Source: an optimization exercise on an open RTL-to-GDS flow (aim: small area and a short achievable clock period). Production flows keep margins and buffers that such runs may drop. Where RTL was checked, it was by simulation tests only, not by an equivalence proof against the original. Some runs may be left out. An edit can pass the tests and still lose a function that they never use. The RTL of runs 7, 8, 22 and 26 was laid out without a check of its function.

===== flow/port_buffer.txt =====
sky130_fd_sc_hd__buf_1

===== flow/setup_margin.txt =====
10

===== design.v =====
module FA(A,B,C,sum, carry);
	input A,B,C;
	output sum,carry;
	assign sum = A^B^C;
	assign carry = (A&B) | (B&C) | (C&A);
endmodule
module HA(A,B,sum, carry);
	input A,B;
	output sum,carry;
	assign sum = A^B;
	assign carry = A&B;
endmodule
module MAC(A,B,out,clk,reset);
	input [15:0] A,B;
	input clk,reset;
	output [35:0] out;
	reg [35:0] acc;
	wire [35:0] nxt;
	always @(posedge clk or posedge reset)
	begin
		if(reset)
			acc <= 36'd0;
		else
			acc <= nxt;
	end
	assign out = acc;
	wire [255:0] pp;
	genvar gi;
	generate for (gi = 0; gi < 16; gi = gi + 1) begin : ppg
		assign pp[16*gi+15:16*gi] = A & {16{B[gi]}};
	end endgenerate
	wire hs1;
	wire hc2;
	wire fs3;
	wire fc4;
	wire hs5;
	wire hc6;
	wire fs7;
	wire fc8;
	wire fs9;
	wire fc10;
	wire hs11;
	wire hc12;
	wire fs13;
	wire fc14;
	wire fs15;
	wire fc16;
	wire fs17;
	wire fc18;
	wire hs19;
	wire hc20;
	wire fs21;
	wire fc22;
	wire fs23;
	wire fc24;
	wire fs25;
	wire fc26;
	wire fs27;
	wire fc28;
	wire hs29;
	wire hc30;
	wire fs31;
	wire fc32;
	wire fs33;
	wire fc34;
	wire fs35;
	wire fc36;
	wire fs37;
	wire fc38;
	wire fs39;
	wire fc40;
	wire hs41;
	wire hc42;
	wire fs43;
	wire fc44;
	wire fs45;
	wire fc46;
	wire fs47;
	wire fc48;
	wire fs49;
	wire fc50;
	wire fs51;
	wire fc52;
	wire fs53;
	wire fc54;
	wire hs55;
	wire hc56;
	wire fs57;
	wire fc58;
	wire fs59;
	wire fc60;
	wire fs61;
	wire fc62;
	wire fs63;
	wire fc64;
	wire fs65;
	wire fc66;
	wire fs67;
	wire fc68;
	wire fs69;
	wire fc70;
	wire hs71;
	wire hc72;
	wire fs73;
	wire fc74;
	wire fs75;
	wire fc76;
	wire fs77;
	wire fc78;
	wire fs79;
	wire fc80;
	wire fs81;
	wire fc82;
	wire fs83;
	wire fc84;
	wire fs85;
	wire fc86;
	wire fs87;
	wire fc88;
	wire hs89;
	wire hc90;
	wire fs91;
	wire fc92;
	wire fs93;
	wire fc94;
	wire fs95;
	wire fc96;
	wire fs97;
	wire fc98;
	wire fs99;
	wire fc100;
	wire fs101;
	wire fc102;
	wire fs103;
	wire fc104;
	wire fs105;
	wire fc106;
	wire fs107;
	wire fc108;
	wire hs109;
	wire hc110;
	wire fs111;
	wire fc112;
	wire fs113;
	wire fc114;
	wire fs115;
	wire fc116;
	wire fs117;
	wire fc118;
	wire fs119;
	wire fc120;
	wire fs121;
	wire fc122;
	wire fs123;
	wire fc124;
	wire fs125;
	wire fc126;
	wire fs127;
	wire fc128;
	wire fs129;
	wire fc130;
	wire hs131;
	wire hc132;
	wire fs133;
	wire fc134;
	wire fs135;
	wire fc136;
	wire fs137;
	wire fc138;
	wire fs139;
	wire fc140;
	wire fs141;
	wire fc142;
	wire fs143;
	wire fc144;
	wire fs145;
	wire fc146;
	wire fs147;
	wire fc148;
	wire fs149;
	wire fc150;
	wire fs151;
	wire fc152;
	wire fs153;
	wire fc154;
	wire hs155;
	wire hc156;
	wire fs157;
	wire fc158;
	wire fs159;
	wire fc160;
	wire fs161;
	wire fc162;
	wire fs163;
	wire fc164;
	wire fs165;
	wire fc166;
	wire fs167;
	wire fc168;
	wire fs169;
	wire fc170;
	wire fs171;
	wire fc172;
	wire fs173;
	wire fc174;
	wire fs175;
	wire fc176;
	wire fs177;
	wire fc178;
	wire fs179;
	wire fc180;
	wire hs181;
	wire hc182;
	wire fs183;
	wire fc184;
	wire fs185;
	wire fc186;
	wire fs187;
	wire fc188;
	wire fs189;
	wire fc190;
	wire fs191;
	wire fc192;
	wire fs193;
	wire fc194;
	wire fs195;
	wire fc196;
	wire fs197;
	wire fc198;
	wire fs199;
	wire fc200;
	wire fs201;
	wire fc202;
	wire fs203;
	wire fc204;
	wire fs205;
	wire fc206;
	wire fs207;
	wire fc208;
	wire hs209;
	wire hc210;
	wire fs211;
	wire fc212;
	wire fs213;
	wire fc214;
	wire fs215;
	wire fc216;
	wire fs217;
	wire fc218;
	wire fs219;
	wire fc220;
	wire fs221;
	wire fc222;
	wire fs223;
	wire fc224;
	wire fs225;
	wire fc226;
	wire fs227;
	wire fc228;
	wire fs229;
	wire fc230;
	wire fs231;
	wire fc232;
	wire fs233;
	wire fc234;
	wire fs235;
	wire fc236;
	wire fs237;
	wire fc238;
	wire hs239;
	wire hc240;
	wire fs241;
	wire fc242;
	wire fs243;
	wire fc244;
	wire fs245;
	wire fc246;
	wire fs247;
	wire fc248;
	wire fs249;
	wire fc250;
	wire fs251;
	wire fc252;
	wire fs253;
	wire fc254;
	wire fs255;
	wire fc256;
	wire fs257;
	wire fc258;
	wire fs259;
	wire fc260;
	wire fs261;
	wire fc262;
	wire fs263;
	wire fc264;
	wire fs265;
	wire fc266;
	wire fs267;
	wire fc268;
	wire hs269;
	wire hc270;
	wire fs271;
	wire fc272;
	wire fs273;
	wire fc274;
	wire fs275;
	wire fc276;
	wire fs277;
	wire fc278;
	wire fs279;
	wire fc280;
	wire fs281;
	wire fc282;
	wire fs283;
	wire fc284;
	wire fs285;
	wire fc286;
	wire fs287;
	wire fc288;
	wire fs289;
	wire fc290;
	wire fs291;
	wire fc292;
	wire fs293;
	wire fc294;
	wire fs295;
	wire fc296;
	wire fs297;
	wire fc298;
	wire fs299;
	wire fc300;
	wire fs301;
	wire fc302;
	wire fs303;
	wire fc304;
	wire fs305;
	wire fc306;
	wire fs307;
	wire fc308;
	wire fs309;
	wire fc310;
	wire fs311;
	wire fc312;
	wire fs313;
	wire fc314;
	wire fs315;
	wire fc316;
	wire fs317;
	wire fc318;
	wire fs319;
	wire fc320;
	wire fs321;
	wire fc322;
	wire fs323;
	wire fc324;
	wire fs325;
	wire fc326;
	wire fs327;
	wire fc328;
	wire fs329;
	wire fc330;
	wire fs331;
	wire fc332;
	wire fs333;
	wire fc334;
	wire fs335;
	wire fc336;
	wire fs337;
	wire fc338;
	wire fs339;
	wire fc340;
	wire fs341;
	wire fc342;
	wire fs343;
	wire fc344;
	wire fs345;
	wire fc346;
	wire fs347;
	wire fc348;
	wire fs349;
	wire fc350;
	wire fs351;
	wire fc352;
	wire fs353;
	wire fc354;
	wire fs355;
	wire fc356;
	wire fs357;
	wire fc358;
	wire fs359;
	wire fc360;
	wire fs361;
	wire fc362;
	wire fs363;
	wire fc364;
	wire fs365;
	wire fc366;
	wire fs367;
	wire fc368;
	wire fs369;
	wire fc370;
	wire fs371;
	wire fc372;
	wire fs373;
	wire fc374;
	wire fs375;
	wire fc376;
	wire fs377;
	wire fc378;
	wire fs379;
	wire fc380;
	wire fs381;
	wire fc382;
	wire fs383;
	wire fc384;
	wire fs385;
	wire fc386;
	wire fs387;
	wire fc388;
	wire fs389;
	wire fc390;
	wire fs391;
	wire fc392;
	wire fs393;
	wire fc394;
	wire fs395;
	wire fc396;
	wire fs397;
	wire fc398;
	wire fs399;
	wire fc400;
	wire fs401;
	wire fc402;
	wire fs403;
	wire fc404;
	wire fs405;
	wire fc406;
	wire fs407;
	wire fc408;
	wire fs409;
	wire fc410;
	wire fs411;
	wire fc412;
	wire fs413;
	wire fc414;
	wire fs415;
	wire fc416;
	wire fs417;
	wire fc418;
	wire fs419;
	wire fc420;
	wire fs421;
	wire fc422;
	wire fs423;
	wire fc424;
	wire fs425;
	wire fc426;
	wire fs427;
	wire fc428;
	wire fs429;
	wire fc430;
	wire fs431;
	wire fc432;
	wire fs433;
	wire fc434;
	wire fs435;
	wire fc436;
	wire fs437;
	wire fc438;
	wire fs439;
	wire fc440;
	wire fs441;
	wire fc442;
	wire fs443;
	wire fc444;
	wire fs445;
	wire fc446;
	wire fs447;
	wire fc448;
	wire fs449;
	wire fc450;
	wire fs451;
	wire fc452;
	wire fs453;
	wire fc454;
	wire fs455;
	wire fc456;
	wire fs457;
	wire fc458;
	wire fs459;
	wire fc460;
	wire fs461;
	wire fc462;
	wire fs463;
	wire fc464;
	wire fs465;
	wire fc466;
	wire fs467;
	wire fc468;
	wire fs469;
	wire fc470;
	wire fs471;
	wire fc472;
	wire fs473;
	wire fc474;
	wire fs475;
	wire fc476;
	wire fs477;
	wire fc478;
	wire fs479;
	wire fc480;
	wire g0_0;
	wire p0_0;
	wire g0_1;
	wire p0_1;
	wire g0_2;
	wire p0_2;
	wire g0_3;
	wire p0_3;
	wire g0_4;
	wire p0_4;
	wire g0_5;
	wire p0_5;
	wire g0_6;
	wire p0_6;
	wire g0_7;
	wire p0_7;
	wire g0_8;
	wire p0_8;
	wire g0_9;
	wire p0_9;
	wire g0_10;
	wire p0_10;
	wire g0_11;
	wire p0_11;
	wire g0_12;
	wire p0_12;
	wire g0_13;
	wire p0_13;
	wire g0_14;
	wire p0_14;
	wire g0_15;
	wire p0_15;
	wire g0_16;
	wire p0_16;
	wire g0_17;
	wire p0_17;
	wire g0_18;
	wire p0_18;
	wire g0_19;
	wire p0_19;
	wire g0_20;
	wire p0_20;
	wire g0_21;
	wire p0_21;
	wire g0_22;
	wire p0_22;
	wire g0_23;
	wire p0_23;
	wire g0_24;
	wire p0_24;
	wire g0_25;
	wire p0_25;
	wire g0_26;
	wire p0_26;
	wire g0_27;
	wire p0_27;
	wire g0_28;
	wire p0_28;
	wire g0_29;
	wire p0_29;
	wire g0_30;
	wire p0_30;
	wire g0_31;
	wire p0_31;
	wire g0_32;
	wire p0_32;
	wire g0_33;
	wire p0_33;
	wire g0_34;
	wire p0_34;
	wire g0_35;
	wire p0_35;
	wire G481;
	wire P481;
	wire G482;
	wire P482;
	wire G483;
	wire P483;
	wire G484;
	wire P484;
	wire G485;
	wire P485;
	wire G486;
	wire P486;
	wire G487;
	wire P487;
	wire G488;
	wire P488;
	wire G489;
	wire P489;
	wire G490;
	wire P490;
	wire G491;
	wire P491;
	wire G492;
	wire P492;
	wire G493;
	wire P493;
	wire G494;
	wire P494;
	wire G495;
	wire P495;
	wire G496;
	wire P496;
	wire G497;
	wire P497;
	wire G498;
	wire P498;
	wire G499;
	wire P499;
	wire G500;
	wire P500;
	wire G501;
	wire P501;
	wire G502;
	wire P502;
	wire G503;
	wire P503;
	wire G504;
	wire P504;
	wire G505;
	wire P505;
	wire G506;
	wire P506;
	wire G507;
	wire P507;
	wire G508;
	wire P508;
	wire G509;
	wire P509;
	wire G510;
	wire P510;
	wire G511;
	wire P511;
	wire G512;
	wire P512;
	wire G513;
	wire P513;
	wire G514;
	wire P514;
	wire G515;
	wire P515;
	wire G516;
	wire P516;
	wire G517;
	wire P517;
	wire G518;
	wire P518;
	wire G519;
	wire P519;
	wire G520;
	wire P520;
	wire G521;
	wire P521;
	wire G522;
	wire P522;
	wire G523;
	wire P523;
	wire G524;
	wire P524;
	wire G525;
	wire P525;
	wire G526;
	wire P526;
	wire G527;
	wire P527;
	wire G528;
	wire P528;
	wire G529;
	wire P529;
	wire G530;
	wire P530;
	wire G531;
	wire P531;
	wire G532;
	wire P532;
	wire G533;
	wire P533;
	wire G534;
	wire P534;
	wire G535;
	wire P535;
	wire G536;
	wire P536;
	wire G537;
	wire P537;
	wire G538;
	wire P538;
	wire G539;
	wire P539;
	wire G540;
	wire P540;
	wire G541;
	wire P541;
	wire G542;
	wire P542;
	wire G543;
	wire P543;
	wire G544;
	wire P544;
	wire G545;
	wire P545;
	wire G546;
	wire P546;
	wire G547;
	wire P547;
	wire G548;
	wire P548;
	wire G549;
	wire P549;
	wire G550;
	wire P550;
	wire G551;
	wire P551;
	wire G552;
	wire P552;
	wire G553;
	wire P553;
	wire G554;
	wire P554;
	HA h2(acc[1], pp[1], hs1, hc2);
	FA f4(acc[2], pp[2], pp[17], fs3, fc4);
	HA h6(pp[32], hc2, hs5, hc6);
	FA f8(acc[3], pp[3], pp[18], fs7, fc8);
	FA f10(pp[33], pp[48], fc4, fs9, fc10);
	HA h12(hc6, fs7, hs11, hc12);
	FA f14(acc[4], pp[4], pp[19], fs13, fc14);
	FA f16(pp[34], pp[49], pp[64], fs15, fc16);
	FA f18(fc8, fs13, fs15, fs17, fc18);
	HA h20(hc12, fc10, hs19, hc20);
	FA f22(acc[5], pp[5], pp[20], fs21, fc22);
	FA f24(pp[35], pp[50], pp[65], fs23, fc24);
	FA f26(pp[80], fc14, fc16, fs25, fc26);
	FA f28(fs21, fs23, fc18, fs27, fc28);
	HA h30(fs25, hc20, hs29, hc30);
	FA f32(acc[6], pp[6], pp[21], fs31, fc32);
	FA f34(pp[36], pp[51], pp[66], fs33, fc34);
	FA f36(pp[81], pp[96], fc22, fs35, fc36);
	FA f38(fc24, fs31, fs33, fs37, fc38);
	FA f40(fc26, fs35, fs37, fs39, fc40);
	HA h42(hc30, fc28, hs41, hc42);
	FA f44(acc[7], pp[7], pp[22], fs43, fc44);
	FA f46(pp[37], pp[52], pp[67], fs45, fc46);
	FA f48(pp[82], pp[97], pp[112], fs47, fc48);
	FA f50(fc32, fc34, fs43, fs49, fc50);
	FA f52(fs45, fs47, fc36, fs51, fc52);
	FA f54(fc38, fs49, fs51, fs53, fc54);
	HA h56(fc40, hc42, hs55, hc56);
	FA f58(acc[8], pp[8], pp[23], fs57, fc58);
	FA f60(pp[38], pp[53], pp[68], fs59, fc60);
	FA f62(pp[83], pp[98], pp[113], fs61, fc62);
	FA f64(pp[128], fc44, fc46, fs63, fc64);
	FA f66(fc48, fs57, fs59, fs65, fc66);
	FA f68(fs61, fc50, fs63, fs67, fc68);
	FA f70(fs65, fc52, fs67, fs69, fc70);
	HA h72(fc54, hc56, hs71, hc72);
	FA f74(acc[9], pp[9], pp[24], fs73, fc74);
	FA f76(pp[39], pp[54], pp[69], fs75, fc76);
	FA f78(pp[84], pp[99], pp[114], fs77, fc78);
	FA f80(pp[129], pp[144], fc58, fs79, fc80);
	FA f82(fc60, fc62, fs73, fs81, fc82);
	FA f84(fs75, fs77, fc64, fs83, fc84);
	FA f86(fc66, fs79, fs81, fs85, fc86);
	FA f88(fc68, fs83, fs85, fs87, fc88);
	HA h90(fc70, hc72, hs89, hc90);
	FA f92(acc[10], pp[10], pp[25], fs91, fc92);
	FA f94(pp[40], pp[55], pp[70], fs93, fc94);
	FA f96(pp[85], pp[100], pp[115], fs95, fc96);
	FA f98(pp[130], pp[145], pp[160], fs97, fc98);
	FA f100(fc74, fc76, fc78, fs99, fc100);
	FA f102(fs91, fs93, fs95, fs101, fc102);
	FA f104(fs97, fc80, fc82, fs103, fc104);
	FA f106(fs99, fs101, fc84, fs105, fc106);
	FA f108(fc86, fs103, fs105, fs107, fc108);
	HA h110(fc88, hc90, hs109, hc110);
	FA f112(acc[11], pp[11], pp[26], fs111, fc112);
	FA f114(pp[41], pp[56], pp[71], fs113, fc114);
	FA f116(pp[86], pp[101], pp[116], fs115, fc116);
	FA f118(pp[131], pp[146], pp[161], fs117, fc118);
	FA f120(pp[176], fc92, fc94, fs119, fc120);
	FA f122(fc96, fc98, fs111, fs121, fc122);
	FA f124(fs113, fs115, fs117, fs123, fc124);
	FA f126(fc100, fc102, fs119, fs125, fc126);
	FA f128(fs121, fs123, fc104, fs127, fc128);
	FA f130(fs125, fc106, fs127, fs129, fc130);
	HA h132(fc108, fs129, hs131, hc132);
	FA f134(acc[12], pp[12], pp[27], fs133, fc134);
	FA f136(pp[42], pp[57], pp[72], fs135, fc136);
	FA f138(pp[87], pp[102], pp[117], fs137, fc138);
	FA f140(pp[132], pp[147], pp[162], fs139, fc140);
	FA f142(pp[177], pp[192], fc112, fs141, fc142);
	FA f144(fc114, fc116, fc118, fs143, fc144);
	FA f146(fs133, fs135, fs137, fs145, fc146);
	FA f148(fs139, fc120, fc122, fs147, fc148);
	FA f150(fc124, fs141, fs143, fs149, fc150);
	FA f152(fs145, fc126, fs147, fs151, fc152);
	FA f154(fs149, fc128, fs151, fs153, fc154);
	HA h156(fc130, fs153, hs155, hc156);
	FA f158(acc[13], pp[13], pp[28], fs157, fc158);
	FA f160(pp[43], pp[58], pp[73], fs159, fc160);
	FA f162(pp[88], pp[103], pp[118], fs161, fc162);
	FA f164(pp[133], pp[148], pp[163], fs163, fc164);
	FA f166(pp[178], pp[193], pp[208], fs165, fc166);
	FA f168(fc134, fc136, fc138, fs167, fc168);
	FA f170(fc140, fs157, fs159, fs169, fc170);
	FA f172(fs161, fs163, fs165, fs171, fc172);
	FA f174(fc142, fc144, fc146, fs173, fc174);
	FA f176(fs167, fs169, fs171, fs175, fc176);
	FA f178(fc148, fc150, fs173, fs177, fc178);
	FA f180(fs175, fc152, fs177, fs179, fc180);
	HA h182(fc154, fs179, hs181, hc182);
	FA f184(acc[14], pp[14], pp[29], fs183, fc184);
	FA f186(pp[44], pp[59], pp[74], fs185, fc186);
	FA f188(pp[89], pp[104], pp[119], fs187, fc188);
	FA f190(pp[134], pp[149], pp[164], fs189, fc190);
	FA f192(pp[179], pp[194], pp[209], fs191, fc192);
	FA f194(pp[224], fc158, fc160, fs193, fc194);
	FA f196(fc162, fc164, fc166, fs195, fc196);
	FA f198(fs183, fs185, fs187, fs197, fc198);
	FA f200(fs189, fs191, fc168, fs199, fc200);
	FA f202(fc170, fc172, fs193, fs201, fc202);
	FA f204(fs195, fs197, fc174, fs203, fc204);
	FA f206(fs199, fc176, fs201, fs205, fc206);
	FA f208(fc178, fs203, fs205, fs207, fc208);
	HA h210(fc180, fs207, hs209, hc210);
	FA f212(acc[15], pp[15], pp[30], fs211, fc212);
	FA f214(pp[45], pp[60], pp[75], fs213, fc214);
	FA f216(pp[90], pp[105], pp[120], fs215, fc216);
	FA f218(pp[135], pp[150], pp[165], fs217, fc218);
	FA f220(pp[180], pp[195], pp[210], fs219, fc220);
	FA f222(pp[225], pp[240], fc184, fs221, fc222);
	FA f224(fc186, fc188, fc190, fs223, fc224);
	FA f226(fc192, fs211, fs213, fs225, fc226);
	FA f228(fs215, fs217, fs219, fs227, fc228);
	FA f230(fc194, fc196, fc198, fs229, fc230);
	FA f232(fs221, fs223, fs225, fs231, fc232);
	FA f234(fs227, fc200, fc202, fs233, fc234);
	FA f236(fs229, fs231, fc204, fs235, fc236);
	FA f238(fc206, fs233, fs235, fs237, fc238);
	HA h240(fc208, hc210, hs239, hc240);
	FA f242(acc[16], pp[31], pp[46], fs241, fc242);
	FA f244(pp[61], pp[76], pp[91], fs243, fc244);
	FA f246(pp[106], pp[121], pp[136], fs245, fc246);
	FA f248(pp[151], pp[166], pp[181], fs247, fc248);
	FA f250(pp[196], pp[211], pp[226], fs249, fc250);
	FA f252(pp[241], fc212, fc214, fs251, fc252);
	FA f254(fc216, fc218, fc220, fs253, fc254);
	FA f256(fs241, fs243, fs245, fs255, fc256);
	FA f258(fs247, fs249, fc222, fs257, fc258);
	FA f260(fc224, fc226, fc228, fs259, fc260);
	FA f262(fs251, fs253, fs255, fs261, fc262);
	FA f264(fc230, fs257, fc232, fs263, fc264);
	FA f266(fs259, fs261, fc234, fs265, fc266);
	FA f268(fs263, fc236, fs265, fs267, fc268);
	HA h270(fc238, fs267, hs269, hc270);
	FA f272(acc[17], pp[47], pp[62], fs271, fc272);
	FA f274(pp[77], pp[92], pp[107], fs273, fc274);
	FA f276(pp[122], pp[137], pp[152], fs275, fc276);
	FA f278(pp[167], pp[182], pp[197], fs277, fc278);
	FA f280(pp[212], pp[227], pp[242], fs279, fc280);
	FA f282(fc242, fc244, fc246, fs281, fc282);
	FA f284(fc248, fc250, fs271, fs283, fc284);
	FA f286(fs273, fs275, fs277, fs285, fc286);
	FA f288(fs279, fc252, fc254, fs287, fc288);
	FA f290(fc256, fs281, fs283, fs289, fc290);
	FA f292(fs285, fc258, fc260, fs291, fc292);
	FA f294(fs287, fc262, fs289, fs293, fc294);
	FA f296(fc264, fs291, fs293, fs295, fc296);
	FA f298(fc266, fs295, fc268, fs297, fc298);
	FA f300(acc[18], pp[63], pp[78], fs299, fc300);
	FA f302(pp[93], pp[108], pp[123], fs301, fc302);
	FA f304(pp[138], pp[153], pp[168], fs303, fc304);
	FA f306(pp[183], pp[198], pp[213], fs305, fc306);
	FA f308(pp[228], pp[243], fc272, fs307, fc308);
	FA f310(fc274, fc276, fc278, fs309, fc310);
	FA f312(fc280, fs299, fs301, fs311, fc312);
	FA f314(fs303, fs305, fc282, fs313, fc314);
	FA f316(fc284, fc286, fs307, fs315, fc316);
	FA f318(fs309, fs311, fc288, fs317, fc318);
	FA f320(fs313, fc290, fs315, fs319, fc320);
	FA f322(fc292, fs317, fc294, fs321, fc322);
	FA f324(fs319, fc296, fs321, fs323, fc324);
	FA f326(acc[19], pp[79], pp[94], fs325, fc326);
	FA f328(pp[109], pp[124], pp[139], fs327, fc328);
	FA f330(pp[154], pp[169], pp[184], fs329, fc330);
	FA f332(pp[199], pp[214], pp[229], fs331, fc332);
	FA f334(pp[244], fc300, fc302, fs333, fc334);
	FA f336(fc304, fc306, fs325, fs335, fc336);
	FA f338(fs327, fs329, fs331, fs337, fc338);
	FA f340(fc308, fc310, fc312, fs339, fc340);
	FA f342(fs333, fs335, fs337, fs341, fc342);
	FA f344(fc314, fc316, fs339, fs343, fc344);
	FA f346(fs341, fc318, fc320, fs345, fc346);
	FA f348(fs343, fc322, fs345, fs347, fc348);
	FA f350(acc[20], pp[95], pp[110], fs349, fc350);
	FA f352(pp[125], pp[140], pp[155], fs351, fc352);
	FA f354(pp[170], pp[185], pp[200], fs353, fc354);
	FA f356(pp[215], pp[230], pp[245], fs355, fc356);
	FA f358(fc326, fc328, fc330, fs357, fc358);
	FA f360(fc332, fs349, fs351, fs359, fc360);
	FA f362(fs353, fs355, fc334, fs361, fc362);
	FA f364(fc336, fc338, fs357, fs363, fc364);
	FA f366(fs359, fc340, fs361, fs365, fc366);
	FA f368(fc342, fs363, fc344, fs367, fc368);
	FA f370(fs365, fc346, fs367, fs369, fc370);
	FA f372(acc[21], pp[111], pp[126], fs371, fc372);
	FA f374(pp[141], pp[156], pp[171], fs373, fc374);
	FA f376(pp[186], pp[201], pp[216], fs375, fc376);
	FA f378(pp[231], pp[246], fc350, fs377, fc378);
	FA f380(fc352, fc354, fc356, fs379, fc380);
	FA f382(fs371, fs373, fs375, fs381, fc382);
	FA f384(fc358, fc360, fs377, fs383, fc384);
	FA f386(fs379, fs381, fc362, fs385, fc386);
	FA f388(fc364, fs383, fc366, fs387, fc388);
	FA f390(fs385, fc368, fs387, fs389, fc390);
	FA f392(acc[22], pp[127], pp[142], fs391, fc392);
	FA f394(pp[157], pp[172], pp[187], fs393, fc394);
	FA f396(pp[202], pp[217], pp[232], fs395, fc396);
	FA f398(pp[247], fc372, fc374, fs397, fc398);
	FA f400(fc376, fs391, fs393, fs399, fc400);
	FA f402(fs395, fc378, fc380, fs401, fc402);
	FA f404(fc382, fs397, fs399, fs403, fc404);
	FA f406(fc384, fs401, fs403, fs405, fc406);
	FA f408(fc386, fs405, fc388, fs407, fc408);
	FA f410(acc[23], pp[143], pp[158], fs409, fc410);
	FA f412(pp[173], pp[188], pp[203], fs411, fc412);
	FA f414(pp[218], pp[233], pp[248], fs413, fc414);
	FA f416(fc392, fc394, fc396, fs415, fc416);
	FA f418(fs409, fs411, fs413, fs417, fc418);
	FA f420(fc398, fc400, fs415, fs419, fc420);
	FA f422(fs417, fc402, fc404, fs421, fc422);
	FA f424(fs419, fc406, fs421, fs423, fc424);
	FA f426(acc[24], pp[159], pp[174], fs425, fc426);
	FA f428(pp[189], pp[204], pp[219], fs427, fc428);
	FA f430(pp[234], pp[249], fc410, fs429, fc430);
	FA f432(fc412, fc414, fs425, fs431, fc432);
	FA f434(fs427, fc416, fc418, fs433, fc434);
	FA f436(fs429, fs431, fc420, fs435, fc436);
	FA f438(fs433, fc422, fs435, fs437, fc438);
	FA f440(acc[25], pp[175], pp[190], fs439, fc440);
	FA f442(pp[205], pp[220], pp[235], fs441, fc442);
	FA f444(pp[250], fc426, fc428, fs443, fc444);
	FA f446(fs439, fs441, fc430, fs445, fc446);
	FA f448(fc432, fs443, fc434, fs447, fc448);
	FA f450(fs445, fc436, fs447, fs449, fc450);
	FA f452(acc[26], pp[191], pp[206], fs451, fc452);
	FA f454(pp[221], pp[236], pp[251], fs453, fc454);
	FA f456(fc440, fc442, fs451, fs455, fc456);
	FA f458(fs453, fc444, fs455, fs457, fc458);
	FA f460(fc446, fs457, fc448, fs459, fc460);
	FA f462(acc[27], pp[207], pp[222], fs461, fc462);
	FA f464(pp[237], pp[252], fc452, fs463, fc464);
	FA f466(fc454, fs461, fc456, fs465, fc466);
	FA f468(fs463, fc458, fs465, fs467, fc468);
	FA f470(acc[28], pp[223], pp[238], fs469, fc470);
	FA f472(pp[253], fc462, fs469, fs471, fc472);
	FA f474(fc464, fs471, fc466, fs473, fc474);
	FA f476(acc[29], pp[239], pp[254], fs475, fc476);
	FA f478(fc470, fs475, fc472, fs477, fc478);
	FA f480(acc[30], pp[255], fc476, fs479, fc480);
	wire [35:0] r0, r1;
	assign r0[0] = acc[0];
	assign r1[0] = pp[0];
	assign r0[1] = pp[16];
	assign r1[1] = hs1;
	assign r0[2] = fs3;
	assign r1[2] = hs5;
	assign r0[3] = hs11;
	assign r1[3] = fs9;
	assign r0[4] = fs17;
	assign r1[4] = hs19;
	assign r0[5] = hs29;
	assign r1[5] = fs27;
	assign r0[6] = fs39;
	assign r1[6] = hs41;
	assign r0[7] = fs53;
	assign r1[7] = hs55;
	assign r0[8] = fs69;
	assign r1[8] = hs71;
	assign r0[9] = fs87;
	assign r1[9] = hs89;
	assign r0[10] = fs107;
	assign r1[10] = hs109;
	assign r0[11] = hc110;
	assign r1[11] = hs131;
	assign r0[12] = hc132;
	assign r1[12] = hs155;
	assign r0[13] = hc156;
	assign r1[13] = hs181;
	assign r0[14] = hc182;
	assign r1[14] = hs209;
	assign r0[15] = fs237;
	assign r1[15] = hs239;
	assign r0[16] = hc240;
	assign r1[16] = hs269;
	assign r0[17] = hc270;
	assign r1[17] = fs297;
	assign r0[18] = fs323;
	assign r1[18] = fc298;
	assign r0[19] = fc324;
	assign r1[19] = fs347;
	assign r0[20] = fc348;
	assign r1[20] = fs369;
	assign r0[21] = fc370;
	assign r1[21] = fs389;
	assign r0[22] = fc390;
	assign r1[22] = fs407;
	assign r0[23] = fs423;
	assign r1[23] = fc408;
	assign r0[24] = fc424;
	assign r1[24] = fs437;
	assign r0[25] = fc438;
	assign r1[25] = fs449;
	assign r0[26] = fc450;
	assign r1[26] = fs459;
	assign r0[27] = fs467;
	assign r1[27] = fc460;
	assign r0[28] = fc468;
	assign r1[28] = fs473;
	assign r0[29] = fs477;
	assign r1[29] = fc474;
	assign r0[30] = fs479;
	assign r1[30] = fc478;
	assign r0[31] = acc[31];
	assign r1[31] = fc480;
	assign r0[32] = acc[32];
	assign r1[32] = 1'b0;
	assign r0[33] = acc[33];
	assign r1[33] = 1'b0;
	assign r0[34] = acc[34];
	assign r1[34] = 1'b0;
	assign r0[35] = acc[35];
	assign r1[35] = 1'b0;
	assign g0_0 = r0[0] & r1[0];
	assign p0_0 = r0[0] ^ r1[0];
	assign g0_1 = r0[1] & r1[1];
	assign p0_1 = r0[1] ^ r1[1];
	assign g0_2 = r0[2] & r1[2];
	assign p0_2 = r0[2] ^ r1[2];
	assign g0_3 = r0[3] & r1[3];
	assign p0_3 = r0[3] ^ r1[3];
	assign g0_4 = r0[4] & r1[4];
	assign p0_4 = r0[4] ^ r1[4];
	assign g0_5 = r0[5] & r1[5];
	assign p0_5 = r0[5] ^ r1[5];
	assign g0_6 = r0[6] & r1[6];
	assign p0_6 = r0[6] ^ r1[6];
	assign g0_7 = r0[7] & r1[7];
	assign p0_7 = r0[7] ^ r1[7];
	assign g0_8 = r0[8] & r1[8];
	assign p0_8 = r0[8] ^ r1[8];
	assign g0_9 = r0[9] & r1[9];
	assign p0_9 = r0[9] ^ r1[9];
	assign g0_10 = r0[10] & r1[10];
	assign p0_10 = r0[10] ^ r1[10];
	assign g0_11 = r0[11] & r1[11];
	assign p0_11 = r0[11] ^ r1[11];
	assign g0_12 = r0[12] & r1[12];
	assign p0_12 = r0[12] ^ r1[12];
	assign g0_13 = r0[13] & r1[13];
	assign p0_13 = r0[13] ^ r1[13];
	assign g0_14 = r0[14] & r1[14];
	assign p0_14 = r0[14] ^ r1[14];
	assign g0_15 = r0[15] & r1[15];
	assign p0_15 = r0[15] ^ r1[15];
	assign g0_16 = r0[16] & r1[16];
	assign p0_16 = r0[16] ^ r1[16];
	assign g0_17 = r0[17] & r1[17];
	assign p0_17 = r0[17] ^ r1[17];
	assign g0_18 = r0[18] & r1[18];
	assign p0_18 = r0[18] ^ r1[18];
	assign g0_19 = r0[19] & r1[19];
	assign p0_19 = r0[19] ^ r1[19];
	assign g0_20 = r0[20] & r1[20];
	assign p0_20 = r0[20] ^ r1[20];
	assign g0_21 = r0[21] & r1[21];
	assign p0_21 = r0[21] ^ r1[21];
	assign g0_22 = r0[22] & r1[22];
	assign p0_22 = r0[22] ^ r1[22];
	assign g0_23 = r0[23] & r1[23];
	assign p0_23 = r0[23] ^ r1[23];
	assign g0_24 = r0[24] & r1[24];
	assign p0_24 = r0[24] ^ r1[24];
	assign g0_25 = r0[25] & r1[25];
	assign p0_25 = r0[25] ^ r1[25];
	assign g0_26 = r0[26] & r1[26];
	assign p0_26 = r0[26] ^ r1[26];
	assign g0_27 = r0[27] & r1[27];
	assign p0_27 = r0[27] ^ r1[27];
	assign g0_28 = r0[28] & r1[28];
	assign p0_28 = r0[28] ^ r1[28];
	assign g0_29 = r0[29] & r1[29];
	assign p0_29 = r0[29] ^ r1[29];
	assign g0_30 = r0[30] & r1[30];
	assign p0_30 = r0[30] ^ r1[30];
	assign g0_31 = r0[31] & r1[31];
	assign p0_31 = r0[31] ^ r1[31];
	assign g0_32 = r0[32] & r1[32];
	assign p0_32 = r0[32] ^ r1[32];
	assign g0_33 = r0[33] & r1[33];
	assign p0_33 = r0[33] ^ r1[33];
	assign g0_34 = r0[34] & r1[34];
	assign p0_34 = r0[34] ^ r1[34];
	assign g0_35 = r0[35] & r1[35];
	assign p0_35 = r0[35] ^ r1[35];
	assign G481 = g0_1 | (p0_1 & g0_0);
	assign P481 = p0_1 & p0_0;
	assign G482 = g0_2 | (p0_2 & G481);
	assign P482 = p0_2 & P481;
	assign G483 = g0_3 | (p0_3 & G482);
	assign P483 = p0_3 & P482;
	assign G484 = g0_4 | (p0_4 & G483);
	assign P484 = p0_4 & P483;
	assign G485 = g0_5 | (p0_5 & G484);
	assign P485 = p0_5 & P484;
	assign G486 = g0_6 | (p0_6 & G485);
	assign P486 = p0_6 & P485;
	assign G487 = g0_7 | (p0_7 & G486);
	assign P487 = p0_7 & P486;
	assign G488 = g0_8 | (p0_8 & G487);
	assign P488 = p0_8 & P487;
	assign G489 = g0_10 | (p0_10 & g0_9);
	assign P489 = p0_10 & p0_9;
	assign G490 = g0_12 | (p0_12 & g0_11);
	assign P490 = p0_12 & p0_11;
	assign G491 = g0_14 | (p0_14 & g0_13);
	assign P491 = p0_14 & p0_13;
	assign G492 = g0_16 | (p0_16 & g0_15);
	assign P492 = p0_16 & p0_15;
	assign G493 = g0_18 | (p0_18 & g0_17);
	assign P493 = p0_18 & p0_17;
	assign G494 = g0_20 | (p0_20 & g0_19);
	assign P494 = p0_20 & p0_19;
	assign G495 = g0_22 | (p0_22 & g0_21);
	assign P495 = p0_22 & p0_21;
	assign G496 = g0_24 | (p0_24 & g0_23);
	assign P496 = p0_24 & p0_23;
	assign G497 = g0_26 | (p0_26 & g0_25);
	assign P497 = p0_26 & p0_25;
	assign G498 = g0_28 | (p0_28 & g0_27);
	assign P498 = p0_28 & p0_27;
	assign G499 = g0_30 | (p0_30 & g0_29);
	assign P499 = p0_30 & p0_29;
	assign G500 = g0_32 | (p0_32 & g0_31);
	assign P500 = p0_32 & p0_31;
	assign G501 = g0_34 | (p0_34 & g0_33);
	assign P501 = p0_34 & p0_33;
	assign G502 = g0_9 | (p0_9 & G488);
	assign P502 = p0_9 & P488;
	assign G503 = G489 | (P489 & G488);
	assign P503 = P489 & P488;
	assign G504 = g0_13 | (p0_13 & G490);
	assign P504 = p0_13 & P490;
	assign G505 = G491 | (P491 & G490);
	assign P505 = P491 & P490;
	assign G506 = g0_17 | (p0_17 & G492);
	assign P506 = p0_17 & P492;
	assign G507 = G493 | (P493 & G492);
	assign P507 = P493 & P492;
	assign G508 = g0_21 | (p0_21 & G494);
	assign P508 = p0_21 & P494;
	assign G509 = G495 | (P495 & G494);
	assign P509 = P495 & P494;
	assign G510 = g0_25 | (p0_25 & G496);
	assign P510 = p0_25 & P496;
	assign G511 = G497 | (P497 & G496);
	assign P511 = P497 & P496;
	assign G512 = g0_29 | (p0_29 & G498);
	assign P512 = p0_29 & P498;
	assign G513 = G499 | (P499 & G498);
	assign P513 = P499 & P498;
	assign G514 = g0_33 | (p0_33 & G500);
	assign P514 = p0_33 & P500;
	assign G515 = G501 | (P501 & G500);
	assign P515 = P501 & P500;
	assign G516 = g0_11 | (p0_11 & G503);
	assign P516 = p0_11 & P503;
	assign G517 = G490 | (P490 & G503);
	assign P517 = P490 & P503;
	assign G518 = G504 | (P504 & G503);
	assign P518 = P504 & P503;
	assign G519 = G505 | (P505 & G503);
	assign P519 = P505 & P503;
	assign G520 = g0_19 | (p0_19 & G507);
	assign P520 = p0_19 & P507;
	assign G521 = G494 | (P494 & G507);
	assign P521 = P494 & P507;
	assign G522 = G508 | (P508 & G507);
	assign P522 = P508 & P507;
	assign G523 = G509 | (P509 & G507);
	assign P523 = P509 & P507;
	assign G524 = g0_27 | (p0_27 & G511);
	assign P524 = p0_27 & P511;
	assign G525 = G498 | (P498 & G511);
	assign P525 = P498 & P511;
	assign G526 = G512 | (P512 & G511);
	assign P526 = P512 & P511;
	assign G527 = G513 | (P513 & G511);
	assign P527 = P513 & P511;
	assign G528 = g0_35 | (p0_35 & G515);
	assign P528 = p0_35 & P515;
	assign G529 = g0_15 | (p0_15 & G519);
	assign P529 = p0_15 & P519;
	assign G530 = G492 | (P492 & G519);
	assign P530 = P492 & P519;
	assign G531 = G506 | (P506 & G519);
	assign P531 = P506 & P519;
	assign G532 = G507 | (P507 & G519);
	assign P532 = P507 & P519;
	assign G533 = G520 | (P520 & G519);
	assign P533 = P520 & P519;
	assign G534 = G521 | (P521 & G519);
	assign P534 = P521 & P519;
	assign G535 = G522 | (P522 & G519);
	assign P535 = P522 & P519;
	assign G536 = G523 | (P523 & G519);
	assign P536 = P523 & P519;
	assign G537 = g0_31 | (p0_31 & G527);
	assign P537 = p0_31 & P527;
	assign G538 = G500 | (P500 & G527);
	assign P538 = P500 & P527;
	assign G539 = G514 | (P514 & G527);
	assign P539 = P514 & P527;
	assign G540 = G515 | (P515 & G527);
	assign P540 = P515 & P527;
	assign G541 = G528 | (P528 & G527);
	assign P541 = P528 & P527;
	assign G542 = g0_23 | (p0_23 & G536);
	assign P542 = p0_23 & P536;
	assign G543 = G496 | (P496 & G536);
	assign P543 = P496 & P536;
	assign G544 = G510 | (P510 & G536);
	assign P544 = P510 & P536;
	assign G545 = G511 | (P511 & G536);
	assign P545 = P511 & P536;
	assign G546 = G524 | (P524 & G536);
	assign P546 = P524 & P536;
	assign G547 = G525 | (P525 & G536);
	assign P547 = P525 & P536;
	assign G548 = G526 | (P526 & G536);
	assign P548 = P526 & P536;
	assign G549 = G527 | (P527 & G536);
	assign P549 = P527 & P536;
	assign G550 = G537 | (P537 & G536);
	assign P550 = P537 & P536;
	assign G551 = G538 | (P538 & G536);
	assign P551 = P538 & P536;
	assign G552 = G539 | (P539 & G536);
	assign P552 = P539 & P536;
	assign G553 = G540 | (P540 & G536);
	assign P553 = P540 & P536;
	assign G554 = G541 | (P541 & G536);
	assign P554 = P541 & P536;
	assign nxt[0] = p0_0;
	assign nxt[1] = p0_1 ^ g0_0;
	assign nxt[2] = p0_2 ^ G481;
	assign nxt[3] = p0_3 ^ G482;
	assign nxt[4] = p0_4 ^ G483;
	assign nxt[5] = p0_5 ^ G484;
	assign nxt[6] = p0_6 ^ G485;
	assign nxt[7] = p0_7 ^ G486;
	assign nxt[8] = p0_8 ^ G487;
	assign nxt[9] = p0_9 ^ G488;
	assign nxt[10] = p0_10 ^ G502;
	assign nxt[11] = p0_11 ^ G503;
	assign nxt[12] = p0_12 ^ G516;
	assign nxt[13] = p0_13 ^ G517;
	assign nxt[14] = p0_14 ^ G518;
	assign nxt[15] = p0_15 ^ G519;
	assign nxt[16] = p0_16 ^ G529;
	assign nxt[17] = p0_17 ^ G530;
	assign nxt[18] = p0_18 ^ G531;
	assign nxt[19] = p0_19 ^ G532;
	assign nxt[20] = p0_20 ^ G533;
	assign nxt[21] = p0_21 ^ G534;
	assign nxt[22] = p0_22 ^ G535;
	assign nxt[23] = p0_23 ^ G536;
	assign nxt[24] = p0_24 ^ G542;
	assign nxt[25] = p0_25 ^ G543;
	assign nxt[26] = p0_26 ^ G544;
	assign nxt[27] = p0_27 ^ G545;
	assign nxt[28] = p0_28 ^ G546;
	assign nxt[29] = p0_29 ^ G547;
	assign nxt[30] = p0_30 ^ G548;
	assign nxt[31] = p0_31 ^ G549;
	assign nxt[32] = p0_32 ^ G550;
	assign nxt[33] = p0_33 ^ G551;
	assign nxt[34] = p0_34 ^ G552;
	assign nxt[35] = p0_35 ^ G553;
endmodule

===== standard.sh =====
#!/bin/bash
# synth_recipe.tcl (not shown) runs the flow's synth.tcl, then flattens the netlist and writes it again
# the make line also repeats each setting of config.mk as NAME=value (left out here)
make -C /OpenROAD-flow-scripts/flow DESIGN_CONFIG=/design/flow/config.mk WORK_HOME=/design/flow/orfs CLKGATE_MAP_FILE= SYNTH_SCRIPT=/design/flow/synth_recipe.tcl "${@:-finish}"

===== config.mk =====
export PLATFORM = sky130hd
export DESIGN_NAME = MAC
export DESIGN_NICKNAME = MAC
export VERILOG_FILES = /design/flow/design.v
export SDC_FILE = /design/flow/constraint.sdc
export NUM_CORES = 4
export LEC_CHECK = 0
export CAP_MARGIN = 20
export CORE_MARGIN = 2
export CORE_UTILIZATION = 65
export SLEW_MARGIN = 20
export SYNTH_HIERARCHICAL = 1
export SYNTH_MINIMUM_KEEP_SIZE = 0

===== constraint.sdc =====
create_clock -name core_clock -period 19.0 [get_ports {clk}]
set_input_delay 3.8000 -clock core_clock [delete_from_list [all_inputs] [get_ports {clk}]]
set_output_delay 3.8000 -clock core_clock [all_outputs]
set_load 0.01 [all_outputs]

===== flow/run.sh =====
#!/bin/bash
# The standard layout (standard synthesis, floorplan, place, CTS, route) with two changes:
# repair_timing is asked for a larger setup slack than 0 (flow/setup_margin.txt) so that it
# keeps shortening the critical path, and the port buffers that every input and output gets
# are sky130_fd_sc_hd__buf_1 (flow/port_buffer.txt) instead of the delay cell buffer_ports
# picks by default; repair_timing then sizes the ones on critical paths.
# Make's full output goes to make_finish.log; each tool's own log is under orfs/logs/.
set -euo pipefail
MARGIN=$(cat flow/setup_margin.txt)
PBUF=$(cat flow/port_buffer.txt)
bash standard.sh SETUP_SLACK_MARGIN=$MARGIN "BUFFER_PORTS_ARGS=-buffer_cell $PBUF" finish > make_finish.log 2>&1

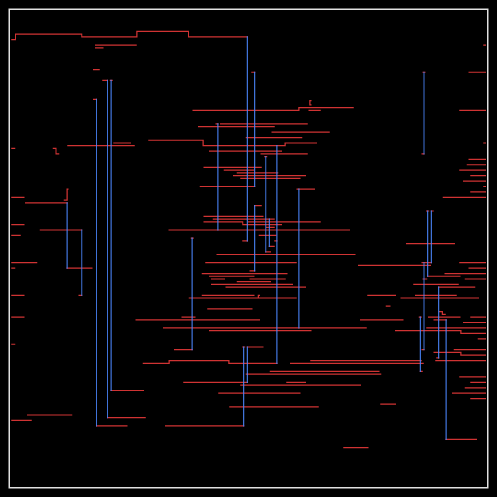
(run_1/wires.png)
Scale: 4 px per um. Only two layers are drawn.
colour	layer	wire length
red	metal 3	1510 um
blue	metal 4	707 um

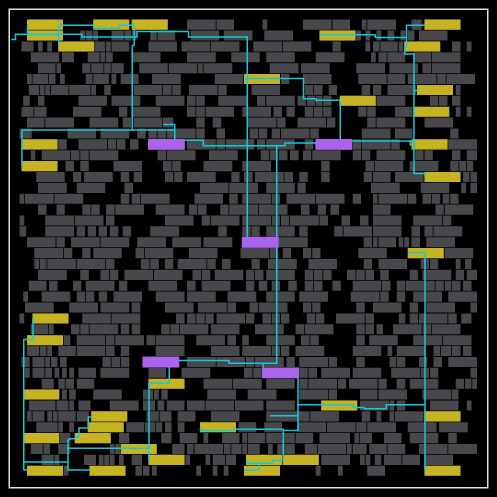
(run_1/clk_routes.png)
Scale: 4 px per um.
[cyan] clock wires | length: 791 um
[purple] clock drivers | count: 5
[yellow] flip-flops | count: 36
flops lie	spread over the die
routed clock nets	6

==> notes.md, run 1 <==
global routing usage on met1 roughly 47%; fraction of layout instances using a drive strength above 1 approximately 6.5%; total placed instance area around 0.009 mm2; number of global-route vias before repair roughly 6.6k; slew margin rel. 44.5%; Initial Util between 60% and 70%; post-route minimum period about 9 ns; Synth Area in Compound Gates about 3.5%; CP most frequent cell fa_1; n_diodes 0; max frequency roughly 110 MHz; top_reg_cell synth dfrtp_1; wire per inst around 23 um; fraction of area in multi-input gates around four fifths; number of non-clock buffers 70; GRT overflow 0; Max FO, Critical Path 16; nature of the critical path startpoint input pin; Layout fillers around 980; area share of fa/ha/maj cells after synthesis 60.5%; highest routed layer met4; Area-dominant class multi-input combinational cells; post-synthesis sequential area ratio 10.4%; met3 Use GR slightly below 6%; Cell Count, Final, Fillers Out 944; Hold Vio Cnt, Final 0; area leader, netlist fa_1; mapped cell area between 0.008 and 0.009 mm2; largest net degree at the start of global routing 37; Async SR Flop Fraction 100%; routability congestion estimate a little under 0.9; synth-to-layout area growth 6.59%; Die Width around 120 um; I/O Buffers slightly below 70; PostCTS Resize Cnt 32; CP Data Arrival Time approximately 9 ns; clock root buffer clkbuf_16; post-synthesis simple-gate area fraction 20.6%; Clock-cell share ~1.8%; flops & latches, synth 36; top-area cell type share of the netlist area between 50% and 60%; setup bufs post-CTS 0; WHS 0.473 ns; die height between 100 and 150 um; Netlist cell types 37; status no timing/DRC/antenna violations; DRT Pass-1 Iters 5; clock skew slightly above 0.009 ns; worst min path class register to register; mux cell area share after synthesis 0%; Sink Count 36; clock buffer count in the final layout 5; Logic inverters 22; commonest cells in the netlist 255 x and2_1, 236 x fa_1, 40 x ha_1, 36 x dfrtp_1, 32 x clkbuf_1; total CTS buffers 5; Residual DRC 0; Routed WL ~22 mm; setup TNS 0 ns; Reg with most FFs acc; critical path type input pin to register; M2 GR Usage 59.8%; IO Pins 70; CTS tree done; max reg flops 36; initial DRC count 361; CP delay by family, top adder cells; largest registers acc (36); Post-Synth XOR/XNOR Area approximately 2.2%; Crit-path slowest cell fa_1; clk buf depth 2; Post-DP HPWL between 15 and 20 mm; Worst-path clk slew roughly 0.060 ns; Setup violations, final 0; Placed Instances ~940; post-synthesis cell count between 700 and 800; via count ~5.6k; top cells by area, synth fa_1 55%, and2_1 18%, dfrtp_1 10%; worst-skew pair later-pin latency around 0.30 ns; die area 0.0142 mm2; number of synthesized flops with an enable pin 0; Slew Limit Fails 0; signal buffers share of area ~3.5%; Tapcells about 180; fraction of area in registers between 9 and 10%; crit-path cells buf_1 > and2_1 > fa_1 > fa_1 > fa_1 > fa_1 > fa_1 > fa_1 > ha_1 > and4_1 > o21ai_1 > a21o_1 > a21boi_2 > nor2_1 > fa_1 > inv_1; WP data required between 15 and 20 ns; Avg Cell Area, Syn approximately 12 um2
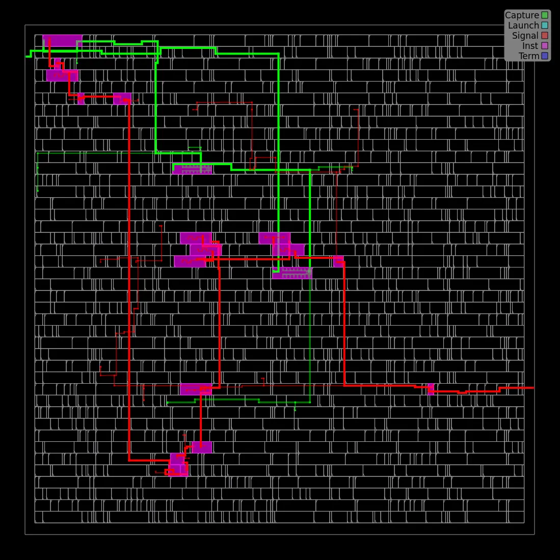
(run_1/worst_path.png)
setup ws final: 10.19 ns
Final Util: 70.3%

-- run 1: cell usage in the layout (no fill, tap or decap), types with 2 or more instances in the layout --
| cell type | count |
|---|---|
| o211ai_1 | 2 |
| nand2_1 | 14 |
| and4_1 | 2 |
| o21ai_2 | 2 |
| buf_1 | 39 |
| o21ai_1 | 7 |
| o21a_1 | 3 |
| clkbuf_4 | 6 |
| nor2_1 | 10 |
| dfrtp_1 | 36 |
| and2_1 | 255 |
| a21o_1 | 3 |
| a21oi_1 | 13 |
| inv_1 | 22 |
| clkbuf_16 | 5 |
| nor2b_1 | 2 |
| xnor2_1 | 12 |
| nand3_1 | 3 |
| fa_1 | 236 |
| nor3_1 | 2 |
| buf_2 | 23 |
| xor2_1 | 10 |
| ha_1 | 40 |
-- run 1: worst paths after layout --
check | startpoint | endpoint | slack (ns) | depth (start not counted)
max in group asynchronous | reset | acc[20] | 15.00 | 3
setup reg to reg | acc[13] | acc[23] | 13.73 | 15
hold / removal | acc[35] | acc[35] | 0.47 | 1
hold reg to reg | acc[35] | acc[35] | 0.47 | 1
setup / recovery | B[14] | acc[23] | 10.19 | 16
min in group asynchronous | reset | acc[32] | 3.61 | 3
==> run 1 -> run 2 <==
==> flow/setup_margin.txt (replaced) <==
9
==> run 2 against run 1 <==
Compared with the run above:
- still clean on timing, DRC and antenna
- clock-buffer cell count stayed put
- non-clock buffer count unchanged
- first-iteration DRC count up 9.4%
- sequential share of layout area grew 0.070 points
- clock skew about the same
==> notes.md, run 2 <==
clock root buffer clkbuf_16 (unchanged); initial DRC count 395 (was 361); wire per inst 23.3 um (about the same); Hold Vio Cnt, Final 0 (unchanged); Setup violations, final 0 (unchanged); most frequent cells in the layout 255 x and2_1, 236 x fa_1, 69 x buf_1 (was 255 x and2_1, 236 x fa_1, 40 x ha_1); total CTS buffers 5 (unchanged); CP delay by family, top adder cells (unchanged); n_diodes 0 (unchanged); Initial Util 66.0% (unchanged); Worst-path clk slew 0.06 ns (about the same); clk buf depth 2 (unchanged); CP most frequent cell fa_1 (unchanged); top cells by area, synth fa_1 55%, and2_1 18%, dfrtp_1 10% (unchanged); CTS tree done (unchanged); DRT Pass-1 Iters 4 (was 5); max frequency 108 MHz (was 113 MHz); fraction of layout instances using a drive strength above 1 2.47% (was 6.51%); crit-path cells buf_1 > and2_1 > fa_1 > fa_1 > fa_1 > fa_1 > fa_1 > fa_1 > fa_1 > ha_1 > and4_1 > o21ai_1 > a21o_1 > a21boi_1 > nor2_1 > fa_1 > inv_1 (was buf_1 > and2_1 > fa_1 > fa_1 > fa_1 > fa_1 > fa_1 > fa_1 > ha_1 > and4_1 > o21ai_1 > a21o_1 > a21boi_2 > nor2_1 > fa_1 > inv_1); Post-Synth XOR/XNOR Area 2.23% (unchanged); Final Util 69.9% (was 70.3%); status no timing/DRC/antenna violations (unchanged); top-area cell type share of the netlist area 54.7% (unchanged); worst-skew pair later-pin latency 0.30 ns (about the same); Synth Area in Compound Gates 3.54% (unchanged); area leader, netlist fa_1 (unchanged); Residual DRC 0 (unchanged); slew margin rel. 35.8% (was 44.5%); total placed instance area 0.00897 mm2 (unchanged); via count 5592 (was 5608); Max FO, Critical Path 16 (unchanged); max reg flops 36 (unchanged); nature of the critical path startpoint input pin (unchanged); post-synthesis cell count 726 (unchanged); critical path type input pin to register (unchanged); Post-DP HPWL 17.1 mm (unchanged); met3 Use GR 5.84% (unchanged); Async SR Flop Fraction 100% (unchanged); Die Width 119 um (unchanged); Avg Cell Area, Syn 11.9 um2 (unchanged); Sink Count 36 (unchanged); mapped cell area 0.00864 mm2 (unchanged); Layout fillers 985 (was 975); post-synthesis simple-gate area fraction 20.6% (unchanged); routability congestion estimate 0.881 (unchanged); Reg with most FFs acc (unchanged); worst min path class register to register (unchanged); GRT overflow 0 (unchanged); Netlist cell types 37 (unchanged); number of synthesized flops with an enable pin 0 (unchanged); Slew Limit Fails 0 (unchanged); mux cell area share after synthesis 0% (unchanged); clock skew 0.00918 ns (was 0.00912 ns); IO Pins 70 (unchanged); top_reg_cell synth dfrtp_1 (unchanged); largest registers acc (36) (unchanged); Crit-path slowest cell buf_1 (was fa_1); area share of fa/ha/maj cells after synthesis 60.5% (unchanged); M2 GR Usage 59.8% (about the same); synth-to-layout area growth 5.84% (was 6.59%)
[run 2: Yosys stat by module, one instance, submodules excluded]
module | copies in the design | area [um2]
FA | 224 | 20.0
MAC | 1 | 3950
HA | 16 | 12.5
[run 2: final timing paths]
check	startpoint	endpoint	slack, ns	cells after the start
setup reg to reg	acc[2]	acc[15]	13.64	16
min in group asynchronous	reset	acc[34]	3.61	3
hold / removal	acc[35]	acc[35]	0.47	1
max in group asynchronous	reset	acc[20]	14.99	3
hold reg to reg	acc[35]	acc[35]	0.47	1
setup / recovery	B[8]	acc[23]	9.75	17
[run 2: per-layer routing]
metal	up-vias	routed length (um)
li1	2322	-
met1	2969	8300
met2	257	11400
met3	44	1600
met4	0	675
met5	-	0
[run 2: final cells by class]
class	count	area (um2)	area share, %
Multi-Input combinational cell	632	7500	82.1
Timing Repair Buffer	70	267	2.92
Inverter	22	82.6	0.903
Tap cell	176	220	2.41
Clock inverter	3	42.5	0.465
Sequential cell	36	901	9.86
Clock buffer	5	125	1.37
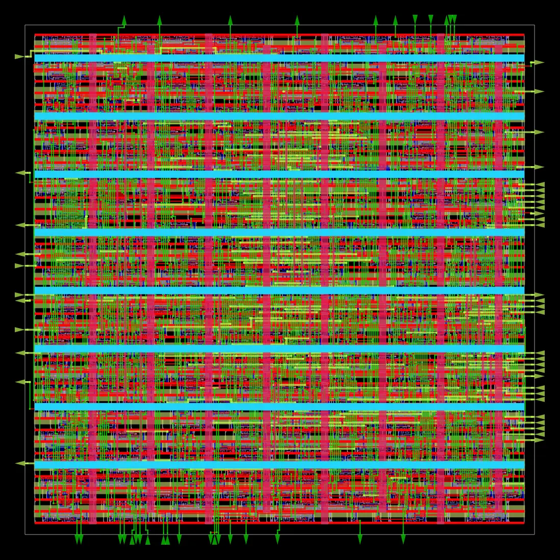
(run_2/chip.png)
Cell Count, Final, Fillers Out: 944
Routed WL: 22.0 mm
die height: 119 um
die area: 0.0142 mm2

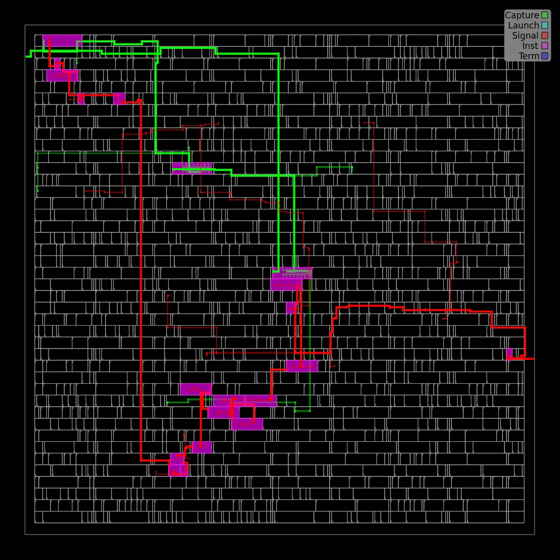
(run_2/worst_path.png)
setup ws final: 9.75 ns
post-route minimum period: 9.25 ns
setup TNS: 0 ns

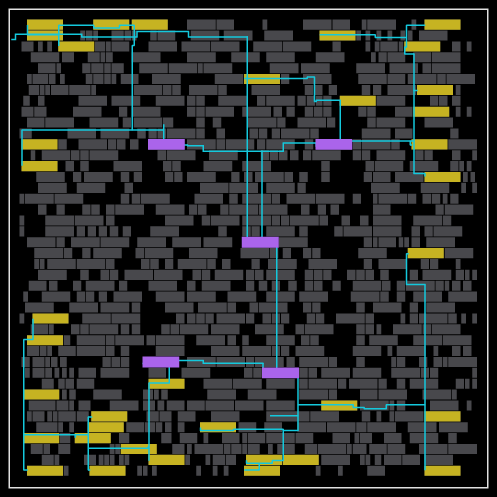
(run_2/clk_routes.png)
Scale: 4 px per um.
[yellow] flip-flops | count: 36
[cyan] clock wires | length: 791 um
[purple] clock drivers | count: 5
routed clock nets	6
flops lie	spread over the die

==> run 2 -> run 3 <==
==> flow/setup_margin.txt (replaced) <==
11
==> run 3 against run 2 <==
Compared with the run above:
- still clean on timing, DRC and antenna
- via count increased by 6.7%
- design area increased by 11%
- register-to-register slack improved by 0.21 ns
- core utilization increased by 8.0 points
- flip-flop and latch count unchanged
- critical path depth decreased by 1
- critical path type unchanged
- largest cell class unchanged
==> notes.md, run 3 <==
nature of the critical path startpoint input pin (unchanged); fraction of area in registers 8.85% (was 9.86%); antenna violations before repair 0 (unchanged); setup TNS 0 ns (unchanged); Async SR Flop Fraction 100% (unchanged); Sink Count 36 (unchanged); post-synthesis sequential area ratio 10.4% (unchanged); Post-Synth XOR/XNOR Area 2.23% (unchanged); Seq. cell area 901 um2 (unchanged); via count 5966 (was 5592); DRT Pass-1 Iters 4 (unchanged); R2R Path End acc[23] (was acc[15]); largest registers acc (36) (unchanged); total placed instance area 0.00907 mm2 (was 0.00897 mm2); clock buffer count in the final layout 6 (was 5); hold endpoint acc[35] (unchanged); Reg with most FFs acc (unchanged); Layout fillers 837 (was 985); clock root buffer clkbuf_16 (unchanged); number of synthesized flops with an enable pin 0 (unchanged); Setup violations, final 0 (unchanged); flops & latches, synth 36 (unchanged); area share of fa/ha/maj cells after synthesis 60.5% (unchanged); number of global-route vias before repair 7119 (was 6641); #MultiIn Comb 632 (unchanged); Logic inverters 22 (unchanged); Avg Cell Area, Syn 11.9 um2 (unchanged); vias per std cell 6.13 (was 5.92); commonest cells in the netlist 255 x and2_1, 236 x fa_1, 40 x ha_1, 36 x dfrtp_1, 32 x clkbuf_1 (unchanged); max reg flops 36 (unchanged); clk buf depth 2 (unchanged); n_diodes 0 (unchanged); status no timing/DRC/antenna violations (unchanged); crit path capture acc[23] (unchanged); Cell Count, Final, Fillers Out 973 (was 944); fraction of layout instances using a drive strength above 1 22.1% (was 2.47%); Clock-cell share 1.51% (was 1.83%); area leader, netlist fa_1 (unchanged); slew margin rel. 63.8% (was 35.8%); largest net degree at the start of global routing 37 (unchanged); Residual DRC 0 (unchanged); Placed Instances 936 (unchanged); top cells by area, synth fa_1 55%, and2_1 18%, dfrtp_1 10% (unchanged); initial DRC count 447 (was 395); Critical Path Stages 16 (was 17); synth-to-layout area growth 17.9% (was 5.84%); critical path type input pin to register (unchanged); Hold Vio Cnt, Final 0 (unchanged); crit-path cells buf_6 > and2_4 > fa_1 > fa_2 > fa_1 > fa_1 > fa_2 > fa_1 > ha_4 > and4_1 > o21ai_2 > a21o_4 > a21boi_4 > nor2_2 > fa_1 > inv_1 (was buf_1 > and2_1 > fa_1 > fa_1 > fa_1 > fa_1 > fa_1 > fa_1 > fa_1 > ha_1 > and4_1 > o21ai_1 > a21o_1 > a21boi_1 > nor2_1 > fa_1 > inv_1); signal buffers share of area 8.93% (was 2.92%); r2r startpoint acc[17] (was acc[2]); post-synthesis simple-gate area fraction 20.6% (unchanged); routability congestion estimate 0.917 (was 0.881); die area 0.0142 mm2 (unchanged); I/O Buffers 69 (unchanged); wire per inst 25.3 um (was 23.3 um); Reg2Reg Setup Slack 13.85 ns (was 13.64 ns); CTS tree done (unchanged); Netlist cell types 37 (unchanged); Die Width 119 um (unchanged); number of non-clock buffers 99 (was 70); worst hold start acc[35] (unchanged); top_reg_cell synth dfrtp_1 (unchanged); worst min path class register to register (unchanged); mapped cell area 0.00864 mm2 (unchanged); Worst-path clk slew 0.06 ns (about the same); most frequent cells in the layout 243 x and2_1, 191 x fa_1, 45 x fa_2 (was 255 x and2_1, 236 x fa_1, 69 x buf_1); cells on worst reg2reg path 14 (was 16); Crit. Startpoint B[1] (was B[8]); mux cell area share after synthesis 0% (unchanged); Synth Area in Compound Gates 3.54% (unchanged); Post-DP HPWL 17.2 mm (was 17.1 mm); Crit-path slowest cell fa_1 (was buf_1); IO Pins 70 (unchanged); top-area cell type share of the netlist area 54.7% (unchanged); die height 119 um (unchanged); CP Data Arrival Time 8.61 ns (was 9.44 ns); Area-dominant class multi-input combinational cells (unchanged); fraction of area in multi-input gates 77.7% (was 82.1%); Tapcells 176 (unchanged); total CTS buffers 5 (unchanged)
run 3: cell counts after synthesis:
Identical to the previous run, type by type.
run 3: cell families (layout without fill, tap and decap cells):
group	count (synthesis)	in the layout
adders and majority gates	276	276
and+or+nand+nor	292	292
AOI/OAI and AO/OA	42	42
buffers and inverters	58	129
DFF	36	36
xor gates and xnor gates	22	22
run 3: Yosys stat by module, one instance, submodules excluded:
| module | cell area (um2) | copies in the design |
|---|---|---|
| HA | 12.5 | 16 |
| MAC | 3950 | 1 |
| FA | 20.0 | 224 |
run 3: repair_timing:
action,CTS,global route
endpoints found under the setup margin,25,22
hold endpoints to repair,0,0
buffers inserted,17,8
hold buffers,0,0
gates cloned,1,3
pin swaps,30,13
resized for setup,175,22
run 3: layer usage:
| layer | global-route usage (%) | share of wire (%) |
|---|---|---|
| met5 | 0 | 0 |
| met4 | 17.1 | 5.3 |
| met3 | 8.76 | 8.3 |
| met2 | 61.9 | 51 |
| met1 | 46.8 | 36 |
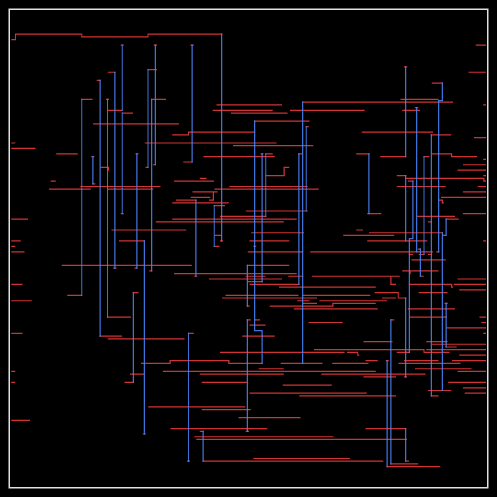
(run_3/wires.png)
Scale: 4 px per um. Only two layers are drawn.
colour	layer	wire length
red	metal 3	2040 um
blue	metal 4	1300 um

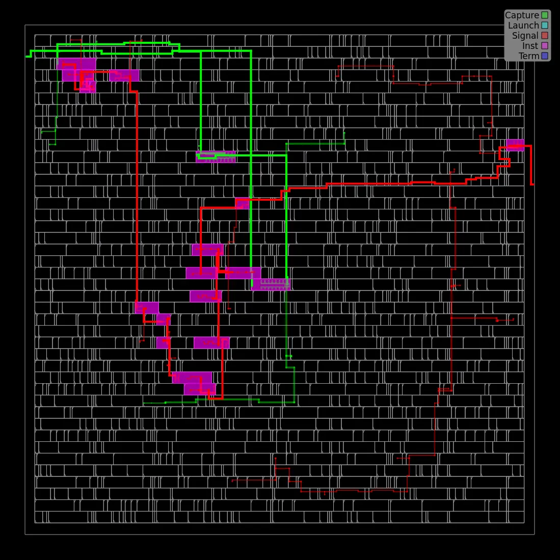
(run_3/worst_path.png)
Final Util: 77.8%
post-route minimum period: 8.42 ns
setup ws final: 10.58 ns

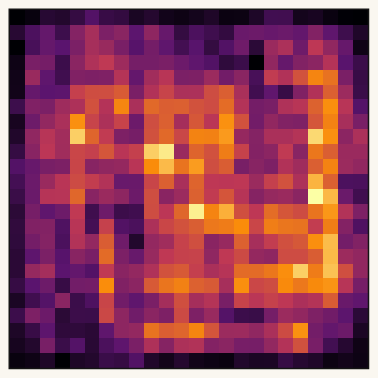
(run_3/metal_density.png)
Scale: 3 px per um. 24 x 24 tiles, from black (low) to pale yellow (high), scaled to the fullest tile. Values are wire area over tile area, all layers added.
mean over tiles	0.29
emptiest ninth of the die	bottom left
tiles over half the peak	30%
nearly empty tiles	1.0%
densest ninth of the die	middle

==> run 3 -> run 4 <==
==> flow/setup_margin.txt (replaced) <==
10
--- a/config.mk
+++ b/config.mk
@@ -7,7 +7,7 @@
 export LEC_CHECK = 0
 export CAP_MARGIN = 20
 export CORE_MARGIN = 2
-export CORE_UTILIZATION = 65
+export CORE_UTILIZATION = 40
 export SLEW_MARGIN = 20
 export SYNTH_HIERARCHICAL = 1
 export SYNTH_MINIMUM_KEEP_SIZE = 0
==> run 4 against run 3 <==
Compared with the run above:
- synthesized cell count did not move
- die area grew 60%
- via count decreased by 9.6%
- area after synthesis did not move
- critical endpoint is now acc[24]
==> notes.md, run 4 <==
Netlist cell types 37 (unchanged); crit-path cells buf_2 > and2_1 > fa_1 > fa_1 > fa_1 > fa_1 > fa_1 > fa_1 > fa_1 > ha_1 > and4_1 > o21ai_1 > a21o_1 > a21boi_1 > nor2_1 > fa_1 > xnor2_1 (was buf_6 > and2_4 > fa_1 > fa_2 > fa_1 > fa_1 > fa_2 > fa_1 > ha_4 > and4_1 > o21ai_2 > a21o_4 > a21boi_4 > nor2_2 > fa_1 > inv_1); die height 151 um (was 119 um); Setup violations, final 0 (unchanged); CP Data Arrival Time 9.01 ns (was 8.61 ns); total placed instance area 0.00913 mm2 (was 0.00907 mm2); via count 5395 (was 5966); syn nets 1036 (unchanged); antenna violations before repair 0 (unchanged); wire per inst 21.3 um (was 25.3 um); clk buf depth 2 (unchanged); fin crit share 46.4% (was 44.3%); worst hold start acc[35] (unchanged); Worst Path Buf+Inv 1 (was 2); Sink Count 36 (unchanged); commonest cells in the netlist 255 x and2_1, 236 x fa_1, 40 x ha_1, 36 x dfrtp_1, 32 x clkbuf_1 (unchanged); # Max-Cap Violations 0 (unchanged); vias per std cell 5.15 (was 6.13); synth-to-layout area growth 8.24% (was 17.9%); top-area cell type share of the netlist area 54.7% (unchanged); Final Net Count 1082 (was 1106); worst min path class register to register (unchanged); Critical Path Stages 17 (was 16); largest registers acc (36) (unchanged); critical path type input pin to register (unchanged); nature of the critical path startpoint input pin (unchanged); most common cell in the netlist and2_1 (unchanged); R2R Path End acc[24] (was acc[23]); max frequency 113 MHz (was 119 MHz); largest net degree at the start of global routing 37 (unchanged); r2r startpoint acc[13] (was acc[17]); PostCTS Resize Cnt 29 (was 175); DRT Pass-1 Iters 4 (unchanged); top_reg_cell synth dfrtp_1 (unchanged); worst-skew pair later-pin latency 0.30 ns (was 0.31 ns); most frequent cells in the layout 255 x and2_1, 236 x fa_1, 44 x buf_1 (was 243 x and2_1, 191 x fa_1, 45 x fa_2); Reg2Reg Setup Slack 13.72 ns (was 13.85 ns); fraction of layout instances using a drive strength above 1 6.47% (was 22.1%); setup bufs post-CTS 0 (was 17); cells on worst reg2reg path 15 (was 14); flops & latches, synth 36 (unchanged); final instance area 0.00935 mm2 (was 0.0102 mm2); Worst-path clk slew 0.07 ns (was 0.06 ns); setup TNS 0 ns (unchanged); CTS tree done (unchanged); Crit-path slowest cell fa_1 (unchanged); remaining antenna violation count 0 (unchanged); Placed Instances 1040 (was 936); total CTS buffers 5 (unchanged); clock root buffer clkbuf_16 (unchanged); Initial Util 41.0% (was 66.0%); Post-DP HPWL 17.9 mm (was 17.2 mm); status no timing/DRC/antenna violations (unchanged); slowest cell delay on critical path 0.45 ns (was 0.56 ns); Async SR Flop Fraction 100% (unchanged); GRT overflow 0 (unchanged); Place WS 9.41 ns (was 9.60 ns); Die Width 151 um (was 119 um); hold path depth 1 (unchanged); WHS 0.481 ns (was 0.480 ns); number of synthesized flops with an enable pin 0 (unchanged); clock skew 0.00493 ns (was 0.0184 ns); post-synthesis sequential area ratio 10.4% (unchanged); initial DRC count 194 (was 447); CP delay by family, top adder cells (unchanged); number of global-route vias before repair 6244 (was 7119); routability congestion estimate 0.842 (was 0.917); Max FO, Critical Path 16 (unchanged); CP most frequent cell fa_1 (unchanged); Crit. End Element register (unchanged); crit path capture acc[24] (was acc[23]); Reg with most FFs acc (unchanged); Avg Cell Area, Syn 11.9 um2 (unchanged); I/O Buffers 69 (unchanged); max reg flops 36 (unchanged); commonest non-fill, non-tap cell in the layout and2_1 (unchanged); top cells by area, synth fa_1 55%, and2_1 18%, dfrtp_1 10% (unchanged); Slew Limit Fails 0 (unchanged); hold endpoint acc[35] (unchanged); area leader, netlist fa_1 (unchanged); post-synthesis cell count 726 (unchanged); Crit. Startpoint B[1] (unchanged); IO Pins 70 (unchanged); n_diodes 0 (unchanged); WP data required 19.19 ns (about the same); all-layer global routing usage 21.7% (was 37.3%); Hold Buf Count CTS 0 (unchanged); slew margin rel. 37.3% (was 63.8%); Hold Vio Cnt, Final 0 (unchanged); mapped cell area 0.00864 mm2 (unchanged); Residual DRC 0 (unchanged)
[run 4: cell counts after synthesis]
No cell type changed its count.
[run 4: kinds of logic after synthesis]
group | Yosys count | share of synthesized area (%)
flip-flops | 36 | 10.4
buffers and inverters | 58 | 2.69
XOR/XNOR | 22 | 2.23
adder cells (fa/ha/maj) | 276 | 60.5
AND/OR/NAND/NOR | 292 | 20.6
AO/OA/AOI/OAI | 42 | 3.54
[run 4: layout make-up]
| cell class | count | area (um2) |
|---|---|---|
| Timing Repair Buffer | 75 | 338 |
| Fill cell | 2005 | 11700 |
| Multi-Input combinational cell | 632 | 7510 |
| Inverter | 22 | 82.6 |
| Tap cell | 275 | 344 |
| Sequential cell | 36 | 901 |
| Clock inverter | 3 | 46.3 |
| Clock buffer | 5 | 125 |
[run 4: routing by layer]
metal  global-route usage (%)  vias to the layer above  share of wire, %  wire length [um]
met5                        0                        -                 0                 0
met4                     5.70                        0               2.1               461
met3                     3.67                       29               5.7              1270
met2                     35.7                      152                50             11100
met1                     30.0                     2887                42              9450
li1                         -                     2327                 -                 -
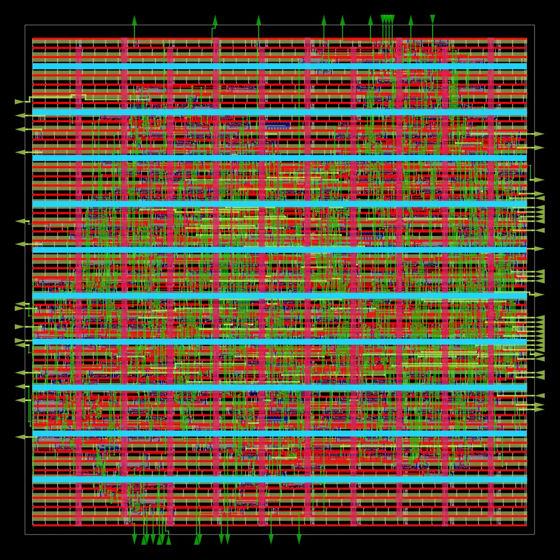
(run_4/chip.png)
# rows: 53
Final Util: 44.3%
die area: 0.0228 mm2
Routed WL: 22.3 mm
Cell Count, Final, Fillers Out: 1048

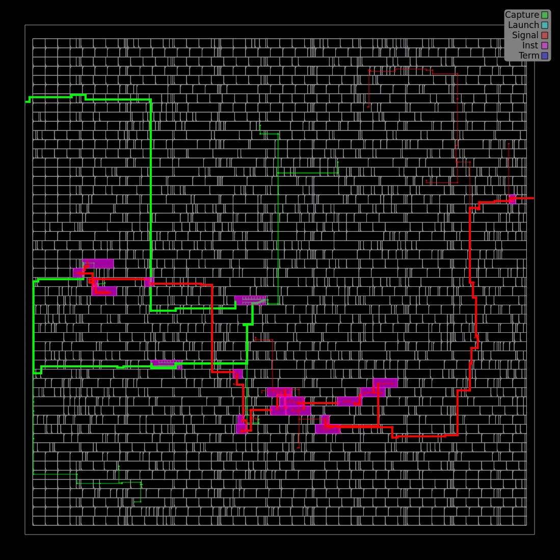
(run_4/worst_path.png)
post-route minimum period: 8.82 ns
setup ws final: 10.18 ns

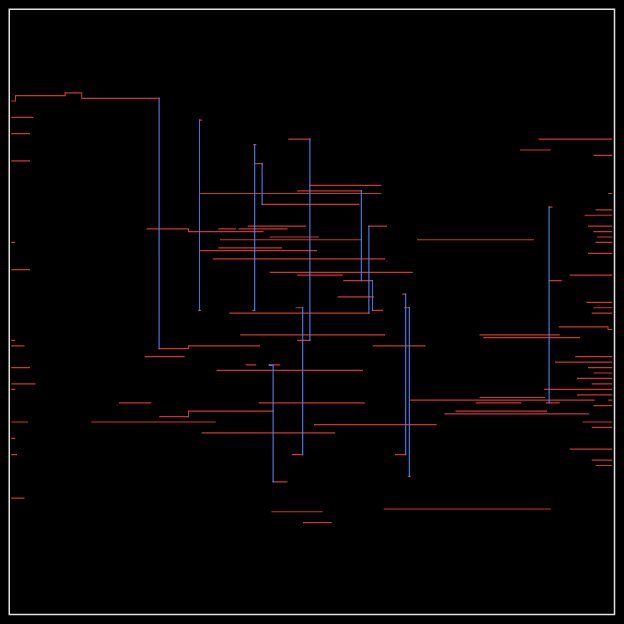
(run_4/wires.png)
Scale: 4 px per um. Only two layers are drawn.
colour	layer	wire length
red	metal 3	1270 um
blue	metal 4	462 um

==> run 4 -> run 5 <==
--- a/config.mk
+++ b/config.mk
@@ -7,7 +7,8 @@
 export LEC_CHECK = 0
 export CAP_MARGIN = 20
 export CORE_MARGIN = 2
-export CORE_UTILIZATION = 40
+export CORE_UTILIZATION = 65
+export CTS_BUF_LIST = sky130_fd_sc_hd__clkbuf_2 sky130_fd_sc_hd__clkbuf_4 sky130_fd_sc_hd__clkbuf_8
 export SLEW_MARGIN = 20
 export SYNTH_HIERARCHICAL = 1
 export SYNTH_MINIMUM_KEEP_SIZE = 0
==> run 5 against run 4 <==
Compared with the run above:
- non-clock buffer count fell by 5
- critical path depth did not move
- final cell count fell by 9.9%
- critical path type unchanged
- worst hold slack got worse by 0.0050 ns
- still clean on timing, DRC and antenna
- highest routed layer unchanged
- maximum frequency barely moved
- clock skew rose by 0.012 ns
==> notes.md, run 5 <==
status no timing/DRC/antenna violations (unchanged); vias per std cell 5.95 (was 5.15); fraction of layout instances using a drive strength above 1 6.38% (was 6.47%); CTS tree done (unchanged); post-synthesis cell count 726 (unchanged); slew margin rel. 46.4% (was 37.3%); most frequent cells in the layout 255 x and2_1, 236 x fa_1, 40 x ha_1 (was 255 x and2_1, 236 x fa_1, 44 x buf_1); number of global-route vias before repair 6697 (was 6244); max frequency 113 MHz (about the same); syn nets 1036 (unchanged); mapped cell area 0.00864 mm2 (unchanged); all-layer global routing usage 35.0% (was 21.7%); cells on worst reg2reg path 15 (unchanged); die area 0.0142 mm2 (was 0.0228 mm2); Initial Util 66.0% (was 41.0%); Tapcells 176 (was 275); Netlist cell types 37 (unchanged); fraction of area in multi-input gates 82.2% (was 80.4%); crit path capture acc[23] (was acc[24]); Layout fillers 976 (was 2005); Final Net Count 1077 (was 1082); Residual DRC 0 (unchanged); number of synthesized flops with an enable pin 0 (unchanged); slowest cell delay on critical path 0.49 ns (was 0.45 ns); top-area cell type share of the netlist area 54.7% (unchanged); Crit-path slowest cell fa_1 (unchanged); Post-DP HPWL 17.1 mm (was 17.9 mm); wire per inst 23.2 um (was 21.3 um); clock buffer count in the final layout 5 (unchanged); top cells by area, synth fa_1 55%, and2_1 18%, dfrtp_1 10% (unchanged); fin crit share 46.4% (about the same); Reg with most FFs acc (unchanged); WP data required 19.22 ns (was 19.19 ns); Clock-cell share 1.22% (was 1.83%); Slew Limit Fails 0 (unchanged); post-route minimum period 8.82 ns (about the same); CP Data Arrival Time 9.04 ns (was 9.01 ns); crit-path cells buf_2 > and2_1 > fa_1 > fa_1 > fa_1 > fa_1 > fa_1 > fa_1 > fa_1 > ha_1 > and4_1 > o21ai_1 > a21o_1 > a21boi_1 > nor2_1 > fa_1 > inv_1 (was buf_2 > and2_1 > fa_1 > fa_1 > fa_1 > fa_1 > fa_1 > fa_1 > fa_1 > ha_1 > and4_1 > o21ai_1 > a21o_1 > a21boi_1 > nor2_1 > fa_1 > xnor2_1); Setup violations, final 0 (unchanged); die height 119 um (was 151 um); # Max-Cap Violations 0 (unchanged); Critical Path Stages 17 (unchanged); worst-skew pair later-pin latency 0.33 ns (was 0.30 ns); largest net degree at the start of global routing 37 (unchanged); multi-input gate area in the final layout 0.00751 mm2 (unchanged); WHS 0.476 ns (was 0.481 ns); fraction of area in registers 9.86% (was 9.64%); Async SR Flop Fraction 100% (unchanged); R2R Path End acc[23] (was acc[24]); #MultiIn Comb 632 (unchanged); Sink Count 36 (unchanged); commonest cells in the netlist 255 x and2_1, 236 x fa_1, 40 x ha_1, 36 x dfrtp_1, 32 x clkbuf_1 (unchanged); flops & latches, synth 36 (unchanged); setup TNS 0 ns (unchanged); commonest non-fill, non-tap cell in the layout and2_1 (unchanged); nature of the critical path startpoint input pin (unchanged); largest registers acc (36) (unchanged); number of non-clock buffers 70 (was 75); # rows 42 (was 53); worst min path class register to register (unchanged); remaining antenna violation count 0 (unchanged); hold endpoint acc[35] (unchanged); signal buffers share of area 3.36% (was 3.61%); Worst Path Buf+Inv 2 (was 1); Max FO, Critical Path 16 (unchanged); area leader, netlist fa_1 (unchanged); Crit. End Element register (unchanged); Worst-path clk slew 0.08 ns (was 0.07 ns); routability congestion estimate 0.881 (was 0.842); synth-to-layout area growth 5.75% (was 8.24%); antenna violations before repair 0 (unchanged); top_reg_cell synth dfrtp_1 (unchanged); via count 5615 (was 5395); clock skew 0.0172 ns (was 0.00493 ns); Reg2Reg Setup Slack 13.69 ns (was 13.72 ns); Area-dominant class multi-input combinational cells (unchanged); worst hold start acc[35] (unchanged); Routed WL 21.9 mm (was 22.3 mm); Crit. Startpoint A[13] (was B[1]); r2r startpoint acc[13] (unchanged); DRT Pass-1 Iters 5 (was 4); hold path depth 1 (unchanged); Avg Cell Area, Syn 11.9 um2 (unchanged); clk buf depth 2 (unchanged); IO Pins 70 (unchanged); final instance area 0.00913 mm2 (was 0.00935 mm2); total placed instance area 0.00897 mm2 (was 0.00913 mm2); most common cell in the netlist and2_1 (unchanged); Seq. cell area 901 um2 (unchanged); initial DRC count 295 (was 194); Hold Vio Cnt, Final 0 (unchanged); critical path type input pin to register (unchanged); GRT overflow 0 (unchanged); Core ar. 0.0131 mm2 (was 0.0211 mm2); CP delay by family, top adder cells (unchanged); clock root buffer clkbuf_8 (was clkbuf_16); n_diodes 0 (unchanged); post-synthesis sequential area ratio 10.4% (unchanged); I/O Buffers 69 (unchanged); CP most frequent cell fa_1 (unchanged)
[run 5: logic make-up after synthesis]
family,share of synthesized area (%)
adder cells (fa/ha/maj),60.5
XOR/XNOR,2.23
flip-flops,10.4
buffers and inverters,2.69
AO/OA/AOI/OAI,3.54
AND/OR/NAND/NOR,20.6
[run 5: layer usage]
layer	wire [um]	GRT usage, %
met2	11100	58.2
met3	1470	7.23
met4	876	13.4
met5	0	0
met1	8430	45.6
[run 5: per-stage QoR]
stage | setup WS, ns | cells | utilization, %
2_1_floorplan | 10.29 | 726 | -
3_3_place_gp | 9.56 | 936 | 68.6
3_5_place_dp | 9.47 | 936 | 68.6
4_1_cts | 10.01 | 944 | 69.7
5_1_grt | 10.00 | 944 | 69.8
6_report | 10.18 | 944 | 69.8
[run 5: timing repair]
item | in CTS | in global routing
hold buffers | 0 | 0
gates resized for setup | 26 | 10
endpoints found under the hold margin | 0 | 0
endpoints found under the setup margin | 10 | 16
setup buffers | 0 | 0
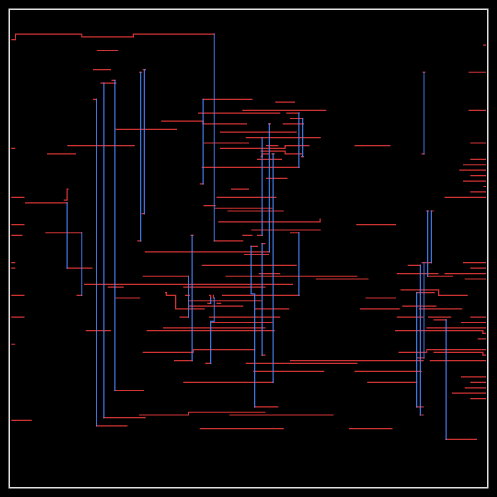
(run_5/wires.png)
Scale: 4 px per um. Only two layers are drawn.
colour	layer	wire length
blue	metal 4	876 um
red	metal 3	1470 um

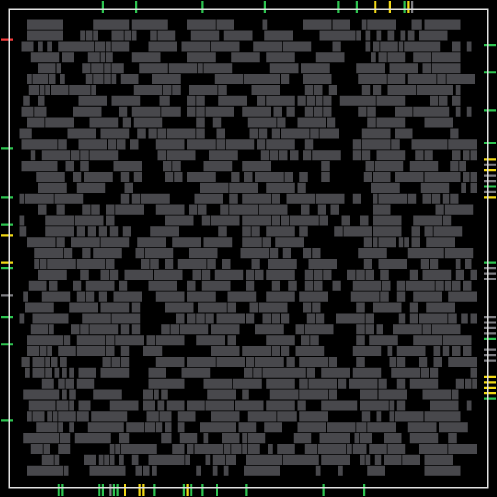
(run_5/io_placement.png)
Scale: 4 px per um. Pins as bars across the die edge, other pins in grey.
colour	port	pins	direction	edge
yellow	`A`	16	input	7 right, 4 bottom, 3 top, 2 left
red	`clk`	1	input	left
green	`out`	36	output	14 bottom, 8 right, 7 top, 7 left
all pins by edge	29 right, 19 bottom, 11 top, 11 left

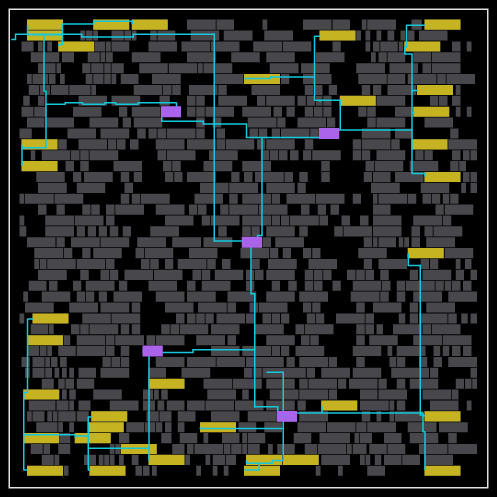
(run_5/clk_routes.png)
Scale: 4 px per um.
[yellow] flip-flops | count: 36
[purple] clock drivers | count: 5
[cyan] clock wires | length: 775 um
routed clock nets	6

==> run 5 -> run 6 <==
--- a/config.mk
+++ b/config.mk
@@ -9,6 +9,7 @@
 export CORE_MARGIN = 2
 export CORE_UTILIZATION = 65
 export CTS_BUF_LIST = sky130_fd_sc_hd__clkbuf_2 sky130_fd_sc_hd__clkbuf_4 sky130_fd_sc_hd__clkbuf_8
+export GPL_TIMING_DRIVEN = 1
 export SLEW_MARGIN = 20
 export SYNTH_HIERARCHICAL = 1
 export SYNTH_MINIMUM_KEEP_SIZE = 0
==> run 6 against run 5 <==
Compared with the run above:
- synthesized cell count is the same
- first-iteration DRC count stayed put
- clock-buffer cell count did not move
- flip-flop and latch count is the same
- sequential share of layout area stayed put
- die area unchanged
- worst hold slack is the same
- via count is the same
- non-clock buffer count unchanged
==> notes.md, run 6 <==
status no timing/DRC/antenna violations (unchanged); Hold Buf Count CTS 0 (unchanged); number of global-route vias before repair 6697 (unchanged); flops & latches, synth 36 (unchanged); worst-skew pair later-pin latency 0.33 ns (about the same); die height 119 um (unchanged); Crit. End Element register (unchanged); commonest non-fill, non-tap cell in the layout and2_1 (unchanged); max frequency 113 MHz (unchanged); cells on worst reg2reg path 15 (unchanged); Final Net Count 1077 (unchanged); crit path capture acc[23] (unchanged); Residual DRC 0 (unchanged); Crit. Startpoint A[13] (unchanged); Crit-path slowest cell fa_1 (unchanged); most frequent cells in the layout 255 x and2_1, 236 x fa_1, 40 x ha_1 (unchanged); Place WS 9.47 ns (unchanged); Avg Cell Area, Syn 11.9 um2 (unchanged); M2 GR Usage 58.2% (unchanged); clock root buffer clkbuf_8 (unchanged); hold endpoint acc[35] (unchanged); Reg with most FFs acc (unchanged); Met2 Wirelength 11.1 mm (unchanged); Sink Count 36 (unchanged); GR peak layer met2 (unchanged); largest registers acc (36) (unchanged); IO Pins 70 (unchanged); Worst-path clk slew 0.08 ns (about the same); clock skew 0.0172 ns (unchanged); mapped cell area 0.00864 mm2 (unchanged); top_reg_cell synth dfrtp_1 (unchanged); Initial Util 66.0% (unchanged); # Max-Cap Violations 0 (unchanged); Placed Instances 936 (unchanged); area leader, netlist fa_1 (unchanged); I/O Buffers 69 (unchanged); most common cell in the netlist and2_1 (unchanged); Reg2Reg Setup Slack 13.69 ns (about the same); met3 Use GR 7.23% (unchanged); clk buf depth 2 (unchanged); number of synthesized flops with an enable pin 0 (unchanged); nature of the critical path startpoint input pin (unchanged); highest routed layer met4 (unchanged); antenna violations before repair 0 (unchanged); GRT overflow 0 (unchanged); synth-to-layout area growth 5.75% (unchanged); setup TNS 0 ns (unchanged); Core ar. 0.0131 mm2 (unchanged); R2R Path End acc[23] (unchanged); top cells by area, synth fa_1 55%, and2_1 18%, dfrtp_1 10% (unchanged); CTS tree done (unchanged); post-route minimum period 8.82 ns (unchanged); PostCTS Resize Cnt 26 (unchanged); remaining antenna violation count 0 (unchanged); wl on met1 8.43 mm (unchanged); Netlist cell types 37 (unchanged); hold path depth 1 (unchanged); Hold Vio Cnt, Final 0 (unchanged); critical path type input pin to register (unchanged); crit-path cells buf_2 > and2_1 > fa_1 > fa_1 > fa_1 > fa_1 > fa_1 > fa_1 > fa_1 > ha_1 > and4_1 > o21ai_1 > a21o_1 > a21boi_1 > nor2_1 > fa_1 > inv_1 (unchanged); CP Data Arrival Time 9.04 ns (about the same); largest net degree at the start of global routing 37 (unchanged); Layout fillers 976 (unchanged); top-area cell type share of the netlist area 54.7% (unchanged); max reg flops 36 (unchanged); DRT Pass-1 Iters 5 (unchanged); setup bufs post-CTS 0 (unchanged); r2r startpoint acc[13] (unchanged); routability congestion estimate 0.881 (unchanged); Setup violations, final 0 (unchanged); post-synthesis cell count 726 (unchanged); WP data required 19.22 ns (about the same); Max FO, Critical Path 16 (unchanged); global routing usage on met1 45.6% (unchanged); total placed instance area 0.00897 mm2 (unchanged); all-layer global routing usage 35.0% (unchanged); n_diodes 0 (unchanged); via count 5615 (unchanged); Post-DP HPWL 17.1 mm (unchanged); commonest cells in the netlist 255 x and2_1, 236 x fa_1, 40 x ha_1, 36 x dfrtp_1, 32 x clkbuf_1 (unchanged); slew margin rel. 46.4% (unchanged); Async SR Flop Fraction 100% (unchanged); post-synthesis sequential area ratio 10.4% (unchanged); Slew Limit Fails 0 (unchanged); wire length on met3 1.47 mm (unchanged); WHS 0.476 ns (unchanged); worst min path class register to register (unchanged); fin crit share 46.4% (unchanged); vias per std cell 5.95 (unchanged)
-- run 6: worst max-delay path, delay by kind of cell --
| kind | cells | cell delay, ns |
|---|---|---|
| compound gates | 3 | 0.54 |
| fa+ha+maj | 9 | 3.87 |
| buf+inv | 2 | 0.35 |
| simple gates | 3 | 0.49 |
-- run 6: per-module statistics from Yosys, one instance, submodules excluded --
module  area (um2)  flops+latches  cells
FA            20.0              0      1
HA            12.5              0      1
MAC           3950             36    486
-- run 6: cells by family (layout without fill, tap and decap cells) --
| group | Yosys count | in the layout | synth area share, % |
|---|---|---|---|
| compound gates | 42 | 42 | 3.54 |
| xor+xnor | 22 | 22 | 2.23 |
| fa+ha+maj | 276 | 276 | 60.5 |
| buf+inv | 58 | 100 | 2.69 |
| flops | 36 | 36 | 10.4 |
| simple gates | 292 | 292 | 20.6 |
-- run 6: final cells by class --
cell class	instances	area (um2)	share of cell area [%]
Clock buffer	5	68.8	0.754
Clock inverter	3	42.5	0.466
Inverter	22	82.6	0.904
Multi-Input combinational cell	632	7510	82.2
Sequential cell	36	901	9.86
Tap cell	176	220	2.41
Timing Repair Buffer	70	307	3.36
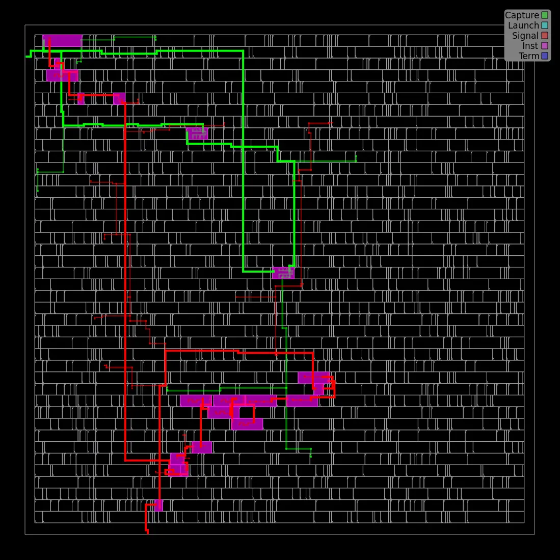
(run_6/worst_path.png)
Final Util: 69.8%
setup ws final: 10.18 ns
Cell Count, Final, Fillers Out: 944

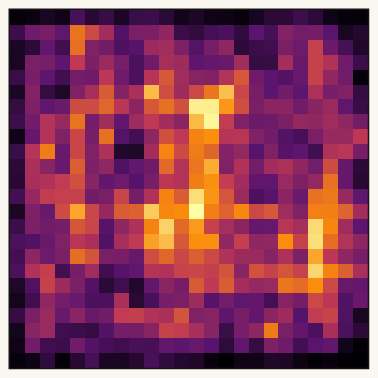
(run_6/metal_density.png)
Scale: 3 px per um. 24 x 24 tiles, from black (low) to pale yellow (high), scaled to the fullest tile. Values are wire area over tile area, all layers added.
densest ninth of the die	middle
nearly empty tiles	2.1%
tiles over half the peak	24%

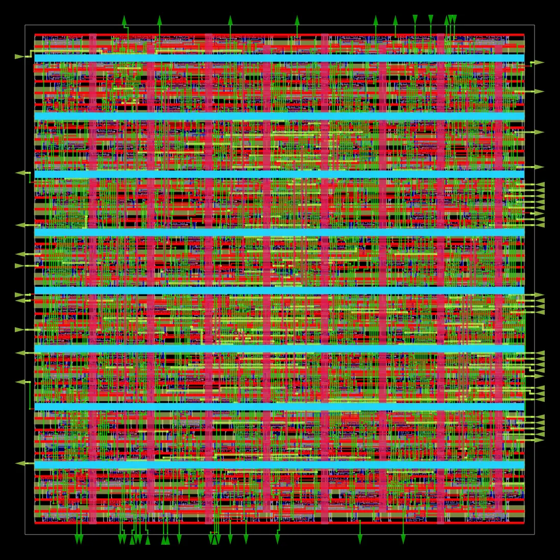
(run_6/chip.png)
Routed WL: 21.9 mm
final instance area: 0.00913 mm2
# rows: 42
die area: 0.0142 mm2

==> run 6 -> run 7 <==
--- a/design.v
+++ b/design.v
@@ -1,3 +1,8 @@
+module NOT16(a, y);
+	input [15:0] a;
+	output [15:0] y;
+	assign y = ~a;
+endmodule
 module FA(A,B,C,sum, carry);
 	input A,B,C;
 	output sum,carry;
@@ -24,10 +29,13 @@
 			acc <= nxt;
 	end
 	assign out = acc;
+	wire [15:0] An, Bn;
+	NOT16 ina(A, An);
+	NOT16 inb(B, Bn);
 	wire [255:0] pp;
 	genvar gi;
 	generate for (gi = 0; gi < 16; gi = gi + 1) begin : ppg
-		assign pp[16*gi+15:16*gi] = A & {16{B[gi]}};
+		assign pp[16*gi+15:16*gi] = ~(An | {16{Bn[gi]}});
 	end endgenerate
 	wire hs1;
 	wire hc2;
--- a/config.mk
+++ b/config.mk
@@ -9,7 +9,6 @@
 export CORE_MARGIN = 2
 export CORE_UTILIZATION = 65
 export CTS_BUF_LIST = sky130_fd_sc_hd__clkbuf_2 sky130_fd_sc_hd__clkbuf_4 sky130_fd_sc_hd__clkbuf_8
-export GPL_TIMING_DRIVEN = 1
 export SLEW_MARGIN = 20
 export SYNTH_HIERARCHICAL = 1
 export SYNTH_MINIMUM_KEEP_SIZE = 0
==> run 7 against run 6 <==
Compared with the run above:
- via count rose by 17%
- critical path type unchanged
- largest cell class unchanged
- die area fell by 4.5%
- register-to-register slack barely moved
- non-clock buffer count rose by 108
- critical endpoint is now acc[33]
- routed wire length rose by 14%
- still clean
- clock-buffer cell count did not move
- highest routed layer unchanged
- flip-flop and latch count did not move
==> notes.md, run 7 <==
commonest non-fill, non-tap cell in the layout nor2_1 (was and2_1); setup bufs post-CTS 96 (was 0); number of non-clock buffers 178 (was 70); max frequency 112 MHz (was 113 MHz); routability congestion estimate 0.938 (was 0.881); n_diodes 0 (unchanged); fraction of area in multi-input gates 71.9% (was 82.2%); commonest cells in the netlist 263 x nor2_1, 236 x fa_1, 62 x clkbuf_1, 57 x inv_1, 40 x ha_1 (was 255 x and2_1, 236 x fa_1, 40 x ha_1, 36 x dfrtp_1, 32 x clkbuf_1); total placed instance area 0.00845 mm2 (was 0.00897 mm2); CP most frequent cell fa_1 (unchanged); post-synthesis sequential area ratio 10.9% (was 10.4%); Logic inverters 59 (was 22); signal buffers share of area 11.8% (was 3.36%); Netlist cell types 35 (was 37); PostCTS Resize Cnt 30 (was 26); # rows 41 (was 42); worst hold start acc[35] (unchanged); Post-Synth XOR/XNOR Area 2.34% (was 2.23%); Initial Util 65.8% (was 66.0%); multi-input gate area in the final layout 0.00692 mm2 (was 0.00751 mm2); IO Pins 70 (unchanged); post-synthesis cell count 790 (was 726); # Max-Cap Violations 0 (unchanged); max reg flops 36 (unchanged); initial DRC count 744 (was 295); worst min path class register to register (unchanged); Slew Limit Fails 0 (unchanged); largest family of logic cells by synthesized area adder cells (unchanged); synth-to-layout area growth 16.9% (was 5.75%); Residual DRC 0 (unchanged); clk buf depth 2 (unchanged); critical path type input pin to register (unchanged); most common cell in the netlist nor2_1 (was and2_1); via count 6551 (was 5615); top cells by area, synth fa_1 57%, nor2_1 12%, dfrtp_1 11% (was fa_1 55%, and2_1 18%, dfrtp_1 10%); CTS tree done (unchanged); vias per std cell 6.04 (was 5.95); DRT Pass-1 Iters 7 (was 5); Place WS 9.42 ns (was 9.47 ns); Layout fillers 854 (was 976); Setup violations, final 0 (unchanged); WP data required 19.26 ns (was 19.22 ns); Crit-path slowest cell fa_2 (was fa_1); crit path capture acc[33] (was acc[23]); Async SR Flop Fraction 100% (unchanged); post-synthesis simple-gate area fraction 14.0% (was 20.6%); largest net degree at the start of global routing 37 (unchanged); Tapcells 172 (was 176); #MultiIn Comb 631 (was 632); Reg2Reg Setup Slack 13.68 ns (was 13.69 ns); Max FO, Critical Path 4 (was 16); Synth Area in Compound Gates 3.48% (was 3.54%); Post-DP HPWL 16.5 mm (was 17.1 mm); antenna violations before repair 0 (unchanged); most frequent cells in the layout 253 x nor2_1, 232 x fa_1, 103 x buf_4 (was 255 x and2_1, 236 x fa_1, 40 x ha_1); largest registers acc (36) (unchanged); WHS 0.490 ns (was 0.476 ns); Core ar. 0.0125 mm2 (was 0.0131 mm2); CP Data Arrival Time 9.19 ns (was 9.04 ns); Critical Path Stages 18 (was 17); Placed Instances 966 (was 936); R2R Path End acc[33] (was acc[23]); slew margin rel. 57.1% (was 46.4%); r2r startpoint acc[13] (unchanged); Area-dominant class multi-input combinational cells (unchanged); flops & latches, synth 36 (unchanged); slowest cell delay on critical path 0.57 ns (was 0.49 ns); setup TNS 0 ns (unchanged); Routed WL 24.9 mm (was 21.9 mm); status no timing/DRC/antenna violations (unchanged); top-area cell type share of the netlist area 57.4% (was 54.7%); fin crit share 47.0% (was 46.4%); Clock-cell share 1.16% (was 1.22%); clock skew 0.0166 ns (was 0.0172 ns); I/O Buffers 69 (unchanged); Crit. Startpoint A[13] (unchanged); Avg Cell Area, Syn 10.4 um2 (was 11.9 um2); hold endpoint acc[35] (unchanged); Hold Buf Count CTS 0 (unchanged); GRT overflow 0 (unchanged); Crit. End Element register (unchanged); fraction of layout instances using a drive strength above 1 19.7% (was 6.38%); total CTS buffers 5 (unchanged); area share of fa/ha/maj cells after synthesis 63.5% (was 60.5%); CP delay by family, top adder cells (unchanged); Sink Count 36 (unchanged); number of synthesized flops with an enable pin 0 (unchanged); num sequential 36 (unchanged); top_reg_cell synth dfrtp_1 (unchanged); hold path depth 1 (unchanged); fraction of area in registers 9.36% (was 9.86%)
-- run 7: cell types whose count changed in the layout (fill, tap and decap cells not counted), moves of 5 or more --
cell | previous run | this run
buf_1 | 39 | 67
nor2_1 | 10 | 253
buf_4 | 1 | 103
clkinvlp_4 | 1 | 32
nor2_2 | 0 | 10
buf_2 | 24 | 0
o21ai_1 | 7 | 1
inv_1 | 22 | 27
and2_1 | 255 | 0
-- run 7: layer usage --
layer / vias up / part of all wire (%) / wire length [um] / GRT usage, %
li1: 2613 / - / - / -
met1: 3253 / 33 / 8180 / 48.2
met2: 490 / 49 / 12200 / 63.9
met3: 195 / 9.5 / 2360 / 9.96
met4: 0 / 8.8 / 2190 / 22.4
met5: - / 0 / 0 / 0
-- run 7: per-module statistics from Yosys, one instance, submodules excluded --
module | times used | cells inside | cell area [um2]
FA | 224 | 1 | 20.0
HA | 16 | 1 | 12.5
MAC | 1 | 518 | 3430
NOT16 | 2 | 16 | 60.1
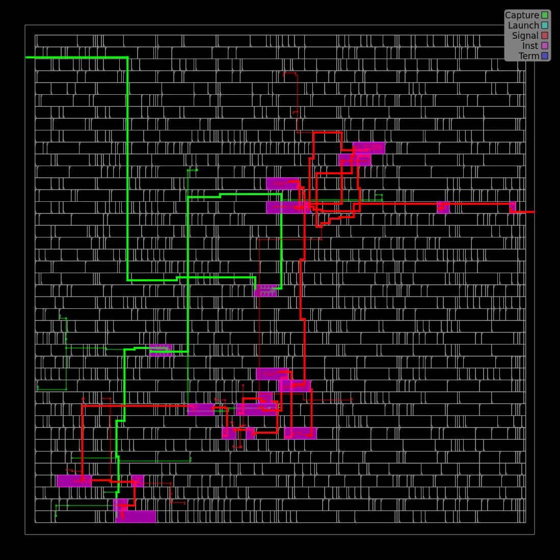
(run_7/worst_path.png)
setup ws final: 10.07 ns
post-route minimum period: 8.93 ns
Final Util: 76.9%

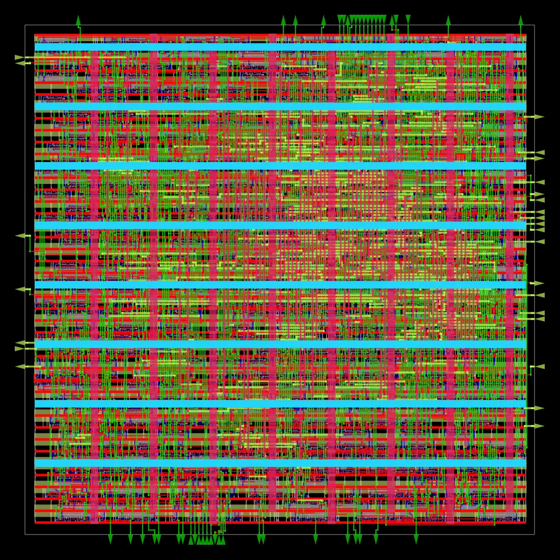
(run_7/chip.png)
die height: 117 um
final instance area: 0.00962 mm2
Die Width: 117 um

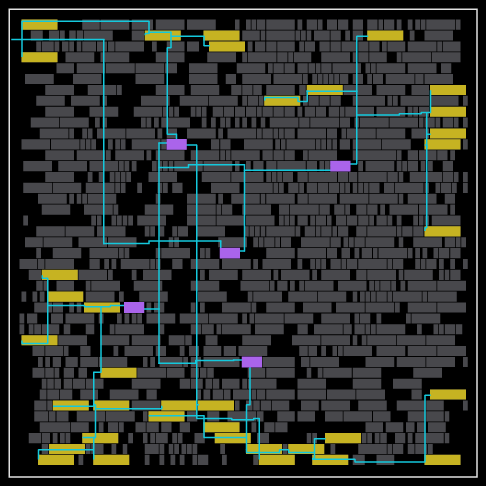
(run_7/clk_routes.png)
Scale: 4 px per um.
[purple] clock drivers | count: 5
[cyan] clock wires | length: 847 um
[yellow] flip-flops | count: 36
flops lie	spread over the die

==> run 7 -> run 8 <==
==> flow/setup_margin.txt (replaced) <==
9.5
--- a/config.mk
+++ b/config.mk
@@ -7,8 +7,7 @@
 export LEC_CHECK = 0
 export CAP_MARGIN = 20
 export CORE_MARGIN = 2
-export CORE_UTILIZATION = 65
-export CTS_BUF_LIST = sky130_fd_sc_hd__clkbuf_2 sky130_fd_sc_hd__clkbuf_4 sky130_fd_sc_hd__clkbuf_8
+export CORE_UTILIZATION = 40
 export SLEW_MARGIN = 20
 export SYNTH_HIERARCHICAL = 1
 export SYNTH_MINIMUM_KEEP_SIZE = 0
==> run 8 against run 7 <==
Compared with the run above:
- routed wire length is 15% lower
- critical endpoint is now acc[34]
- critical path depth stayed put
- critical path type unchanged
- area after synthesis stayed put
- clock-buffer cell count stayed put
- still clean
- core utilization is 34 points lower
==> notes.md, run 8 <==
status no timing/DRC/antenna violations (unchanged); Seq. cell area 901 um2 (unchanged); via count 5596 (was 6551); routability congestion estimate 0.847 (was 0.938); n_diodes 0 (unchanged); die height 147 um (was 117 um); all-layer global routing usage 20.9% (was 39.2%); GRT overflow 0 (unchanged); Reg2Reg Setup Slack 13.67 ns (was 13.68 ns); initial DRC count 413 (was 744); Die Width 147 um (was 117 um); number of global-route vias before repair 6334 (was 7183); Place WS 9.50 ns (was 9.42 ns); most common cell in the netlist nor2_1 (unchanged); # rows 52 (was 41); GR peak layer met2 (unchanged); global routing usage on met1 27.4% (was 48.2%); max frequency 108 MHz (was 112 MHz); Residual DRC 0 (unchanged); flops & latches, synth 36 (unchanged); worst min path class register to register (unchanged); CP delay by family, top adder cells (unchanged); Initial Util 40.7% (was 65.8%); # Max-Cap Violations 0 (unchanged); syn nets 1100 (unchanged); Cell Count, Final, Fillers Out 1071 (was 1084); slowest cell delay on critical path 0.55 ns (was 0.57 ns); Crit-path slowest cell inv_1 (was fa_2); largest registers acc (36) (unchanged); Setup violations, final 0 (unchanged); Critical Path Stages 18 (unchanged); met3 Use GR 2.96% (was 9.96%); post-synthesis cell count 790 (unchanged); hold path depth 1 (unchanged); setup TNS 0 ns (unchanged); setup bufs post-CTS 0 (was 96); M2 GR Usage 35.4% (was 63.9%); max reg flops 36 (unchanged); top cells by area, synth fa_1 57%, nor2_1 12%, dfrtp_1 11% (unchanged); I/O Buffers 69 (unchanged); remaining antenna violation count 0 (unchanged); Post-DP HPWL 16.8 mm (was 16.5 mm); slew margin rel. 39.9% (was 57.1%); Core ar. 0.0202 mm2 (was 0.0125 mm2); crit path capture acc[34] (was acc[33]); mapped cell area 0.00823 mm2 (unchanged); Avg Cell Area, Syn 10.4 um2 (unchanged); r2r startpoint acc[13] (unchanged); Hold Vio Cnt, Final 0 (unchanged); antenna violations before repair 0 (unchanged); vias per std cell 5.23 (was 6.04); PostCTS Resize Cnt 0 (was 30); top-area cell type share of the netlist area 57.4% (unchanged); synth-to-layout area growth 6.09% (was 16.9%); DRT Pass-1 Iters 5 (was 7)
[run 8: metal layers]
metal,vias to the layer above,share of wire (%)
met5,-,0
li1,2387,-
met4,0,3.9
met1,2965,41
met2,201,50
met3,43,5.3
[run 8: kinds of logic after synthesis]
kind of cell / share of synthesized area, %
compound gates: 3.48
xor+xnor: 2.34
buf+inv: 5.79
flops: 10.9
simple gates: 14.0
fa+ha+maj: 63.5
[run 8: per-stage QoR]
step | util, % | instance area, um2
after global routing | 43.2 | 8730
after floorplan | - | 8230
after global placement | 42.3 | 8570
after CTS | 43.2 | 8730
after detailed placement | 42.3 | 8570
final | 43.2 | 8730
[run 8: layout make-up]
type,count,area share [%]
Sequential cell,36,10.3
Clock inverter,3,0.487
Multi-Input combinational cell,631,78.5
Tap cell,270,3.87
Timing Repair Buffer,69,2.97
Clock buffer,5,1.43
Inverter,57,2.45
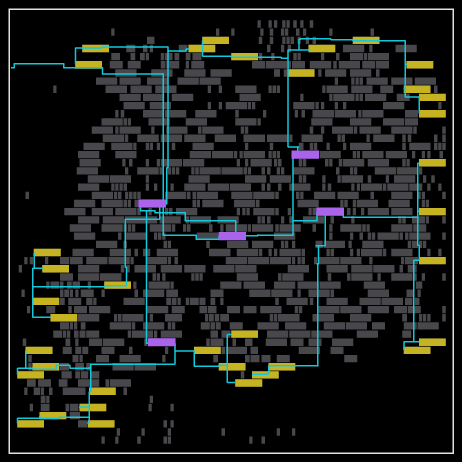
(run_8/clk_routes.png)
Scale: 3 px per um.
[cyan] clock wires | length: 983 um
[yellow] flip-flops | count: 36
[purple] clock drivers | count: 5
flops lie	spread over the die

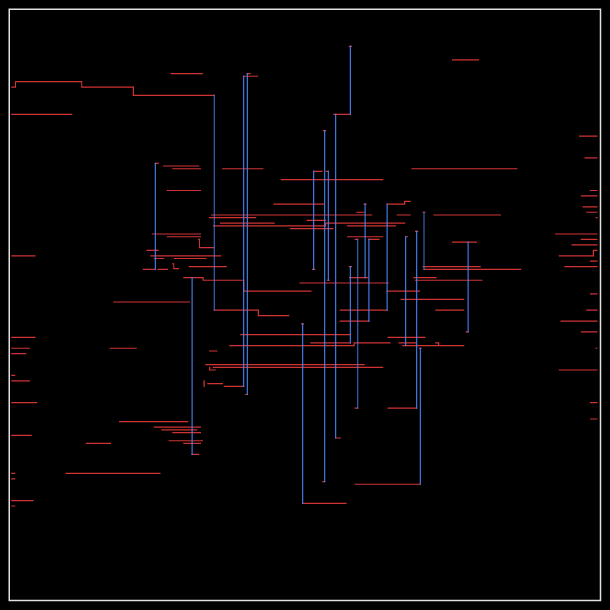
(run_8/wires.png)
Scale: 4 px per um. Only two layers are drawn.
colour	layer	wire length
red	metal 3	1130 um
blue	metal 4	833 um

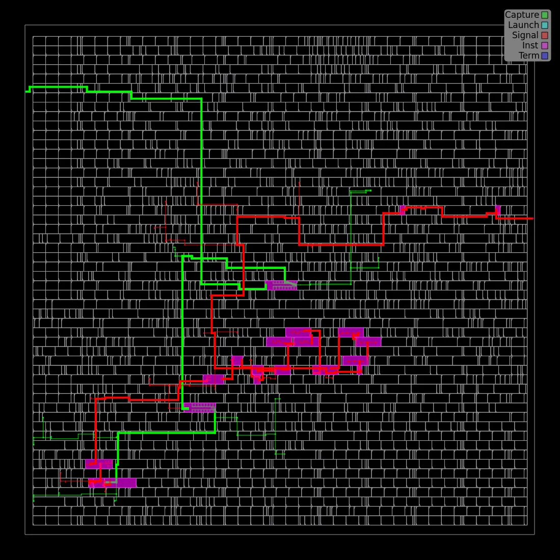
(run_8/worst_path.png)
setup ws final: 9.77 ns
Final Util: 43.2%

==> run 8 -> run 9 <==
--- a/design.v
+++ b/design.v
@@ -29,13 +29,22 @@
 			acc <= nxt;
 	end
 	assign out = acc;
-	wire [15:0] An, Bn;
-	NOT16 ina(A, An);
-	NOT16 inb(B, Bn);
 	wire [255:0] pp;
 	genvar gi;
+	wire [15:0] An0, Bn0;
+	NOT16 ina0(A, An0);
+	NOT16 inb0(B, Bn0);
+	wire [15:0] An1, Bn1;
+	NOT16 ina1(A, An1);
+	NOT16 inb1(B, Bn1);
+	genvar gj;
 	generate for (gi = 0; gi < 16; gi = gi + 1) begin : ppg
-		assign pp[16*gi+15:16*gi] = ~(An | {16{Bn[gi]}});
+		for (gj = 0; gj < 16; gj = gj + 1) begin : ppc
+			wire an, bn;
+			assign an = (gi * 2 / 16 == 0) ? An0[gj] : An1[gj];
+			assign bn = (gj * 2 / 16 == 0) ? Bn0[gi] : Bn1[gi];
+			assign pp[16*gi+gj] = ~(an | bn);
+		end
 	end endgenerate
 	wire hs1;
 	wire hc2;
==> run 9 against run 8 <==
Compared with the run above:
- area after synthesis rose by 1.2%
- critical endpoint is now acc[30]
- still clean
- design area rose by 1.2%
- critical path type unchanged
- clock skew rose by 0.0047 ns
==> notes.md, run 9 <==
status no timing/DRC/antenna violations (unchanged); final instance area 0.00884 mm2 (was 0.00873 mm2); Core ar. 0.0204 mm2 (was 0.0202 mm2); area leader, netlist fa_1 (unchanged); Cell Count, Final, Fillers Out 1106 (was 1071); WP data required 19.19 ns (about the same); I/O Buffers 69 (unchanged); slowest cell delay on critical path 0.46 ns (was 0.55 ns); cells on worst reg2reg path 15 (unchanged); Avg Cell Area, Syn 10.1 um2 (was 10.4 um2); setup ws final 10.00 ns (was 9.77 ns); n_diodes 0 (unchanged); Setup violations, final 0 (unchanged); Crit. End Element register (unchanged); CP most frequent cell fa_1 (unchanged); Hold Buf Count CTS 0 (unchanged); wire per inst 18.5 um (was 19.9 um); mapped cell area 0.00834 mm2 (was 0.00823 mm2); GR peak layer met2 (unchanged); Post-DP HPWL 17.6 mm (was 16.8 mm); Reg with most FFs acc (unchanged); GRT overflow 0 (unchanged); top-area cell type share of the netlist area 56.7% (was 57.4%); commonest non-fill, non-tap cell in the layout nor2_1 (unchanged); Layout fillers 1999 (was 1984); Max FO, Critical Path 8 (was 16); max reg flops 36 (unchanged); Worst-path clk slew 0.06 ns (was 0.07 ns); CTS tree done (unchanged); nature of the critical path startpoint input pin (unchanged); Hold Vio Cnt, Final 0 (unchanged); top_reg_cell synth dfrtp_1 (unchanged); highest routed layer met4 (unchanged); vias per std cell 5.07 (was 5.23); wire length on met3 1.11 mm (was 1.13 mm); Crit-path slowest cell fa_1 (was inv_1); commonest cells in the netlist 267 x nor2_1, 236 x fa_1, 89 x inv_1, 64 x clkbuf_1, 40 x ha_1 (was 263 x nor2_1, 236 x fa_1, 62 x clkbuf_1, 57 x inv_1, 40 x ha_1)
-- run 9: cell count changes after synthesis, sizes merged, moves of 2 or more --
cell	change
o21ai	+2
nand2b	+2
nand3	-3
o21a	-3
o31a	-2
nor2	+4
nor3	+2
clkbuf	+2
inv	+32
-- run 9: path summary, 6_finish.rpt --
path,end
worst min-delay path,acc[35]
worst min register to register,acc[35]
worst max-delay path,acc[30]
worst max register to register,acc[30]
max in group asynchronous,acc[14]
min in group asynchronous,acc[27]
-- run 9: cell type report --
class	instances	area share (%)
clock buffer	5	1.42
clock inverter	3	0.481
inverter	89	3.78
multi-input combinational	633	77.3
timing repair buffer	70	3.02
sequential	36	10.2
tap	270	3.82
-- run 9: cell families after synthesis --
family | synth area share [%]
buffers and inverters | 7.25
and+or+nand+nor | 13.9
adders and majority gates | 62.7
DFF | 10.8
AOI/OAI and AO/OA | 3.03
xor gates and xnor gates | 2.31
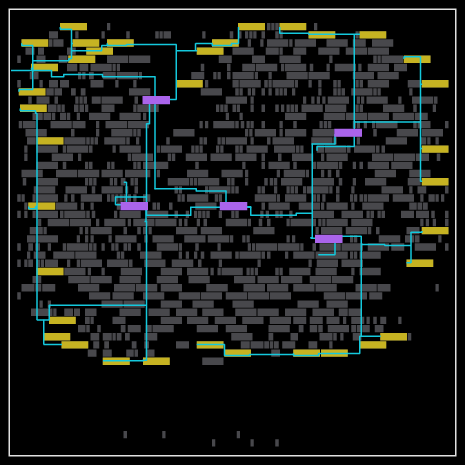
(run_9/clk_routes.png)
Scale: 3 px per um.
[cyan] clock wires | length: 949 um
[yellow] flip-flops | count: 36
[purple] clock drivers | count: 5
routed clock nets	6

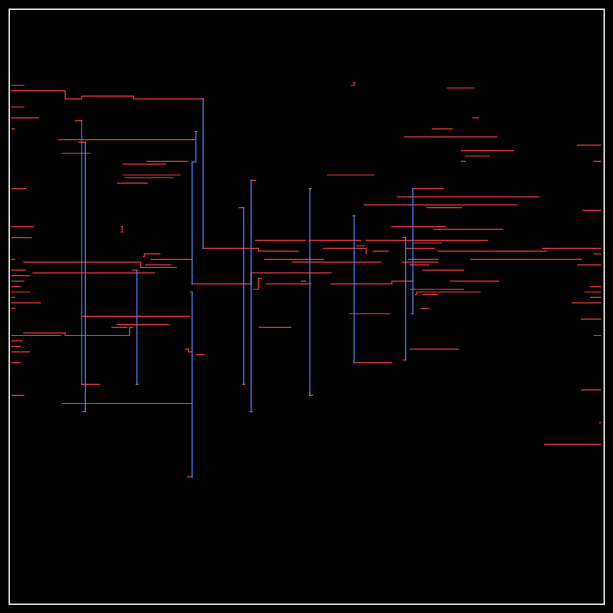
(run_9/wires.png)
Scale: 4 px per um. Only two layers are drawn.
colour	layer	wire length
red	metal 3	1110 um
blue	metal 4	537 um

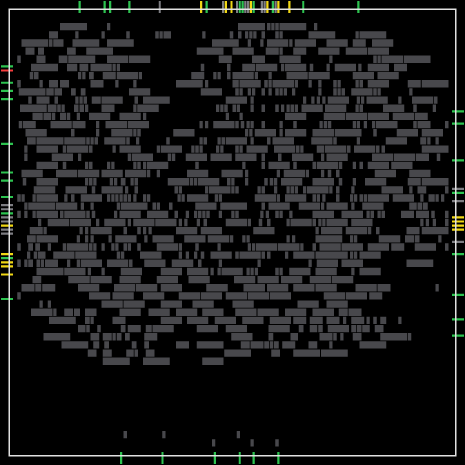
(run_9/io_placement.png)
Scale: 3 px per um. Pins as bars across the die edge, other pins in grey.
colour	port	pins	direction	edge
green	`out`	36	output	11 top, 11 left, 8 right, 6 bottom
yellow	`A`	16	input	7 top, 5 left, 4 right
red	`clk`	1	input	left
all pins by edge	26 top, 23 left, 15 right, 6 bottom

==> run 9 -> run 10 <==
==> flow/setup_margin.txt (replaced) <==
10
==> run 10 against run 9 <==
Compared with the run above:
- final cell count is the same
- setup slack gained 0.26 ns
- flip-flop and latch count is the same
- routed wire length shrank 0.20%
- via count shrank 0.30%
- largest cell class unchanged
- highest routed layer unchanged
==> notes.md, run 10 <==
met3 Use GR 3.01% (unchanged); all-layer global routing usage 19.9% (unchanged); max frequency 114 MHz (was 111 MHz); n_diodes 0 (unchanged); Initial Util 40.9% (unchanged); Synth Area in Compound Gates 3.03% (unchanged); slowest cell delay on critical path 0.47 ns (was 0.46 ns); # Max-Cap Violations 0 (unchanged); DRT Pass-1 Iters 5 (was 4); antenna violations before repair 0 (unchanged); syn nets 1136 (unchanged); Final Net Count 1145 (unchanged); top cells by area, synth fa_1 57%, nor2_1 12%, dfrtp_1 11% (unchanged); Hold Buf Count CTS 0 (unchanged); Logic inverters 89 (unchanged); hold endpoint acc[35] (unchanged); Tapcells 270 (unchanged); clock root buffer clkbuf_16 (unchanged); crit-path cells buf_1 > inv_1 > nor2_1 > fa_1 > fa_1 > fa_1 > fa_1 > fa_1 > fa_1 > fa_1 > ha_1 > nand2_1 > o21ai_2 > a21oi_1 > o22a_2 > o21ai_4 > nand3_2 > xnor2_1 (was buf_1 > inv_1 > nor2_1 > fa_1 > fa_1 > fa_1 > fa_1 > fa_1 > fa_1 > fa_1 > ha_1 > nand2_1 > nor3_1 > o21ai_2 > o22ai_1 > o21ai_1 > o21ba_1 > xnor2_1); Met2 Wirelength 10.2 mm (about the same); fraction of area in registers 10.2% (about the same); multi-input gate area in the final layout 0.00686 mm2 (was 0.00683 mm2); Residual DRC 0 (unchanged); Seq. cell area 901 um2 (unchanged); clock buffer count in the final layout 5 (unchanged); Hold Vio Cnt, Final 0 (unchanged); status no timing/DRC/antenna violations (unchanged); post-synthesis sequential area ratio 10.8% (unchanged); Slew Limit Fails 0 (unchanged); worst min path class register to register (unchanged); hold path depth 1 (unchanged); cells on worst reg2reg path 16 (was 15); Worst-path clk slew 0.06 ns (about the same); signal buffers share of area 3.00% (was 3.02%); wire per inst 18.5 um (about the same); Max FO, Critical Path 8 (unchanged); CP delay by family, top adder cells (unchanged); mux cell area share after synthesis 0% (unchanged); highest routed layer met4 (unchanged); fraction of area in multi-input gates 77.4% (was 77.3%); global routing usage on met1 27.7% (unchanged); most frequent cells in the layout 266 x nor2_1, 236 x fa_1, 83 x inv_1 (was 267 x nor2_1, 236 x fa_1, 88 x inv_1); total CTS buffers 5 (unchanged); Setup violations, final 0 (unchanged); num sequential 36 (unchanged); Post-DP HPWL 17.6 mm (unchanged); post-route minimum period 8.74 ns (was 9.00 ns); number of synthesized flops with an enable pin 0 (unchanged); Core ar. 0.0204 mm2 (unchanged); top_reg_cell synth dfrtp_1 (unchanged); worst-skew pair later-pin latency 0.31 ns (about the same); Routed WL 20.4 mm (was 20.5 mm); area leader, netlist fa_1 (unchanged); final instance area 0.00887 mm2 (was 0.00884 mm2); GR peak layer met2 (unchanged); number of global-route vias before repair 6264 (unchanged); worst hold start acc[35] (unchanged); setup TNS 0 ns (unchanged); Critical Path Stages 18 (unchanged); synth-to-layout area growth 6.42% (was 6.02%); slew margin rel. 66.0% (was 65.9%); nature of the critical path startpoint input pin (unchanged); Clock-cell share 1.89% (was 1.90%); WHS 0.477 ns (unchanged); Reg2Reg Setup Slack 13.79 ns (was 13.57 ns); CP Data Arrival Time 8.93 ns (was 9.18 ns); critical path type input pin to register (unchanged); initial DRC count 222 (was 223); Place WS 9.72 ns (unchanged); commonest non-fill, non-tap cell in the layout nor2_1 (unchanged); Avg Cell Area, Syn 10.1 um2 (unchanged); largest family of logic cells by synthesized area adder cells (unchanged); setup ws final 10.26 ns (was 10.00 ns); Placed Instances 1098 (unchanged); die area 0.0220 mm2 (unchanged); GRT overflow 0 (unchanged); flops & latches, synth 36 (unchanged); clk buf depth 2 (unchanged); fin crit share 46.0% (was 47.3%); wl on met1 8.66 mm (was 8.59 mm); remaining antenna violation count 0 (unchanged); most common cell in the netlist nor2_1 (unchanged); top-area cell type share of the netlist area 56.7% (unchanged); max reg flops 36 (unchanged); Area-dominant class multi-input combinational cells (unchanged); Crit-path slowest cell fa_1 (unchanged)
-- run 10: worst max path at each step --
stage | from | end | slack [ns]
final | A[4] | acc[35] | 10.26
after global routing | B[0] | acc[28] | 10.01
after CTS | A[7] | acc[30] | 10.04
after detailed placement | A[7] | acc[30] | 9.72
after global placement | B[0] | acc[30] | 9.68
after floorplan | A[8] | acc[24] | 10.35
-- run 10: timing repair --
item,in CTS,in global routing
resized for setup,0,13
setup endpoints to repair,0,14
setup buffers,0,0
-- run 10: cells by family (layout without fill, tap and decap cells) --
kind of cell	Yosys count	in the layout
flip-flops	36	36
AO/OA/AOI/OAI	40	40
buffers and inverters	157	167
adder cells (fa/ha/maj)	276	276
AND/OR/NAND/NOR	295	295
XOR/XNOR	22	22
-- run 10: modules after synthesis (local to each module, per instance) --
module / flip-flops and latches / cells / copies in the design
HA: 0 / 1 / 16
MAC: 36 / 522 / 1
FA: 0 / 1 / 224
NOT16: 0 / 16 / 4
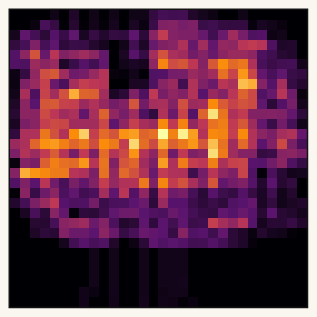
(run_10/metal_density.png)
Scale: 2 px per um. 30 x 30 tiles, from black (low) to pale yellow (high), scaled to the fullest tile. Values are wire area over tile area, all layers added.
tiles over half the peak	16%
mean over tiles	0.15
fullest tile	0.58

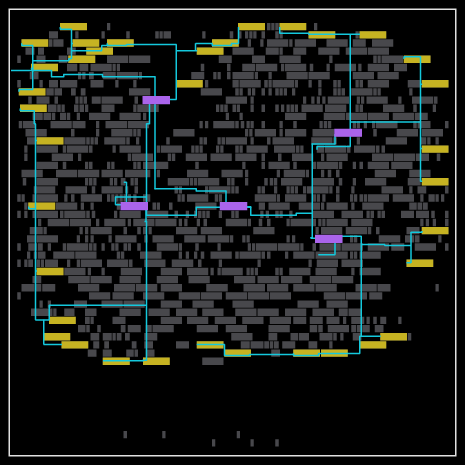
(run_10/clk_routes.png)
Scale: 3 px per um.
[yellow] flip-flops | count: 36
[cyan] clock wires | length: 950 um
[purple] clock drivers | count: 5
flops lie	spread over the die

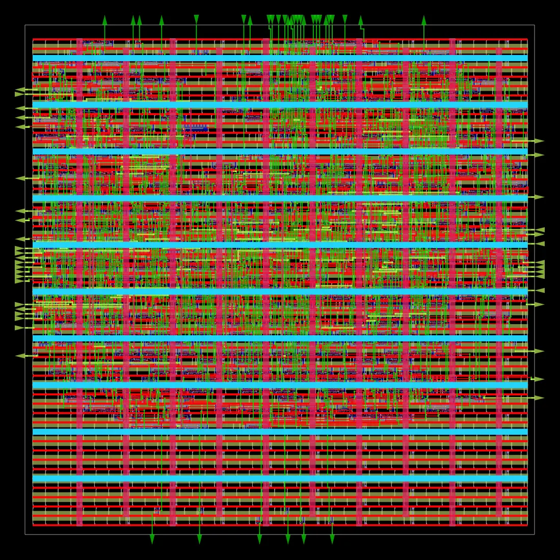
(run_10/chip.png)
Die Width: 148 um
Cell Count, Final, Fillers Out: 1106
die height: 148 um
IO Pins: 70
# rows: 52

==> run 10 -> run 11 <==
==> flow/setup_margin.txt (replaced) <==
9.8
==> run 11 against run 10 <==
Compared with the run above:
- clock skew hardly changed
- largest cell class unchanged
- synthesized cell count is the same
- final cell count unchanged
- clock-buffer cell count is the same
- global-route usage stayed put
- core utilization down 0.14 points
- design area down 0.31%
- critical path depth unchanged
- highest routed layer unchanged
- setup slack got worse by 0.17 ns
- still clean on timing, DRC and antenna
- flip-flop and latch count is the same
==> notes.md, run 11 <==
worst-skew pair later-pin latency 0.31 ns (about the same); all-layer global routing usage 19.9% (unchanged); top_reg_cell synth dfrtp_1 (unchanged); fin crit share 46.9% (was 46.0%); Synth Area in Compound Gates 3.03% (unchanged); total CTS buffers 5 (unchanged); total placed instance area 0.00867 mm2 (unchanged); post-synthesis simple-gate area fraction 13.9% (unchanged); GRT overflow 0 (unchanged); mapped cell area 0.00834 mm2 (unchanged); Avg Cell Area, Syn 10.1 um2 (unchanged); Cell Count, Final, Fillers Out 1106 (unchanged); vias per std cell 5.07 (was 5.05); fraction of layout instances using a drive strength above 1 2.27% (was 3.59%); clock root buffer clkbuf_16 (unchanged); most frequent cells in the layout 267 x nor2_1, 236 x fa_1, 88 x inv_1 (was 266 x nor2_1, 236 x fa_1, 83 x inv_1); CP Data Arrival Time 9.10 ns (was 8.93 ns); met3 Use GR 3.01% (unchanged); Sink Count 36 (unchanged); crit-path cells buf_1 > inv_1 > nor2_1 > fa_1 > fa_1 > fa_1 > fa_1 > fa_1 > fa_1 > fa_1 > ha_1 > nand2_1 > nor3_1 > o21ai_2 > o22a_1 > o21ai_2 > nand3_2 > xnor2_1 (was buf_1 > inv_1 > nor2_1 > fa_1 > fa_1 > fa_1 > fa_1 > fa_1 > fa_1 > fa_1 > ha_1 > nand2_1 > o21ai_2 > a21oi_1 > o22a_2 > o21ai_4 > nand3_2 > xnor2_1); M2 GR Usage 32.8% (unchanged); max reg flops 36 (unchanged); Crit-path slowest cell fa_1 (unchanged); top cells by area, synth fa_1 57%, nor2_1 12%, dfrtp_1 11% (unchanged); GR peak layer met2 (unchanged); WP data required 19.19 ns (about the same); wire length on met3 1.07 mm (was 1.00 mm); max frequency 112 MHz (was 114 MHz); largest family of logic cells by synthesized area adder cells (unchanged); Placed Instances 1098 (unchanged); Crit. End Element register (unchanged); post-synthesis cell count 826 (unchanged); via count 5611 (was 5588); Initial Util 40.9% (unchanged); CTS tree done (unchanged); critical path type input pin to register (unchanged); number of synthesized flops with an enable pin 0 (unchanged); Place WS 9.72 ns (unchanged); slowest cell delay on critical path 0.50 ns (was 0.47 ns); Worst-path clk slew 0.06 ns (about the same); area share of fa/ha/maj cells after synthesis 62.7% (unchanged); Layout fillers 1998 (was 1990); largest net degree at the start of global routing 37 (unchanged); highest routed layer met4 (unchanged); Met2 Wirelength 10.2 mm (about the same); setup bufs post-CTS 0 (unchanged); status no timing/DRC/antenna violations (unchanged); Die Width 148 um (unchanged); syn nets 1136 (unchanged); nature of the critical path startpoint input pin (unchanged); Max FO, Critical Path 8 (unchanged); Slew Limit Fails 0 (unchanged); Setup violations, final 0 (unchanged); largest registers acc (36) (unchanged); die height 148 um (unchanged); slew margin rel. 65.5% (was 66.0%); Post-Synth XOR/XNOR Area 2.31% (unchanged); IO Pins 70 (unchanged); CP most frequent cell fa_1 (unchanged); # rows 52 (unchanged); Final Net Count 1145 (unchanged); Hold Buf Count CTS 0 (unchanged); Netlist cell types 34 (unchanged); commonest cells in the netlist 267 x nor2_1, 236 x fa_1, 89 x inv_1, 64 x clkbuf_1, 40 x ha_1 (unchanged); n_diodes 0 (unchanged); # Max-Cap Violations 0 (unchanged); wire per inst 18.5 um (about the same); most common cell in the netlist nor2_1 (unchanged); CP delay by family, top adder cells (unchanged); wl on met1 8.62 mm (was 8.66 mm); mux cell area share after synthesis 0% (unchanged); DRT Pass-1 Iters 5 (unchanged); remaining antenna violation count 0 (unchanged); Post-DP HPWL 17.6 mm (unchanged); Core ar. 0.0204 mm2 (unchanged); flops & latches, synth 36 (unchanged)
[run 11: cell types whose count changed in the layout (fill, tap and decap cells not counted)]
cell | before | now
o22a_1 | 0 | 1
o22a_2 | 1 | 0
a21oi_2 | 1 | 0
o21ai_4 | 1 | 0
o21ai_1 | 2 | 4
a21oi_1 | 16 | 17
o21ai_2 | 3 | 2
nor3_2 | 1 | 0
nor2_1 | 266 | 267
inv_2 | 5 | 0
nor2_2 | 1 | 0
nor3_1 | 2 | 3
inv_1 | 83 | 88
[run 11: cell type report]
class                           count  area (um2)  area share [%]
Multi-Input combinational cell    633        6840            77.3
Sequential cell                    36         901            10.2
Tap cell                          270         338            3.82
Inverter                           89         334            3.78
Timing Repair Buffer               70         267            3.01
Clock buffer                        5         125            1.41
Clock inverter                      3        42.5           0.481
[run 11: final timing paths]
kind	cells after the start	to	slack (ns)	start
setup / recovery	18	acc[35]	10.09	A[7]
hold / removal	1	acc[35]	0.48	acc[35]
setup reg to reg	15	acc[35]	13.66	acc[13]
hold reg to reg	1	acc[35]	0.48	acc[35]
max in group asynchronous	3	acc[14]	15.06	reset
min in group asynchronous	3	acc[27]	3.58	reset
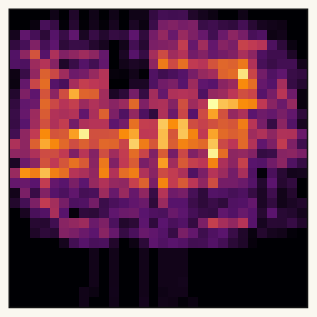
(run_11/metal_density.png)
Scale: 2 px per um. 30 x 30 tiles, from black (low) to pale yellow (high), scaled to the fullest tile. Values are wire area over tile area, all layers added.
mean over tiles	0.15
tiles over half the peak	17%
nearly empty tiles	22%
emptiest ninth of the die	bottom right
fullest tile	0.58

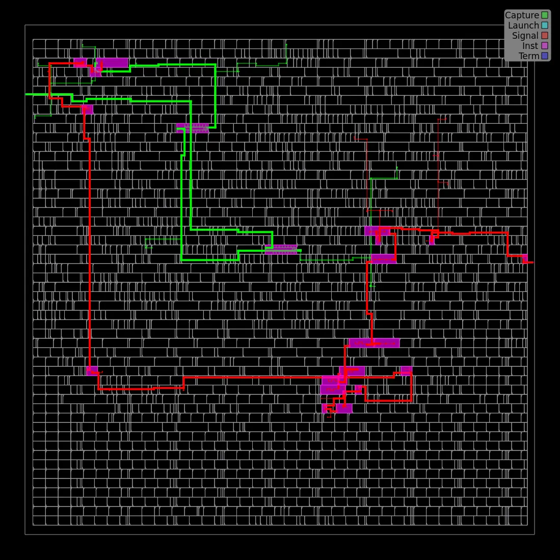
(run_11/worst_path.png)
setup ws final: 10.09 ns
Final Util: 43.4%
post-route minimum period: 8.91 ns

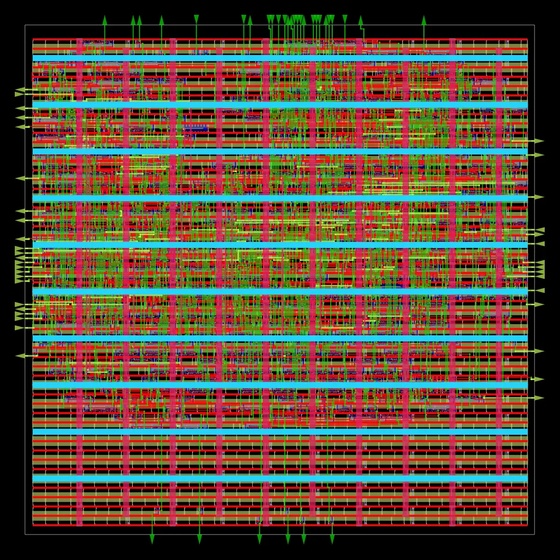
(run_11/chip.png)
final instance area: 0.00884 mm2
die area: 0.0220 mm2
Routed WL: 20.4 mm

==> run 11 -> run 12 <==
==> flow/setup_margin.txt (replaced) <==
10.4
==> run 12 against run 11 <==
Compared with the run above:
- still clean on timing, DRC and antenna
- worst hold slack got worse by 0.014 ns
- area after synthesis unchanged
- non-clock buffer count up 21
- setup slack gained 0.42 ns
- core utilization increased by 2.3 points
- final cell count up 1.9%
- flip-flop and latch count did not move
- critical path depth down 2
- clock skew hardly changed
- critical endpoint is now acc[23]
==> notes.md, run 12 <==
Async SR Flop Fraction 100% (unchanged); CP most frequent cell fa_1 (unchanged); remaining antenna violation count 0 (unchanged); status no timing/DRC/antenna violations (unchanged); Post-DP HPWL 18.1 mm (was 17.6 mm); multi-input gate area in the final layout 0.00709 mm2 (was 0.00684 mm2); Initial Util 40.9% (unchanged); Worst Path Buf+Inv 3 (was 2); vias per std cell 5.17 (was 5.07); fraction of layout instances using a drive strength above 1 18.3% (was 2.27%); top cells by area, synth fa_1 57%, nor2_1 12%, dfrtp_1 11% (unchanged); setup bufs post-CTS 0 (unchanged); Reg with most FFs acc (unchanged); CTS tree done (unchanged); Hold Vio Cnt, Final 0 (unchanged); Worst-path clk slew 0.07 ns (was 0.06 ns); I/O Buffers 69 (unchanged); Final Net Count 1166 (was 1145); mapped cell area 0.00834 mm2 (unchanged); commonest non-fill, non-tap cell in the layout nor2_1 (unchanged); total placed instance area 0.00867 mm2 (unchanged); final instance area 0.00931 mm2 (was 0.00884 mm2); top-area cell type share of the netlist area 56.7% (unchanged); Setup violations, final 0 (unchanged); CP Data Arrival Time 8.69 ns (was 9.10 ns); Hold Buf Count CTS 0 (unchanged); top_reg_cell synth dfrtp_1 (unchanged); clk buf depth 2 (unchanged); n_diodes 0 (unchanged); cells on worst reg2reg path 13 (was 15); commonest cells in the netlist 267 x nor2_1, 236 x fa_1, 89 x inv_1, 64 x clkbuf_1, 40 x ha_1 (unchanged); GR peak layer met2 (unchanged); routability congestion estimate 0.929 (was 0.890); worst min path class register to register (unchanged); antenna violations before repair 0 (unchanged); worst hold start acc[35] (unchanged); met3 Use GR 3.28% (was 3.01%); Avg Cell Area, Syn 10.1 um2 (unchanged); fin crit share 44.7% (was 46.9%); post-synthesis sequential area ratio 10.8% (unchanged); Residual DRC 0 (unchanged); flops & latches, synth 36 (unchanged); wire length on met3 1.27 mm (was 1.07 mm); number of synthesized flops with an enable pin 0 (unchanged); Crit. End Element register (unchanged); # Max-Cap Violations 0 (unchanged); slowest cell delay on critical path 0.56 ns (was 0.50 ns); Routed WL 21.6 mm (was 20.4 mm)
## run 12: cells by family after synthesis
kind of cell | synth area share, %
AOI/OAI and AO/OA | 3.03
xor gates and xnor gates | 2.31
adders and majority gates | 62.7
DFF | 10.8
buffers and inverters | 7.25
and+or+nand+nor | 13.9
## run 12: area by class of cell
class                   count  area share (%)
multi-input cells         633            76.1
flip-flops and latches     36            9.67
repair buffers             91            4.76
inverters                  89            4.04
well taps                 270            3.63
clock buffers               5            1.34
clock inverters             3           0.457
## run 12: modules after synthesis, one instance, submodules excluded
module  flip-flops and latches  area, um2
MAC                         36       3410
HA                           0       12.5
FA                           0       20.0
NOT16                        0       60.1
## run 12: how the worst max path moves through the flow
| stage | end | slack, ns | depth (start not counted) |
|---|---|---|---|
| 6_report | acc[23] | 10.52 | 16 |
| 5_1_grt | acc[23] | 10.36 | 16 |
| 4_1_cts | acc[30] | 10.37 | 18 |
| 3_5_place_dp | acc[30] | 9.72 | 18 |
| 3_3_place_gp | acc[30] | 9.72 | 18 |
| 2_1_floorplan | acc[24] | 10.41 | 17 |
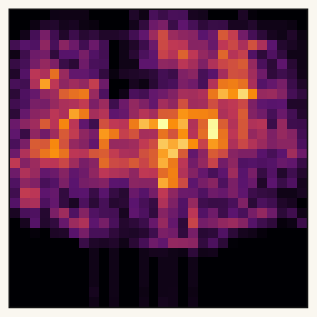
(run_12/metal_density.png)
Scale: 2 px per um. 30 x 30 tiles, from black (low) to pale yellow (high), scaled to the fullest tile. Values are wire area over tile area, all layers added.
densest ninth of the die	middle
fullest tile	0.64
mean over tiles	0.16
tiles over half the peak	13%
emptiest ninth of the die	bottom right
nearly empty tiles	22%

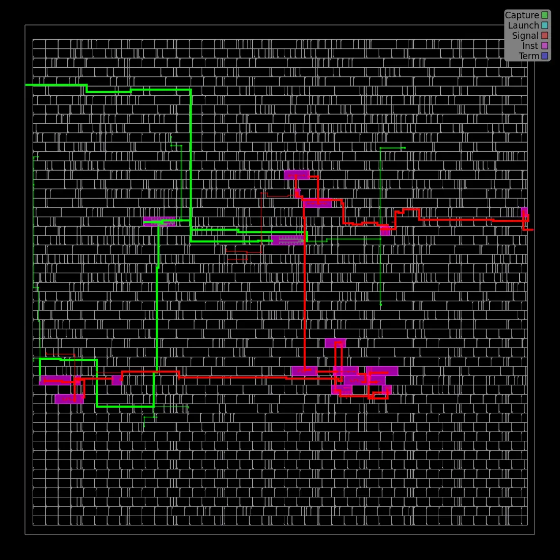
(run_12/worst_path.png)
post-route minimum period: 8.49 ns
setup ws final: 10.52 ns
Cell Count, Final, Fillers Out: 1127
Final Util: 45.7%

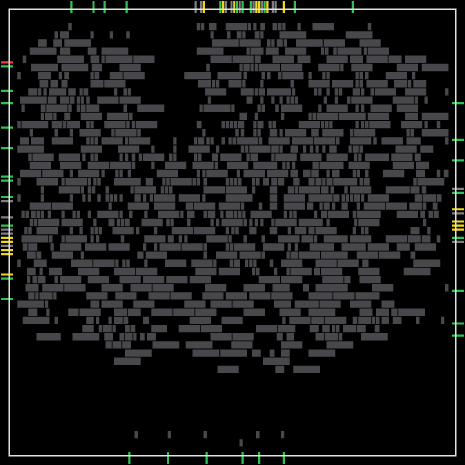
(run_12/io_placement.png)
Scale: 3 px per um. Pins as bars across the die edge, other pins in grey.
colour	port	pins	direction	edge
yellow	`A`	16	input	7 top, 5 left, 4 right
red	`clk`	1	input	left
green	`out`	36	output	11 top, 11 left, 8 right, 6 bottom
all pins by edge	27 top, 22 left, 15 right, 6 bottom

==> run 12 -> run 13 <==
==> flow/setup_margin.txt (replaced) <==
10.2
==> run 13 against run 12 <==
Compared with the run above:
- clock-buffer cell count unchanged
- synthesized cell count did not move
- flip-flop and latch count stayed put
- clock skew is essentially flat
- critical path depth increased by 2
- setup slack worse by 0.12 ns
- die area is the same
==> notes.md, run 13 <==
most frequent cells in the layout 264 x nor2_1, 236 x fa_1, 69 x buf_1 (was 244 x nor2_1, 218 x fa_1, 54 x buf_1); number of global-route vias before repair 6265 (was 6408); Setup violations, final 0 (unchanged); antenna violations before repair 0 (unchanged); worst min path class register to register (unchanged); IO Pins 70 (unchanged); Die Width 148 um (unchanged); # rows 52 (unchanged); clk buf depth 2 (unchanged); wire per inst 18.5 um (was 19.2 um); Crit. End Element register (unchanged); status no timing/DRC/antenna violations (unchanged); Synth Area in Compound Gates 3.03% (unchanged); final instance area 0.00894 mm2 (was 0.00931 mm2); PostCTS Resize Cnt 10 (was 41); Post-Synth XOR/XNOR Area 2.31% (unchanged); all-layer global routing usage 19.9% (was 20.6%); Reg with most FFs acc (unchanged); flops & latches, synth 36 (unchanged); commonest non-fill, non-tap cell in the layout nor2_1 (unchanged); slowest cell delay on critical path 0.49 ns (was 0.56 ns); Seq. cell area 901 um2 (unchanged); setup TNS 0 ns (unchanged); Max FO, Critical Path 8 (was 6); fin crit share 45.3% (was 44.7%); WHS 0.477 ns (was 0.463 ns); routability congestion estimate 0.890 (was 0.929); largest family of logic cells by synthesized area adder cells (unchanged); Layout fillers 1982 (was 1963); Final Net Count 1145 (was 1166); syn nets 1136 (unchanged); # Max-Cap Violations 0 (unchanged); area share of fa/ha/maj cells after synthesis 62.7% (unchanged); post-synthesis simple-gate area fraction 13.9% (unchanged); die height 148 um (unchanged); I/O Buffers 69 (unchanged); die area 0.0220 mm2 (unchanged); post-synthesis sequential area ratio 10.8% (unchanged); clock root buffer clkbuf_16 (unchanged); Hold Buf Count CTS 0 (unchanged); Post-DP HPWL 17.6 mm (was 18.1 mm); slew margin rel. 65.1% (was 63.1%); CP Data Arrival Time 8.80 ns (was 8.69 ns); top-area cell type share of the netlist area 56.7% (unchanged); largest registers acc (36) (unchanged); via count 5546 (was 5826); vias per std cell 5.01 (was 5.17); Async SR Flop Fraction 100% (unchanged); mux cell area share after synthesis 0% (unchanged); Placed Instances 1098 (unchanged); most common cell in the netlist nor2_1 (unchanged); Initial Util 40.9% (unchanged); clock skew 0.0120 ns (was 0.0118 ns); Avg Cell Area, Syn 10.1 um2 (unchanged); WP data required 19.19 ns (was 19.21 ns); fraction of layout instances using a drive strength above 1 7.42% (was 18.3%); Core ar. 0.0204 mm2 (unchanged)
[run 13: cell counts after synthesis]
No cell type changed its count.
[run 13: per-module statistics from Yosys, one instance, submodules excluded]
module	area, um2	copies in the design	flops+latches
NOT16	60.1	4	0
HA	12.5	16	0
FA	20.0	224	0
MAC	3410	1	36
[run 13: final timing paths]
check | start | end | slack, ns | cells after the start
setup / recovery | A[3] | acc[30] | 10.39 | 18
hold / removal | acc[35] | acc[35] | 0.48 | 1
setup reg to reg | acc[2] | acc[15] | 13.89 | 16
hold reg to reg | acc[35] | acc[35] | 0.48 | 1
max in group asynchronous | reset | acc[14] | 15.06 | 3
min in group asynchronous | reset | acc[27] | 3.58 | 3
[run 13: routing by layer]
metal,vias to the layer above,wire length [um],GRT usage (%)
li1,2451,-,-
met1,2911,8720,27.6
met2,158,10200,32.8
met3,26,954,3.01
met4,0,529,5.57
met5,-,0,0
[run 13: area by class of cell]
cell class | count | share of cell area [%]
multi-input cells | 633 | 77.5
flip-flops and latches | 36 | 10.1
well taps | 270 | 3.78
inverters | 89 | 3.74
repair buffers | 70 | 2.98
clock buffers | 5 | 1.40
clock inverters | 3 | 0.476
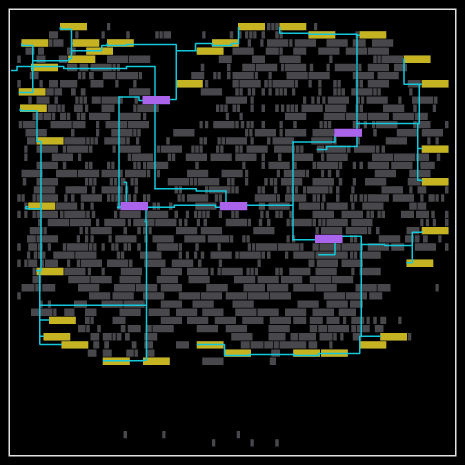
(run_13/clk_routes.png)
Scale: 3 px per um.
[cyan] clock wires | length: 960 um
[purple] clock drivers | count: 5
[yellow] flip-flops | count: 36
routed clock nets	6
flops lie	spread over the die

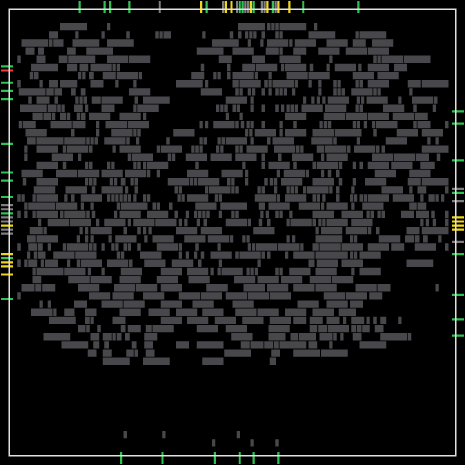
(run_13/io_placement.png)
Scale: 3 px per um. Pins as bars across the die edge, other pins in grey.
colour	port	pins	direction	edge
green	`out`	36	output	11 top, 11 left, 8 right, 6 bottom
red	`clk`	1	input	left
yellow	`A`	16	input	7 top, 5 left, 4 right
all pins by edge	26 top, 23 left, 15 right, 6 bottom

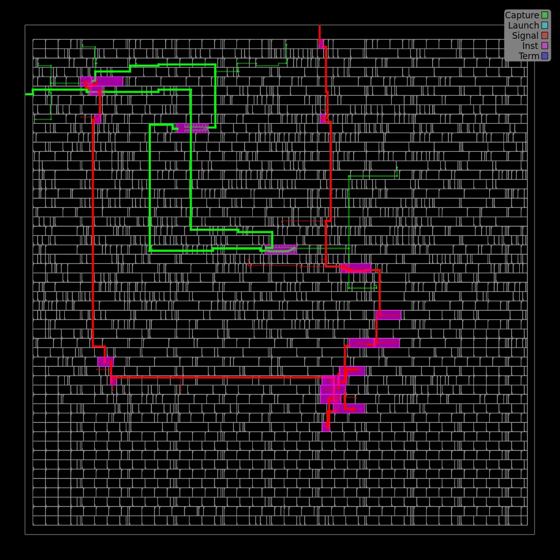
(run_13/worst_path.png)
setup ws final: 10.39 ns
post-route minimum period: 8.61 ns
Final Util: 43.9%
Cell Count, Final, Fillers Out: 1106

==> run 13 -> run 14 <==
==> flow/setup_margin.txt (replaced) <==
10
--- a/config.mk
+++ b/config.mk
@@ -7,7 +7,7 @@
 export LEC_CHECK = 0
 export CAP_MARGIN = 20
 export CORE_MARGIN = 2
-export CORE_UTILIZATION = 40
+export CORE_UTILIZATION = 55
 export SLEW_MARGIN = 20
 export SYNTH_HIERARCHICAL = 1
 export SYNTH_MINIMUM_KEEP_SIZE = 0
==> run 14 against run 13 <==
Compared with the run above:
- non-clock buffer count increased by 4
- via count increased by 4.4%
- flip-flop and latch count unchanged
- core utilization increased by 16 points
- critical path depth decreased by 1
- synthesized cell count unchanged
- design area decreased by 1.5%
- highest routed layer unchanged
- routed wire length increased by 9.1%
- final cell count decreased by 7.4%
- still clean
- worst hold slack got worse by 0.0072 ns
==> notes.md, run 14 <==
Reg2Reg Setup Slack 13.63 ns (was 13.89 ns); Residual DRC 0 (unchanged); mapped cell area 0.00834 mm2 (unchanged); most common cell in the netlist nor2_1 (unchanged); antenna violations before repair 0 (unchanged); top_reg_cell synth dfrtp_1 (unchanged); Crit-path slowest cell fa_1 (unchanged); wire length on met3 1.56 mm (was 954 um); commonest cells in the netlist 267 x nor2_1, 236 x fa_1, 89 x inv_1, 64 x clkbuf_1, 40 x ha_1 (unchanged); worst min path class register to register (unchanged); total CTS buffers 5 (unchanged); setup ws final 10.12 ns (was 10.39 ns); cells on worst reg2reg path 14 (was 16); vias per std cell 5.66 (was 5.01); status no timing/DRC/antenna violations (unchanged); Initial Util 56.9% (was 40.9%); Sink Count 36 (unchanged); Slew Limit Fails 0 (unchanged); max frequency 113 MHz (was 116 MHz); crit path capture acc[23] (was acc[30]); Post-DP HPWL 18.7 mm (was 17.6 mm); setup TNS 0 ns (unchanged); Setup violations, final 0 (unchanged); Netlist cell types 34 (unchanged); number of synthesized flops with an enable pin 0 (unchanged); clk buf depth 2 (unchanged); routability congestion estimate 0.962 (was 0.890); I/O Buffers 69 (unchanged); hold endpoint acc[35] (unchanged); fin crit share 46.8% (was 45.3%); total placed instance area 0.00856 mm2 (was 0.00867 mm2); Crit. End Element register (unchanged); Async SR Flop Fraction 100% (unchanged); n_diodes 0 (unchanged); Hold Vio Cnt, Final 0 (unchanged); post-synthesis sequential area ratio 10.8% (unchanged); Hold Buf Count CTS 0 (unchanged); die area 0.0162 mm2 (was 0.0220 mm2); commonest non-fill, non-tap cell in the layout nor2_1 (unchanged); synth-to-layout area growth 5.60% (was 7.24%); max reg flops 36 (unchanged); wl on met1 8.79 mm (was 8.72 mm); largest net degree at the start of global routing 37 (unchanged); R2R Path End acc[23] (was acc[15]); post-synthesis cell count 826 (unchanged); DRT Pass-1 Iters 5 (unchanged); die height 127 um (was 148 um); nature of the critical path startpoint input pin (unchanged); wire per inst 21.8 um (was 18.5 um)
-- run 14: cell counts after synthesis --
No cell type changed its count.
-- run 14: area by class of cell --
cell class | instances | area (um2) | area share [%]
clock inverter | 3 | 46.3 | 0.526
multi-input combinational | 633 | 6870 | 78.0
sequential | 36 | 901 | 10.2
tap | 184 | 230 | 2.62
inverter | 89 | 338 | 3.84
clock buffer | 5 | 125 | 1.42
timing repair buffer | 74 | 297 | 3.37
-- run 14: cells by family (layout without fill, tap and decap cells) --
group / Yosys count / after routing / share of synthesized area [%]
AND/OR/NAND/NOR: 295 / 295 / 13.9
adder cells (fa/ha/maj): 276 / 276 / 62.7
buffers and inverters: 157 / 171 / 7.25
AO/OA/AOI/OAI: 40 / 40 / 3.03
flip-flops: 36 / 36 / 10.8
XOR/XNOR: 22 / 22 / 2.31
-- run 14: modules after synthesis (local to each module, per instance) --
module	flops+latches	copies in the design	area (um2)	cells
FA	0	224	20.0	1
HA	0	16	12.5	1
MAC	36	1	3410	522
NOT16	0	4	60.1	16
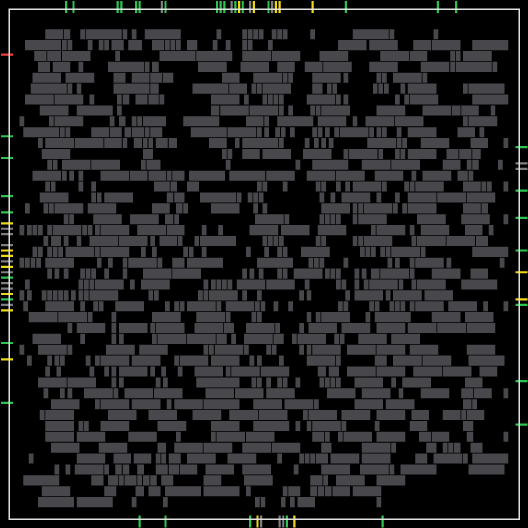
(run_14/io_placement.png)
Scale: 4 px per um. Pins as bars across the die edge, other pins in grey.
colour	port	pins	direction	edge
yellow	`A`	16	input	7 left, 5 top, 2 right, 2 bottom
green	`out`	36	output	16 top, 8 left, 7 right, 5 bottom
red	`clk`	1	input	left

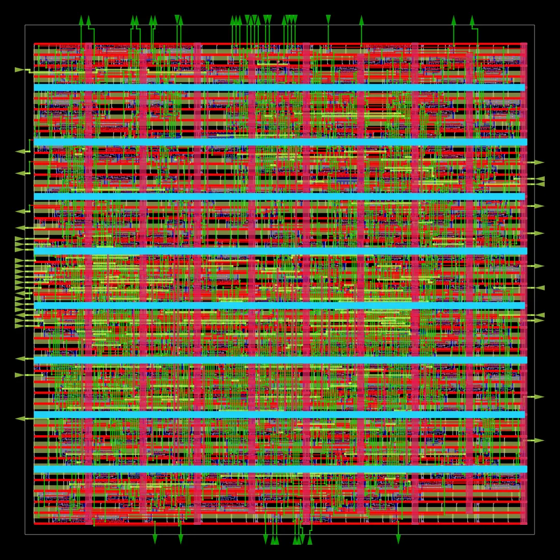
(run_14/chip.png)
Routed WL: 22.3 mm
final instance area: 0.00880 mm2
Cell Count, Final, Fillers Out: 1024
Final Util: 60.1%
# rows: 44

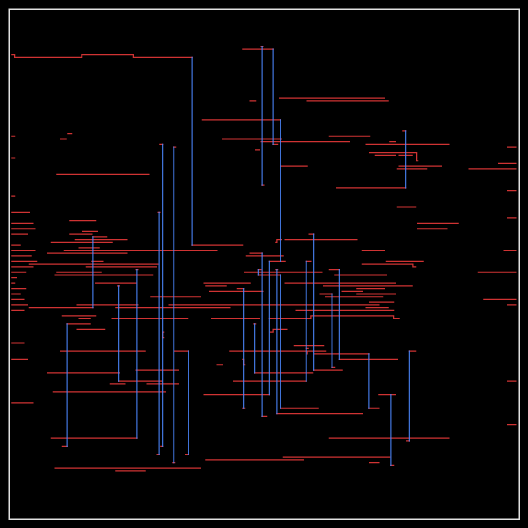
(run_14/wires.png)
Scale: 4 px per um. Only two layers are drawn.
colour	layer	wire length
red	metal 3	1560 um
blue	metal 4	855 um

==> run 14 -> run 15 <==
==> flow/setup_margin.txt (replaced) <==
10.3
--- a/config.mk
+++ b/config.mk
@@ -7,7 +7,7 @@
 export LEC_CHECK = 0
 export CAP_MARGIN = 20
 export CORE_MARGIN = 2
-export CORE_UTILIZATION = 55
+export CORE_UTILIZATION = 65
 export SLEW_MARGIN = 20
 export SYNTH_HIERARCHICAL = 1
 export SYNTH_MINIMUM_KEEP_SIZE = 0
==> run 15 against run 14 <==
Compared with the run above:
- register-to-register slack better by 0.24 ns
- clock skew up 0.0029 ns
- still clean on timing, DRC and antenna
- flip-flop and latch count stayed put
- area after synthesis stayed put
- setup slack improved by 0.27 ns
==> notes.md, run 15 <==
IO Pins 70 (unchanged); area leader, netlist fa_1 (unchanged); fin crit share 45.3% (was 46.8%); cells on worst reg2reg path 14 (unchanged); initial DRC count 363 (was 461); Crit. End Element register (unchanged); Seq. cell area 901 um2 (unchanged); status no timing/DRC/antenna violations (unchanged); #MultiIn Comb 633 (unchanged); die height 117 um (was 127 um); synth-to-layout area growth 8.47% (was 5.60%); top cells by area, synth fa_1 57%, nor2_1 12%, dfrtp_1 11% (unchanged); critical path type input pin to register (unchanged); mapped cell area 0.00834 mm2 (unchanged); Worst-path clk slew 0.07 ns (about the same); number of global-route vias before repair 6432 (was 6681); post-synthesis simple-gate area fraction 13.9% (unchanged); Residual DRC 0 (unchanged); Sink Count 36 (unchanged); CTS tree done (unchanged); signal buffers share of area 4.62% (was 3.37%); # rows 41 (was 44); Core ar. 0.0126 mm2 (was 0.0146 mm2); Reg2Reg Setup Slack 13.87 ns (was 13.63 ns); Max FO, Critical Path 8 (unchanged); worst min path class register to register (unchanged); hold path depth 1 (unchanged); largest registers acc (36) (unchanged); multi-input gate area in the final layout 0.00701 mm2 (was 0.00687 mm2); max frequency 116 MHz (was 113 MHz); Netlist cell types 34 (unchanged); mux cell area share after synthesis 0% (unchanged); Async SR Flop Fraction 100% (unchanged); GRT overflow 0 (unchanged); CP delay by family, top adder cells (unchanged); Routed WL 21.9 mm (was 22.3 mm); Logic inverters 89 (unchanged); commonest non-fill, non-tap cell in the layout nor2_1 (unchanged); nature of the critical path startpoint input pin (unchanged); Setup violations, final 0 (unchanged); commonest cells in the netlist 267 x nor2_1, 236 x fa_1, 89 x inv_1, 64 x clkbuf_1, 40 x ha_1 (unchanged); Placed Instances 1000 (was 1012); max reg flops 36 (unchanged); Tapcells 172 (was 184); largest net degree at the start of global routing 37 (unchanged); fraction of area in registers 9.96% (was 10.2%); routability congestion estimate 0.971 (was 0.962); worst-skew pair later-pin latency 0.30 ns (about the same); crit-path cells buf_1 > inv_2 > buf_4 > nor2_1 > fa_1 > fa_1 > fa_1 > fa_1 > fa_1 > fa_1 > ha_4 > nand2_2 > nor3_4 > o21ai_4 > a21o_1 > fa_1 > inv_1 (was buf_1 > inv_1 > nor2_1 > fa_1 > fa_1 > fa_1 > fa_1 > fa_1 > fa_1 > fa_1 > ha_1 > nand2_1 > nor3_1 > o21ai_2 > a21o_1 > fa_1 > inv_1); Initial Util 66.3% (was 56.9%); setup bufs post-CTS 0 (unchanged); via count 6005 (was 5792); fraction of area in multi-input gates 77.5% (was 78.0%); flops & latches, synth 36 (unchanged); hold endpoint acc[35] (unchanged); n_diodes 0 (unchanged); post-synthesis sequential area ratio 10.8% (unchanged); setup TNS 0 ns (unchanged); largest family of logic cells by synthesized area adder cells (unchanged); WP data required 19.19 ns (was 19.20 ns); number of synthesized flops with an enable pin 0 (unchanged); area share of fa/ha/maj cells after synthesis 62.7% (unchanged); Clock-cell share 1.65% (was 1.95%); Area-dominant class multi-input combinational cells (unchanged); # Max-Cap Violations 0 (unchanged); post-synthesis cell count 826 (unchanged); total CTS buffers 5 (unchanged); Reg with most FFs acc (unchanged); syn nets 1136 (unchanged); worst hold start acc[35] (unchanged); Post-DP HPWL 18.2 mm (was 18.7 mm); clock skew 0.00928 ns (was 0.00636 ns); clock root buffer clkbuf_16 (unchanged); number of non-clock buffers 89 (was 74); Crit-path slowest cell fa_1 (unchanged)
run 15: how the worst max path moves through the flow:
stage / from / slack (ns) / cells past startpoint / end
floorplan: A[8] / 10.35 / 17 / acc[24]
global placement: A[8] / 9.78 / 18 / acc[35]
detailed placement: A[8] / 9.72 / 18 / acc[35]
CTS: B[0] / 10.25 / 17 / acc[24]
global route: A[8] / 10.28 / 18 / acc[16]
finish: A[9] / 10.39 / 17 / acc[23]
run 15: per-stage QoR:
stage	cell area, um2	util (%)	hold WS, ns
6_report	9040	71.9	0.472
3_5_place_dp	8550	68.0	0.460
2_1_floorplan	8340	-	0.446
3_3_place_gp	8550	68.0	0.459
4_1_cts	8730	69.5	0.474
5_1_grt	9040	71.9	0.479
run 15: layer usage:
layer | share of wire (%) | global-route usage, % | vias up | wire length [um]
met1 | 38 | 43.2 | 3160 | 8290
met3 | 5.5 | 5.10 | 69 | 1200
li1 | - | - | 2482 | -
met2 | 52 | 56.7 | 294 | 11300
met4 | 5.0 | 17.7 | 0 | 1100
met5 | 0 | 0 | - | 0
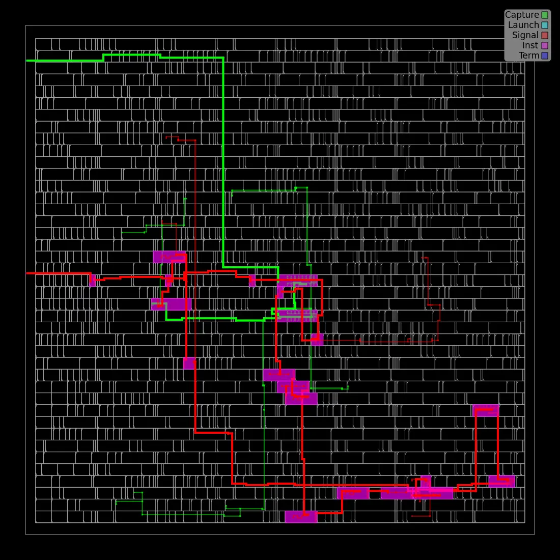
(run_15/worst_path.png)
Cell Count, Final, Fillers Out: 1027
post-route minimum period: 8.61 ns
Final Util: 71.9%
setup ws final: 10.39 ns

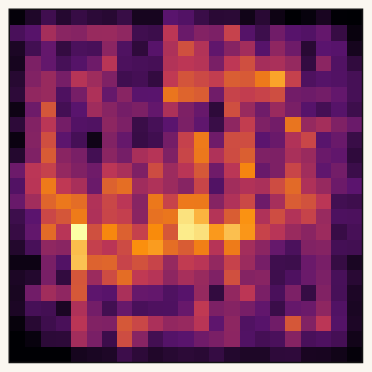
(run_15/metal_density.png)
Scale: 3 px per um. 23 x 23 tiles, from black (low) to pale yellow (high), scaled to the fullest tile. Values are wire area over tile area, all layers added.
emptiest ninth of the die	bottom right
fullest tile	0.75
nearly empty tiles	2.1%
densest ninth of the die	middle
tiles over half the peak	21%
mean over tiles	0.26

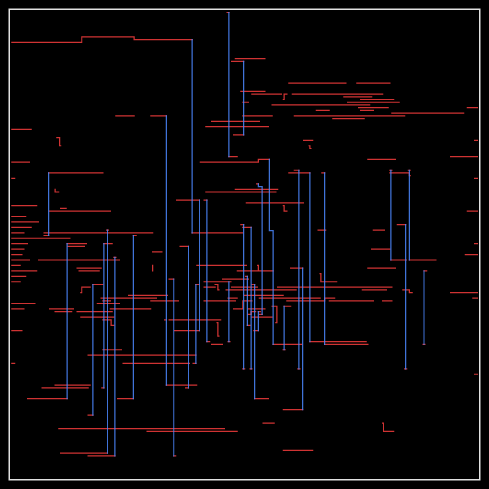
(run_15/wires.png)
Scale: 4 px per um. Only two layers are drawn.
colour	layer	wire length
blue	metal 4	1100 um
red	metal 3	1200 um

==> run 15 -> run 16 <==
==> flow/setup_margin.txt (replaced) <==
10
--- a/config.mk
+++ b/config.mk
@@ -8,6 +8,7 @@
 export CAP_MARGIN = 20
 export CORE_MARGIN = 2
 export CORE_UTILIZATION = 65
+export CTS_BUF_LIST = sky130_fd_sc_hd__clkbuf_2 sky130_fd_sc_hd__clkbuf_4 sky130_fd_sc_hd__clkbuf_8
 export SLEW_MARGIN = 20
 export SYNTH_HIERARCHICAL = 1
 export SYNTH_MINIMUM_KEEP_SIZE = 0
==> run 16 against run 15 <==
Compared with the run above:
- still clean on timing, DRC and antenna
- worst hold slack got worse by 0.0014 ns
- maximum frequency is 2.6% lower
- design area decreased by 4.3%
- non-clock buffer count is 19 lower
- first-iteration DRC count increased by 14%
- area after synthesis unchanged
- critical endpoint is now acc[35]
==> notes.md, run 16 <==
flops & latches, synth 36 (unchanged); Routed WL 21.6 mm (was 21.9 mm); slew margin rel. 64.1% (was 62.7%); Hold Vio Cnt, Final 0 (unchanged); clock root buffer clkbuf_8 (was clkbuf_16); fin crit share 46.5% (was 45.3%); clock skew 0.0134 ns (was 0.00928 ns); commonest cells in the netlist 267 x nor2_1, 236 x fa_1, 89 x inv_1, 64 x clkbuf_1, 40 x ha_1 (unchanged); top_reg_cell synth dfrtp_1 (unchanged); status no timing/DRC/antenna violations (unchanged); global routing usage on met1 43.6% (was 43.2%); # Max-Cap Violations 0 (unchanged); Reg with most FFs acc (unchanged); cells on worst reg2reg path 15 (was 14); WP data required 19.20 ns (was 19.19 ns); max frequency 113 MHz (was 116 MHz); Core ar. 0.0126 mm2 (unchanged); Initial Util 66.3% (unchanged); die area 0.0137 mm2 (unchanged); critical path type input pin to register (unchanged); r2r startpoint acc[13] (unchanged); post-synthesis sequential area ratio 10.8% (unchanged); wire length on met3 1.32 mm (was 1.20 mm); nature of the critical path startpoint input pin (unchanged); CTS tree done (unchanged); Crit. End Element register (unchanged); crit-path cells buf_1 > inv_1 > nor2_1 > fa_1 > fa_1 > fa_1 > fa_1 > fa_1 > fa_1 > fa_1 > ha_1 > nand2_1 > o21ai_2 > a21oi_1 > o22a_1 > o21ai_2 > nand3_2 > xnor2_1 (was buf_1 > inv_2 > buf_4 > nor2_1 > fa_1 > fa_1 > fa_1 > fa_1 > fa_1 > fa_1 > ha_4 > nand2_2 > nor3_4 > o21ai_4 > a21o_1 > fa_1 > inv_1); total CTS buffers 5 (unchanged); commonest non-fill, non-tap cell in the layout nor2_1 (unchanged); Avg Cell Area, Syn 10.1 um2 (unchanged); M2 GR Usage 57.2% (was 56.7%); met3 Use GR 5.05% (was 5.10%); slowest cell delay on critical path 0.51 ns (was 0.59 ns); GRT overflow 0 (unchanged); Place WS 9.72 ns (unchanged); setup bufs post-CTS 0 (unchanged); Die Width 117 um (unchanged); via count 5848 (was 6005); Hold Buf Count CTS 0 (unchanged); hold path depth 1 (unchanged); top-area cell type share of the netlist area 56.7% (unchanged); largest registers acc (36) (unchanged); vias per std cell 5.80 (was 5.85); Reg2Reg Setup Slack 13.69 ns (was 13.87 ns); antenna violations before repair 0 (unchanged); highest routed layer met4 (unchanged); Placed Instances 1000 (unchanged); IO Pins 70 (unchanged); fraction of layout instances using a drive strength above 1 2.51% (was 14.5%); initial DRC count 413 (was 363); n_diodes 0 (unchanged); WHS 0.471 ns (was 0.472 ns); max reg flops 36 (unchanged); largest net degree at the start of global routing 37 (unchanged); mapped cell area 0.00834 mm2 (unchanged); top cells by area, synth fa_1 57%, nor2_1 12%, dfrtp_1 11% (unchanged); total placed instance area 0.00855 mm2 (unchanged); Post-DP HPWL 18.2 mm (unchanged); number of synthesized flops with an enable pin 0 (unchanged); setup ws final 10.16 ns (was 10.39 ns); worst hold start acc[35] (unchanged); most frequent cells in the layout 267 x nor2_1, 236 x fa_1, 88 x inv_1 (was 251 x nor2_1, 230 x fa_1, 62 x buf_1); Slew Limit Fails 0 (unchanged); R2R Path End acc[35] (was acc[23]); synth-to-layout area growth 3.84% (was 8.47%)
[run 16: critical path, delay by kind of cell]
kind	cells	cell delay [ns]
xor+xnor	1	0.13
buf+inv	2	0.36
compound gates	4	0.94
simple gates	3	0.34
fa+ha+maj	8	3.43
[run 16: worst max-delay path by stage]
stage | start | to | slack [ns] | cells after the start
3_5_place_dp | A[8] | acc[35] | 9.72 | 18
4_1_cts | A[8] | acc[35] | 10.05 | 18
3_3_place_gp | A[8] | acc[35] | 9.78 | 18
6_report | B[5] | acc[35] | 10.16 | 18
5_1_grt | B[0] | acc[22] | 9.99 | 17
2_1_floorplan | A[8] | acc[24] | 10.35 | 17
[run 16: final cells by class]
class	instances	area, um2
multi-input cells	633	6850
fillers	1014	3910
well taps	172	215
flip-flops and latches	36	901
repair buffers	70	267
inverters	89	334
clock buffers	5	68.8
clock inverters	3	23.8
[run 16: kinds of logic after synthesis]
group,share of synthesized area (%)
AND/OR/NAND/NOR,13.9
AO/OA/AOI/OAI,3.03
XOR/XNOR,2.31
buffers and inverters,7.25
adder cells (fa/ha/maj),62.7
flip-flops,10.8
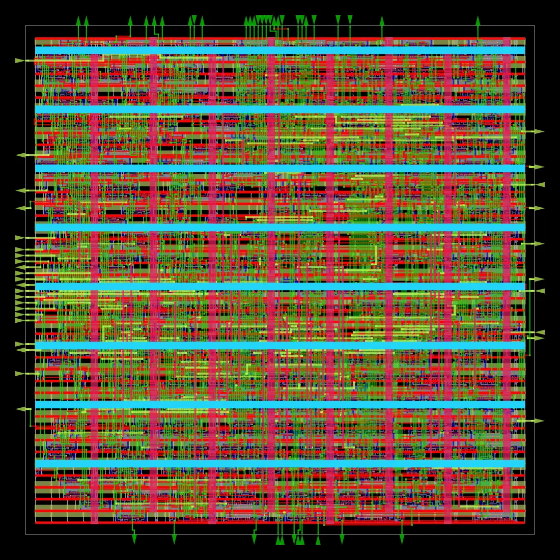
(run_16/chip.png)
# rows: 41
Cell Count, Final, Fillers Out: 1008
die height: 117 um
Final Util: 68.9%

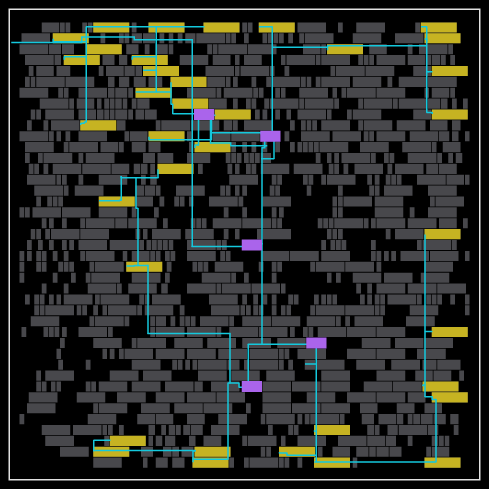
(run_16/clk_routes.png)
Scale: 4 px per um.
[cyan] clock wires | length: 812 um
[purple] clock drivers | count: 5
[yellow] flip-flops | count: 36
routed clock nets	6

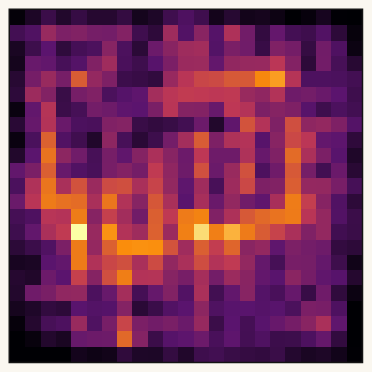
(run_16/metal_density.png)
Scale: 3 px per um. 23 x 23 tiles, from black (low) to pale yellow (high), scaled to the fullest tile. Values are wire area over tile area, all layers added.
mean over tiles	0.26
tiles over half the peak	15%
nearly empty tiles	3.0%
fullest tile	0.82

==> run 16 -> run 17 <==
==> flow/setup_margin.txt (replaced) <==
10.2
==> run 17 against run 16 <==
Compared with the run above:
- still clean on timing, DRC and antenna
- non-clock buffer count stayed put
- worst hold slack better by 0.0039 ns
- clock skew is 0.00053 ns higher
- flip-flop and latch count stayed put
- first-iteration DRC count is 9.0% lower
- area after synthesis stayed put
- largest cell class unchanged
- highest routed layer unchanged
==> notes.md, run 17 <==
remaining antenna violation count 0 (unchanged); WHS 0.474 ns (was 0.471 ns); top cells by area, synth fa_1 57%, nor2_1 12%, dfrtp_1 11% (unchanged); Cell Count, Final, Fillers Out 1008 (unchanged); die area 0.0137 mm2 (unchanged); Slew Limit Fails 0 (unchanged); total CTS buffers 5 (unchanged); GRT overflow 0 (unchanged); area leader, netlist fa_1 (unchanged); CP Data Arrival Time 8.94 ns (was 9.04 ns); n_diodes 0 (unchanged); synth-to-layout area growth 4.40% (was 3.84%); Setup violations, final 0 (unchanged); largest registers acc (36) (unchanged); Worst Path Buf+Inv 3 (was 2); fraction of area in registers 10.4% (about the same); slowest cell delay on critical path 0.52 ns (was 0.51 ns); Residual DRC 0 (unchanged); multi-input gate area in the final layout 0.00689 mm2 (was 0.00685 mm2); Sink Count 36 (unchanged); CP most frequent cell fa_1 (unchanged); Hold Vio Cnt, Final 0 (unchanged); # Max-Cap Violations 0 (unchanged); Final Net Count 1145 (unchanged); largest family of logic cells by synthesized area adder cells (unchanged); Post-Synth XOR/XNOR Area 2.31% (unchanged); Crit-path slowest cell fa_1 (unchanged); vias per std cell 5.88 (was 5.80); post-synthesis simple-gate area fraction 13.9% (unchanged); signal buffers share of area 3.06% (was 3.08%); Avg Cell Area, Syn 10.1 um2 (unchanged); #MultiIn Comb 633 (unchanged); via count 5922 (was 5848); number of non-clock buffers 70 (unchanged); total placed instance area 0.00855 mm2 (unchanged); area share of fa/ha/maj cells after synthesis 62.7% (unchanged); status no timing/DRC/antenna violations (unchanged); Logic inverters 89 (unchanged); max frequency 115 MHz (was 113 MHz); nature of the critical path startpoint input pin (unchanged); flops & latches, synth 36 (unchanged); clk buf depth 2 (unchanged); Post-DP HPWL 18.2 mm (unchanged); DRT Pass-1 Iters 5 (unchanged); most common cell in the netlist nor2_1 (unchanged); fraction of layout instances using a drive strength above 1 5.50% (was 2.51%); Hold Buf Count CTS 0 (unchanged); worst min path class register to register (unchanged); # rows 41 (unchanged); mux cell area share after synthesis 0% (unchanged); clock root buffer clkbuf_8 (unchanged); IO Pins 70 (unchanged); Die Width 117 um (unchanged); CTS tree done (unchanged); mapped cell area 0.00834 mm2 (unchanged); Seq. cell area 901 um2 (unchanged); Netlist cell types 34 (unchanged); fin crit share 45.9% (was 46.5%); setup bufs post-CTS 0 (unchanged); num sequential 36 (unchanged); number of synthesized flops with an enable pin 0 (unchanged); Worst-path clk slew 0.10 ns (was 0.09 ns); Tapcells 172 (unchanged); M2 GR Usage 57.1% (was 57.2%); post-synthesis cell count 826 (unchanged); Place WS 9.72 ns (unchanged); Crit. End Element register (unchanged); routability congestion estimate 0.971 (unchanged); Initial Util 66.3% (unchanged); commonest non-fill, non-tap cell in the layout nor2_1 (unchanged); crit-path cells buf_1 > inv_1 > nor2_1 > fa_1 > fa_1 > fa_1 > fa_1 > fa_1 > fa_1 > fa_1 > ha_1 > nand2_2 > nor3_4 > o21ai_4 > a21o_1 > fa_1 > inv_1 (was buf_1 > inv_1 > nor2_1 > fa_1 > fa_1 > fa_1 > fa_1 > fa_1 > fa_1 > fa_1 > ha_1 > nand2_1 > o21ai_2 > a21oi_1 > o22a_1 > o21ai_2 > nand3_2 > xnor2_1); commonest cells in the netlist 267 x nor2_1, 236 x fa_1, 89 x inv_1, 64 x clkbuf_1, 40 x ha_1 (unchanged); die height 117 um (unchanged); I/O Buffers 69 (unchanged); fraction of area in multi-input gates 79.2% (was 79.1%); all-layer global routing usage 34.0% (about the same); wire per inst 21.5 um (was 21.4 um); Met2 Wirelength 11.1 mm (was 11.3 mm); highest routed layer met4 (unchanged); most frequent cells in the layout 265 x nor2_1, 236 x fa_1, 72 x inv_1 (was 267 x nor2_1, 236 x fa_1, 88 x inv_1); Area-dominant class multi-input combinational cells (unchanged); slew margin rel. 64.3% (was 64.1%); clock skew 0.0139 ns (was 0.0134 ns); Clock-cell share 1.06% (was 1.07%); WP data required 19.22 ns (was 19.20 ns); number of global-route vias before repair 6439 (was 6441); worst-skew pair later-pin latency 0.32 ns (about the same); Placed Instances 1000 (unchanged); global routing usage on met1 43.5% (was 43.6%)
[run 17: cell counts after synthesis]
Identical to the previous run, type by type.
[run 17: per-module statistics from Yosys (local to each module, per instance)]
module,cell area (um2),copies in the design,flip-flops and latches
MAC,3410,1,36
NOT16,60.1,4,0
FA,20.0,224,0
HA,12.5,16,0
[run 17: final timing paths]
check / start / end / slack (ns) / cells after the start
setup / recovery: A[2] / acc[23] / 10.29 / 17
hold / removal: acc[35] / acc[35] / 0.47 / 1
setup reg to reg: acc[13] / acc[23] / 13.76 / 14
hold reg to reg: acc[35] / acc[35] / 0.47 / 1
max in group asynchronous: reset / acc[17] / 15.05 / 3
min in group asynchronous: reset / acc[5] / 3.58 / 3
[run 17: cell families after synthesis]
kind of cell	after synthesis
adders and majority gates	276
AOI/OAI and AO/OA	40
buffers and inverters	157
and+or+nand+nor	295
DFF	36
xor gates and xnor gates	22
[run 17: worst register-to-register path: cells and delay by family (launching register included)]
| kind | cells | cell delay [ns] |
|---|---|---|
| adder cells (fa/ha/maj) | 9 | 3.93 |
| flip-flops | 1 | 0.45 |
| AND/OR/NAND/NOR | 2 | 0.36 |
| buffers and inverters | 1 | 0.04 |
| AO/OA/AOI/OAI | 2 | 0.37 |
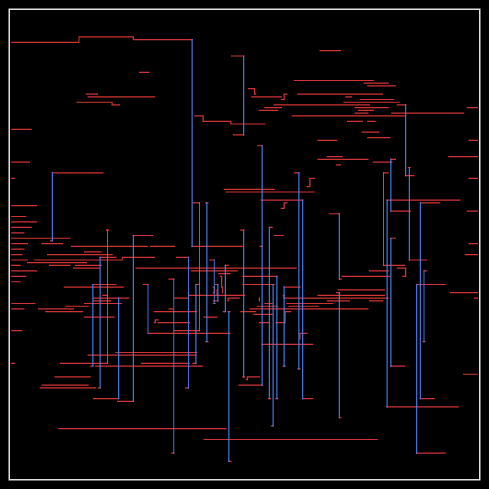
(run_17/wires.png)
Scale: 4 px per um. Only two layers are drawn.
colour	layer	wire length
blue	metal 4	1120 um
red	metal 3	1410 um

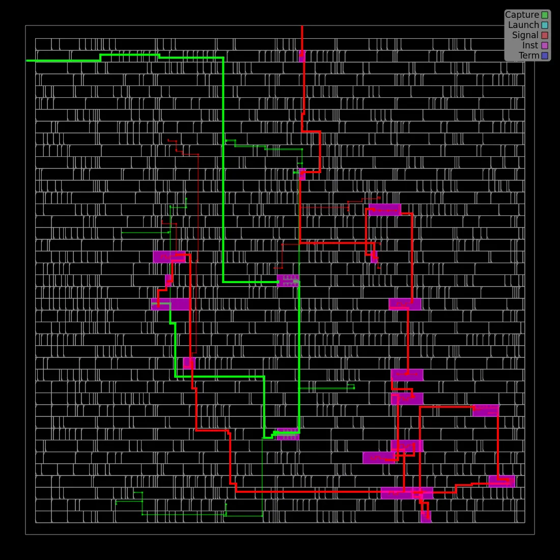
(run_17/worst_path.png)
setup ws final: 10.29 ns
Final Util: 69.2%
post-route minimum period: 8.71 ns

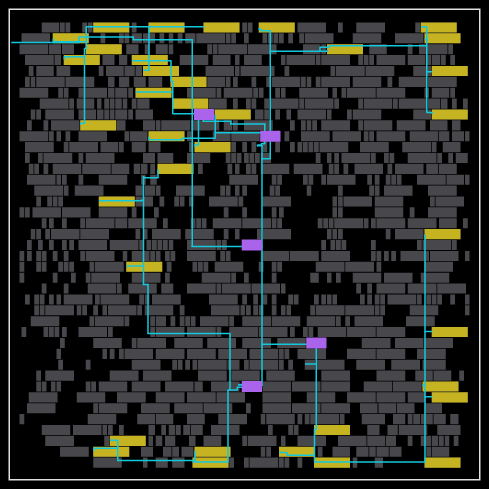
(run_17/clk_routes.png)
Scale: 4 px per um.
[cyan] clock wires | length: 802 um
[yellow] flip-flops | count: 36
[purple] clock drivers | count: 5
routed clock nets	6

==> run 17 -> run 18 <==
--- a/config.mk
+++ b/config.mk
@@ -7,7 +7,7 @@
 export LEC_CHECK = 0
 export CAP_MARGIN = 20
 export CORE_MARGIN = 2
-export CORE_UTILIZATION = 65
+export CORE_UTILIZATION = 40
 export CTS_BUF_LIST = sky130_fd_sc_hd__clkbuf_2 sky130_fd_sc_hd__clkbuf_4 sky130_fd_sc_hd__clkbuf_8
 export SLEW_MARGIN = 20
 export SYNTH_HIERARCHICAL = 1
==> run 18 against run 17 <==
Compared with the run above:
- still clean on timing, DRC and antenna
- clock skew is essentially flat
- sequential share of layout area down 0.18 points
==> notes.md, run 18 <==
Initial Util 40.9% (was 66.3%); commonest non-fill, non-tap cell in the layout nor2_1 (unchanged); Final Net Count 1145 (unchanged); total CTS buffers 5 (unchanged); CP delay by family, top adder cells (unchanged); largest registers acc (36) (unchanged); Reg2Reg Setup Slack 13.80 ns (was 13.76 ns); Place WS 9.72 ns (about the same); Async SR Flop Fraction 100% (unchanged); Placed Instances 1098 (was 1000); status no timing/DRC/antenna violations (unchanged); number of global-route vias before repair 6270 (was 6439); GR peak layer met2 (unchanged); CP Data Arrival Time 8.89 ns (was 8.94 ns); highest routed layer met4 (unchanged); M2 GR Usage 32.9% (was 57.1%); flops & latches, synth 36 (unchanged); fraction of layout instances using a drive strength above 1 6.46% (was 5.50%); nature of the critical path startpoint input pin (unchanged); post-synthesis sequential area ratio 10.8% (unchanged); max reg flops 36 (unchanged); Post-Synth XOR/XNOR Area 2.31% (unchanged); via count 5609 (was 5922); most common cell in the netlist nor2_1 (unchanged); critical path type input pin to register (unchanged); wl on met1 8.66 mm (was 8.08 mm); Worst Path Buf+Inv 2 (was 3); mux cell area share after synthesis 0% (unchanged); Setup violations, final 0 (unchanged); global routing usage on met1 27.9% (was 43.5%); # Max-Cap Violations 0 (unchanged); WP data required 19.23 ns (was 19.22 ns); CP most frequent cell fa_1 (unchanged); # rows 52 (was 41); Sink Count 36 (unchanged); Hold Buf Count CTS 0 (unchanged); Post-DP HPWL 17.6 mm (was 18.2 mm); number of synthesized flops with an enable pin 0 (unchanged); setup TNS 0 ns (unchanged); Core ar. 0.0204 mm2 (was 0.0126 mm2); initial DRC count 248 (was 376); most frequent cells in the layout 265 x nor2_1, 236 x fa_1, 69 x buf_1 (was 265 x nor2_1, 236 x fa_1, 72 x inv_1); wire length on met3 1.22 mm (was 1.41 mm); post-synthesis simple-gate area fraction 13.9% (unchanged); largest net degree at the start of global routing 37 (unchanged); routability congestion estimate 0.890 (was 0.971); Crit-path slowest cell fa_1 (unchanged); post-synthesis cell count 826 (unchanged); slew margin rel. 65.3% (was 64.3%); CTS tree done (unchanged); Layout fillers 1988 (was 1005); Crit. End Element register (unchanged); Residual DRC 0 (unchanged); I/O Buffers 69 (unchanged); synth-to-layout area growth 6.24% (was 4.40%); Avg Cell Area, Syn 10.1 um2 (unchanged); fin crit share 45.5% (was 45.9%); GRT overflow 0 (unchanged); crit-path cells buf_1 > inv_1 > nor2_1 > fa_1 > fa_1 > fa_1 > fa_1 > fa_1 > fa_1 > fa_1 > ha_1 > nand2_2 > o21ai_4 > a21oi_1 > o22a_2 > o21ai_4 > nand3_2 > xnor2_1 (was buf_1 > inv_1 > nor2_1 > fa_1 > fa_1 > fa_1 > fa_1 > fa_1 > fa_1 > fa_1 > ha_1 > nand2_2 > nor3_4 > o21ai_4 > a21o_1 > fa_1 > inv_1)
-- run 18: cell counts after synthesis --
Identical to the previous run, type by type.
-- run 18: logic make-up (layout without fill, tap and decap cells) --
logic type,count (synthesis),count (layout)
buf+inv,157,167
xor+xnor,22,22
simple gates,295,295
compound gates,40,40
fa+ha+maj,276,276
flops,36,36
-- run 18: layout make-up --
| type | count | area (um2) | area share, % |
|---|---|---|---|
| flip-flops and latches | 36 | 901 | 10.2 |
| inverters | 89 | 334 | 3.77 |
| clock buffers | 5 | 68.8 | 0.777 |
| multi-input cells | 633 | 6910 | 78.0 |
| clock inverters | 3 | 42.5 | 0.480 |
| repair buffers | 70 | 267 | 3.01 |
| well taps | 270 | 338 | 3.81 |
-- run 18: timing repair --
action	4_1_cts	5_1_grt
gates resized for setup	7	33
gates cloned	0	0
pin swaps	0	2
setup endpoints to repair	6	15
-- run 18: worst paths after layout --
check                      startpoint  endpoint  depth (start not counted)
setup / recovery                 A[3]   acc[35]                         18
hold / removal                acc[35]   acc[35]                          1
max in group asynchronous       reset   acc[10]                          3
hold reg to reg               acc[35]   acc[35]                          1
min in group asynchronous       reset   acc[27]                          3
setup reg to reg              acc[13]   acc[35]                         15
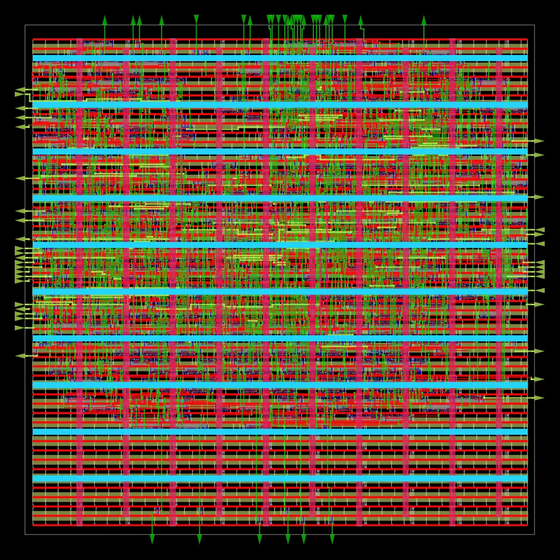
(run_18/chip.png)
Routed WL: 20.6 mm
Final Util: 43.5%

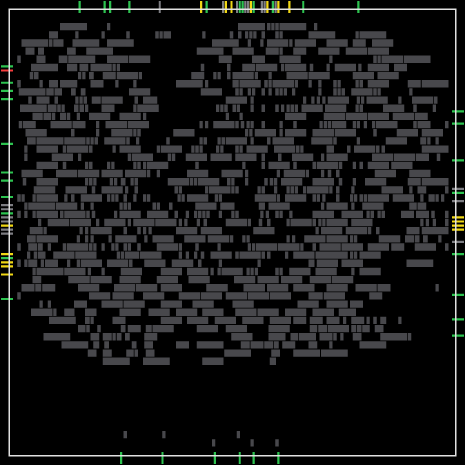
(run_18/io_placement.png)
Scale: 3 px per um. Pins as bars across the die edge, other pins in grey.
colour	port	pins	direction	edge
green	`out`	36	output	11 top, 11 left, 8 right, 6 bottom
yellow	`A`	16	input	7 top, 5 left, 4 right
red	`clk`	1	input	left

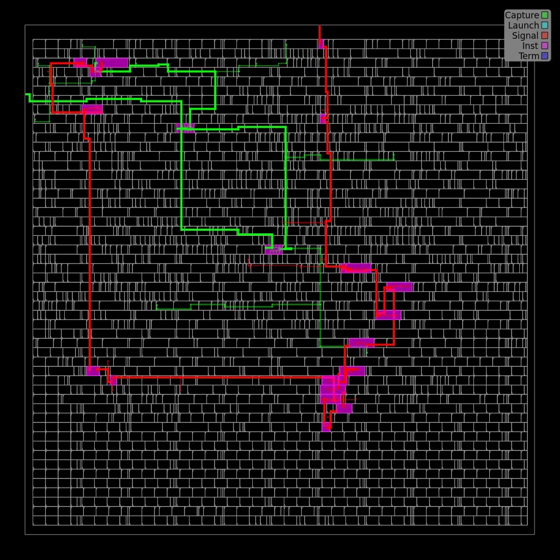
(run_18/worst_path.png)
post-route minimum period: 8.65 ns
setup ws final: 10.35 ns

==> run 18 -> run 19 <==
==> flow/setup_margin.txt (replaced) <==
10.1
==> run 19 against run 18 <==
Compared with the run above:
- maximum frequency decreased by 0.63%
- highest routed layer unchanged
- sequential share of layout area about the same
- register-to-register slack got worse by 0.03 ns
- critical path depth unchanged
==> notes.md, run 19 <==
CTS tree done (unchanged); most frequent cells in the layout 266 x nor2_1, 236 x fa_1, 78 x inv_1 (was 265 x nor2_1, 236 x fa_1, 69 x buf_1); global routing usage on met1 28.0% (was 27.9%); area leader, netlist fa_1 (unchanged); Slew Limit Fails 0 (unchanged); largest registers acc (36) (unchanged); CP most frequent cell fa_1 (unchanged); highest routed layer met4 (unchanged); Sink Count 36 (unchanged); slew margin rel. 65.9% (was 65.3%); worst min path class register to register (unchanged); clock root buffer clkbuf_8 (unchanged); slowest cell delay on critical path 0.47 ns (about the same); die area 0.0220 mm2 (unchanged); area share of fa/ha/maj cells after synthesis 62.7% (unchanged); WP data required 19.23 ns (about the same); # Max-Cap Violations 0 (unchanged); critical path type input pin to register (unchanged); max frequency 115 MHz (was 116 MHz); GR peak layer met2 (unchanged); largest family of logic cells by synthesized area adder cells (unchanged); n_diodes 0 (unchanged); nature of the critical path startpoint input pin (unchanged); Hold Vio Cnt, Final 0 (unchanged); met3 Use GR 3.47% (was 3.53%); wl on met1 8.71 mm (was 8.66 mm); Avg Cell Area, Syn 10.1 um2 (unchanged); crit-path cells buf_1 > inv_1 > nor2_1 > fa_1 > fa_1 > fa_1 > fa_1 > fa_1 > fa_1 > fa_1 > ha_1 > nand2_1 > o21ai_2 > a21oi_1 > o22a_2 > o21ai_4 > nand3_2 > xnor2_1 (was buf_1 > inv_1 > nor2_1 > fa_1 > fa_1 > fa_1 > fa_1 > fa_1 > fa_1 > fa_1 > ha_1 > nand2_2 > o21ai_4 > a21oi_1 > o22a_2 > o21ai_4 > nand3_2 > xnor2_1); Die Width 148 um (unchanged); remaining antenna violation count 0 (unchanged); post-route minimum period 8.71 ns (was 8.65 ns); Crit. Startpoint B[6] (was A[3]); initial DRC count 223 (was 248); Hold Buf Count CTS 0 (unchanged); top cells by area, synth fa_1 57%, nor2_1 12%, dfrtp_1 11% (unchanged); status no timing/DRC/antenna violations (unchanged); Residual DRC 0 (unchanged); synth-to-layout area growth 5.79% (was 6.24%); post-synthesis sequential area ratio 10.8% (unchanged); Async SR Flop Fraction 100% (unchanged)
==> run 19: cell counts after synthesis <==
Identical to the previous run, type by type.
==> run 19: cell type report <==
class / count / area [um2] / area share, %
multi-input combinational: 633 / 6870 / 77.9
sequential: 36 / 901 / 10.2
tap: 270 / 338 / 3.83
inverter: 89 / 334 / 3.79
timing repair buffer: 70 / 267 / 3.02
clock buffer: 5 / 68.8 / 0.780
clock inverter: 3 / 42.5 / 0.482
==> run 19: path summary, 6_finish.rpt <==
kind | to | slack, ns | depth (start not counted)
setup / recovery | acc[35] | 10.29 | 18
hold / removal | acc[35] | 0.48 | 1
setup reg to reg | acc[35] | 13.77 | 15
hold reg to reg | acc[35] | 0.48 | 1
max in group asynchronous | acc[17] | 15.11 | 3
min in group asynchronous | acc[27] | 3.53 | 3
==> run 19: metrics by stage <==
stage               instances  hold slack [ns]  worst slack [ns]
CTS                      1106            0.484             10.10
detailed placement       1098            0.471              9.72
global route             1106            0.510             10.11
floorplan                 826            0.446             10.35
global placement         1098            0.457              9.68
finish                   1106            0.480             10.29
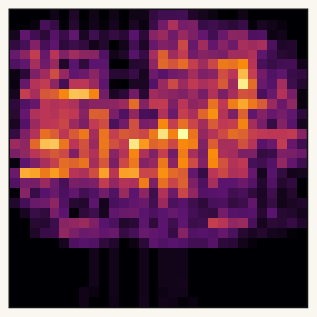
(run_19/metal_density.png)
Scale: 2 px per um. 30 x 30 tiles, from black (low) to pale yellow (high), scaled to the fullest tile. Values are wire area over tile area, all layers added.
fullest tile	0.58
nearly empty tiles	22%
mean over tiles	0.15
tiles over half the peak	16%
densest ninth of the die	middle

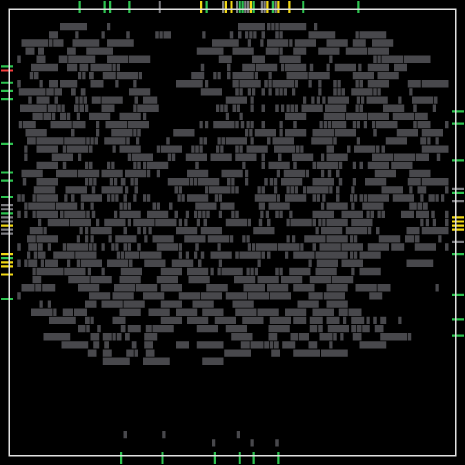
(run_19/io_placement.png)
Scale: 3 px per um. Pins as bars across the die edge, other pins in grey.
colour	port	pins	direction	edge
green	`out`	36	output	11 top, 11 left, 8 right, 6 bottom
yellow	`A`	16	input	7 top, 5 left, 4 right
red	`clk`	1	input	left
all pins by edge	26 top, 23 left, 15 right, 6 bottom

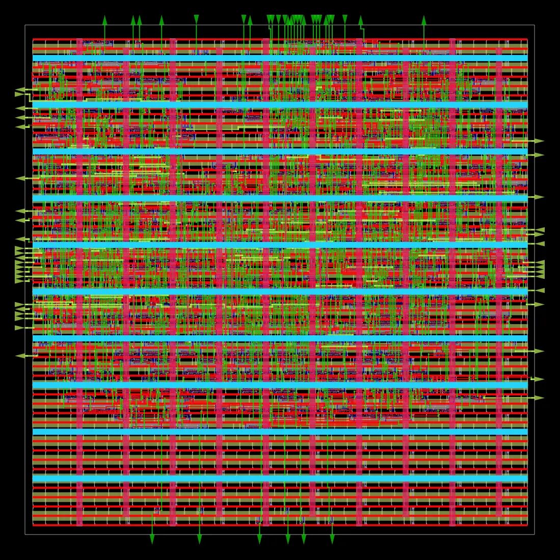
(run_19/chip.png)
Cell Count, Final, Fillers Out: 1106
Routed WL: 20.5 mm

==> run 19 -> run 20 <==
==> flow/setup_margin.txt (replaced) <==
10.2
--- a/config.mk
+++ b/config.mk
@@ -9,6 +9,7 @@
 export CORE_MARGIN = 2
 export CORE_UTILIZATION = 40
 export CTS_BUF_LIST = sky130_fd_sc_hd__clkbuf_2 sky130_fd_sc_hd__clkbuf_4 sky130_fd_sc_hd__clkbuf_8
+export PLACE_DENSITY = 0.8
 export SLEW_MARGIN = 20
 export SYNTH_HIERARCHICAL = 1
 export SYNTH_MINIMUM_KEEP_SIZE = 0
==> run 20 against run 19 <==
Compared with the run above:
- non-clock buffer count stayed put
- register-to-register slack better by 0.04 ns
- first-iteration DRC count is 120% higher
- sequential share of layout area hardly changed
- final cell count stayed put
- synthesized cell count stayed put
- maximum frequency is 0.66% higher
- still clean
- core utilization hardly changed
- setup slack better by 0.057 ns
==> notes.md, run 20 <==
Sink Count 36 (unchanged); # rows 52 (unchanged); Core ar. 0.0204 mm2 (unchanged); status no timing/DRC/antenna violations (unchanged); setup TNS 0 ns (unchanged); commonest non-fill, non-tap cell in the layout nor2_1 (unchanged); largest registers acc (36) (unchanged); post-synthesis cell count 826 (unchanged); worst-skew pair later-pin latency 0.31 ns (was 0.35 ns); total CTS buffers 5 (unchanged); fraction of area in multi-input gates 78.0% (was 77.9%); Final Net Count 1145 (unchanged); number of synthesized flops with an enable pin 0 (unchanged); crit-path cells buf_1 > inv_1 > nor2_2 > fa_1 > fa_1 > fa_1 > fa_1 > fa_1 > fa_1 > fa_1 > ha_1 > nand2_1 > nor3_2 > o21ai_2 > a21o_1 > fa_1 > xnor2_1 (was buf_1 > inv_1 > nor2_1 > fa_1 > fa_1 > fa_1 > fa_1 > fa_1 > fa_1 > fa_1 > ha_1 > nand2_1 > o21ai_2 > a21oi_1 > o22a_2 > o21ai_4 > nand3_2 > xnor2_1); worst hold start acc[35] (unchanged); clk buf depth 2 (unchanged); Crit. End Element register (unchanged); GR peak layer met2 (unchanged); setup ws final 10.35 ns (was 10.29 ns); area leader, netlist fa_1 (unchanged); worst min path class register to register (unchanged); all-layer global routing usage 20.5% (was 20.1%); Cell Count, Final, Fillers Out 1106 (unchanged); die area 0.0220 mm2 (unchanged); most frequent cells in the layout 264 x nor2_1, 236 x fa_1, 68 x inv_1, 68 x buf_1, 40 x ha_1 (was 266 x nor2_1, 236 x fa_1, 78 x inv_1); Post-Synth XOR/XNOR Area 2.31% (unchanged); Hold Vio Cnt, Final 0 (unchanged); num sequential 36 (unchanged); Reg with most FFs acc (unchanged); met3 Use GR 4.33% (was 3.47%); Initial Util 40.9% (unchanged); setup bufs post-CTS 0 (unchanged); Reg2Reg Setup Slack 13.81 ns (was 13.77 ns); top cells by area, synth fa_1 57%, nor2_1 12%, dfrtp_1 11% (unchanged); Post-DP HPWL 18.3 mm (was 17.6 mm); number of non-clock buffers 70 (unchanged); top_reg_cell synth dfrtp_1 (unchanged); mux cell area share after synthesis 0% (unchanged); Place WS 9.87 ns (was 9.72 ns); initial DRC count 500 (was 223); antenna violations before repair 0 (unchanged); top-area cell type share of the netlist area 56.7% (unchanged); slowest cell delay on critical path 0.50 ns (was 0.47 ns); IO Pins 70 (unchanged); vias per std cell 5.43 (was 5.05); synth-to-layout area growth 5.84% (was 5.79%); number of global-route vias before repair 6816 (was 6270); Async SR Flop Fraction 100% (unchanged); max frequency 116 MHz (was 115 MHz); Worst-path clk slew 0.08 ns (was 0.09 ns); Setup violations, final 0 (unchanged); Avg Cell Area, Syn 10.1 um2 (unchanged); hold path depth 1 (unchanged); Residual DRC 0 (unchanged); post-route minimum period 8.65 ns (was 8.71 ns)
## run 20: cell counts after synthesis
No cell type changed its count.
## run 20: routing by layer
layer / vias up / wire length, um / part of all wire [%]
li1: 2444 / - / -
met1: 3083 / 7430 / 35
met2: 373 / 10600 / 50
met3: 101 / 1810 / 8.5
met4: 0 / 1520 / 7.1
met5: - / 0 / 0
## run 20: repair_timing
action                     4_1_cts  5_1_grt
hold endpoints to repair         0        0
pin swaps                        0        2
resized for setup                1       33
setup endpoints to repair        1       16
gates cloned                     0        0
hold buffers                     0        0
## run 20: kinds of logic after synthesis
kind of cell    after synthesis
compound gates               40
xor+xnor                     22
fa+ha+maj                   276
buf+inv                     157
flops                        36
simple gates                295
## run 20: per-stage QoR
step / cell area [um2]
finish: 8820
global route: 8820
CTS: 8770
detailed placement: 8670
global placement: 8670
floorplan: 8340
## run 20: critical path, delay by kind of cell
family / cells / cell delay (ns)
fa+ha+maj: 9 / 3.77
simple gates: 3 / 0.41
buf+inv: 2 / 0.38
compound gates: 2 / 0.34
xor+xnor: 1 / 0.14
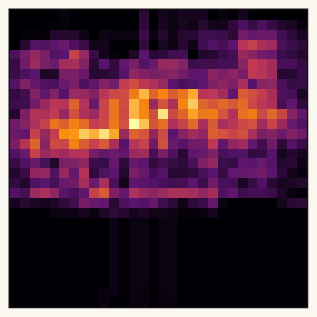
(run_20/metal_density.png)
Scale: 2 px per um. 30 x 30 tiles, from black (low) to pale yellow (high), scaled to the fullest tile. Values are wire area over tile area, all layers added.
tiles over half the peak	11%
fullest tile	0.86
mean over tiles	0.17
emptiest ninth of the die	bottom right

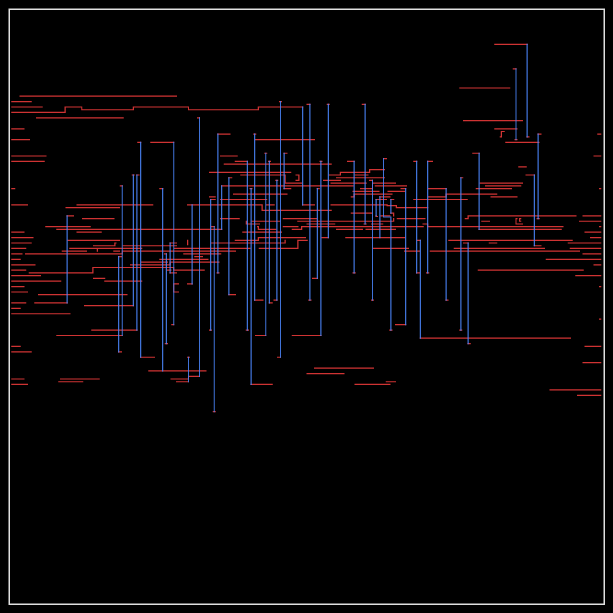
(run_20/wires.png)
Scale: 4 px per um. Only two layers are drawn.
colour	layer	wire length
red	metal 3	1810 um
blue	metal 4	1520 um

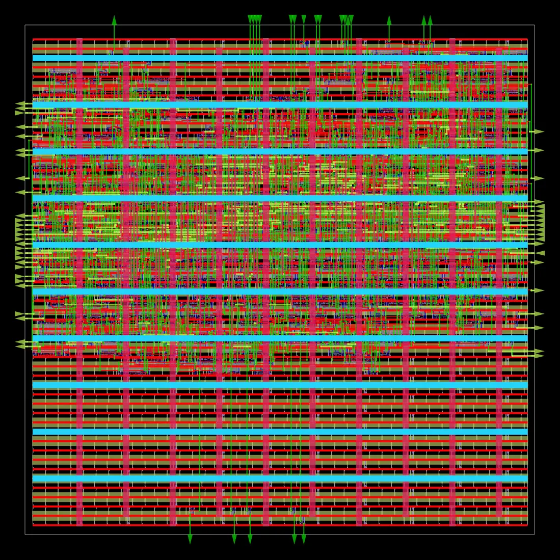
(run_20/chip.png)
Routed WL: 21.4 mm
Final Util: 43.3%
die height: 148 um
final instance area: 0.00882 mm2

==> run 20 -> run 21 <==
--- a/config.mk
+++ b/config.mk
@@ -7,9 +7,9 @@
 export LEC_CHECK = 0
 export CAP_MARGIN = 20
 export CORE_MARGIN = 2
-export CORE_UTILIZATION = 40
+export CORE_UTILIZATION = 70
 export CTS_BUF_LIST = sky130_fd_sc_hd__clkbuf_2 sky130_fd_sc_hd__clkbuf_4 sky130_fd_sc_hd__clkbuf_8
-export PLACE_DENSITY = 0.8
+export PLACE_DENSITY = 0.85
 export SLEW_MARGIN = 20
 export SYNTH_HIERARCHICAL = 1
 export SYNTH_MINIMUM_KEEP_SIZE = 0
==> run 21 against run 20 <==
Compared with the run above:
- still clean on timing, DRC and antenna
- clock skew up 0.021 ns
- setup slack worse by 0.034 ns
- sequential share of layout area up 0.11 points
==> notes.md, run 21 <==
status no timing/DRC/antenna violations (unchanged); unrepaired setup endpoints after global routing false (was true); Worst Path Buf+Inv 2 (unchanged); Final Net Count 1148 (was 1145); GRT overflow 0 (unchanged); I/O Buffers 69 (unchanged); slew margin rel. 65.5% (was 64.4%); Worst-path clk slew 0.09 ns (was 0.08 ns); CP most frequent cell fa_1 (unchanged); max frequency 115 MHz (was 116 MHz); nature of the critical path startpoint input pin (unchanged); hold path depth 1 (unchanged); post-synthesis sequential area ratio 10.8% (unchanged); most common cell in the netlist nor2_1 (unchanged); setup bufs post-CTS 0 (unchanged); most frequent cells in the layout 262 x nor2_1, 234 x fa_1, 65 x buf_1 (was 264 x nor2_1, 236 x fa_1, 68 x inv_1, 68 x buf_1, 40 x ha_1); mapped cell area 0.00834 mm2 (unchanged); total CTS buffers 5 (unchanged); clock skew 0.0247 ns (was 0.00396 ns); fin crit share 45.7% (was 45.5%); post-synthesis cell count 826 (unchanged); Crit-path slowest cell fa_1 (unchanged); synth-to-layout area growth 4.73% (was 5.84%); R2R Path End acc[24] (unchanged); wl on met1 8.04 mm (was 7.43 mm); commonest cells in the netlist 267 x nor2_1, 236 x fa_1, 89 x inv_1, 64 x clkbuf_1, 40 x ha_1 (unchanged); wire length on met3 2.29 mm (was 1.81 mm); largest net degree at the start of global routing 37 (unchanged); remaining antenna violation count 0 (unchanged); highest routed layer met4 (unchanged); Crit. End Element register (unchanged); final instance area 0.00873 mm2 (was 0.00882 mm2); flops & latches, synth 36 (unchanged); critical path type input pin to register (unchanged); setup TNS 0 ns (unchanged); IO Pins 70 (unchanged); antenna violations before repair 0 (unchanged); setup ws final 10.31 ns (was 10.35 ns); Post-DP HPWL 18.5 mm (was 18.3 mm); total placed instance area 0.00851 mm2 (was 0.00867 mm2); largest family of logic cells by synthesized area adder cells (unchanged); Max FO, Critical Path 8 (unchanged); Hold Vio Cnt, Final 0 (unchanged); clock root buffer clkbuf_8 (unchanged); top-area cell type share of the netlist area 56.7% (unchanged); CTS tree done (unchanged); syn nets 1136 (unchanged); max reg flops 36 (unchanged); Reg2Reg Setup Slack 13.73 ns (was 13.81 ns); Initial Util 72.4% (was 40.9%); CP Data Arrival Time 8.89 ns (was 8.85 ns); WHS 0.475 ns (was 0.471 ns); post-synthesis simple-gate area fraction 13.9% (unchanged); slowest cell delay on critical path 0.50 ns (about the same); r2r startpoint acc[13] (unchanged); Hold Buf Count CTS 0 (unchanged); hold endpoint acc[35] (unchanged); CP delay by family, top adder cells (unchanged); top_reg_cell synth dfrtp_1 (unchanged); Setup violations, final 0 (unchanged); Netlist cell types 34 (unchanged); Layout fillers 795 (was 1908); worst-skew pair later-pin latency 0.33 ns (was 0.31 ns); n_diodes 0 (unchanged); routability congestion estimate 0.991 (was 0.966); WP data required 19.20 ns (about the same); wire per inst 22.8 um (was 19.3 um); clk buf depth 2 (unchanged); Async SR Flop Fraction 100% (unchanged); mux cell area share after synthesis 0% (unchanged); Sink Count 36 (unchanged); cells on worst reg2reg path 14 (unchanged); area share of fa/ha/maj cells after synthesis 62.7% (unchanged); Place WS 9.73 ns (was 9.87 ns); number of global-route vias before repair 6903 (was 6816); number of synthesized flops with an enable pin 0 (unchanged); top cells by area, synth fa_1 57%, nor2_1 12%, dfrtp_1 11% (unchanged); DRT Pass-1 Iters 16 (was 6); multi-input gate area in the final layout 0.00692 mm2 (was 0.00688 mm2); all-layer global routing usage 37.9% (was 20.5%); Met2 Wirelength 11.0 mm (was 10.6 mm); commonest non-fill, non-tap cell in the layout nor2_1 (unchanged); fraction of layout instances using a drive strength above 1 9.18% (was 6.10%); Slew Limit Fails 0 (unchanged); via count 6045 (was 6001); # Max-Cap Violations 0 (unchanged); initial DRC count 592 (was 500); Reg with most FFs acc (unchanged); crit-path cells buf_1 > inv_1 > nor2_1 > fa_1 > fa_1 > fa_1 > fa_1 > fa_1 > fa_1 > ha_1 > ha_4 > o211ai_1 > nor3_2 > o21ai_2 > a21o_1 > fa_1 > xnor2_1 (was buf_1 > inv_1 > nor2_2 > fa_1 > fa_1 > fa_1 > fa_1 > fa_1 > fa_1 > fa_1 > ha_1 > nand2_1 > nor3_2 > o21ai_2 > a21o_1 > fa_1 > xnor2_1); vias per std cell 6.16 (was 5.43); Residual DRC 0 (unchanged); Seq. cell area 901 um2 (unchanged); worst min path class register to register (unchanged); PostCTS Resize Cnt 6 (was 1); area leader, netlist fa_1 (unchanged)
## run 21: final cells by class
class	instances	share of cell area [%]
tap	143	2.05
inverter	89	3.98
sequential	36	10.3
multi-input combinational	633	79.2
clock inverter	3	0.244
clock buffer	5	0.788
timing repair buffer	73	3.37
## run 21: per-module statistics from Yosys (local to each module, per instance)
module  flip-flops and latches  copies in the design  cells inside
MAC                         36                     1           522
FA                           0                   224             1
NOT16                        0                     4            16
HA                           0                    16             1
## run 21: how the worst max path moves through the flow
stage               from       to  slack, ns  cells after the start
floorplan           A[8]  acc[24]      10.35                     17
global placement    B[5]  acc[35]       9.88                     18
finish              B[4]  acc[24]      10.31                     17
CTS                 B[0]  acc[30]      10.20                     18
detailed placement  B[5]  acc[30]       9.73                     18
global route        B[1]  acc[24]      10.16                     17
## run 21: per-layer routing
metal	up-vias	GRT usage, %
li1	2450	-
met1	3062	49.6
met2	437	61.4
met3	96	7.82
met4	0	18.9
met5	-	0
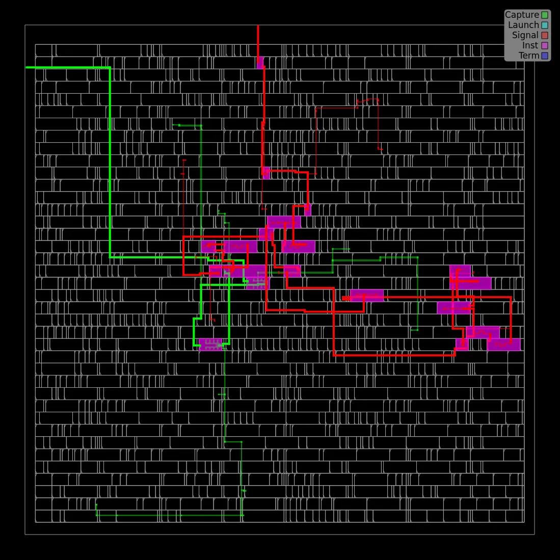
(run_21/worst_path.png)
Final Util: 75.8%
Cell Count, Final, Fillers Out: 982
post-route minimum period: 8.69 ns

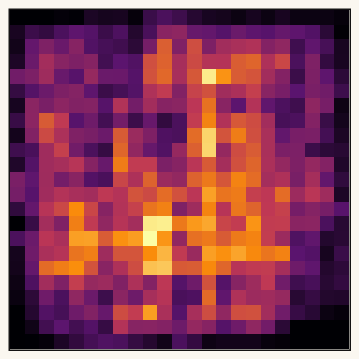
(run_21/metal_density.png)
Scale: 3 px per um. 23 x 23 tiles, from black (low) to pale yellow (high), scaled to the fullest tile. Values are wire area over tile area, all layers added.
densest ninth of the die	middle
mean over tiles	0.30
tiles over half the peak	26%
nearly empty tiles	4.5%
fullest tile	0.83

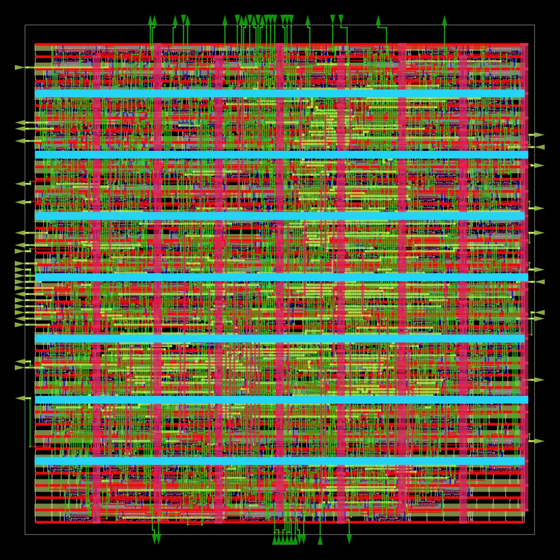
(run_21/chip.png)
die height: 113 um
Die Width: 113 um
Routed WL: 22.4 mm
# rows: 39
die area: 0.0128 mm2

==> run 21 -> run 22 <==
--- a/design.v
+++ b/design.v
@@ -37,12 +37,15 @@
 	wire [15:0] An1, Bn1;
 	NOT16 ina1(A, An1);
 	NOT16 inb1(B, Bn1);
+	wire [15:0] An2, Bn2;
+	NOT16 ina2(A, An2);
+	NOT16 inb2(B, Bn2);
 	genvar gj;
 	generate for (gi = 0; gi < 16; gi = gi + 1) begin : ppg
 		for (gj = 0; gj < 16; gj = gj + 1) begin : ppc
 			wire an, bn;
-			assign an = (gi * 2 / 16 == 0) ? An0[gj] : An1[gj];
-			assign bn = (gj * 2 / 16 == 0) ? Bn0[gi] : Bn1[gi];
+			assign an = (gi * 3 / 16 == 0) ? An0[gj] : (gi * 3 / 16 == 1) ? An1[gj] : An2[gj];
+			assign bn = (gj * 3 / 16 == 0) ? Bn0[gi] : (gj * 3 / 16 == 1) ? Bn1[gi] : Bn2[gi];
 			assign pp[16*gi+gj] = ~(an | bn);
 		end
 	end endgenerate
==> flow/setup_margin.txt (replaced) <==
10
==> config.mk (replaced) <==
export PLATFORM = sky130hd
export DESIGN_NAME = MAC
export DESIGN_NICKNAME = MAC
export VERILOG_FILES = /design/flow/design.v
export SDC_FILE = /design/flow/constraint.sdc
export NUM_CORES = 4
export LEC_CHECK = 0
export CAP_MARGIN = 20
export CORE_MARGIN = 2
export CORE_UTILIZATION = 40
export SLEW_MARGIN = 20
export SYNTH_HIERARCHICAL = 1
export SYNTH_MINIMUM_KEEP_SIZE = 0
==> run 22 against run 21 <==
Compared with the run above:
- setup slack worse by 0.12 ns
- die area increased by 70%
- final cell count is 16% higher
- routed wire length shrank 2.3%
- maximum frequency shrank 1.4%
- clock-buffer cell count stayed put
- flip-flop and latch count unchanged
- non-clock buffer count fell by 4
- via count down 4.4%
- sequential share of layout area decreased by 0.28 points
- design area rose by 2.8%
- critical endpoint unchanged
==> notes.md, run 22 <==
status no timing/DRC/antenna violations (unchanged); most frequent cells in the layout 260 x nor2_1, 236 x fa_1, 116 x inv_1 (was 262 x nor2_1, 234 x fa_1, 65 x buf_1); Met2 Wirelength 10.6 mm (was 11.0 mm); met3 Use GR 3.43% (was 7.82%); # Max-Cap Violations 0 (unchanged); Sink Count 36 (unchanged); clock skew 0.00944 ns (was 0.0247 ns); largest registers acc (36) (unchanged); worst-skew pair later-pin latency 0.29 ns (was 0.33 ns); CP delay by family, top adder cells (unchanged); wl on met1 9.60 mm (was 8.04 mm); nature of the critical path startpoint input pin (unchanged); via count 5778 (was 6045); routability congestion estimate 0.867 (was 0.991); setup TNS 0 ns (unchanged); Layout fillers 1939 (was 795); IO Pins 70 (unchanged); total CTS buffers 5 (unchanged); crit-path cells buf_1 > inv_1 > nor2_1 > fa_1 > fa_1 > fa_1 > fa_1 > fa_1 > fa_1 > fa_1 > ha_1 > and4_1 > o21ai_0 > a31oi_1 > o21ai_0 > fa_1 > xnor2_1 (was buf_1 > inv_1 > nor2_1 > fa_1 > fa_1 > fa_1 > fa_1 > fa_1 > fa_1 > ha_1 > ha_4 > o211ai_1 > nor3_2 > o21ai_2 > a21o_1 > fa_1 > xnor2_1); fin crit share 46.3% (was 45.7%); GRT overflow 0 (unchanged); Routed WL 21.9 mm (was 22.4 mm); fraction of area in registers 10.0% (was 10.3%); DRT Pass-1 Iters 4 (was 16); Post-DP HPWL 19.6 mm (was 18.5 mm); slew margin rel. 44.2% (was 65.5%); max frequency 114 MHz (was 115 MHz); Reg with most FFs acc (unchanged); Worst-path clk slew 0.06 ns (was 0.09 ns); final instance area 0.00898 mm2 (was 0.00873 mm2); multi-input gate area in the final layout 0.00689 mm2 (was 0.00692 mm2); GR peak layer met2 (unchanged); die height 148 um (was 113 um); Hold Vio Cnt, Final 0 (unchanged); unrepaired setup endpoints after global routing false (unchanged); Avg Cell Area, Syn 10.4 um2 (was 10.1 um2); clock buffer count in the final layout 5 (unchanged); Setup violations, final 0 (unchanged); CP Data Arrival Time 8.98 ns (was 8.89 ns); initial DRC count 311 (was 592); CTS tree done (unchanged); n_diodes 0 (unchanged); Crit. End Element register (unchanged); fraction of area in multi-input gates 76.7% (was 79.2%); antenna violations before repair 0 (unchanged); Tapcells 270 (was 143); Residual DRC 0 (unchanged); vias per std cell 5.09 (was 6.16); Slew Limit Fails 0 (unchanged); wire per inst 19.3 um (was 22.8 um); commonest non-fill, non-tap cell in the layout nor2_1 (unchanged); Die Width 148 um (was 113 um); Placed Instances 1127 (was 971); number of global-route vias before repair 6752 (was 6903); die area 0.0218 mm2 (was 0.0128 mm2); most common cell in the netlist nor2_1 (unchanged); signal buffers share of area 2.89% (was 3.37%); #MultiIn Comb 632 (was 633); fraction of layout instances using a drive strength above 1 2.89% (was 9.18%); Crit-path slowest cell fa_1 (unchanged); Async SR Flop Fraction 100% (unchanged); highest routed layer met4 (unchanged); PostCTS Resize Cnt 0 (was 6); remaining antenna violation count 0 (unchanged); global routing usage on met1 30.1% (was 49.6%); area leader, netlist fa_1 (unchanged); worst min path class register to register (unchanged); Hold Buf Count CTS 0 (unchanged); synth-to-layout area growth 8.78% (was 4.73%); top cells by area, synth fa_1 57%, nor2_1 12%, dfrtp_1 11% (unchanged); # rows 52 (was 39); wire length on met3 1.13 mm (was 2.29 mm); commonest cells in the netlist 261 x nor2_1, 236 x fa_1, 120 x inv_1, 40 x ha_1, 36 x dfrtp_1 (was 267 x nor2_1, 236 x fa_1, 89 x inv_1, 64 x clkbuf_1, 40 x ha_1); number of non-clock buffers 69 (was 73)
run 22: cell types whose count changed in the layout (fill, tap and decap cells not counted), sizes merged, moves of 3 or more:
cell    before  now
inv         89  120
nor2       267  262
clkbuf       9    5
a31oi        0    3
nand2b       6    3
nand3        1    4
o21a         0    3
o21ai        8    5
run 22: worst paths after layout:
path / startpoint / end / slack (ns) / depth (start not counted)
min: acc[35] / acc[35] / 0.51 / 1
max: A[13] / acc[24] / 10.19 / 17
max in group asynchronous: reset / acc[11] / 14.82 / 2
min reg2reg: acc[35] / acc[35] / 0.51 / 1
min in group asynchronous: reset / acc[32] / 3.66 / 2
max reg2reg: acc[13] / acc[24] / 13.73 / 14
run 22: kinds of logic after synthesis:
family / synth area share, %
XOR/XNOR: 2.33
AND/OR/NAND/NOR: 14.0
adder cells (fa/ha/maj): 63.3
buffers and inverters: 5.82
AO/OA/AOI/OAI: 3.65
flip-flops: 10.9
run 22: Yosys stat by module (local to each module, per instance):
module / flops+latches / cells / times used
NOT16: 0 / 16 / 6
HA: 0 / 1 / 16
MAC: 36 / 456 / 1
FA: 0 / 1 / 224
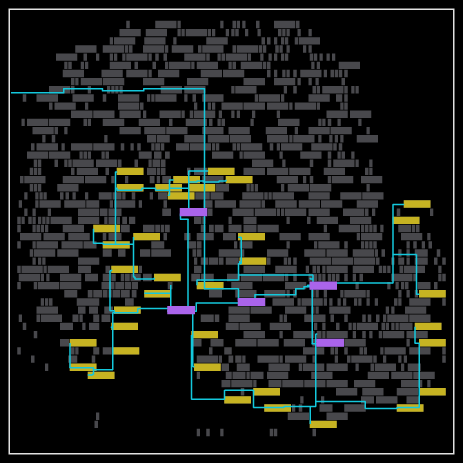
(run_22/clk_routes.png)
Scale: 3 px per um.
[cyan] clock wires | length: 840 um
[yellow] flip-flops | count: 36
[purple] clock drivers | count: 5
routed clock nets	6

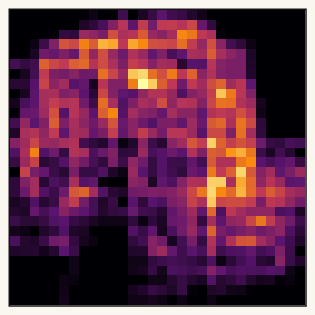
(run_22/metal_density.png)
Scale: 2 px per um. 30 x 30 tiles, from black (low) to pale yellow (high), scaled to the fullest tile. Values are wire area over tile area, all layers added.
emptiest ninth of the die	bottom left
mean over tiles	0.16
nearly empty tiles	22%
tiles over half the peak	15%
fullest tile	0.63

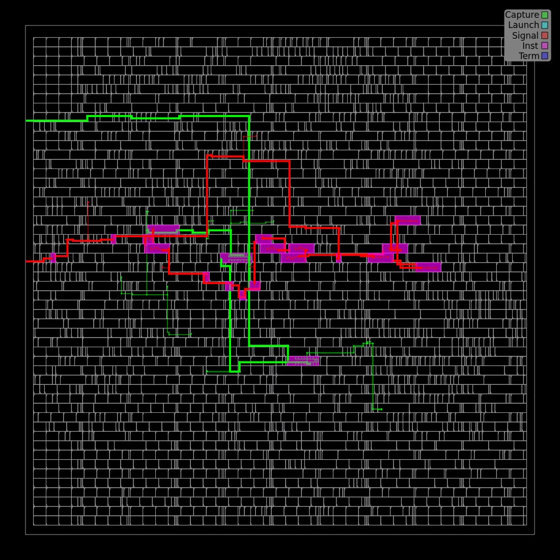
(run_22/worst_path.png)
Cell Count, Final, Fillers Out: 1135
setup ws final: 10.19 ns
Final Util: 44.4%
post-route minimum period: 8.81 ns

==> run 22 -> run 23 <==
--- a/design.v
+++ b/design.v
@@ -1,8 +1,3 @@
-module NOT16(a, y);
-	input [15:0] a;
-	output [15:0] y;
-	assign y = ~a;
-endmodule
 module FA(A,B,C,sum, carry);
 	input A,B,C;
 	output sum,carry;
@@ -31,23 +26,8 @@
 	assign out = acc;
 	wire [255:0] pp;
 	genvar gi;
-	wire [15:0] An0, Bn0;
-	NOT16 ina0(A, An0);
-	NOT16 inb0(B, Bn0);
-	wire [15:0] An1, Bn1;
-	NOT16 ina1(A, An1);
-	NOT16 inb1(B, Bn1);
-	wire [15:0] An2, Bn2;
-	NOT16 ina2(A, An2);
-	NOT16 inb2(B, Bn2);
-	genvar gj;
 	generate for (gi = 0; gi < 16; gi = gi + 1) begin : ppg
-		for (gj = 0; gj < 16; gj = gj + 1) begin : ppc
-			wire an, bn;
-			assign an = (gi * 3 / 16 == 0) ? An0[gj] : (gi * 3 / 16 == 1) ? An1[gj] : An2[gj];
-			assign bn = (gj * 3 / 16 == 0) ? Bn0[gi] : (gj * 3 / 16 == 1) ? Bn1[gi] : Bn2[gi];
-			assign pp[16*gi+gj] = ~(an | bn);
-		end
+		assign pp[16*gi+15:16*gi] = A & {16{B[gi]}};
 	end endgenerate
 	wire hs1;
 	wire hc2;
==> flow/run.sh (replaced) <==
#!/bin/bash
# The standard layout (standard synthesis, floorplan, place, CTS, route), with repair_timing
# asked for a larger setup slack than 0 so that it keeps shortening the critical path.
# Each tool's full output is also kept by ORFS under orfs/logs/.
set -euo pipefail
MARGIN=$(cat flow/setup_margin.txt)
bash standard.sh SETUP_SLACK_MARGIN=$MARGIN finish > make_finish.log 2>&1
removed: flow/port_buffer.txt
==> run 23 against run 22 <==
Compared with the run above:
- still clean on timing, DRC and antenna
- maximum frequency fell by 0.62%
- area after synthesis grew 4.6%
- register-to-register slack worse by 0.03 ns
- global-route usage grew 0.90 points
- die area grew 4.5%
- synthesized cell count decreased by 8.3%
- critical path depth unchanged
- highest routed layer unchanged
==> notes.md, run 23 <==
clock skew 0.00613 ns (was 0.00944 ns); remaining antenna violation count 0 (unchanged); final instance area 0.00971 mm2 (was 0.00898 mm2); largest registers acc (36) (unchanged); Seq. cell area 901 um2 (unchanged); r2r startpoint acc[13] (unchanged); synth-to-layout area growth 12.5% (was 8.78%); Sink Count 36 (unchanged); Reg2Reg Setup Slack 13.70 ns (was 13.73 ns); Setup violations, final 0 (unchanged); clock root buffer clkbuf_16 (unchanged); routability congestion estimate 0.910 (was 0.867); status no timing/DRC/antenna violations (unchanged); DRT Pass-1 Iters 5 (was 4); hold endpoint acc[35] (unchanged); top_reg_cell synth dfrtp_1 (unchanged); number of synthesized flops with an enable pin 0 (unchanged); Layout fillers 1934 (was 1939); Place WS 9.01 ns (was 9.82 ns); Reg with most FFs acc (unchanged); Max FO, Critical Path 16 (was 6); R2R Path End acc[24] (unchanged); initial DRC count 284 (was 311); n_diodes 0 (unchanged); Netlist cell types 37 (was 38); slowest cell delay on critical path 0.52 ns (was 0.47 ns); all-layer global routing usage 22.6% (was 21.7%); commonest non-fill, non-tap cell in the layout and2_1 (was nor2_1); PostCTS Resize Cnt 99 (was 0); most frequent cells in the layout 255 x and2_1, 235 x fa_1, 37 x ha_1, 37 x clkdlybuf4s50_1, 36 x dfrtp_1 (was 260 x nor2_1, 236 x fa_1, 116 x inv_1); Avg Cell Area, Syn 11.9 um2 (was 10.4 um2); worst-skew pair later-pin latency 0.30 ns (was 0.29 ns); largest net degree at the start of global routing 37 (unchanged); post-route minimum period 8.86 ns (was 8.81 ns); Hold Buf Count CTS 0 (unchanged); # rows 53 (was 52)
-- run 23: final cells by class --
class / count / share of cell area (%)
clock buffer: 5 / 1.29
clock inverter: 3 / 0.477
inverter: 22 / 0.850
multi-input combinational: 632 / 78.0
sequential: 36 / 9.27
tap: 275 / 3.54
timing repair buffer: 77 / 6.61
-- run 23: cells by family after synthesis --
| family | after synthesis | synth area share [%] |
|---|---|---|
| XOR/XNOR | 22 | 2.23 |
| buffers and inverters | 58 | 2.69 |
| flip-flops | 36 | 10.4 |
| AO/OA/AOI/OAI | 42 | 3.54 |
| adder cells (fa/ha/maj) | 276 | 60.5 |
| AND/OR/NAND/NOR | 292 | 20.6 |
-- run 23: routing by layer --
metal | global-route usage [%] | wire (um) | up-vias
met4 | 6.17 | 540 | 0
met1 | 30.6 | 9660 | 3033
met3 | 3.40 | 1420 | 36
met2 | 38.1 | 12100 | 200
li1 | - | - | 2332
met5 | 0 | 0 | -
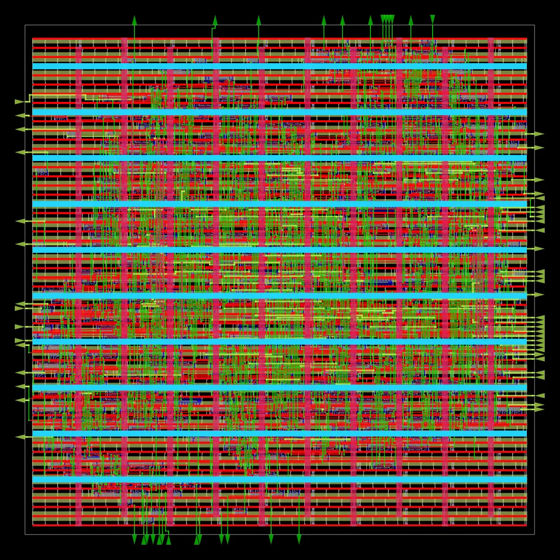
(run_23/chip.png)
Routed WL: 23.7 mm
Final Util: 46.1%
die area: 0.0228 mm2

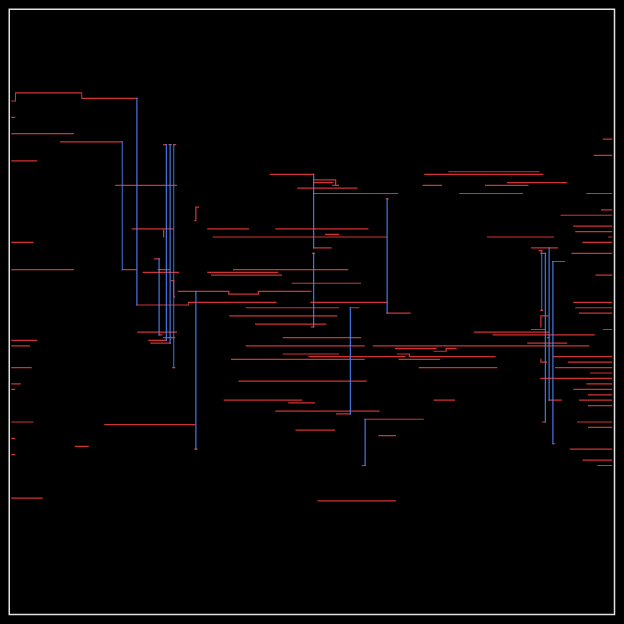
(run_23/wires.png)
Scale: 4 px per um. Only two layers are drawn.
colour	layer	wire length
blue	metal 4	541 um
red	metal 3	1420 um

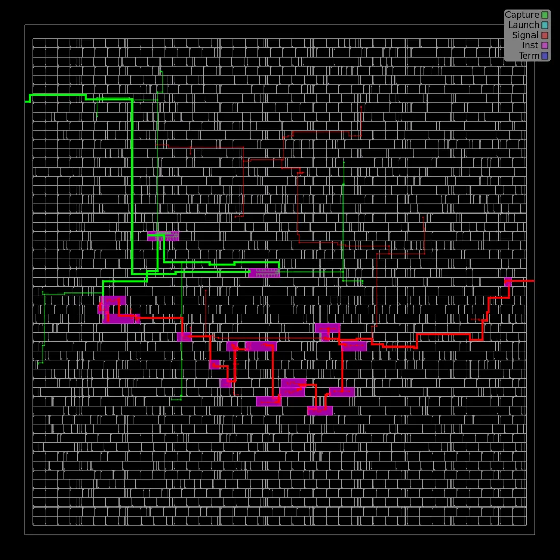
(run_23/worst_path.png)
setup ws final: 10.14 ns
Cell Count, Final, Fillers Out: 1050

==> run 23 -> run 24 <==
--- a/config.mk
+++ b/config.mk
@@ -11,3 +11,4 @@
 export SLEW_MARGIN = 20
 export SYNTH_HIERARCHICAL = 1
 export SYNTH_MINIMUM_KEEP_SIZE = 0
+export TNS_END_PERCENT = 0
==> run 24 against run 23 <==
Compared with the run above:
- critical path type unchanged
- global-route usage did not move
- largest cell class unchanged
- flip-flop and latch count is the same
- final cell count unchanged
==> notes.md, run 24 <==
most frequent cells in the layout 255 x and2_1, 235 x fa_1, 37 x ha_1, 37 x clkdlybuf4s50_1, 36 x dfrtp_1 (unchanged); Layout fillers 1937 (was 1934); die area 0.0228 mm2 (unchanged); Reg2Reg Setup Slack 13.70 ns (about the same); remaining antenna violation count 0 (unchanged); CP most frequent cell fa_1 (unchanged); Residual DRC 0 (unchanged); total placed instance area 0.00954 mm2 (unchanged); commonest non-fill, non-tap cell in the layout and2_1 (unchanged); synth-to-layout area growth 12.5% (unchanged); commonest cells in the netlist 255 x and2_1, 236 x fa_1, 40 x ha_1, 36 x dfrtp_1, 32 x clkbuf_1 (unchanged); DRT Pass-1 Iters 5 (unchanged); cells on worst reg2reg path 15 (unchanged); top_reg_cell synth dfrtp_1 (unchanged); Crit. End Element register (unchanged); highest routed layer met4 (unchanged); Seq. cell area 901 um2 (unchanged); Met2 Wirelength 12.1 mm (unchanged); Critical Path Stages 17 (unchanged); antenna violations before repair 0 (unchanged); fraction of layout instances using a drive strength above 1 8.26% (unchanged); r2r startpoint acc[13] (unchanged); area leader, netlist fa_1 (unchanged); wl on met1 9.66 mm (about the same); Placed Instances 1036 (unchanged); unrepaired setup endpoints after global routing true (unchanged); Hold Buf Count CTS 0 (unchanged); initial DRC count 284 (unchanged); # Max-Cap Violations 0 (unchanged); GRT overflow 0 (unchanged); Avg Cell Area, Syn 11.9 um2 (unchanged); setup TNS 0 ns (unchanged); IO Pins 70 (unchanged); Routed WL 23.7 mm (unchanged); number of synthesized flops with an enable pin 0 (unchanged); status no timing/DRC/antenna violations (unchanged); syn nets 1036 (unchanged); Crit. Startpoint B[6] (unchanged); all-layer global routing usage 22.6% (unchanged); max frequency 113 MHz (about the same); most common cell in the netlist and2_1 (unchanged); top cells by area, synth fa_1 55%, and2_1 18%, dfrtp_1 10% (unchanged); CTS tree done (unchanged); critical path type input pin to register (unchanged); WP data required 19.19 ns (about the same); worst-skew pair later-pin latency 0.30 ns (about the same); crit-path cells buf_2 > and2_1 > fa_1 > fa_1 > fa_1 > fa_1 > fa_1 > fa_1 > fa_1 > ha_4 > and4_1 > o21ai_2 > a21o_1 > a21boi_2 > nor2_1 > fa_1 > xnor2_1 (unchanged); Hold Vio Cnt, Final 0 (unchanged); post-synthesis cell count 726 (unchanged); Netlist cell types 37 (unchanged); mapped cell area 0.00864 mm2 (unchanged); n_diodes 0 (unchanged); Initial Util 41.0% (unchanged); Setup violations, final 0 (unchanged); total CTS buffers 5 (unchanged); hold path depth 1 (unchanged); Worst-path clk slew 0.07 ns (about the same); largest registers acc (36) (unchanged); clk buf depth 2 (unchanged); wire per inst 22.5 um (unchanged); hold endpoint acc[35] (unchanged); Post-DP HPWL 18.2 mm (unchanged); fin crit share 46.6% (about the same); post-synthesis sequential area ratio 10.4% (unchanged); Max FO, Critical Path 16 (unchanged); Core ar. 0.0211 mm2 (unchanged); flops & latches, synth 36 (unchanged); Crit-path slowest cell fa_1 (unchanged); Final Util 46.1% (unchanged); # rows 53 (unchanged); Worst Path Buf+Inv 1 (unchanged); slowest cell delay on critical path 0.52 ns (about the same); crit path capture acc[24] (unchanged); Cell Count, Final, Fillers Out 1050 (unchanged); Final Net Count 1084 (unchanged); Place WS 9.01 ns (unchanged)
-- run 24: layout make-up --
type / count / area share, %
clock inverters: 3 / 0.477
well taps: 275 / 3.54
repair buffers: 77 / 6.61
multi-input cells: 632 / 78.0
flip-flops and latches: 36 / 9.27
inverters: 22 / 0.850
clock buffers: 5 / 1.29
-- run 24: cell families after synthesis --
family	count (synthesis)	share of synthesized area [%]
AOI/OAI and AO/OA	42	3.54
xor gates and xnor gates	22	2.23
adders and majority gates	276	60.5
buffers and inverters	58	2.69
DFF	36	10.4
and+or+nand+nor	292	20.6
-- run 24: repair_timing --
item                       4_1_cts  5_1_grt
cloned                           0        1
pin swaps                        0        5
setup endpoints to repair       22       13
buffers inserted                 0        5
gates resized for setup         97       62
-- run 24: routing by layer --
layer,global-route usage (%),up-vias
met4,6.17,0
li1,-,2332
met2,38.1,200
met3,3.40,36
met1,30.6,3033
met5,0,-
-- run 24: Yosys stat by module, one instance, submodules excluded --
module	flops+latches	area, um2	cells inside	copies in the design
FA	0	20.0	1	224
HA	0	12.5	1	16
MAC	36	3950	486	1
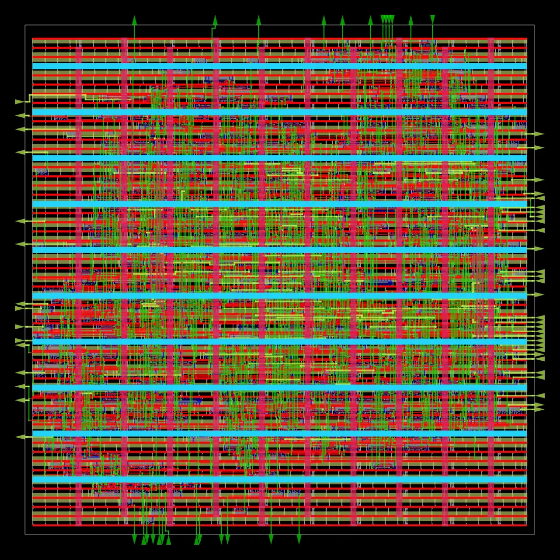
(run_24/chip.png)
Die Width: 151 um
die height: 151 um
final instance area: 0.00971 mm2

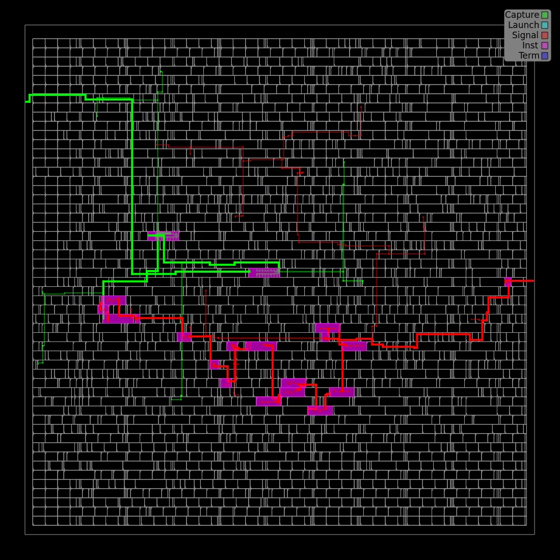
(run_24/worst_path.png)
post-route minimum period: 8.86 ns
setup ws final: 10.14 ns

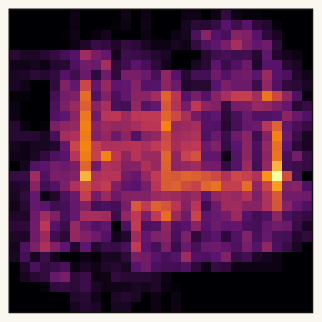
(run_24/metal_density.png)
Scale: 2 px per um. 30 x 30 tiles, from black (low) to pale yellow (high), scaled to the fullest tile. Values are wire area over tile area, all layers added.
nearly empty tiles	20%
fullest tile	0.75
densest ninth of the die	middle
mean over tiles	0.16

==> run 24 -> run 25 <==
--- a/config.mk
+++ b/config.mk
@@ -7,7 +7,7 @@
 export LEC_CHECK = 0
 export CAP_MARGIN = 20
 export CORE_MARGIN = 2
-export CORE_UTILIZATION = 40
+export CORE_UTILIZATION = 65
 export SLEW_MARGIN = 20
 export SYNTH_HIERARCHICAL = 1
 export SYNTH_MINIMUM_KEEP_SIZE = 0
==> run 25 against run 24 <==
Compared with the run above:
- non-clock buffer count fell by 7
- still clean on timing, DRC and antenna
- register-to-register slack is essentially flat
- clock-buffer cell count is 2 higher
- core utilization up 26 points
- first-iteration DRC count is 30% higher
- via count is 1.2% higher
- setup slack improved by 0.034 ns
- worst hold slack got worse by 0.0024 ns
==> notes.md, run 25 <==
status no timing/DRC/antenna violations (unchanged); fin crit share 46.5% (was 46.6%); DRT Pass-1 Iters 7 (was 5); most frequent cells in the layout 255 x and2_1, 236 x fa_1, 39 x ha_1 (was 255 x and2_1, 235 x fa_1, 37 x ha_1, 37 x clkdlybuf4s50_1, 36 x dfrtp_1); Residual DRC 0 (unchanged); post-synthesis sequential area ratio 10.4% (unchanged); Met2 Wirelength 11.6 mm (was 12.1 mm); GR peak layer met2 (unchanged); Routed WL 22.4 mm (was 23.7 mm); Die Width 119 um (was 151 um); WHS 0.476 ns (was 0.479 ns); Crit-path slowest cell fa_1 (unchanged); Setup violations, final 0 (unchanged); wl on met1 8.29 mm (was 9.66 mm); commonest cells in the netlist 255 x and2_1, 236 x fa_1, 40 x ha_1, 36 x dfrtp_1, 32 x clkbuf_1 (unchanged); Worst-path clk slew 0.06 ns (was 0.07 ns); mapped cell area 0.00864 mm2 (unchanged); Sink Count 36 (unchanged); all-layer global routing usage 34.9% (was 22.6%); met3 Use GR 5.60% (was 3.40%); area leader, netlist fa_1 (unchanged); largest registers acc (36) (unchanged); remaining antenna violation count 0 (unchanged); IO Pins 70 (unchanged); synth-to-layout area growth 9.82% (was 12.5%); Worst Path Buf+Inv 1 (unchanged); CP delay by family, top adder cells (unchanged); top-area cell type share of the netlist area 54.7% (unchanged); Crit. End Element register (unchanged); worst-skew pair later-pin latency 0.30 ns (about the same); slowest cell delay on critical path 0.52 ns (about the same); # rows 42 (was 53); Async SR Flop Fraction 100% (unchanged); highest routed layer met4 (unchanged); clk buf depth 2 (unchanged); Post-DP HPWL 17.3 mm (was 18.2 mm); nature of the critical path startpoint input pin (unchanged); post-synthesis cell count 726 (unchanged); n_diodes 0 (unchanged); Cell Count, Final, Fillers Out 944 (was 1050); top_reg_cell synth dfrtp_1 (unchanged); flops & latches, synth 36 (unchanged); Netlist cell types 37 (unchanged); max reg flops 36 (unchanged); setup TNS 0 ns (unchanged); clock skew 0.00801 ns (was 0.00613 ns); Core ar. 0.0131 mm2 (was 0.0211 mm2); Reg with most FFs acc (unchanged); clock root buffer clkbuf_16 (unchanged); final instance area 0.00948 mm2 (was 0.00971 mm2); unrepaired setup endpoints after global routing false (was true); Final Net Count 1077 (was 1084)
-- run 25: cell counts after synthesis --
No cell type changed its count.
-- run 25: layout make-up --
class,instances,area (um2)
clock buffers,7,153
clock inverters,1,30.0
fillers,944,3600
inverters,22,82.6
multi-input cells,632,7530
flip-flops and latches,36,901
well taps,176,220
repair buffers,70,571
-- run 25: worst paths after layout --
check	startpoint	end	slack, ns	depth (start not counted)
worst max-delay path	B[5]	acc[30]	10.17	17
worst min-delay path	acc[35]	acc[35]	0.48	1
worst max register to register	acc[16]	acc[23]	13.69	14
worst min register to register	acc[35]	acc[35]	0.48	1
max in group asynchronous	reset	acc[4]	14.69	3
min in group asynchronous	reset	acc[16]	3.95	3
-- run 25: cell families (layout without fill, tap and decap cells) --
| logic type | after synthesis | count (layout) | synth area share, % |
|---|---|---|---|
| compound gates | 42 | 42 | 3.54 |
| xor+xnor | 22 | 22 | 2.23 |
| fa+ha+maj | 276 | 276 | 60.5 |
| buf+inv | 58 | 100 | 2.69 |
| flops | 36 | 36 | 10.4 |
| simple gates | 292 | 292 | 20.6 |
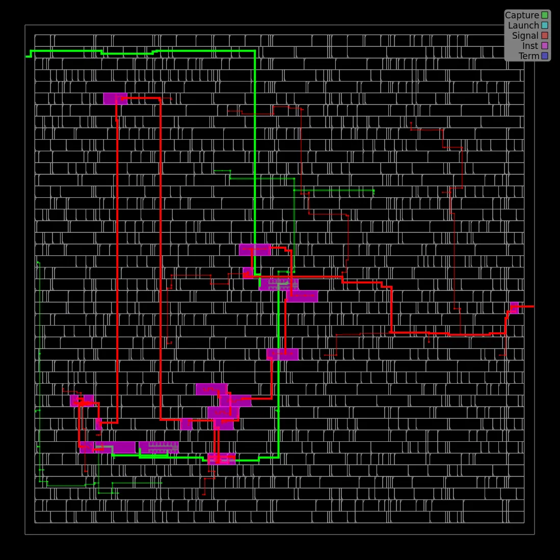
(run_25/worst_path.png)
setup ws final: 10.17 ns
Final Util: 72.5%
post-route minimum period: 8.83 ns

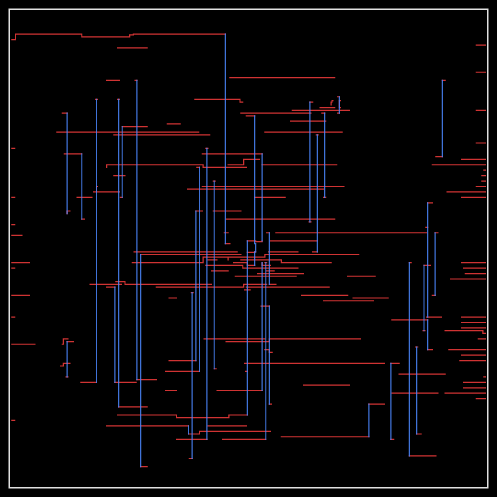
(run_25/wires.png)
Scale: 4 px per um. Only two layers are drawn.
colour	layer	wire length
blue	metal 4	1160 um
red	metal 3	1370 um

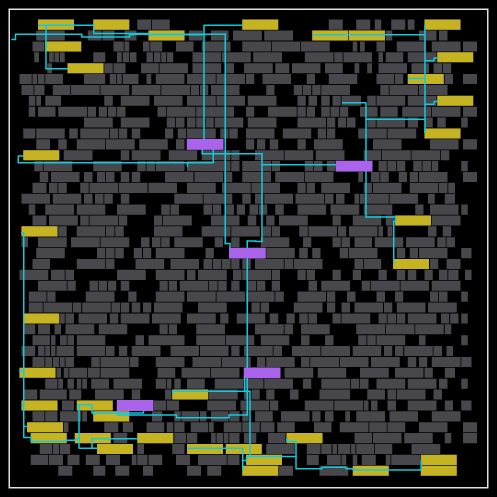
(run_25/clk_routes.png)
Scale: 4 px per um.
[purple] clock drivers | count: 5
[yellow] flip-flops | count: 36
[cyan] clock wires | length: 798 um
routed clock nets	6
flops lie	spread over the die

==> run 25 -> run 26 <==
--- a/design.v
+++ b/design.v
@@ -1,3 +1,21 @@
+module FX(A, B, C, S, CO);
+	input A, B, C;
+	output S, CO;
+	wire t;
+	X2 x1(A, B, t);
+	X2 x2(t, C, S);
+	MJ m(A, B, C, CO);
+endmodule
+module X2(a, b, y);
+	input a, b;
+	output y;
+	assign y = a ^ b;
+endmodule
+module MJ(a, b, c, y);
+	input a, b, c;
+	output y;
+	assign y = (a & b) | (a & c) | (b & c);
+endmodule
 module FA(A,B,C,sum, carry);
 	input A,B,C;
 	output sum,carry;
@@ -795,27 +813,27 @@
 	FA f128(fs121, fs123, fc104, fs127, fc128);
 	FA f130(fs125, fc106, fs127, fs129, fc130);
 	HA h132(fc108, fs129, hs131, hc132);
-	FA f134(acc[12], pp[12], pp[27], fs133, fc134);
-	FA f136(pp[42], pp[57], pp[72], fs135, fc136);
-	FA f138(pp[87], pp[102], pp[117], fs137, fc138);
-	FA f140(pp[132], pp[147], pp[162], fs139, fc140);
+	FX x134(acc[12], pp[12], pp[27], fs133, fc134);
+	FX x136(pp[42], pp[57], pp[72], fs135, fc136);
+	FX x138(pp[87], pp[102], pp[117], fs137, fc138);
+	FX x140(pp[132], pp[147], pp[162], fs139, fc140);
 	FA f142(pp[177], pp[192], fc112, fs141, fc142);
 	FA f144(fc114, fc116, fc118, fs143, fc144);
-	FA f146(fs133, fs135, fs137, fs145, fc146);
+	FX x146(fs133, fs135, fs137, fs145, fc146);
 	FA f148(fs139, fc120, fc122, fs147, fc148);
 	FA f150(fc124, fs141, fs143, fs149, fc150);
 	FA f152(fs145, fc126, fs147, fs151, fc152);
 	FA f154(fs149, fc128, fs151, fs153, fc154);
 	HA h156(fc130, fs153, hs155, hc156);
-	FA f158(acc[13], pp[13], pp[28], fs157, fc158);
-	FA f160(pp[43], pp[58], pp[73], fs159, fc160);
-	FA f162(pp[88], pp[103], pp[118], fs161, fc162);
-	FA f164(pp[133], pp[148], pp[163], fs163, fc164);
-	FA f166(pp[178], pp[193], pp[208], fs165, fc166);
-	FA f168(fc134, fc136, fc138, fs167, fc168);
-	FA f170(fc140, fs157, fs159, fs169, fc170);
-	FA f172(fs161, fs163, fs165, fs171, fc172);
-	FA f174(fc142, fc144, fc146, fs173, fc174);
+	FX x158(acc[13], pp[13], pp[28], fs157, fc158);
+	FX x160(pp[43], pp[58], pp[73], fs159, fc160);
+	FX x162(pp[88], pp[103], pp[118], fs161, fc162);
+	FX x164(pp[133], pp[148], pp[163], fs163, fc164);
+	FX x166(pp[178], pp[193], pp[208], fs165, fc166);
+	FX x168(fc134, fc136, fc138, fs167, fc168);
+	FX x170(fc140, fs157, fs159, fs169, fc170);
+	FX x172(fs161, fs163, fs165, fs171, fc172);
+	FX x174(fc142, fc144, fc146, fs173, fc174);
 	FA f176(fs167, fs169, fs171, fs175, fc176);
 	FA f178(fc148, fc150, fs173, fs177, fc178);
 	FA f180(fs175, fc152, fs177, fs179, fc180);
@@ -825,12 +843,12 @@
 	FA f188(pp[89], pp[104], pp[119], fs187, fc188);
 	FA f190(pp[134], pp[149], pp[164], fs189, fc190);
 	FA f192(pp[179], pp[194], pp[209], fs191, fc192);
-	FA f194(pp[224], fc158, fc160, fs193, fc194);
+	FX x194(pp[224], fc158, fc160, fs193, fc194);
 	FA f196(fc162, fc164, fc166, fs195, fc196);
 	FA f198(fs183, fs185, fs187, fs197, fc198);
-	FA f200(fs189, fs191, fc168, fs199, fc200);
-	FA f202(fc170, fc172, fs193, fs201, fc202);
-	FA f204(fs195, fs197, fc174, fs203, fc204);
+	FX x200(fs189, fs191, fc168, fs199, fc200);
+	FX x202(fc170, fc172, fs193, fs201, fc202);
+	FX x204(fs195, fs197, fc174, fs203, fc204);
 	FA f206(fs199, fc176, fs201, fs205, fc206);
 	FA f208(fc178, fs203, fs205, fs207, fc208);
 	HA h210(fc180, fs207, hs209, hc210);
@@ -845,8 +863,8 @@
 	FA f228(fs215, fs217, fs219, fs227, fc228);
 	FA f230(fc194, fc196, fc198, fs229, fc230);
 	FA f232(fs221, fs223, fs225, fs231, fc232);
-	FA f234(fs227, fc200, fc202, fs233, fc234);
-	FA f236(fs229, fs231, fc204, fs235, fc236);
+	FX x234(fs227, fc200, fc202, fs233, fc234);
+	FX x236(fs229, fs231, fc204, fs235, fc236);
 	FA f238(fc206, fs233, fs235, fs237, fc238);
 	HA h240(fc208, hc210, hs239, hc240);
 	FA f242(acc[16], pp[31], pp[46], fs241, fc242);
@@ -861,23 +879,23 @@
 	FA f260(fc224, fc226, fc228, fs259, fc260);
 	FA f262(fs251, fs253, fs255, fs261, fc262);
 	FA f264(fc230, fs257, fc232, fs263, fc264);
-	FA f266(fs259, fs261, fc234, fs265, fc266);
-	FA f268(fs263, fc236, fs265, fs267, fc268);
+	FX x266(fs259, fs261, fc234, fs265, fc266);
+	FX x268(fs263, fc236, fs265, fs267, fc268);
 	HA h270(fc238, fs267, hs269, hc270);
-	FA f272(acc[17], pp[47], pp[62], fs271, fc272);
-	FA f274(pp[77], pp[92], pp[107], fs273, fc274);
-	FA f276(pp[122], pp[137], pp[152], fs275, fc276);
+	FX x272(acc[17], pp[47], pp[62], fs271, fc272);
+	FX x274(pp[77], pp[92], pp[107], fs273, fc274);
+	FX x276(pp[122], pp[137], pp[152], fs275, fc276);
 	FA f278(pp[167], pp[182], pp[197], fs277, fc278);
 	FA f280(pp[212], pp[227], pp[242], fs279, fc280);
 	FA f282(fc242, fc244, fc246, fs281, fc282);
-	FA f284(fc248, fc250, fs271, fs283, fc284);
+	FX x284(fc248, fc250, fs271, fs283, fc284);
 	FA f286(fs273, fs275, fs277, fs285, fc286);
 	FA f288(fs279, fc252, fc254, fs287, fc288);
-	FA f290(fc256, fs281, fs283, fs289, fc290);
+	FX x290(fc256, fs281, fs283, fs289, fc290);
 	FA f292(fs285, fc258, fc260, fs291, fc292);
-	FA f294(fs287, fc262, fs289, fs293, fc294);
-	FA f296(fc264, fs291, fs293, fs295, fc296);
-	FA f298(fc266, fs295, fc268, fs297, fc298);
+	FX x294(fs287, fc262, fs289, fs293, fc294);
+	FX x296(fc264, fs291, fs293, fs295, fc296);
+	FX x298(fc266, fs295, fc268, fs297, fc298);
 	FA f300(acc[18], pp[63], pp[78], fs299, fc300);
 	FA f302(pp[93], pp[108], pp[123], fs301, fc302);
 	FA f304(pp[138], pp[153], pp[168], fs303, fc304);
@@ -996,18 +1014,18 @@
 	assign r1[11] = hs131;
 	assign r0[12] = hc132;
 	assign r1[12] = hs155;
-	assign r0[13] = hc156;
-	assign r1[13] = hs181;
-	assign r0[14] = hc182;
-	assign r1[14] = hs209;
+	assign r0[13] = hs181;
+	assign r1[13] = hc156;
+	assign r0[14] = hs209;
+	assign r1[14] = hc182;
 	assign r0[15] = fs237;
 	assign r1[15] = hs239;
 	assign r0[16] = hc240;
 	assign r1[16] = hs269;
-	assign r0[17] = hc270;
-	assign r1[17] = fs297;
-	assign r0[18] = fs323;
-	assign r1[18] = fc298;
+	assign r0[17] = fs297;
+	assign r1[17] = hc270;
+	assign r0[18] = fc298;
+	assign r1[18] = fs323;
 	assign r0[19] = fc324;
 	assign r1[19] = fs347;
 	assign r0[20] = fc348;
==> flow/run.sh (replaced) <==
#!/bin/bash
# The standard layout (standard synthesis, floorplan, place, CTS, route) with two changes:
# repair_timing is asked for a larger setup slack than 0 (flow/setup_margin.txt) so that it
# keeps shortening the critical path, and the port buffers that every input and output gets
# are sky130_fd_sc_hd__buf_1 (flow/port_buffer.txt) instead of the delay cell buffer_ports
# picks by default; repair_timing then sizes the ones on critical paths.
# Make's full output goes to make_finish.log; each tool's own log is under orfs/logs/.
set -euo pipefail
MARGIN=$(cat flow/setup_margin.txt)
PBUF=$(cat flow/port_buffer.txt)
bash standard.sh SETUP_SLACK_MARGIN=$MARGIN "BUFFER_PORTS_ARGS=-buffer_cell $PBUF" finish > make_finish.log 2>&1
==> flow/port_buffer.txt (new file) <==
sky130_fd_sc_hd__buf_1
--- a/config.mk
+++ b/config.mk
@@ -8,7 +8,7 @@
 export CAP_MARGIN = 20
 export CORE_MARGIN = 2
 export CORE_UTILIZATION = 65
+export CTS_BUF_LIST = sky130_fd_sc_hd__clkbuf_2 sky130_fd_sc_hd__clkbuf_4 sky130_fd_sc_hd__clkbuf_8
 export SLEW_MARGIN = 20
 export SYNTH_HIERARCHICAL = 1
 export SYNTH_MINIMUM_KEEP_SIZE = 0
-export TNS_END_PERCENT = 0
==> run 26 against run 25 <==
Compared with the run above:
- clock-buffer cell count decreased by 2
- core utilization down 2.0 points
- clock skew increased by 0.0077 ns
- sequential share of layout area grew 0.12 points
- critical path type unchanged
- final cell count rose by 6.6%
- worst hold slack improved by 0.0052 ns
- design area down 1.2%
- via count up 5.7%
==> notes.md, run 26 <==
number of synthesized flops with an enable pin 0 (unchanged); top_reg_cell synth dfrtp_1 (unchanged); Crit. End Element register (unchanged); Layout fillers 1005 (was 944); Max FO, Critical Path 16 (unchanged); commonest non-fill, non-tap cell in the layout and2_1 (unchanged); Die Width 121 um (was 119 um); GRT overflow 0 (unchanged); WP data required 19.23 ns (was 19.22 ns); setup ws final 10.17 ns (about the same); Setup violations, final 0 (unchanged); CP Data Arrival Time 9.06 ns (was 9.05 ns); r2r startpoint acc[15] (was acc[16]); Routed WL 23.1 mm (was 22.4 mm); area leader, netlist fa_1 (unchanged); Place WS 9.57 ns (was 9.10 ns); Final Net Count 1109 (was 1077); global routing usage on met1 44.6% (was 44.3%); PostCTS Resize Cnt 14 (was 93); CTS tree done (unchanged); number of global-route vias before repair 7017 (was 6810); M2 GR Usage 58.1% (was 59.3%); fraction of layout instances using a drive strength above 1 9.40% (was 6.77%); Netlist cell types 37 (unchanged); largest registers acc (36) (unchanged); routability congestion estimate 0.886 (was 0.920); flops & latches, synth 36 (unchanged); remaining antenna violation count 0 (unchanged); fin crit share 46.5% (about the same); cells on worst reg2reg path 14 (unchanged); clock root buffer clkbuf_8 (was clkbuf_16); # rows 42 (unchanged); total placed instance area 0.00924 mm2 (was 0.00940 mm2); Hold Buf Count CTS 0 (unchanged); Core ar. 0.0133 mm2 (was 0.0131 mm2); worst-skew pair later-pin latency 0.34 ns (was 0.30 ns); crit path capture acc[34] (was acc[30]); Async SR Flop Fraction 100% (unchanged); Residual DRC 0 (unchanged); met3 Use GR 9.35% (was 5.60%); Placed Instances 998 (was 936); multi-input gate area in the final layout 0.00776 mm2 (was 0.00753 mm2); Worst-path clk slew 0.09 ns (was 0.06 ns); slew margin rel. 42.5% (was 60.5%); post-route minimum period 8.83 ns (about the same); R2R Path End acc[34] (was acc[23]); mapped cell area 0.00890 mm2 (was 0.00864 mm2); via count 5991 (was 5670); hold path depth 1 (unchanged); post-synthesis cell count 788 (was 726); syn nets 1068 (was 1036); post-synthesis sequential area ratio 10.1% (was 10.4%); Cell Count, Final, Fillers Out 1006 (was 944); Reg with most FFs acc (unchanged); Slew Limit Fails 0 (unchanged); top-area cell type share of the netlist area 46.3% (was 54.7%); die height 121 um (was 119 um); all-layer global routing usage 35.3% (was 34.9%); max frequency 113 MHz (about the same); Post-DP HPWL 18.0 mm (was 17.3 mm); vias per std cell 5.96 (was 6.01); setup bufs post-CTS 0 (unchanged); worst hold start acc[35] (unchanged); initial DRC count 340 (was 368); Sink Count 36 (unchanged); synth-to-layout area growth 5.30% (was 9.82%); Seq. cell area 901 um2 (unchanged); die area 0.0146 mm2 (was 0.0142 mm2); WHS 0.481 ns (was 0.476 ns); max reg flops 36 (unchanged); GR peak layer met2 (unchanged); worst min path class register to register (unchanged); I/O Buffers 69 (unchanged); total CTS buffers 5 (unchanged); Final Util 70.5% (was 72.5%); most common cell in the netlist and2_1 (unchanged); critical path type input pin to register (unchanged); antenna violations before repair 0 (unchanged); hold endpoint acc[35] (unchanged); status no timing/DRC/antenna violations (unchanged); clk buf depth 2 (unchanged); final instance area 0.00937 mm2 (was 0.00948 mm2); nature of the critical path startpoint input pin (unchanged); Avg Cell Area, Syn 11.3 um2 (was 11.9 um2); most frequent cells in the layout 255 x and2_1, 206 x fa_1, 67 x xor2_1 (was 255 x and2_1, 236 x fa_1, 39 x ha_1); Hold Vio Cnt, Final 0 (unchanged); Initial Util 66.9% (was 66.0%); setup TNS 0 ns (unchanged); n_diodes 0 (unchanged); largest net degree at the start of global routing 37 (unchanged)
-- run 26: layout make-up --
class / count / share of cell area, %
clock inverter: 3 / 0.254
tap: 176 / 2.35
timing repair buffer: 70 / 3.23
inverter: 25 / 1.00
sequential: 36 / 9.61
clock buffer: 5 / 0.734
multi-input combinational: 691 / 82.8
-- run 26: logic make-up after synthesis --
family / share of synthesized area (%)
adders and majority gates: 55.8
DFF: 10.1
AOI/OAI and AO/OA: 3.22
buffers and inverters: 2.74
xor gates and xnor gates: 8.07
and+or+nand+nor: 20.1
-- run 26: critical path, cell delays in order --
cell and delay [ns]:
clkbuf_2 0.27, and2_1 0.28, fa_1 0.46, fa_1 0.47
fa_1 0.40, fa_1 0.47, fa_1 0.54, fa_1 0.45
ha_1 0.37, and4_1 0.20, o21ai_0 0.16, a31o_2 0.32
o21ba_4 0.26, o31ai_4 0.35, nand2_1 0.11, xnor2_1 0.13
-- run 26: routing by layer --
layer  vias to the layer above  share of wire, %
li1                       2537                 -
met3                        57               8.3
met4                         0               3.0
met5                         -                 0
met1                      3133                39
met2                       264                50
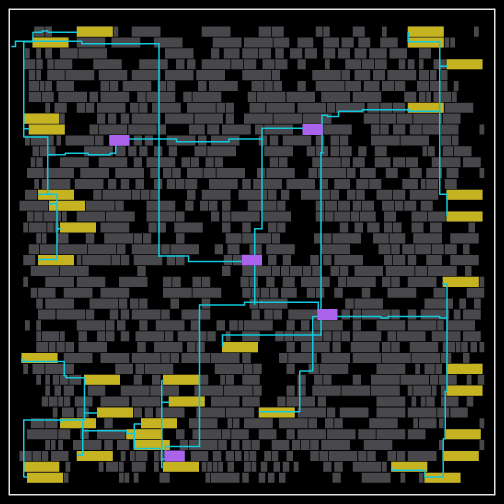
(run_26/clk_routes.png)
Scale: 4 px per um.
[cyan] clock wires | length: 851 um
[purple] clock drivers | count: 5
[yellow] flip-flops | count: 36
routed clock nets	6

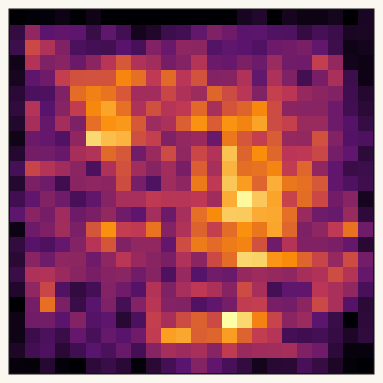
(run_26/metal_density.png)
Scale: 3 px per um. 24 x 24 tiles, from black (low) to pale yellow (high), scaled to the fullest tile. Values are wire area over tile area, all layers added.
fullest tile	0.69
mean over tiles	0.26
nearly empty tiles	4.2%
densest ninth of the die	middle

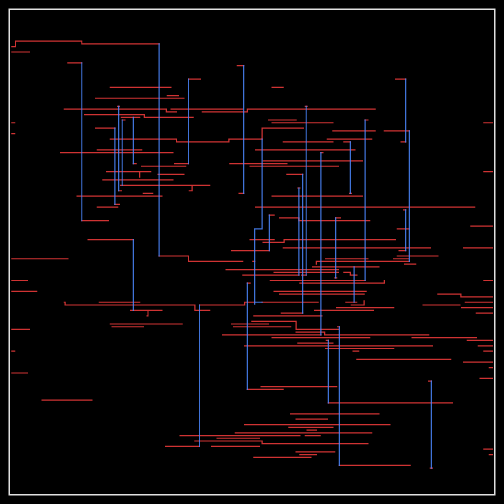
(run_26/wires.png)
Scale: 4 px per um. Only two layers are drawn.
colour	layer	wire length
blue	metal 4	698 um
red	metal 3	1910 um


==> notes/layouts.md <==
Pictures saved along the way, in no particular order.

Routed clock nets over the placement.
picture 1
Scale: 4 px per um.
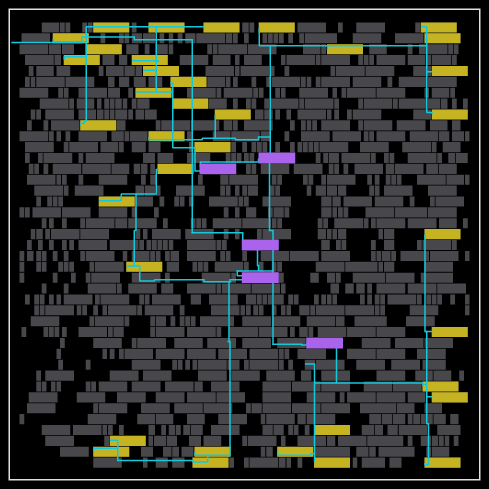
picture 2
Scale: 3 px per um.
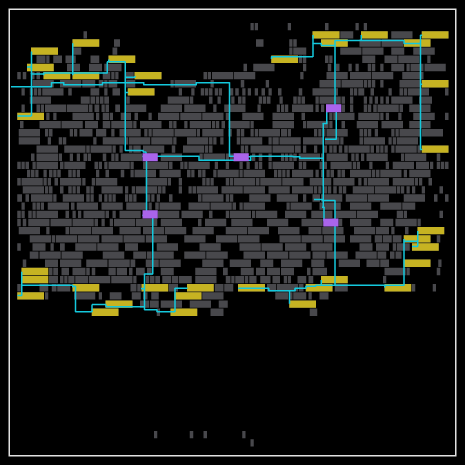
picture 3
Scale: 3 px per um.
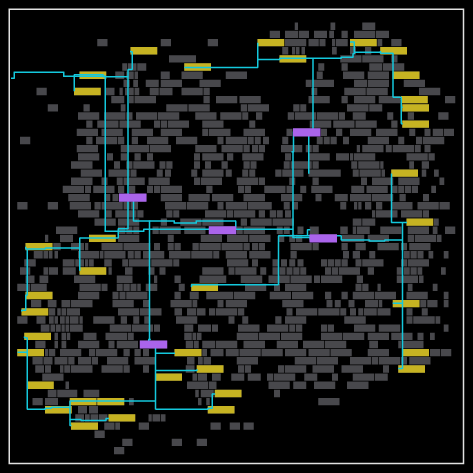
picture 4
Scale: 3 px per um.
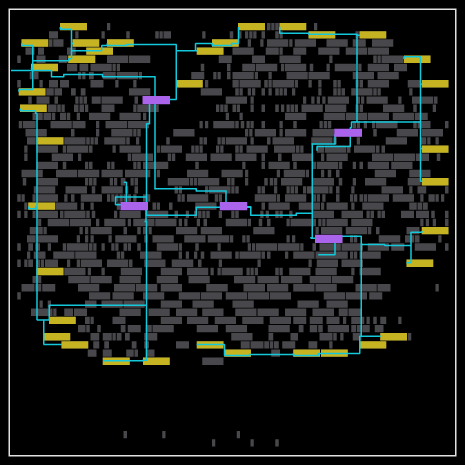
picture 5
Scale: 4 px per um.
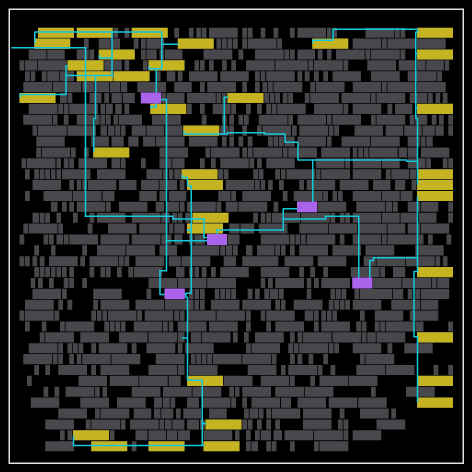
picture 6
Scale: 4 px per um.
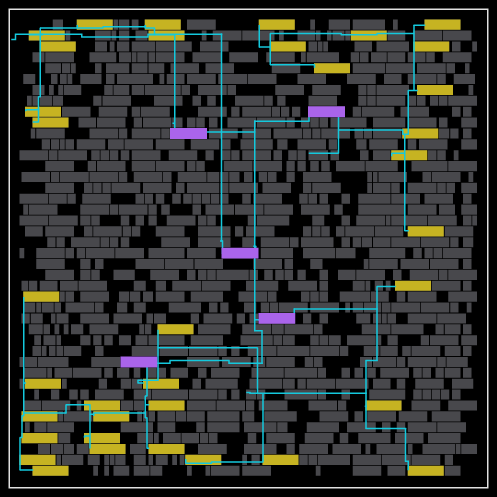
| picture | from |
|---|---|
| picture 5 | run 21 |
| picture 3 | run 24 |
| picture 2 | run 20 |
| picture 4 | run 11 |
| picture 1 | run 15 |
| picture 6 | run 3 |


==> gallery <==
I/O pins on the die edge.
panel A
Scale: 3 px per um. Pins as bars across the die edge, other pins in grey.
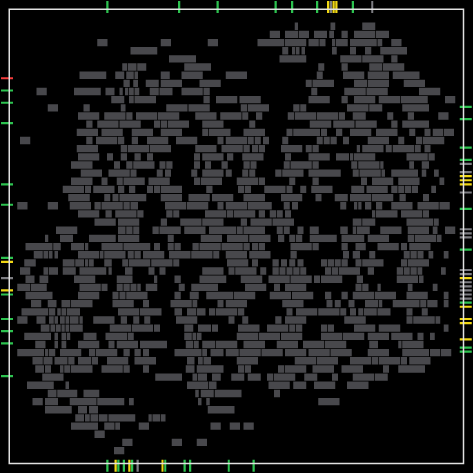
panel B
Scale: 3 px per um. Pins as bars across the die edge, other pins in grey.
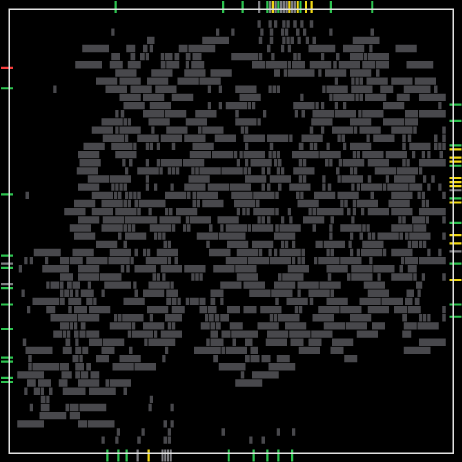
panel C
Scale: 3 px per um. Pins as bars across the die edge, other pins in grey.
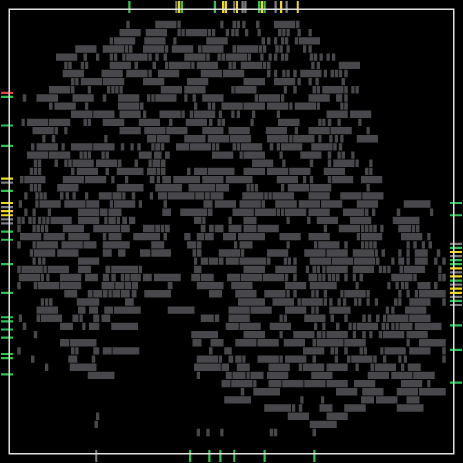
panel D
Scale: 4 px per um. Pins as bars across the die edge, other pins in grey.
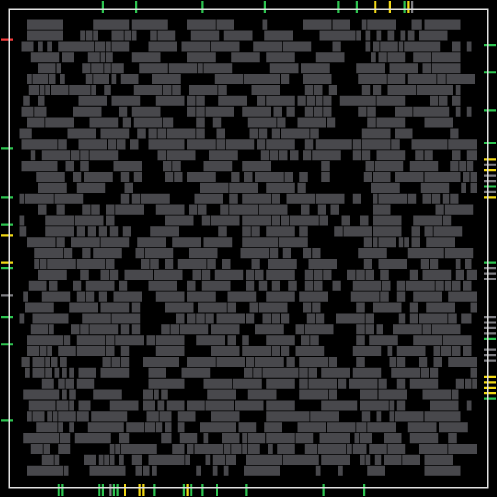
panel E
Scale: 4 px per um. Pins as bars across the die edge, other pins in grey.
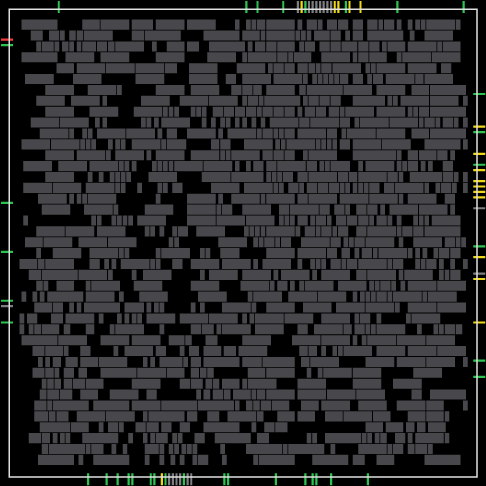
panel F
Scale: 4 px per um. Pins as bars across the die edge, other pins in grey.
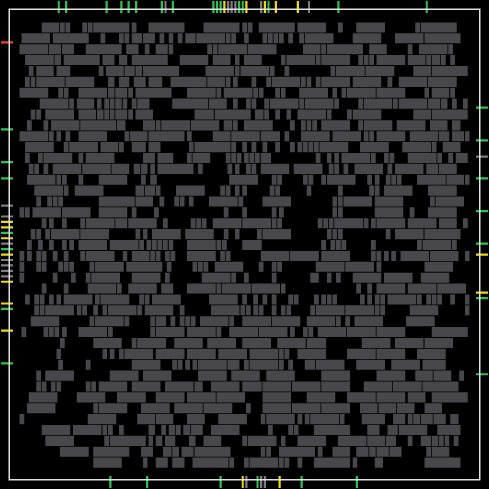
| from | picture |
|---|---|
| run 1 | panel D |
| run 8 | panel B |
| run 22 | panel C |
| run 7 | panel E |
| run 24 | panel A |
| run 17 | panel F |

Key to panel A:
colour	port	pins	direction	edge
green	`out`	36	output	11 left, 9 right, 9 bottom, 7 top
yellow	`A`	16	input	8 right, 3 top, 3 bottom, 2 left
red	`clk`	1	input	left
all pins by edge	30 right, 15 left, 13 bottom, 12 top

static timing again, ports no longer ideal:
The flow's constraints put no driver on any port. The routed layouts listed below were extracted and timed again, unchanged, in two steps. Step 1, drivers: a clkbuf_16 drives clk and a buf_2 each remaining input, both assumed. Step 2 times the ports against the registers' clock, not the clock port: input delays grow and output delays shrink by t, the midpoint of the rising clock arrivals with the driver on. a / b / c = ideal ports / drivers / drivers and shift; a / b = the first two.
run	t, ns	setup WS [ns]	worst setup path after step 2	cell pins on the clock port's net
run 1	0.339	10.188 / 10.195 / 9.857	input to register	1
run 2	0.341	9.753 / 9.767 / 9.426	input to register	1
run 3	0.342	10.580 / 10.548 / 10.206	input to register	1
run 4	0.346	10.177 / 10.199 / 9.853	input to register	1
run 5	0.362	10.182 / 10.187 / 9.825	input to register	1
run 6	0.362	10.182 / 10.187 / 9.825	input to register	1
run 7	0.370	10.074 / 10.071 / 9.701	input to register	1
run 8	0.349	9.771 / 9.792 / 9.443	input to register	1
run 9	0.346	10.004 / 10.023 / 9.678	input to register	1
run 10	0.346	10.261 / 10.277 / 9.931	input to register	1
run 11	0.346	10.090 / 10.110 / 9.764	input to register	1
run 12	0.342	10.515 / 10.531 / 10.189	input to register	1
run 13	0.345	10.390 / 10.399 / 10.054	input to register	1
run 14	0.344	10.117 / 10.135 / 9.791	input to register	1
run 15	0.334	10.391 / 10.399 / 10.066	input to register	1
run 16	0.352	10.163 / 10.181 / 9.829	input to register	1
run 17	0.352	10.288 / 10.305 / 9.953	input to register	1
run 18	0.381	10.347 / 10.364 / 9.983	input to register	1
run 19	0.380	10.292 / 10.305 / 9.925	input to register	1
run 20	0.347	10.349 / 10.356 / 10.009	input to register	1
run 21	0.354	10.315 / 10.327 / 9.973	input to register	1
run 22	0.338	10.194 / 10.216 / 9.879	input to register	1
run 23	0.345	10.138 / 10.158 / 9.813	input to register	1
run 24	0.345	10.138 / 10.159 / 9.814	input to register	1
run 25	0.337	10.173 / 10.195 / 9.858	input to register	1
run 26	0.377	10.168 / 10.181 / 9.805	input to register	1
After both steps every run listed still meets setup and hold. The setup slack of run 3, which loses most, moves by -0.032 ns with the drivers and by -0.374 ns with both steps.
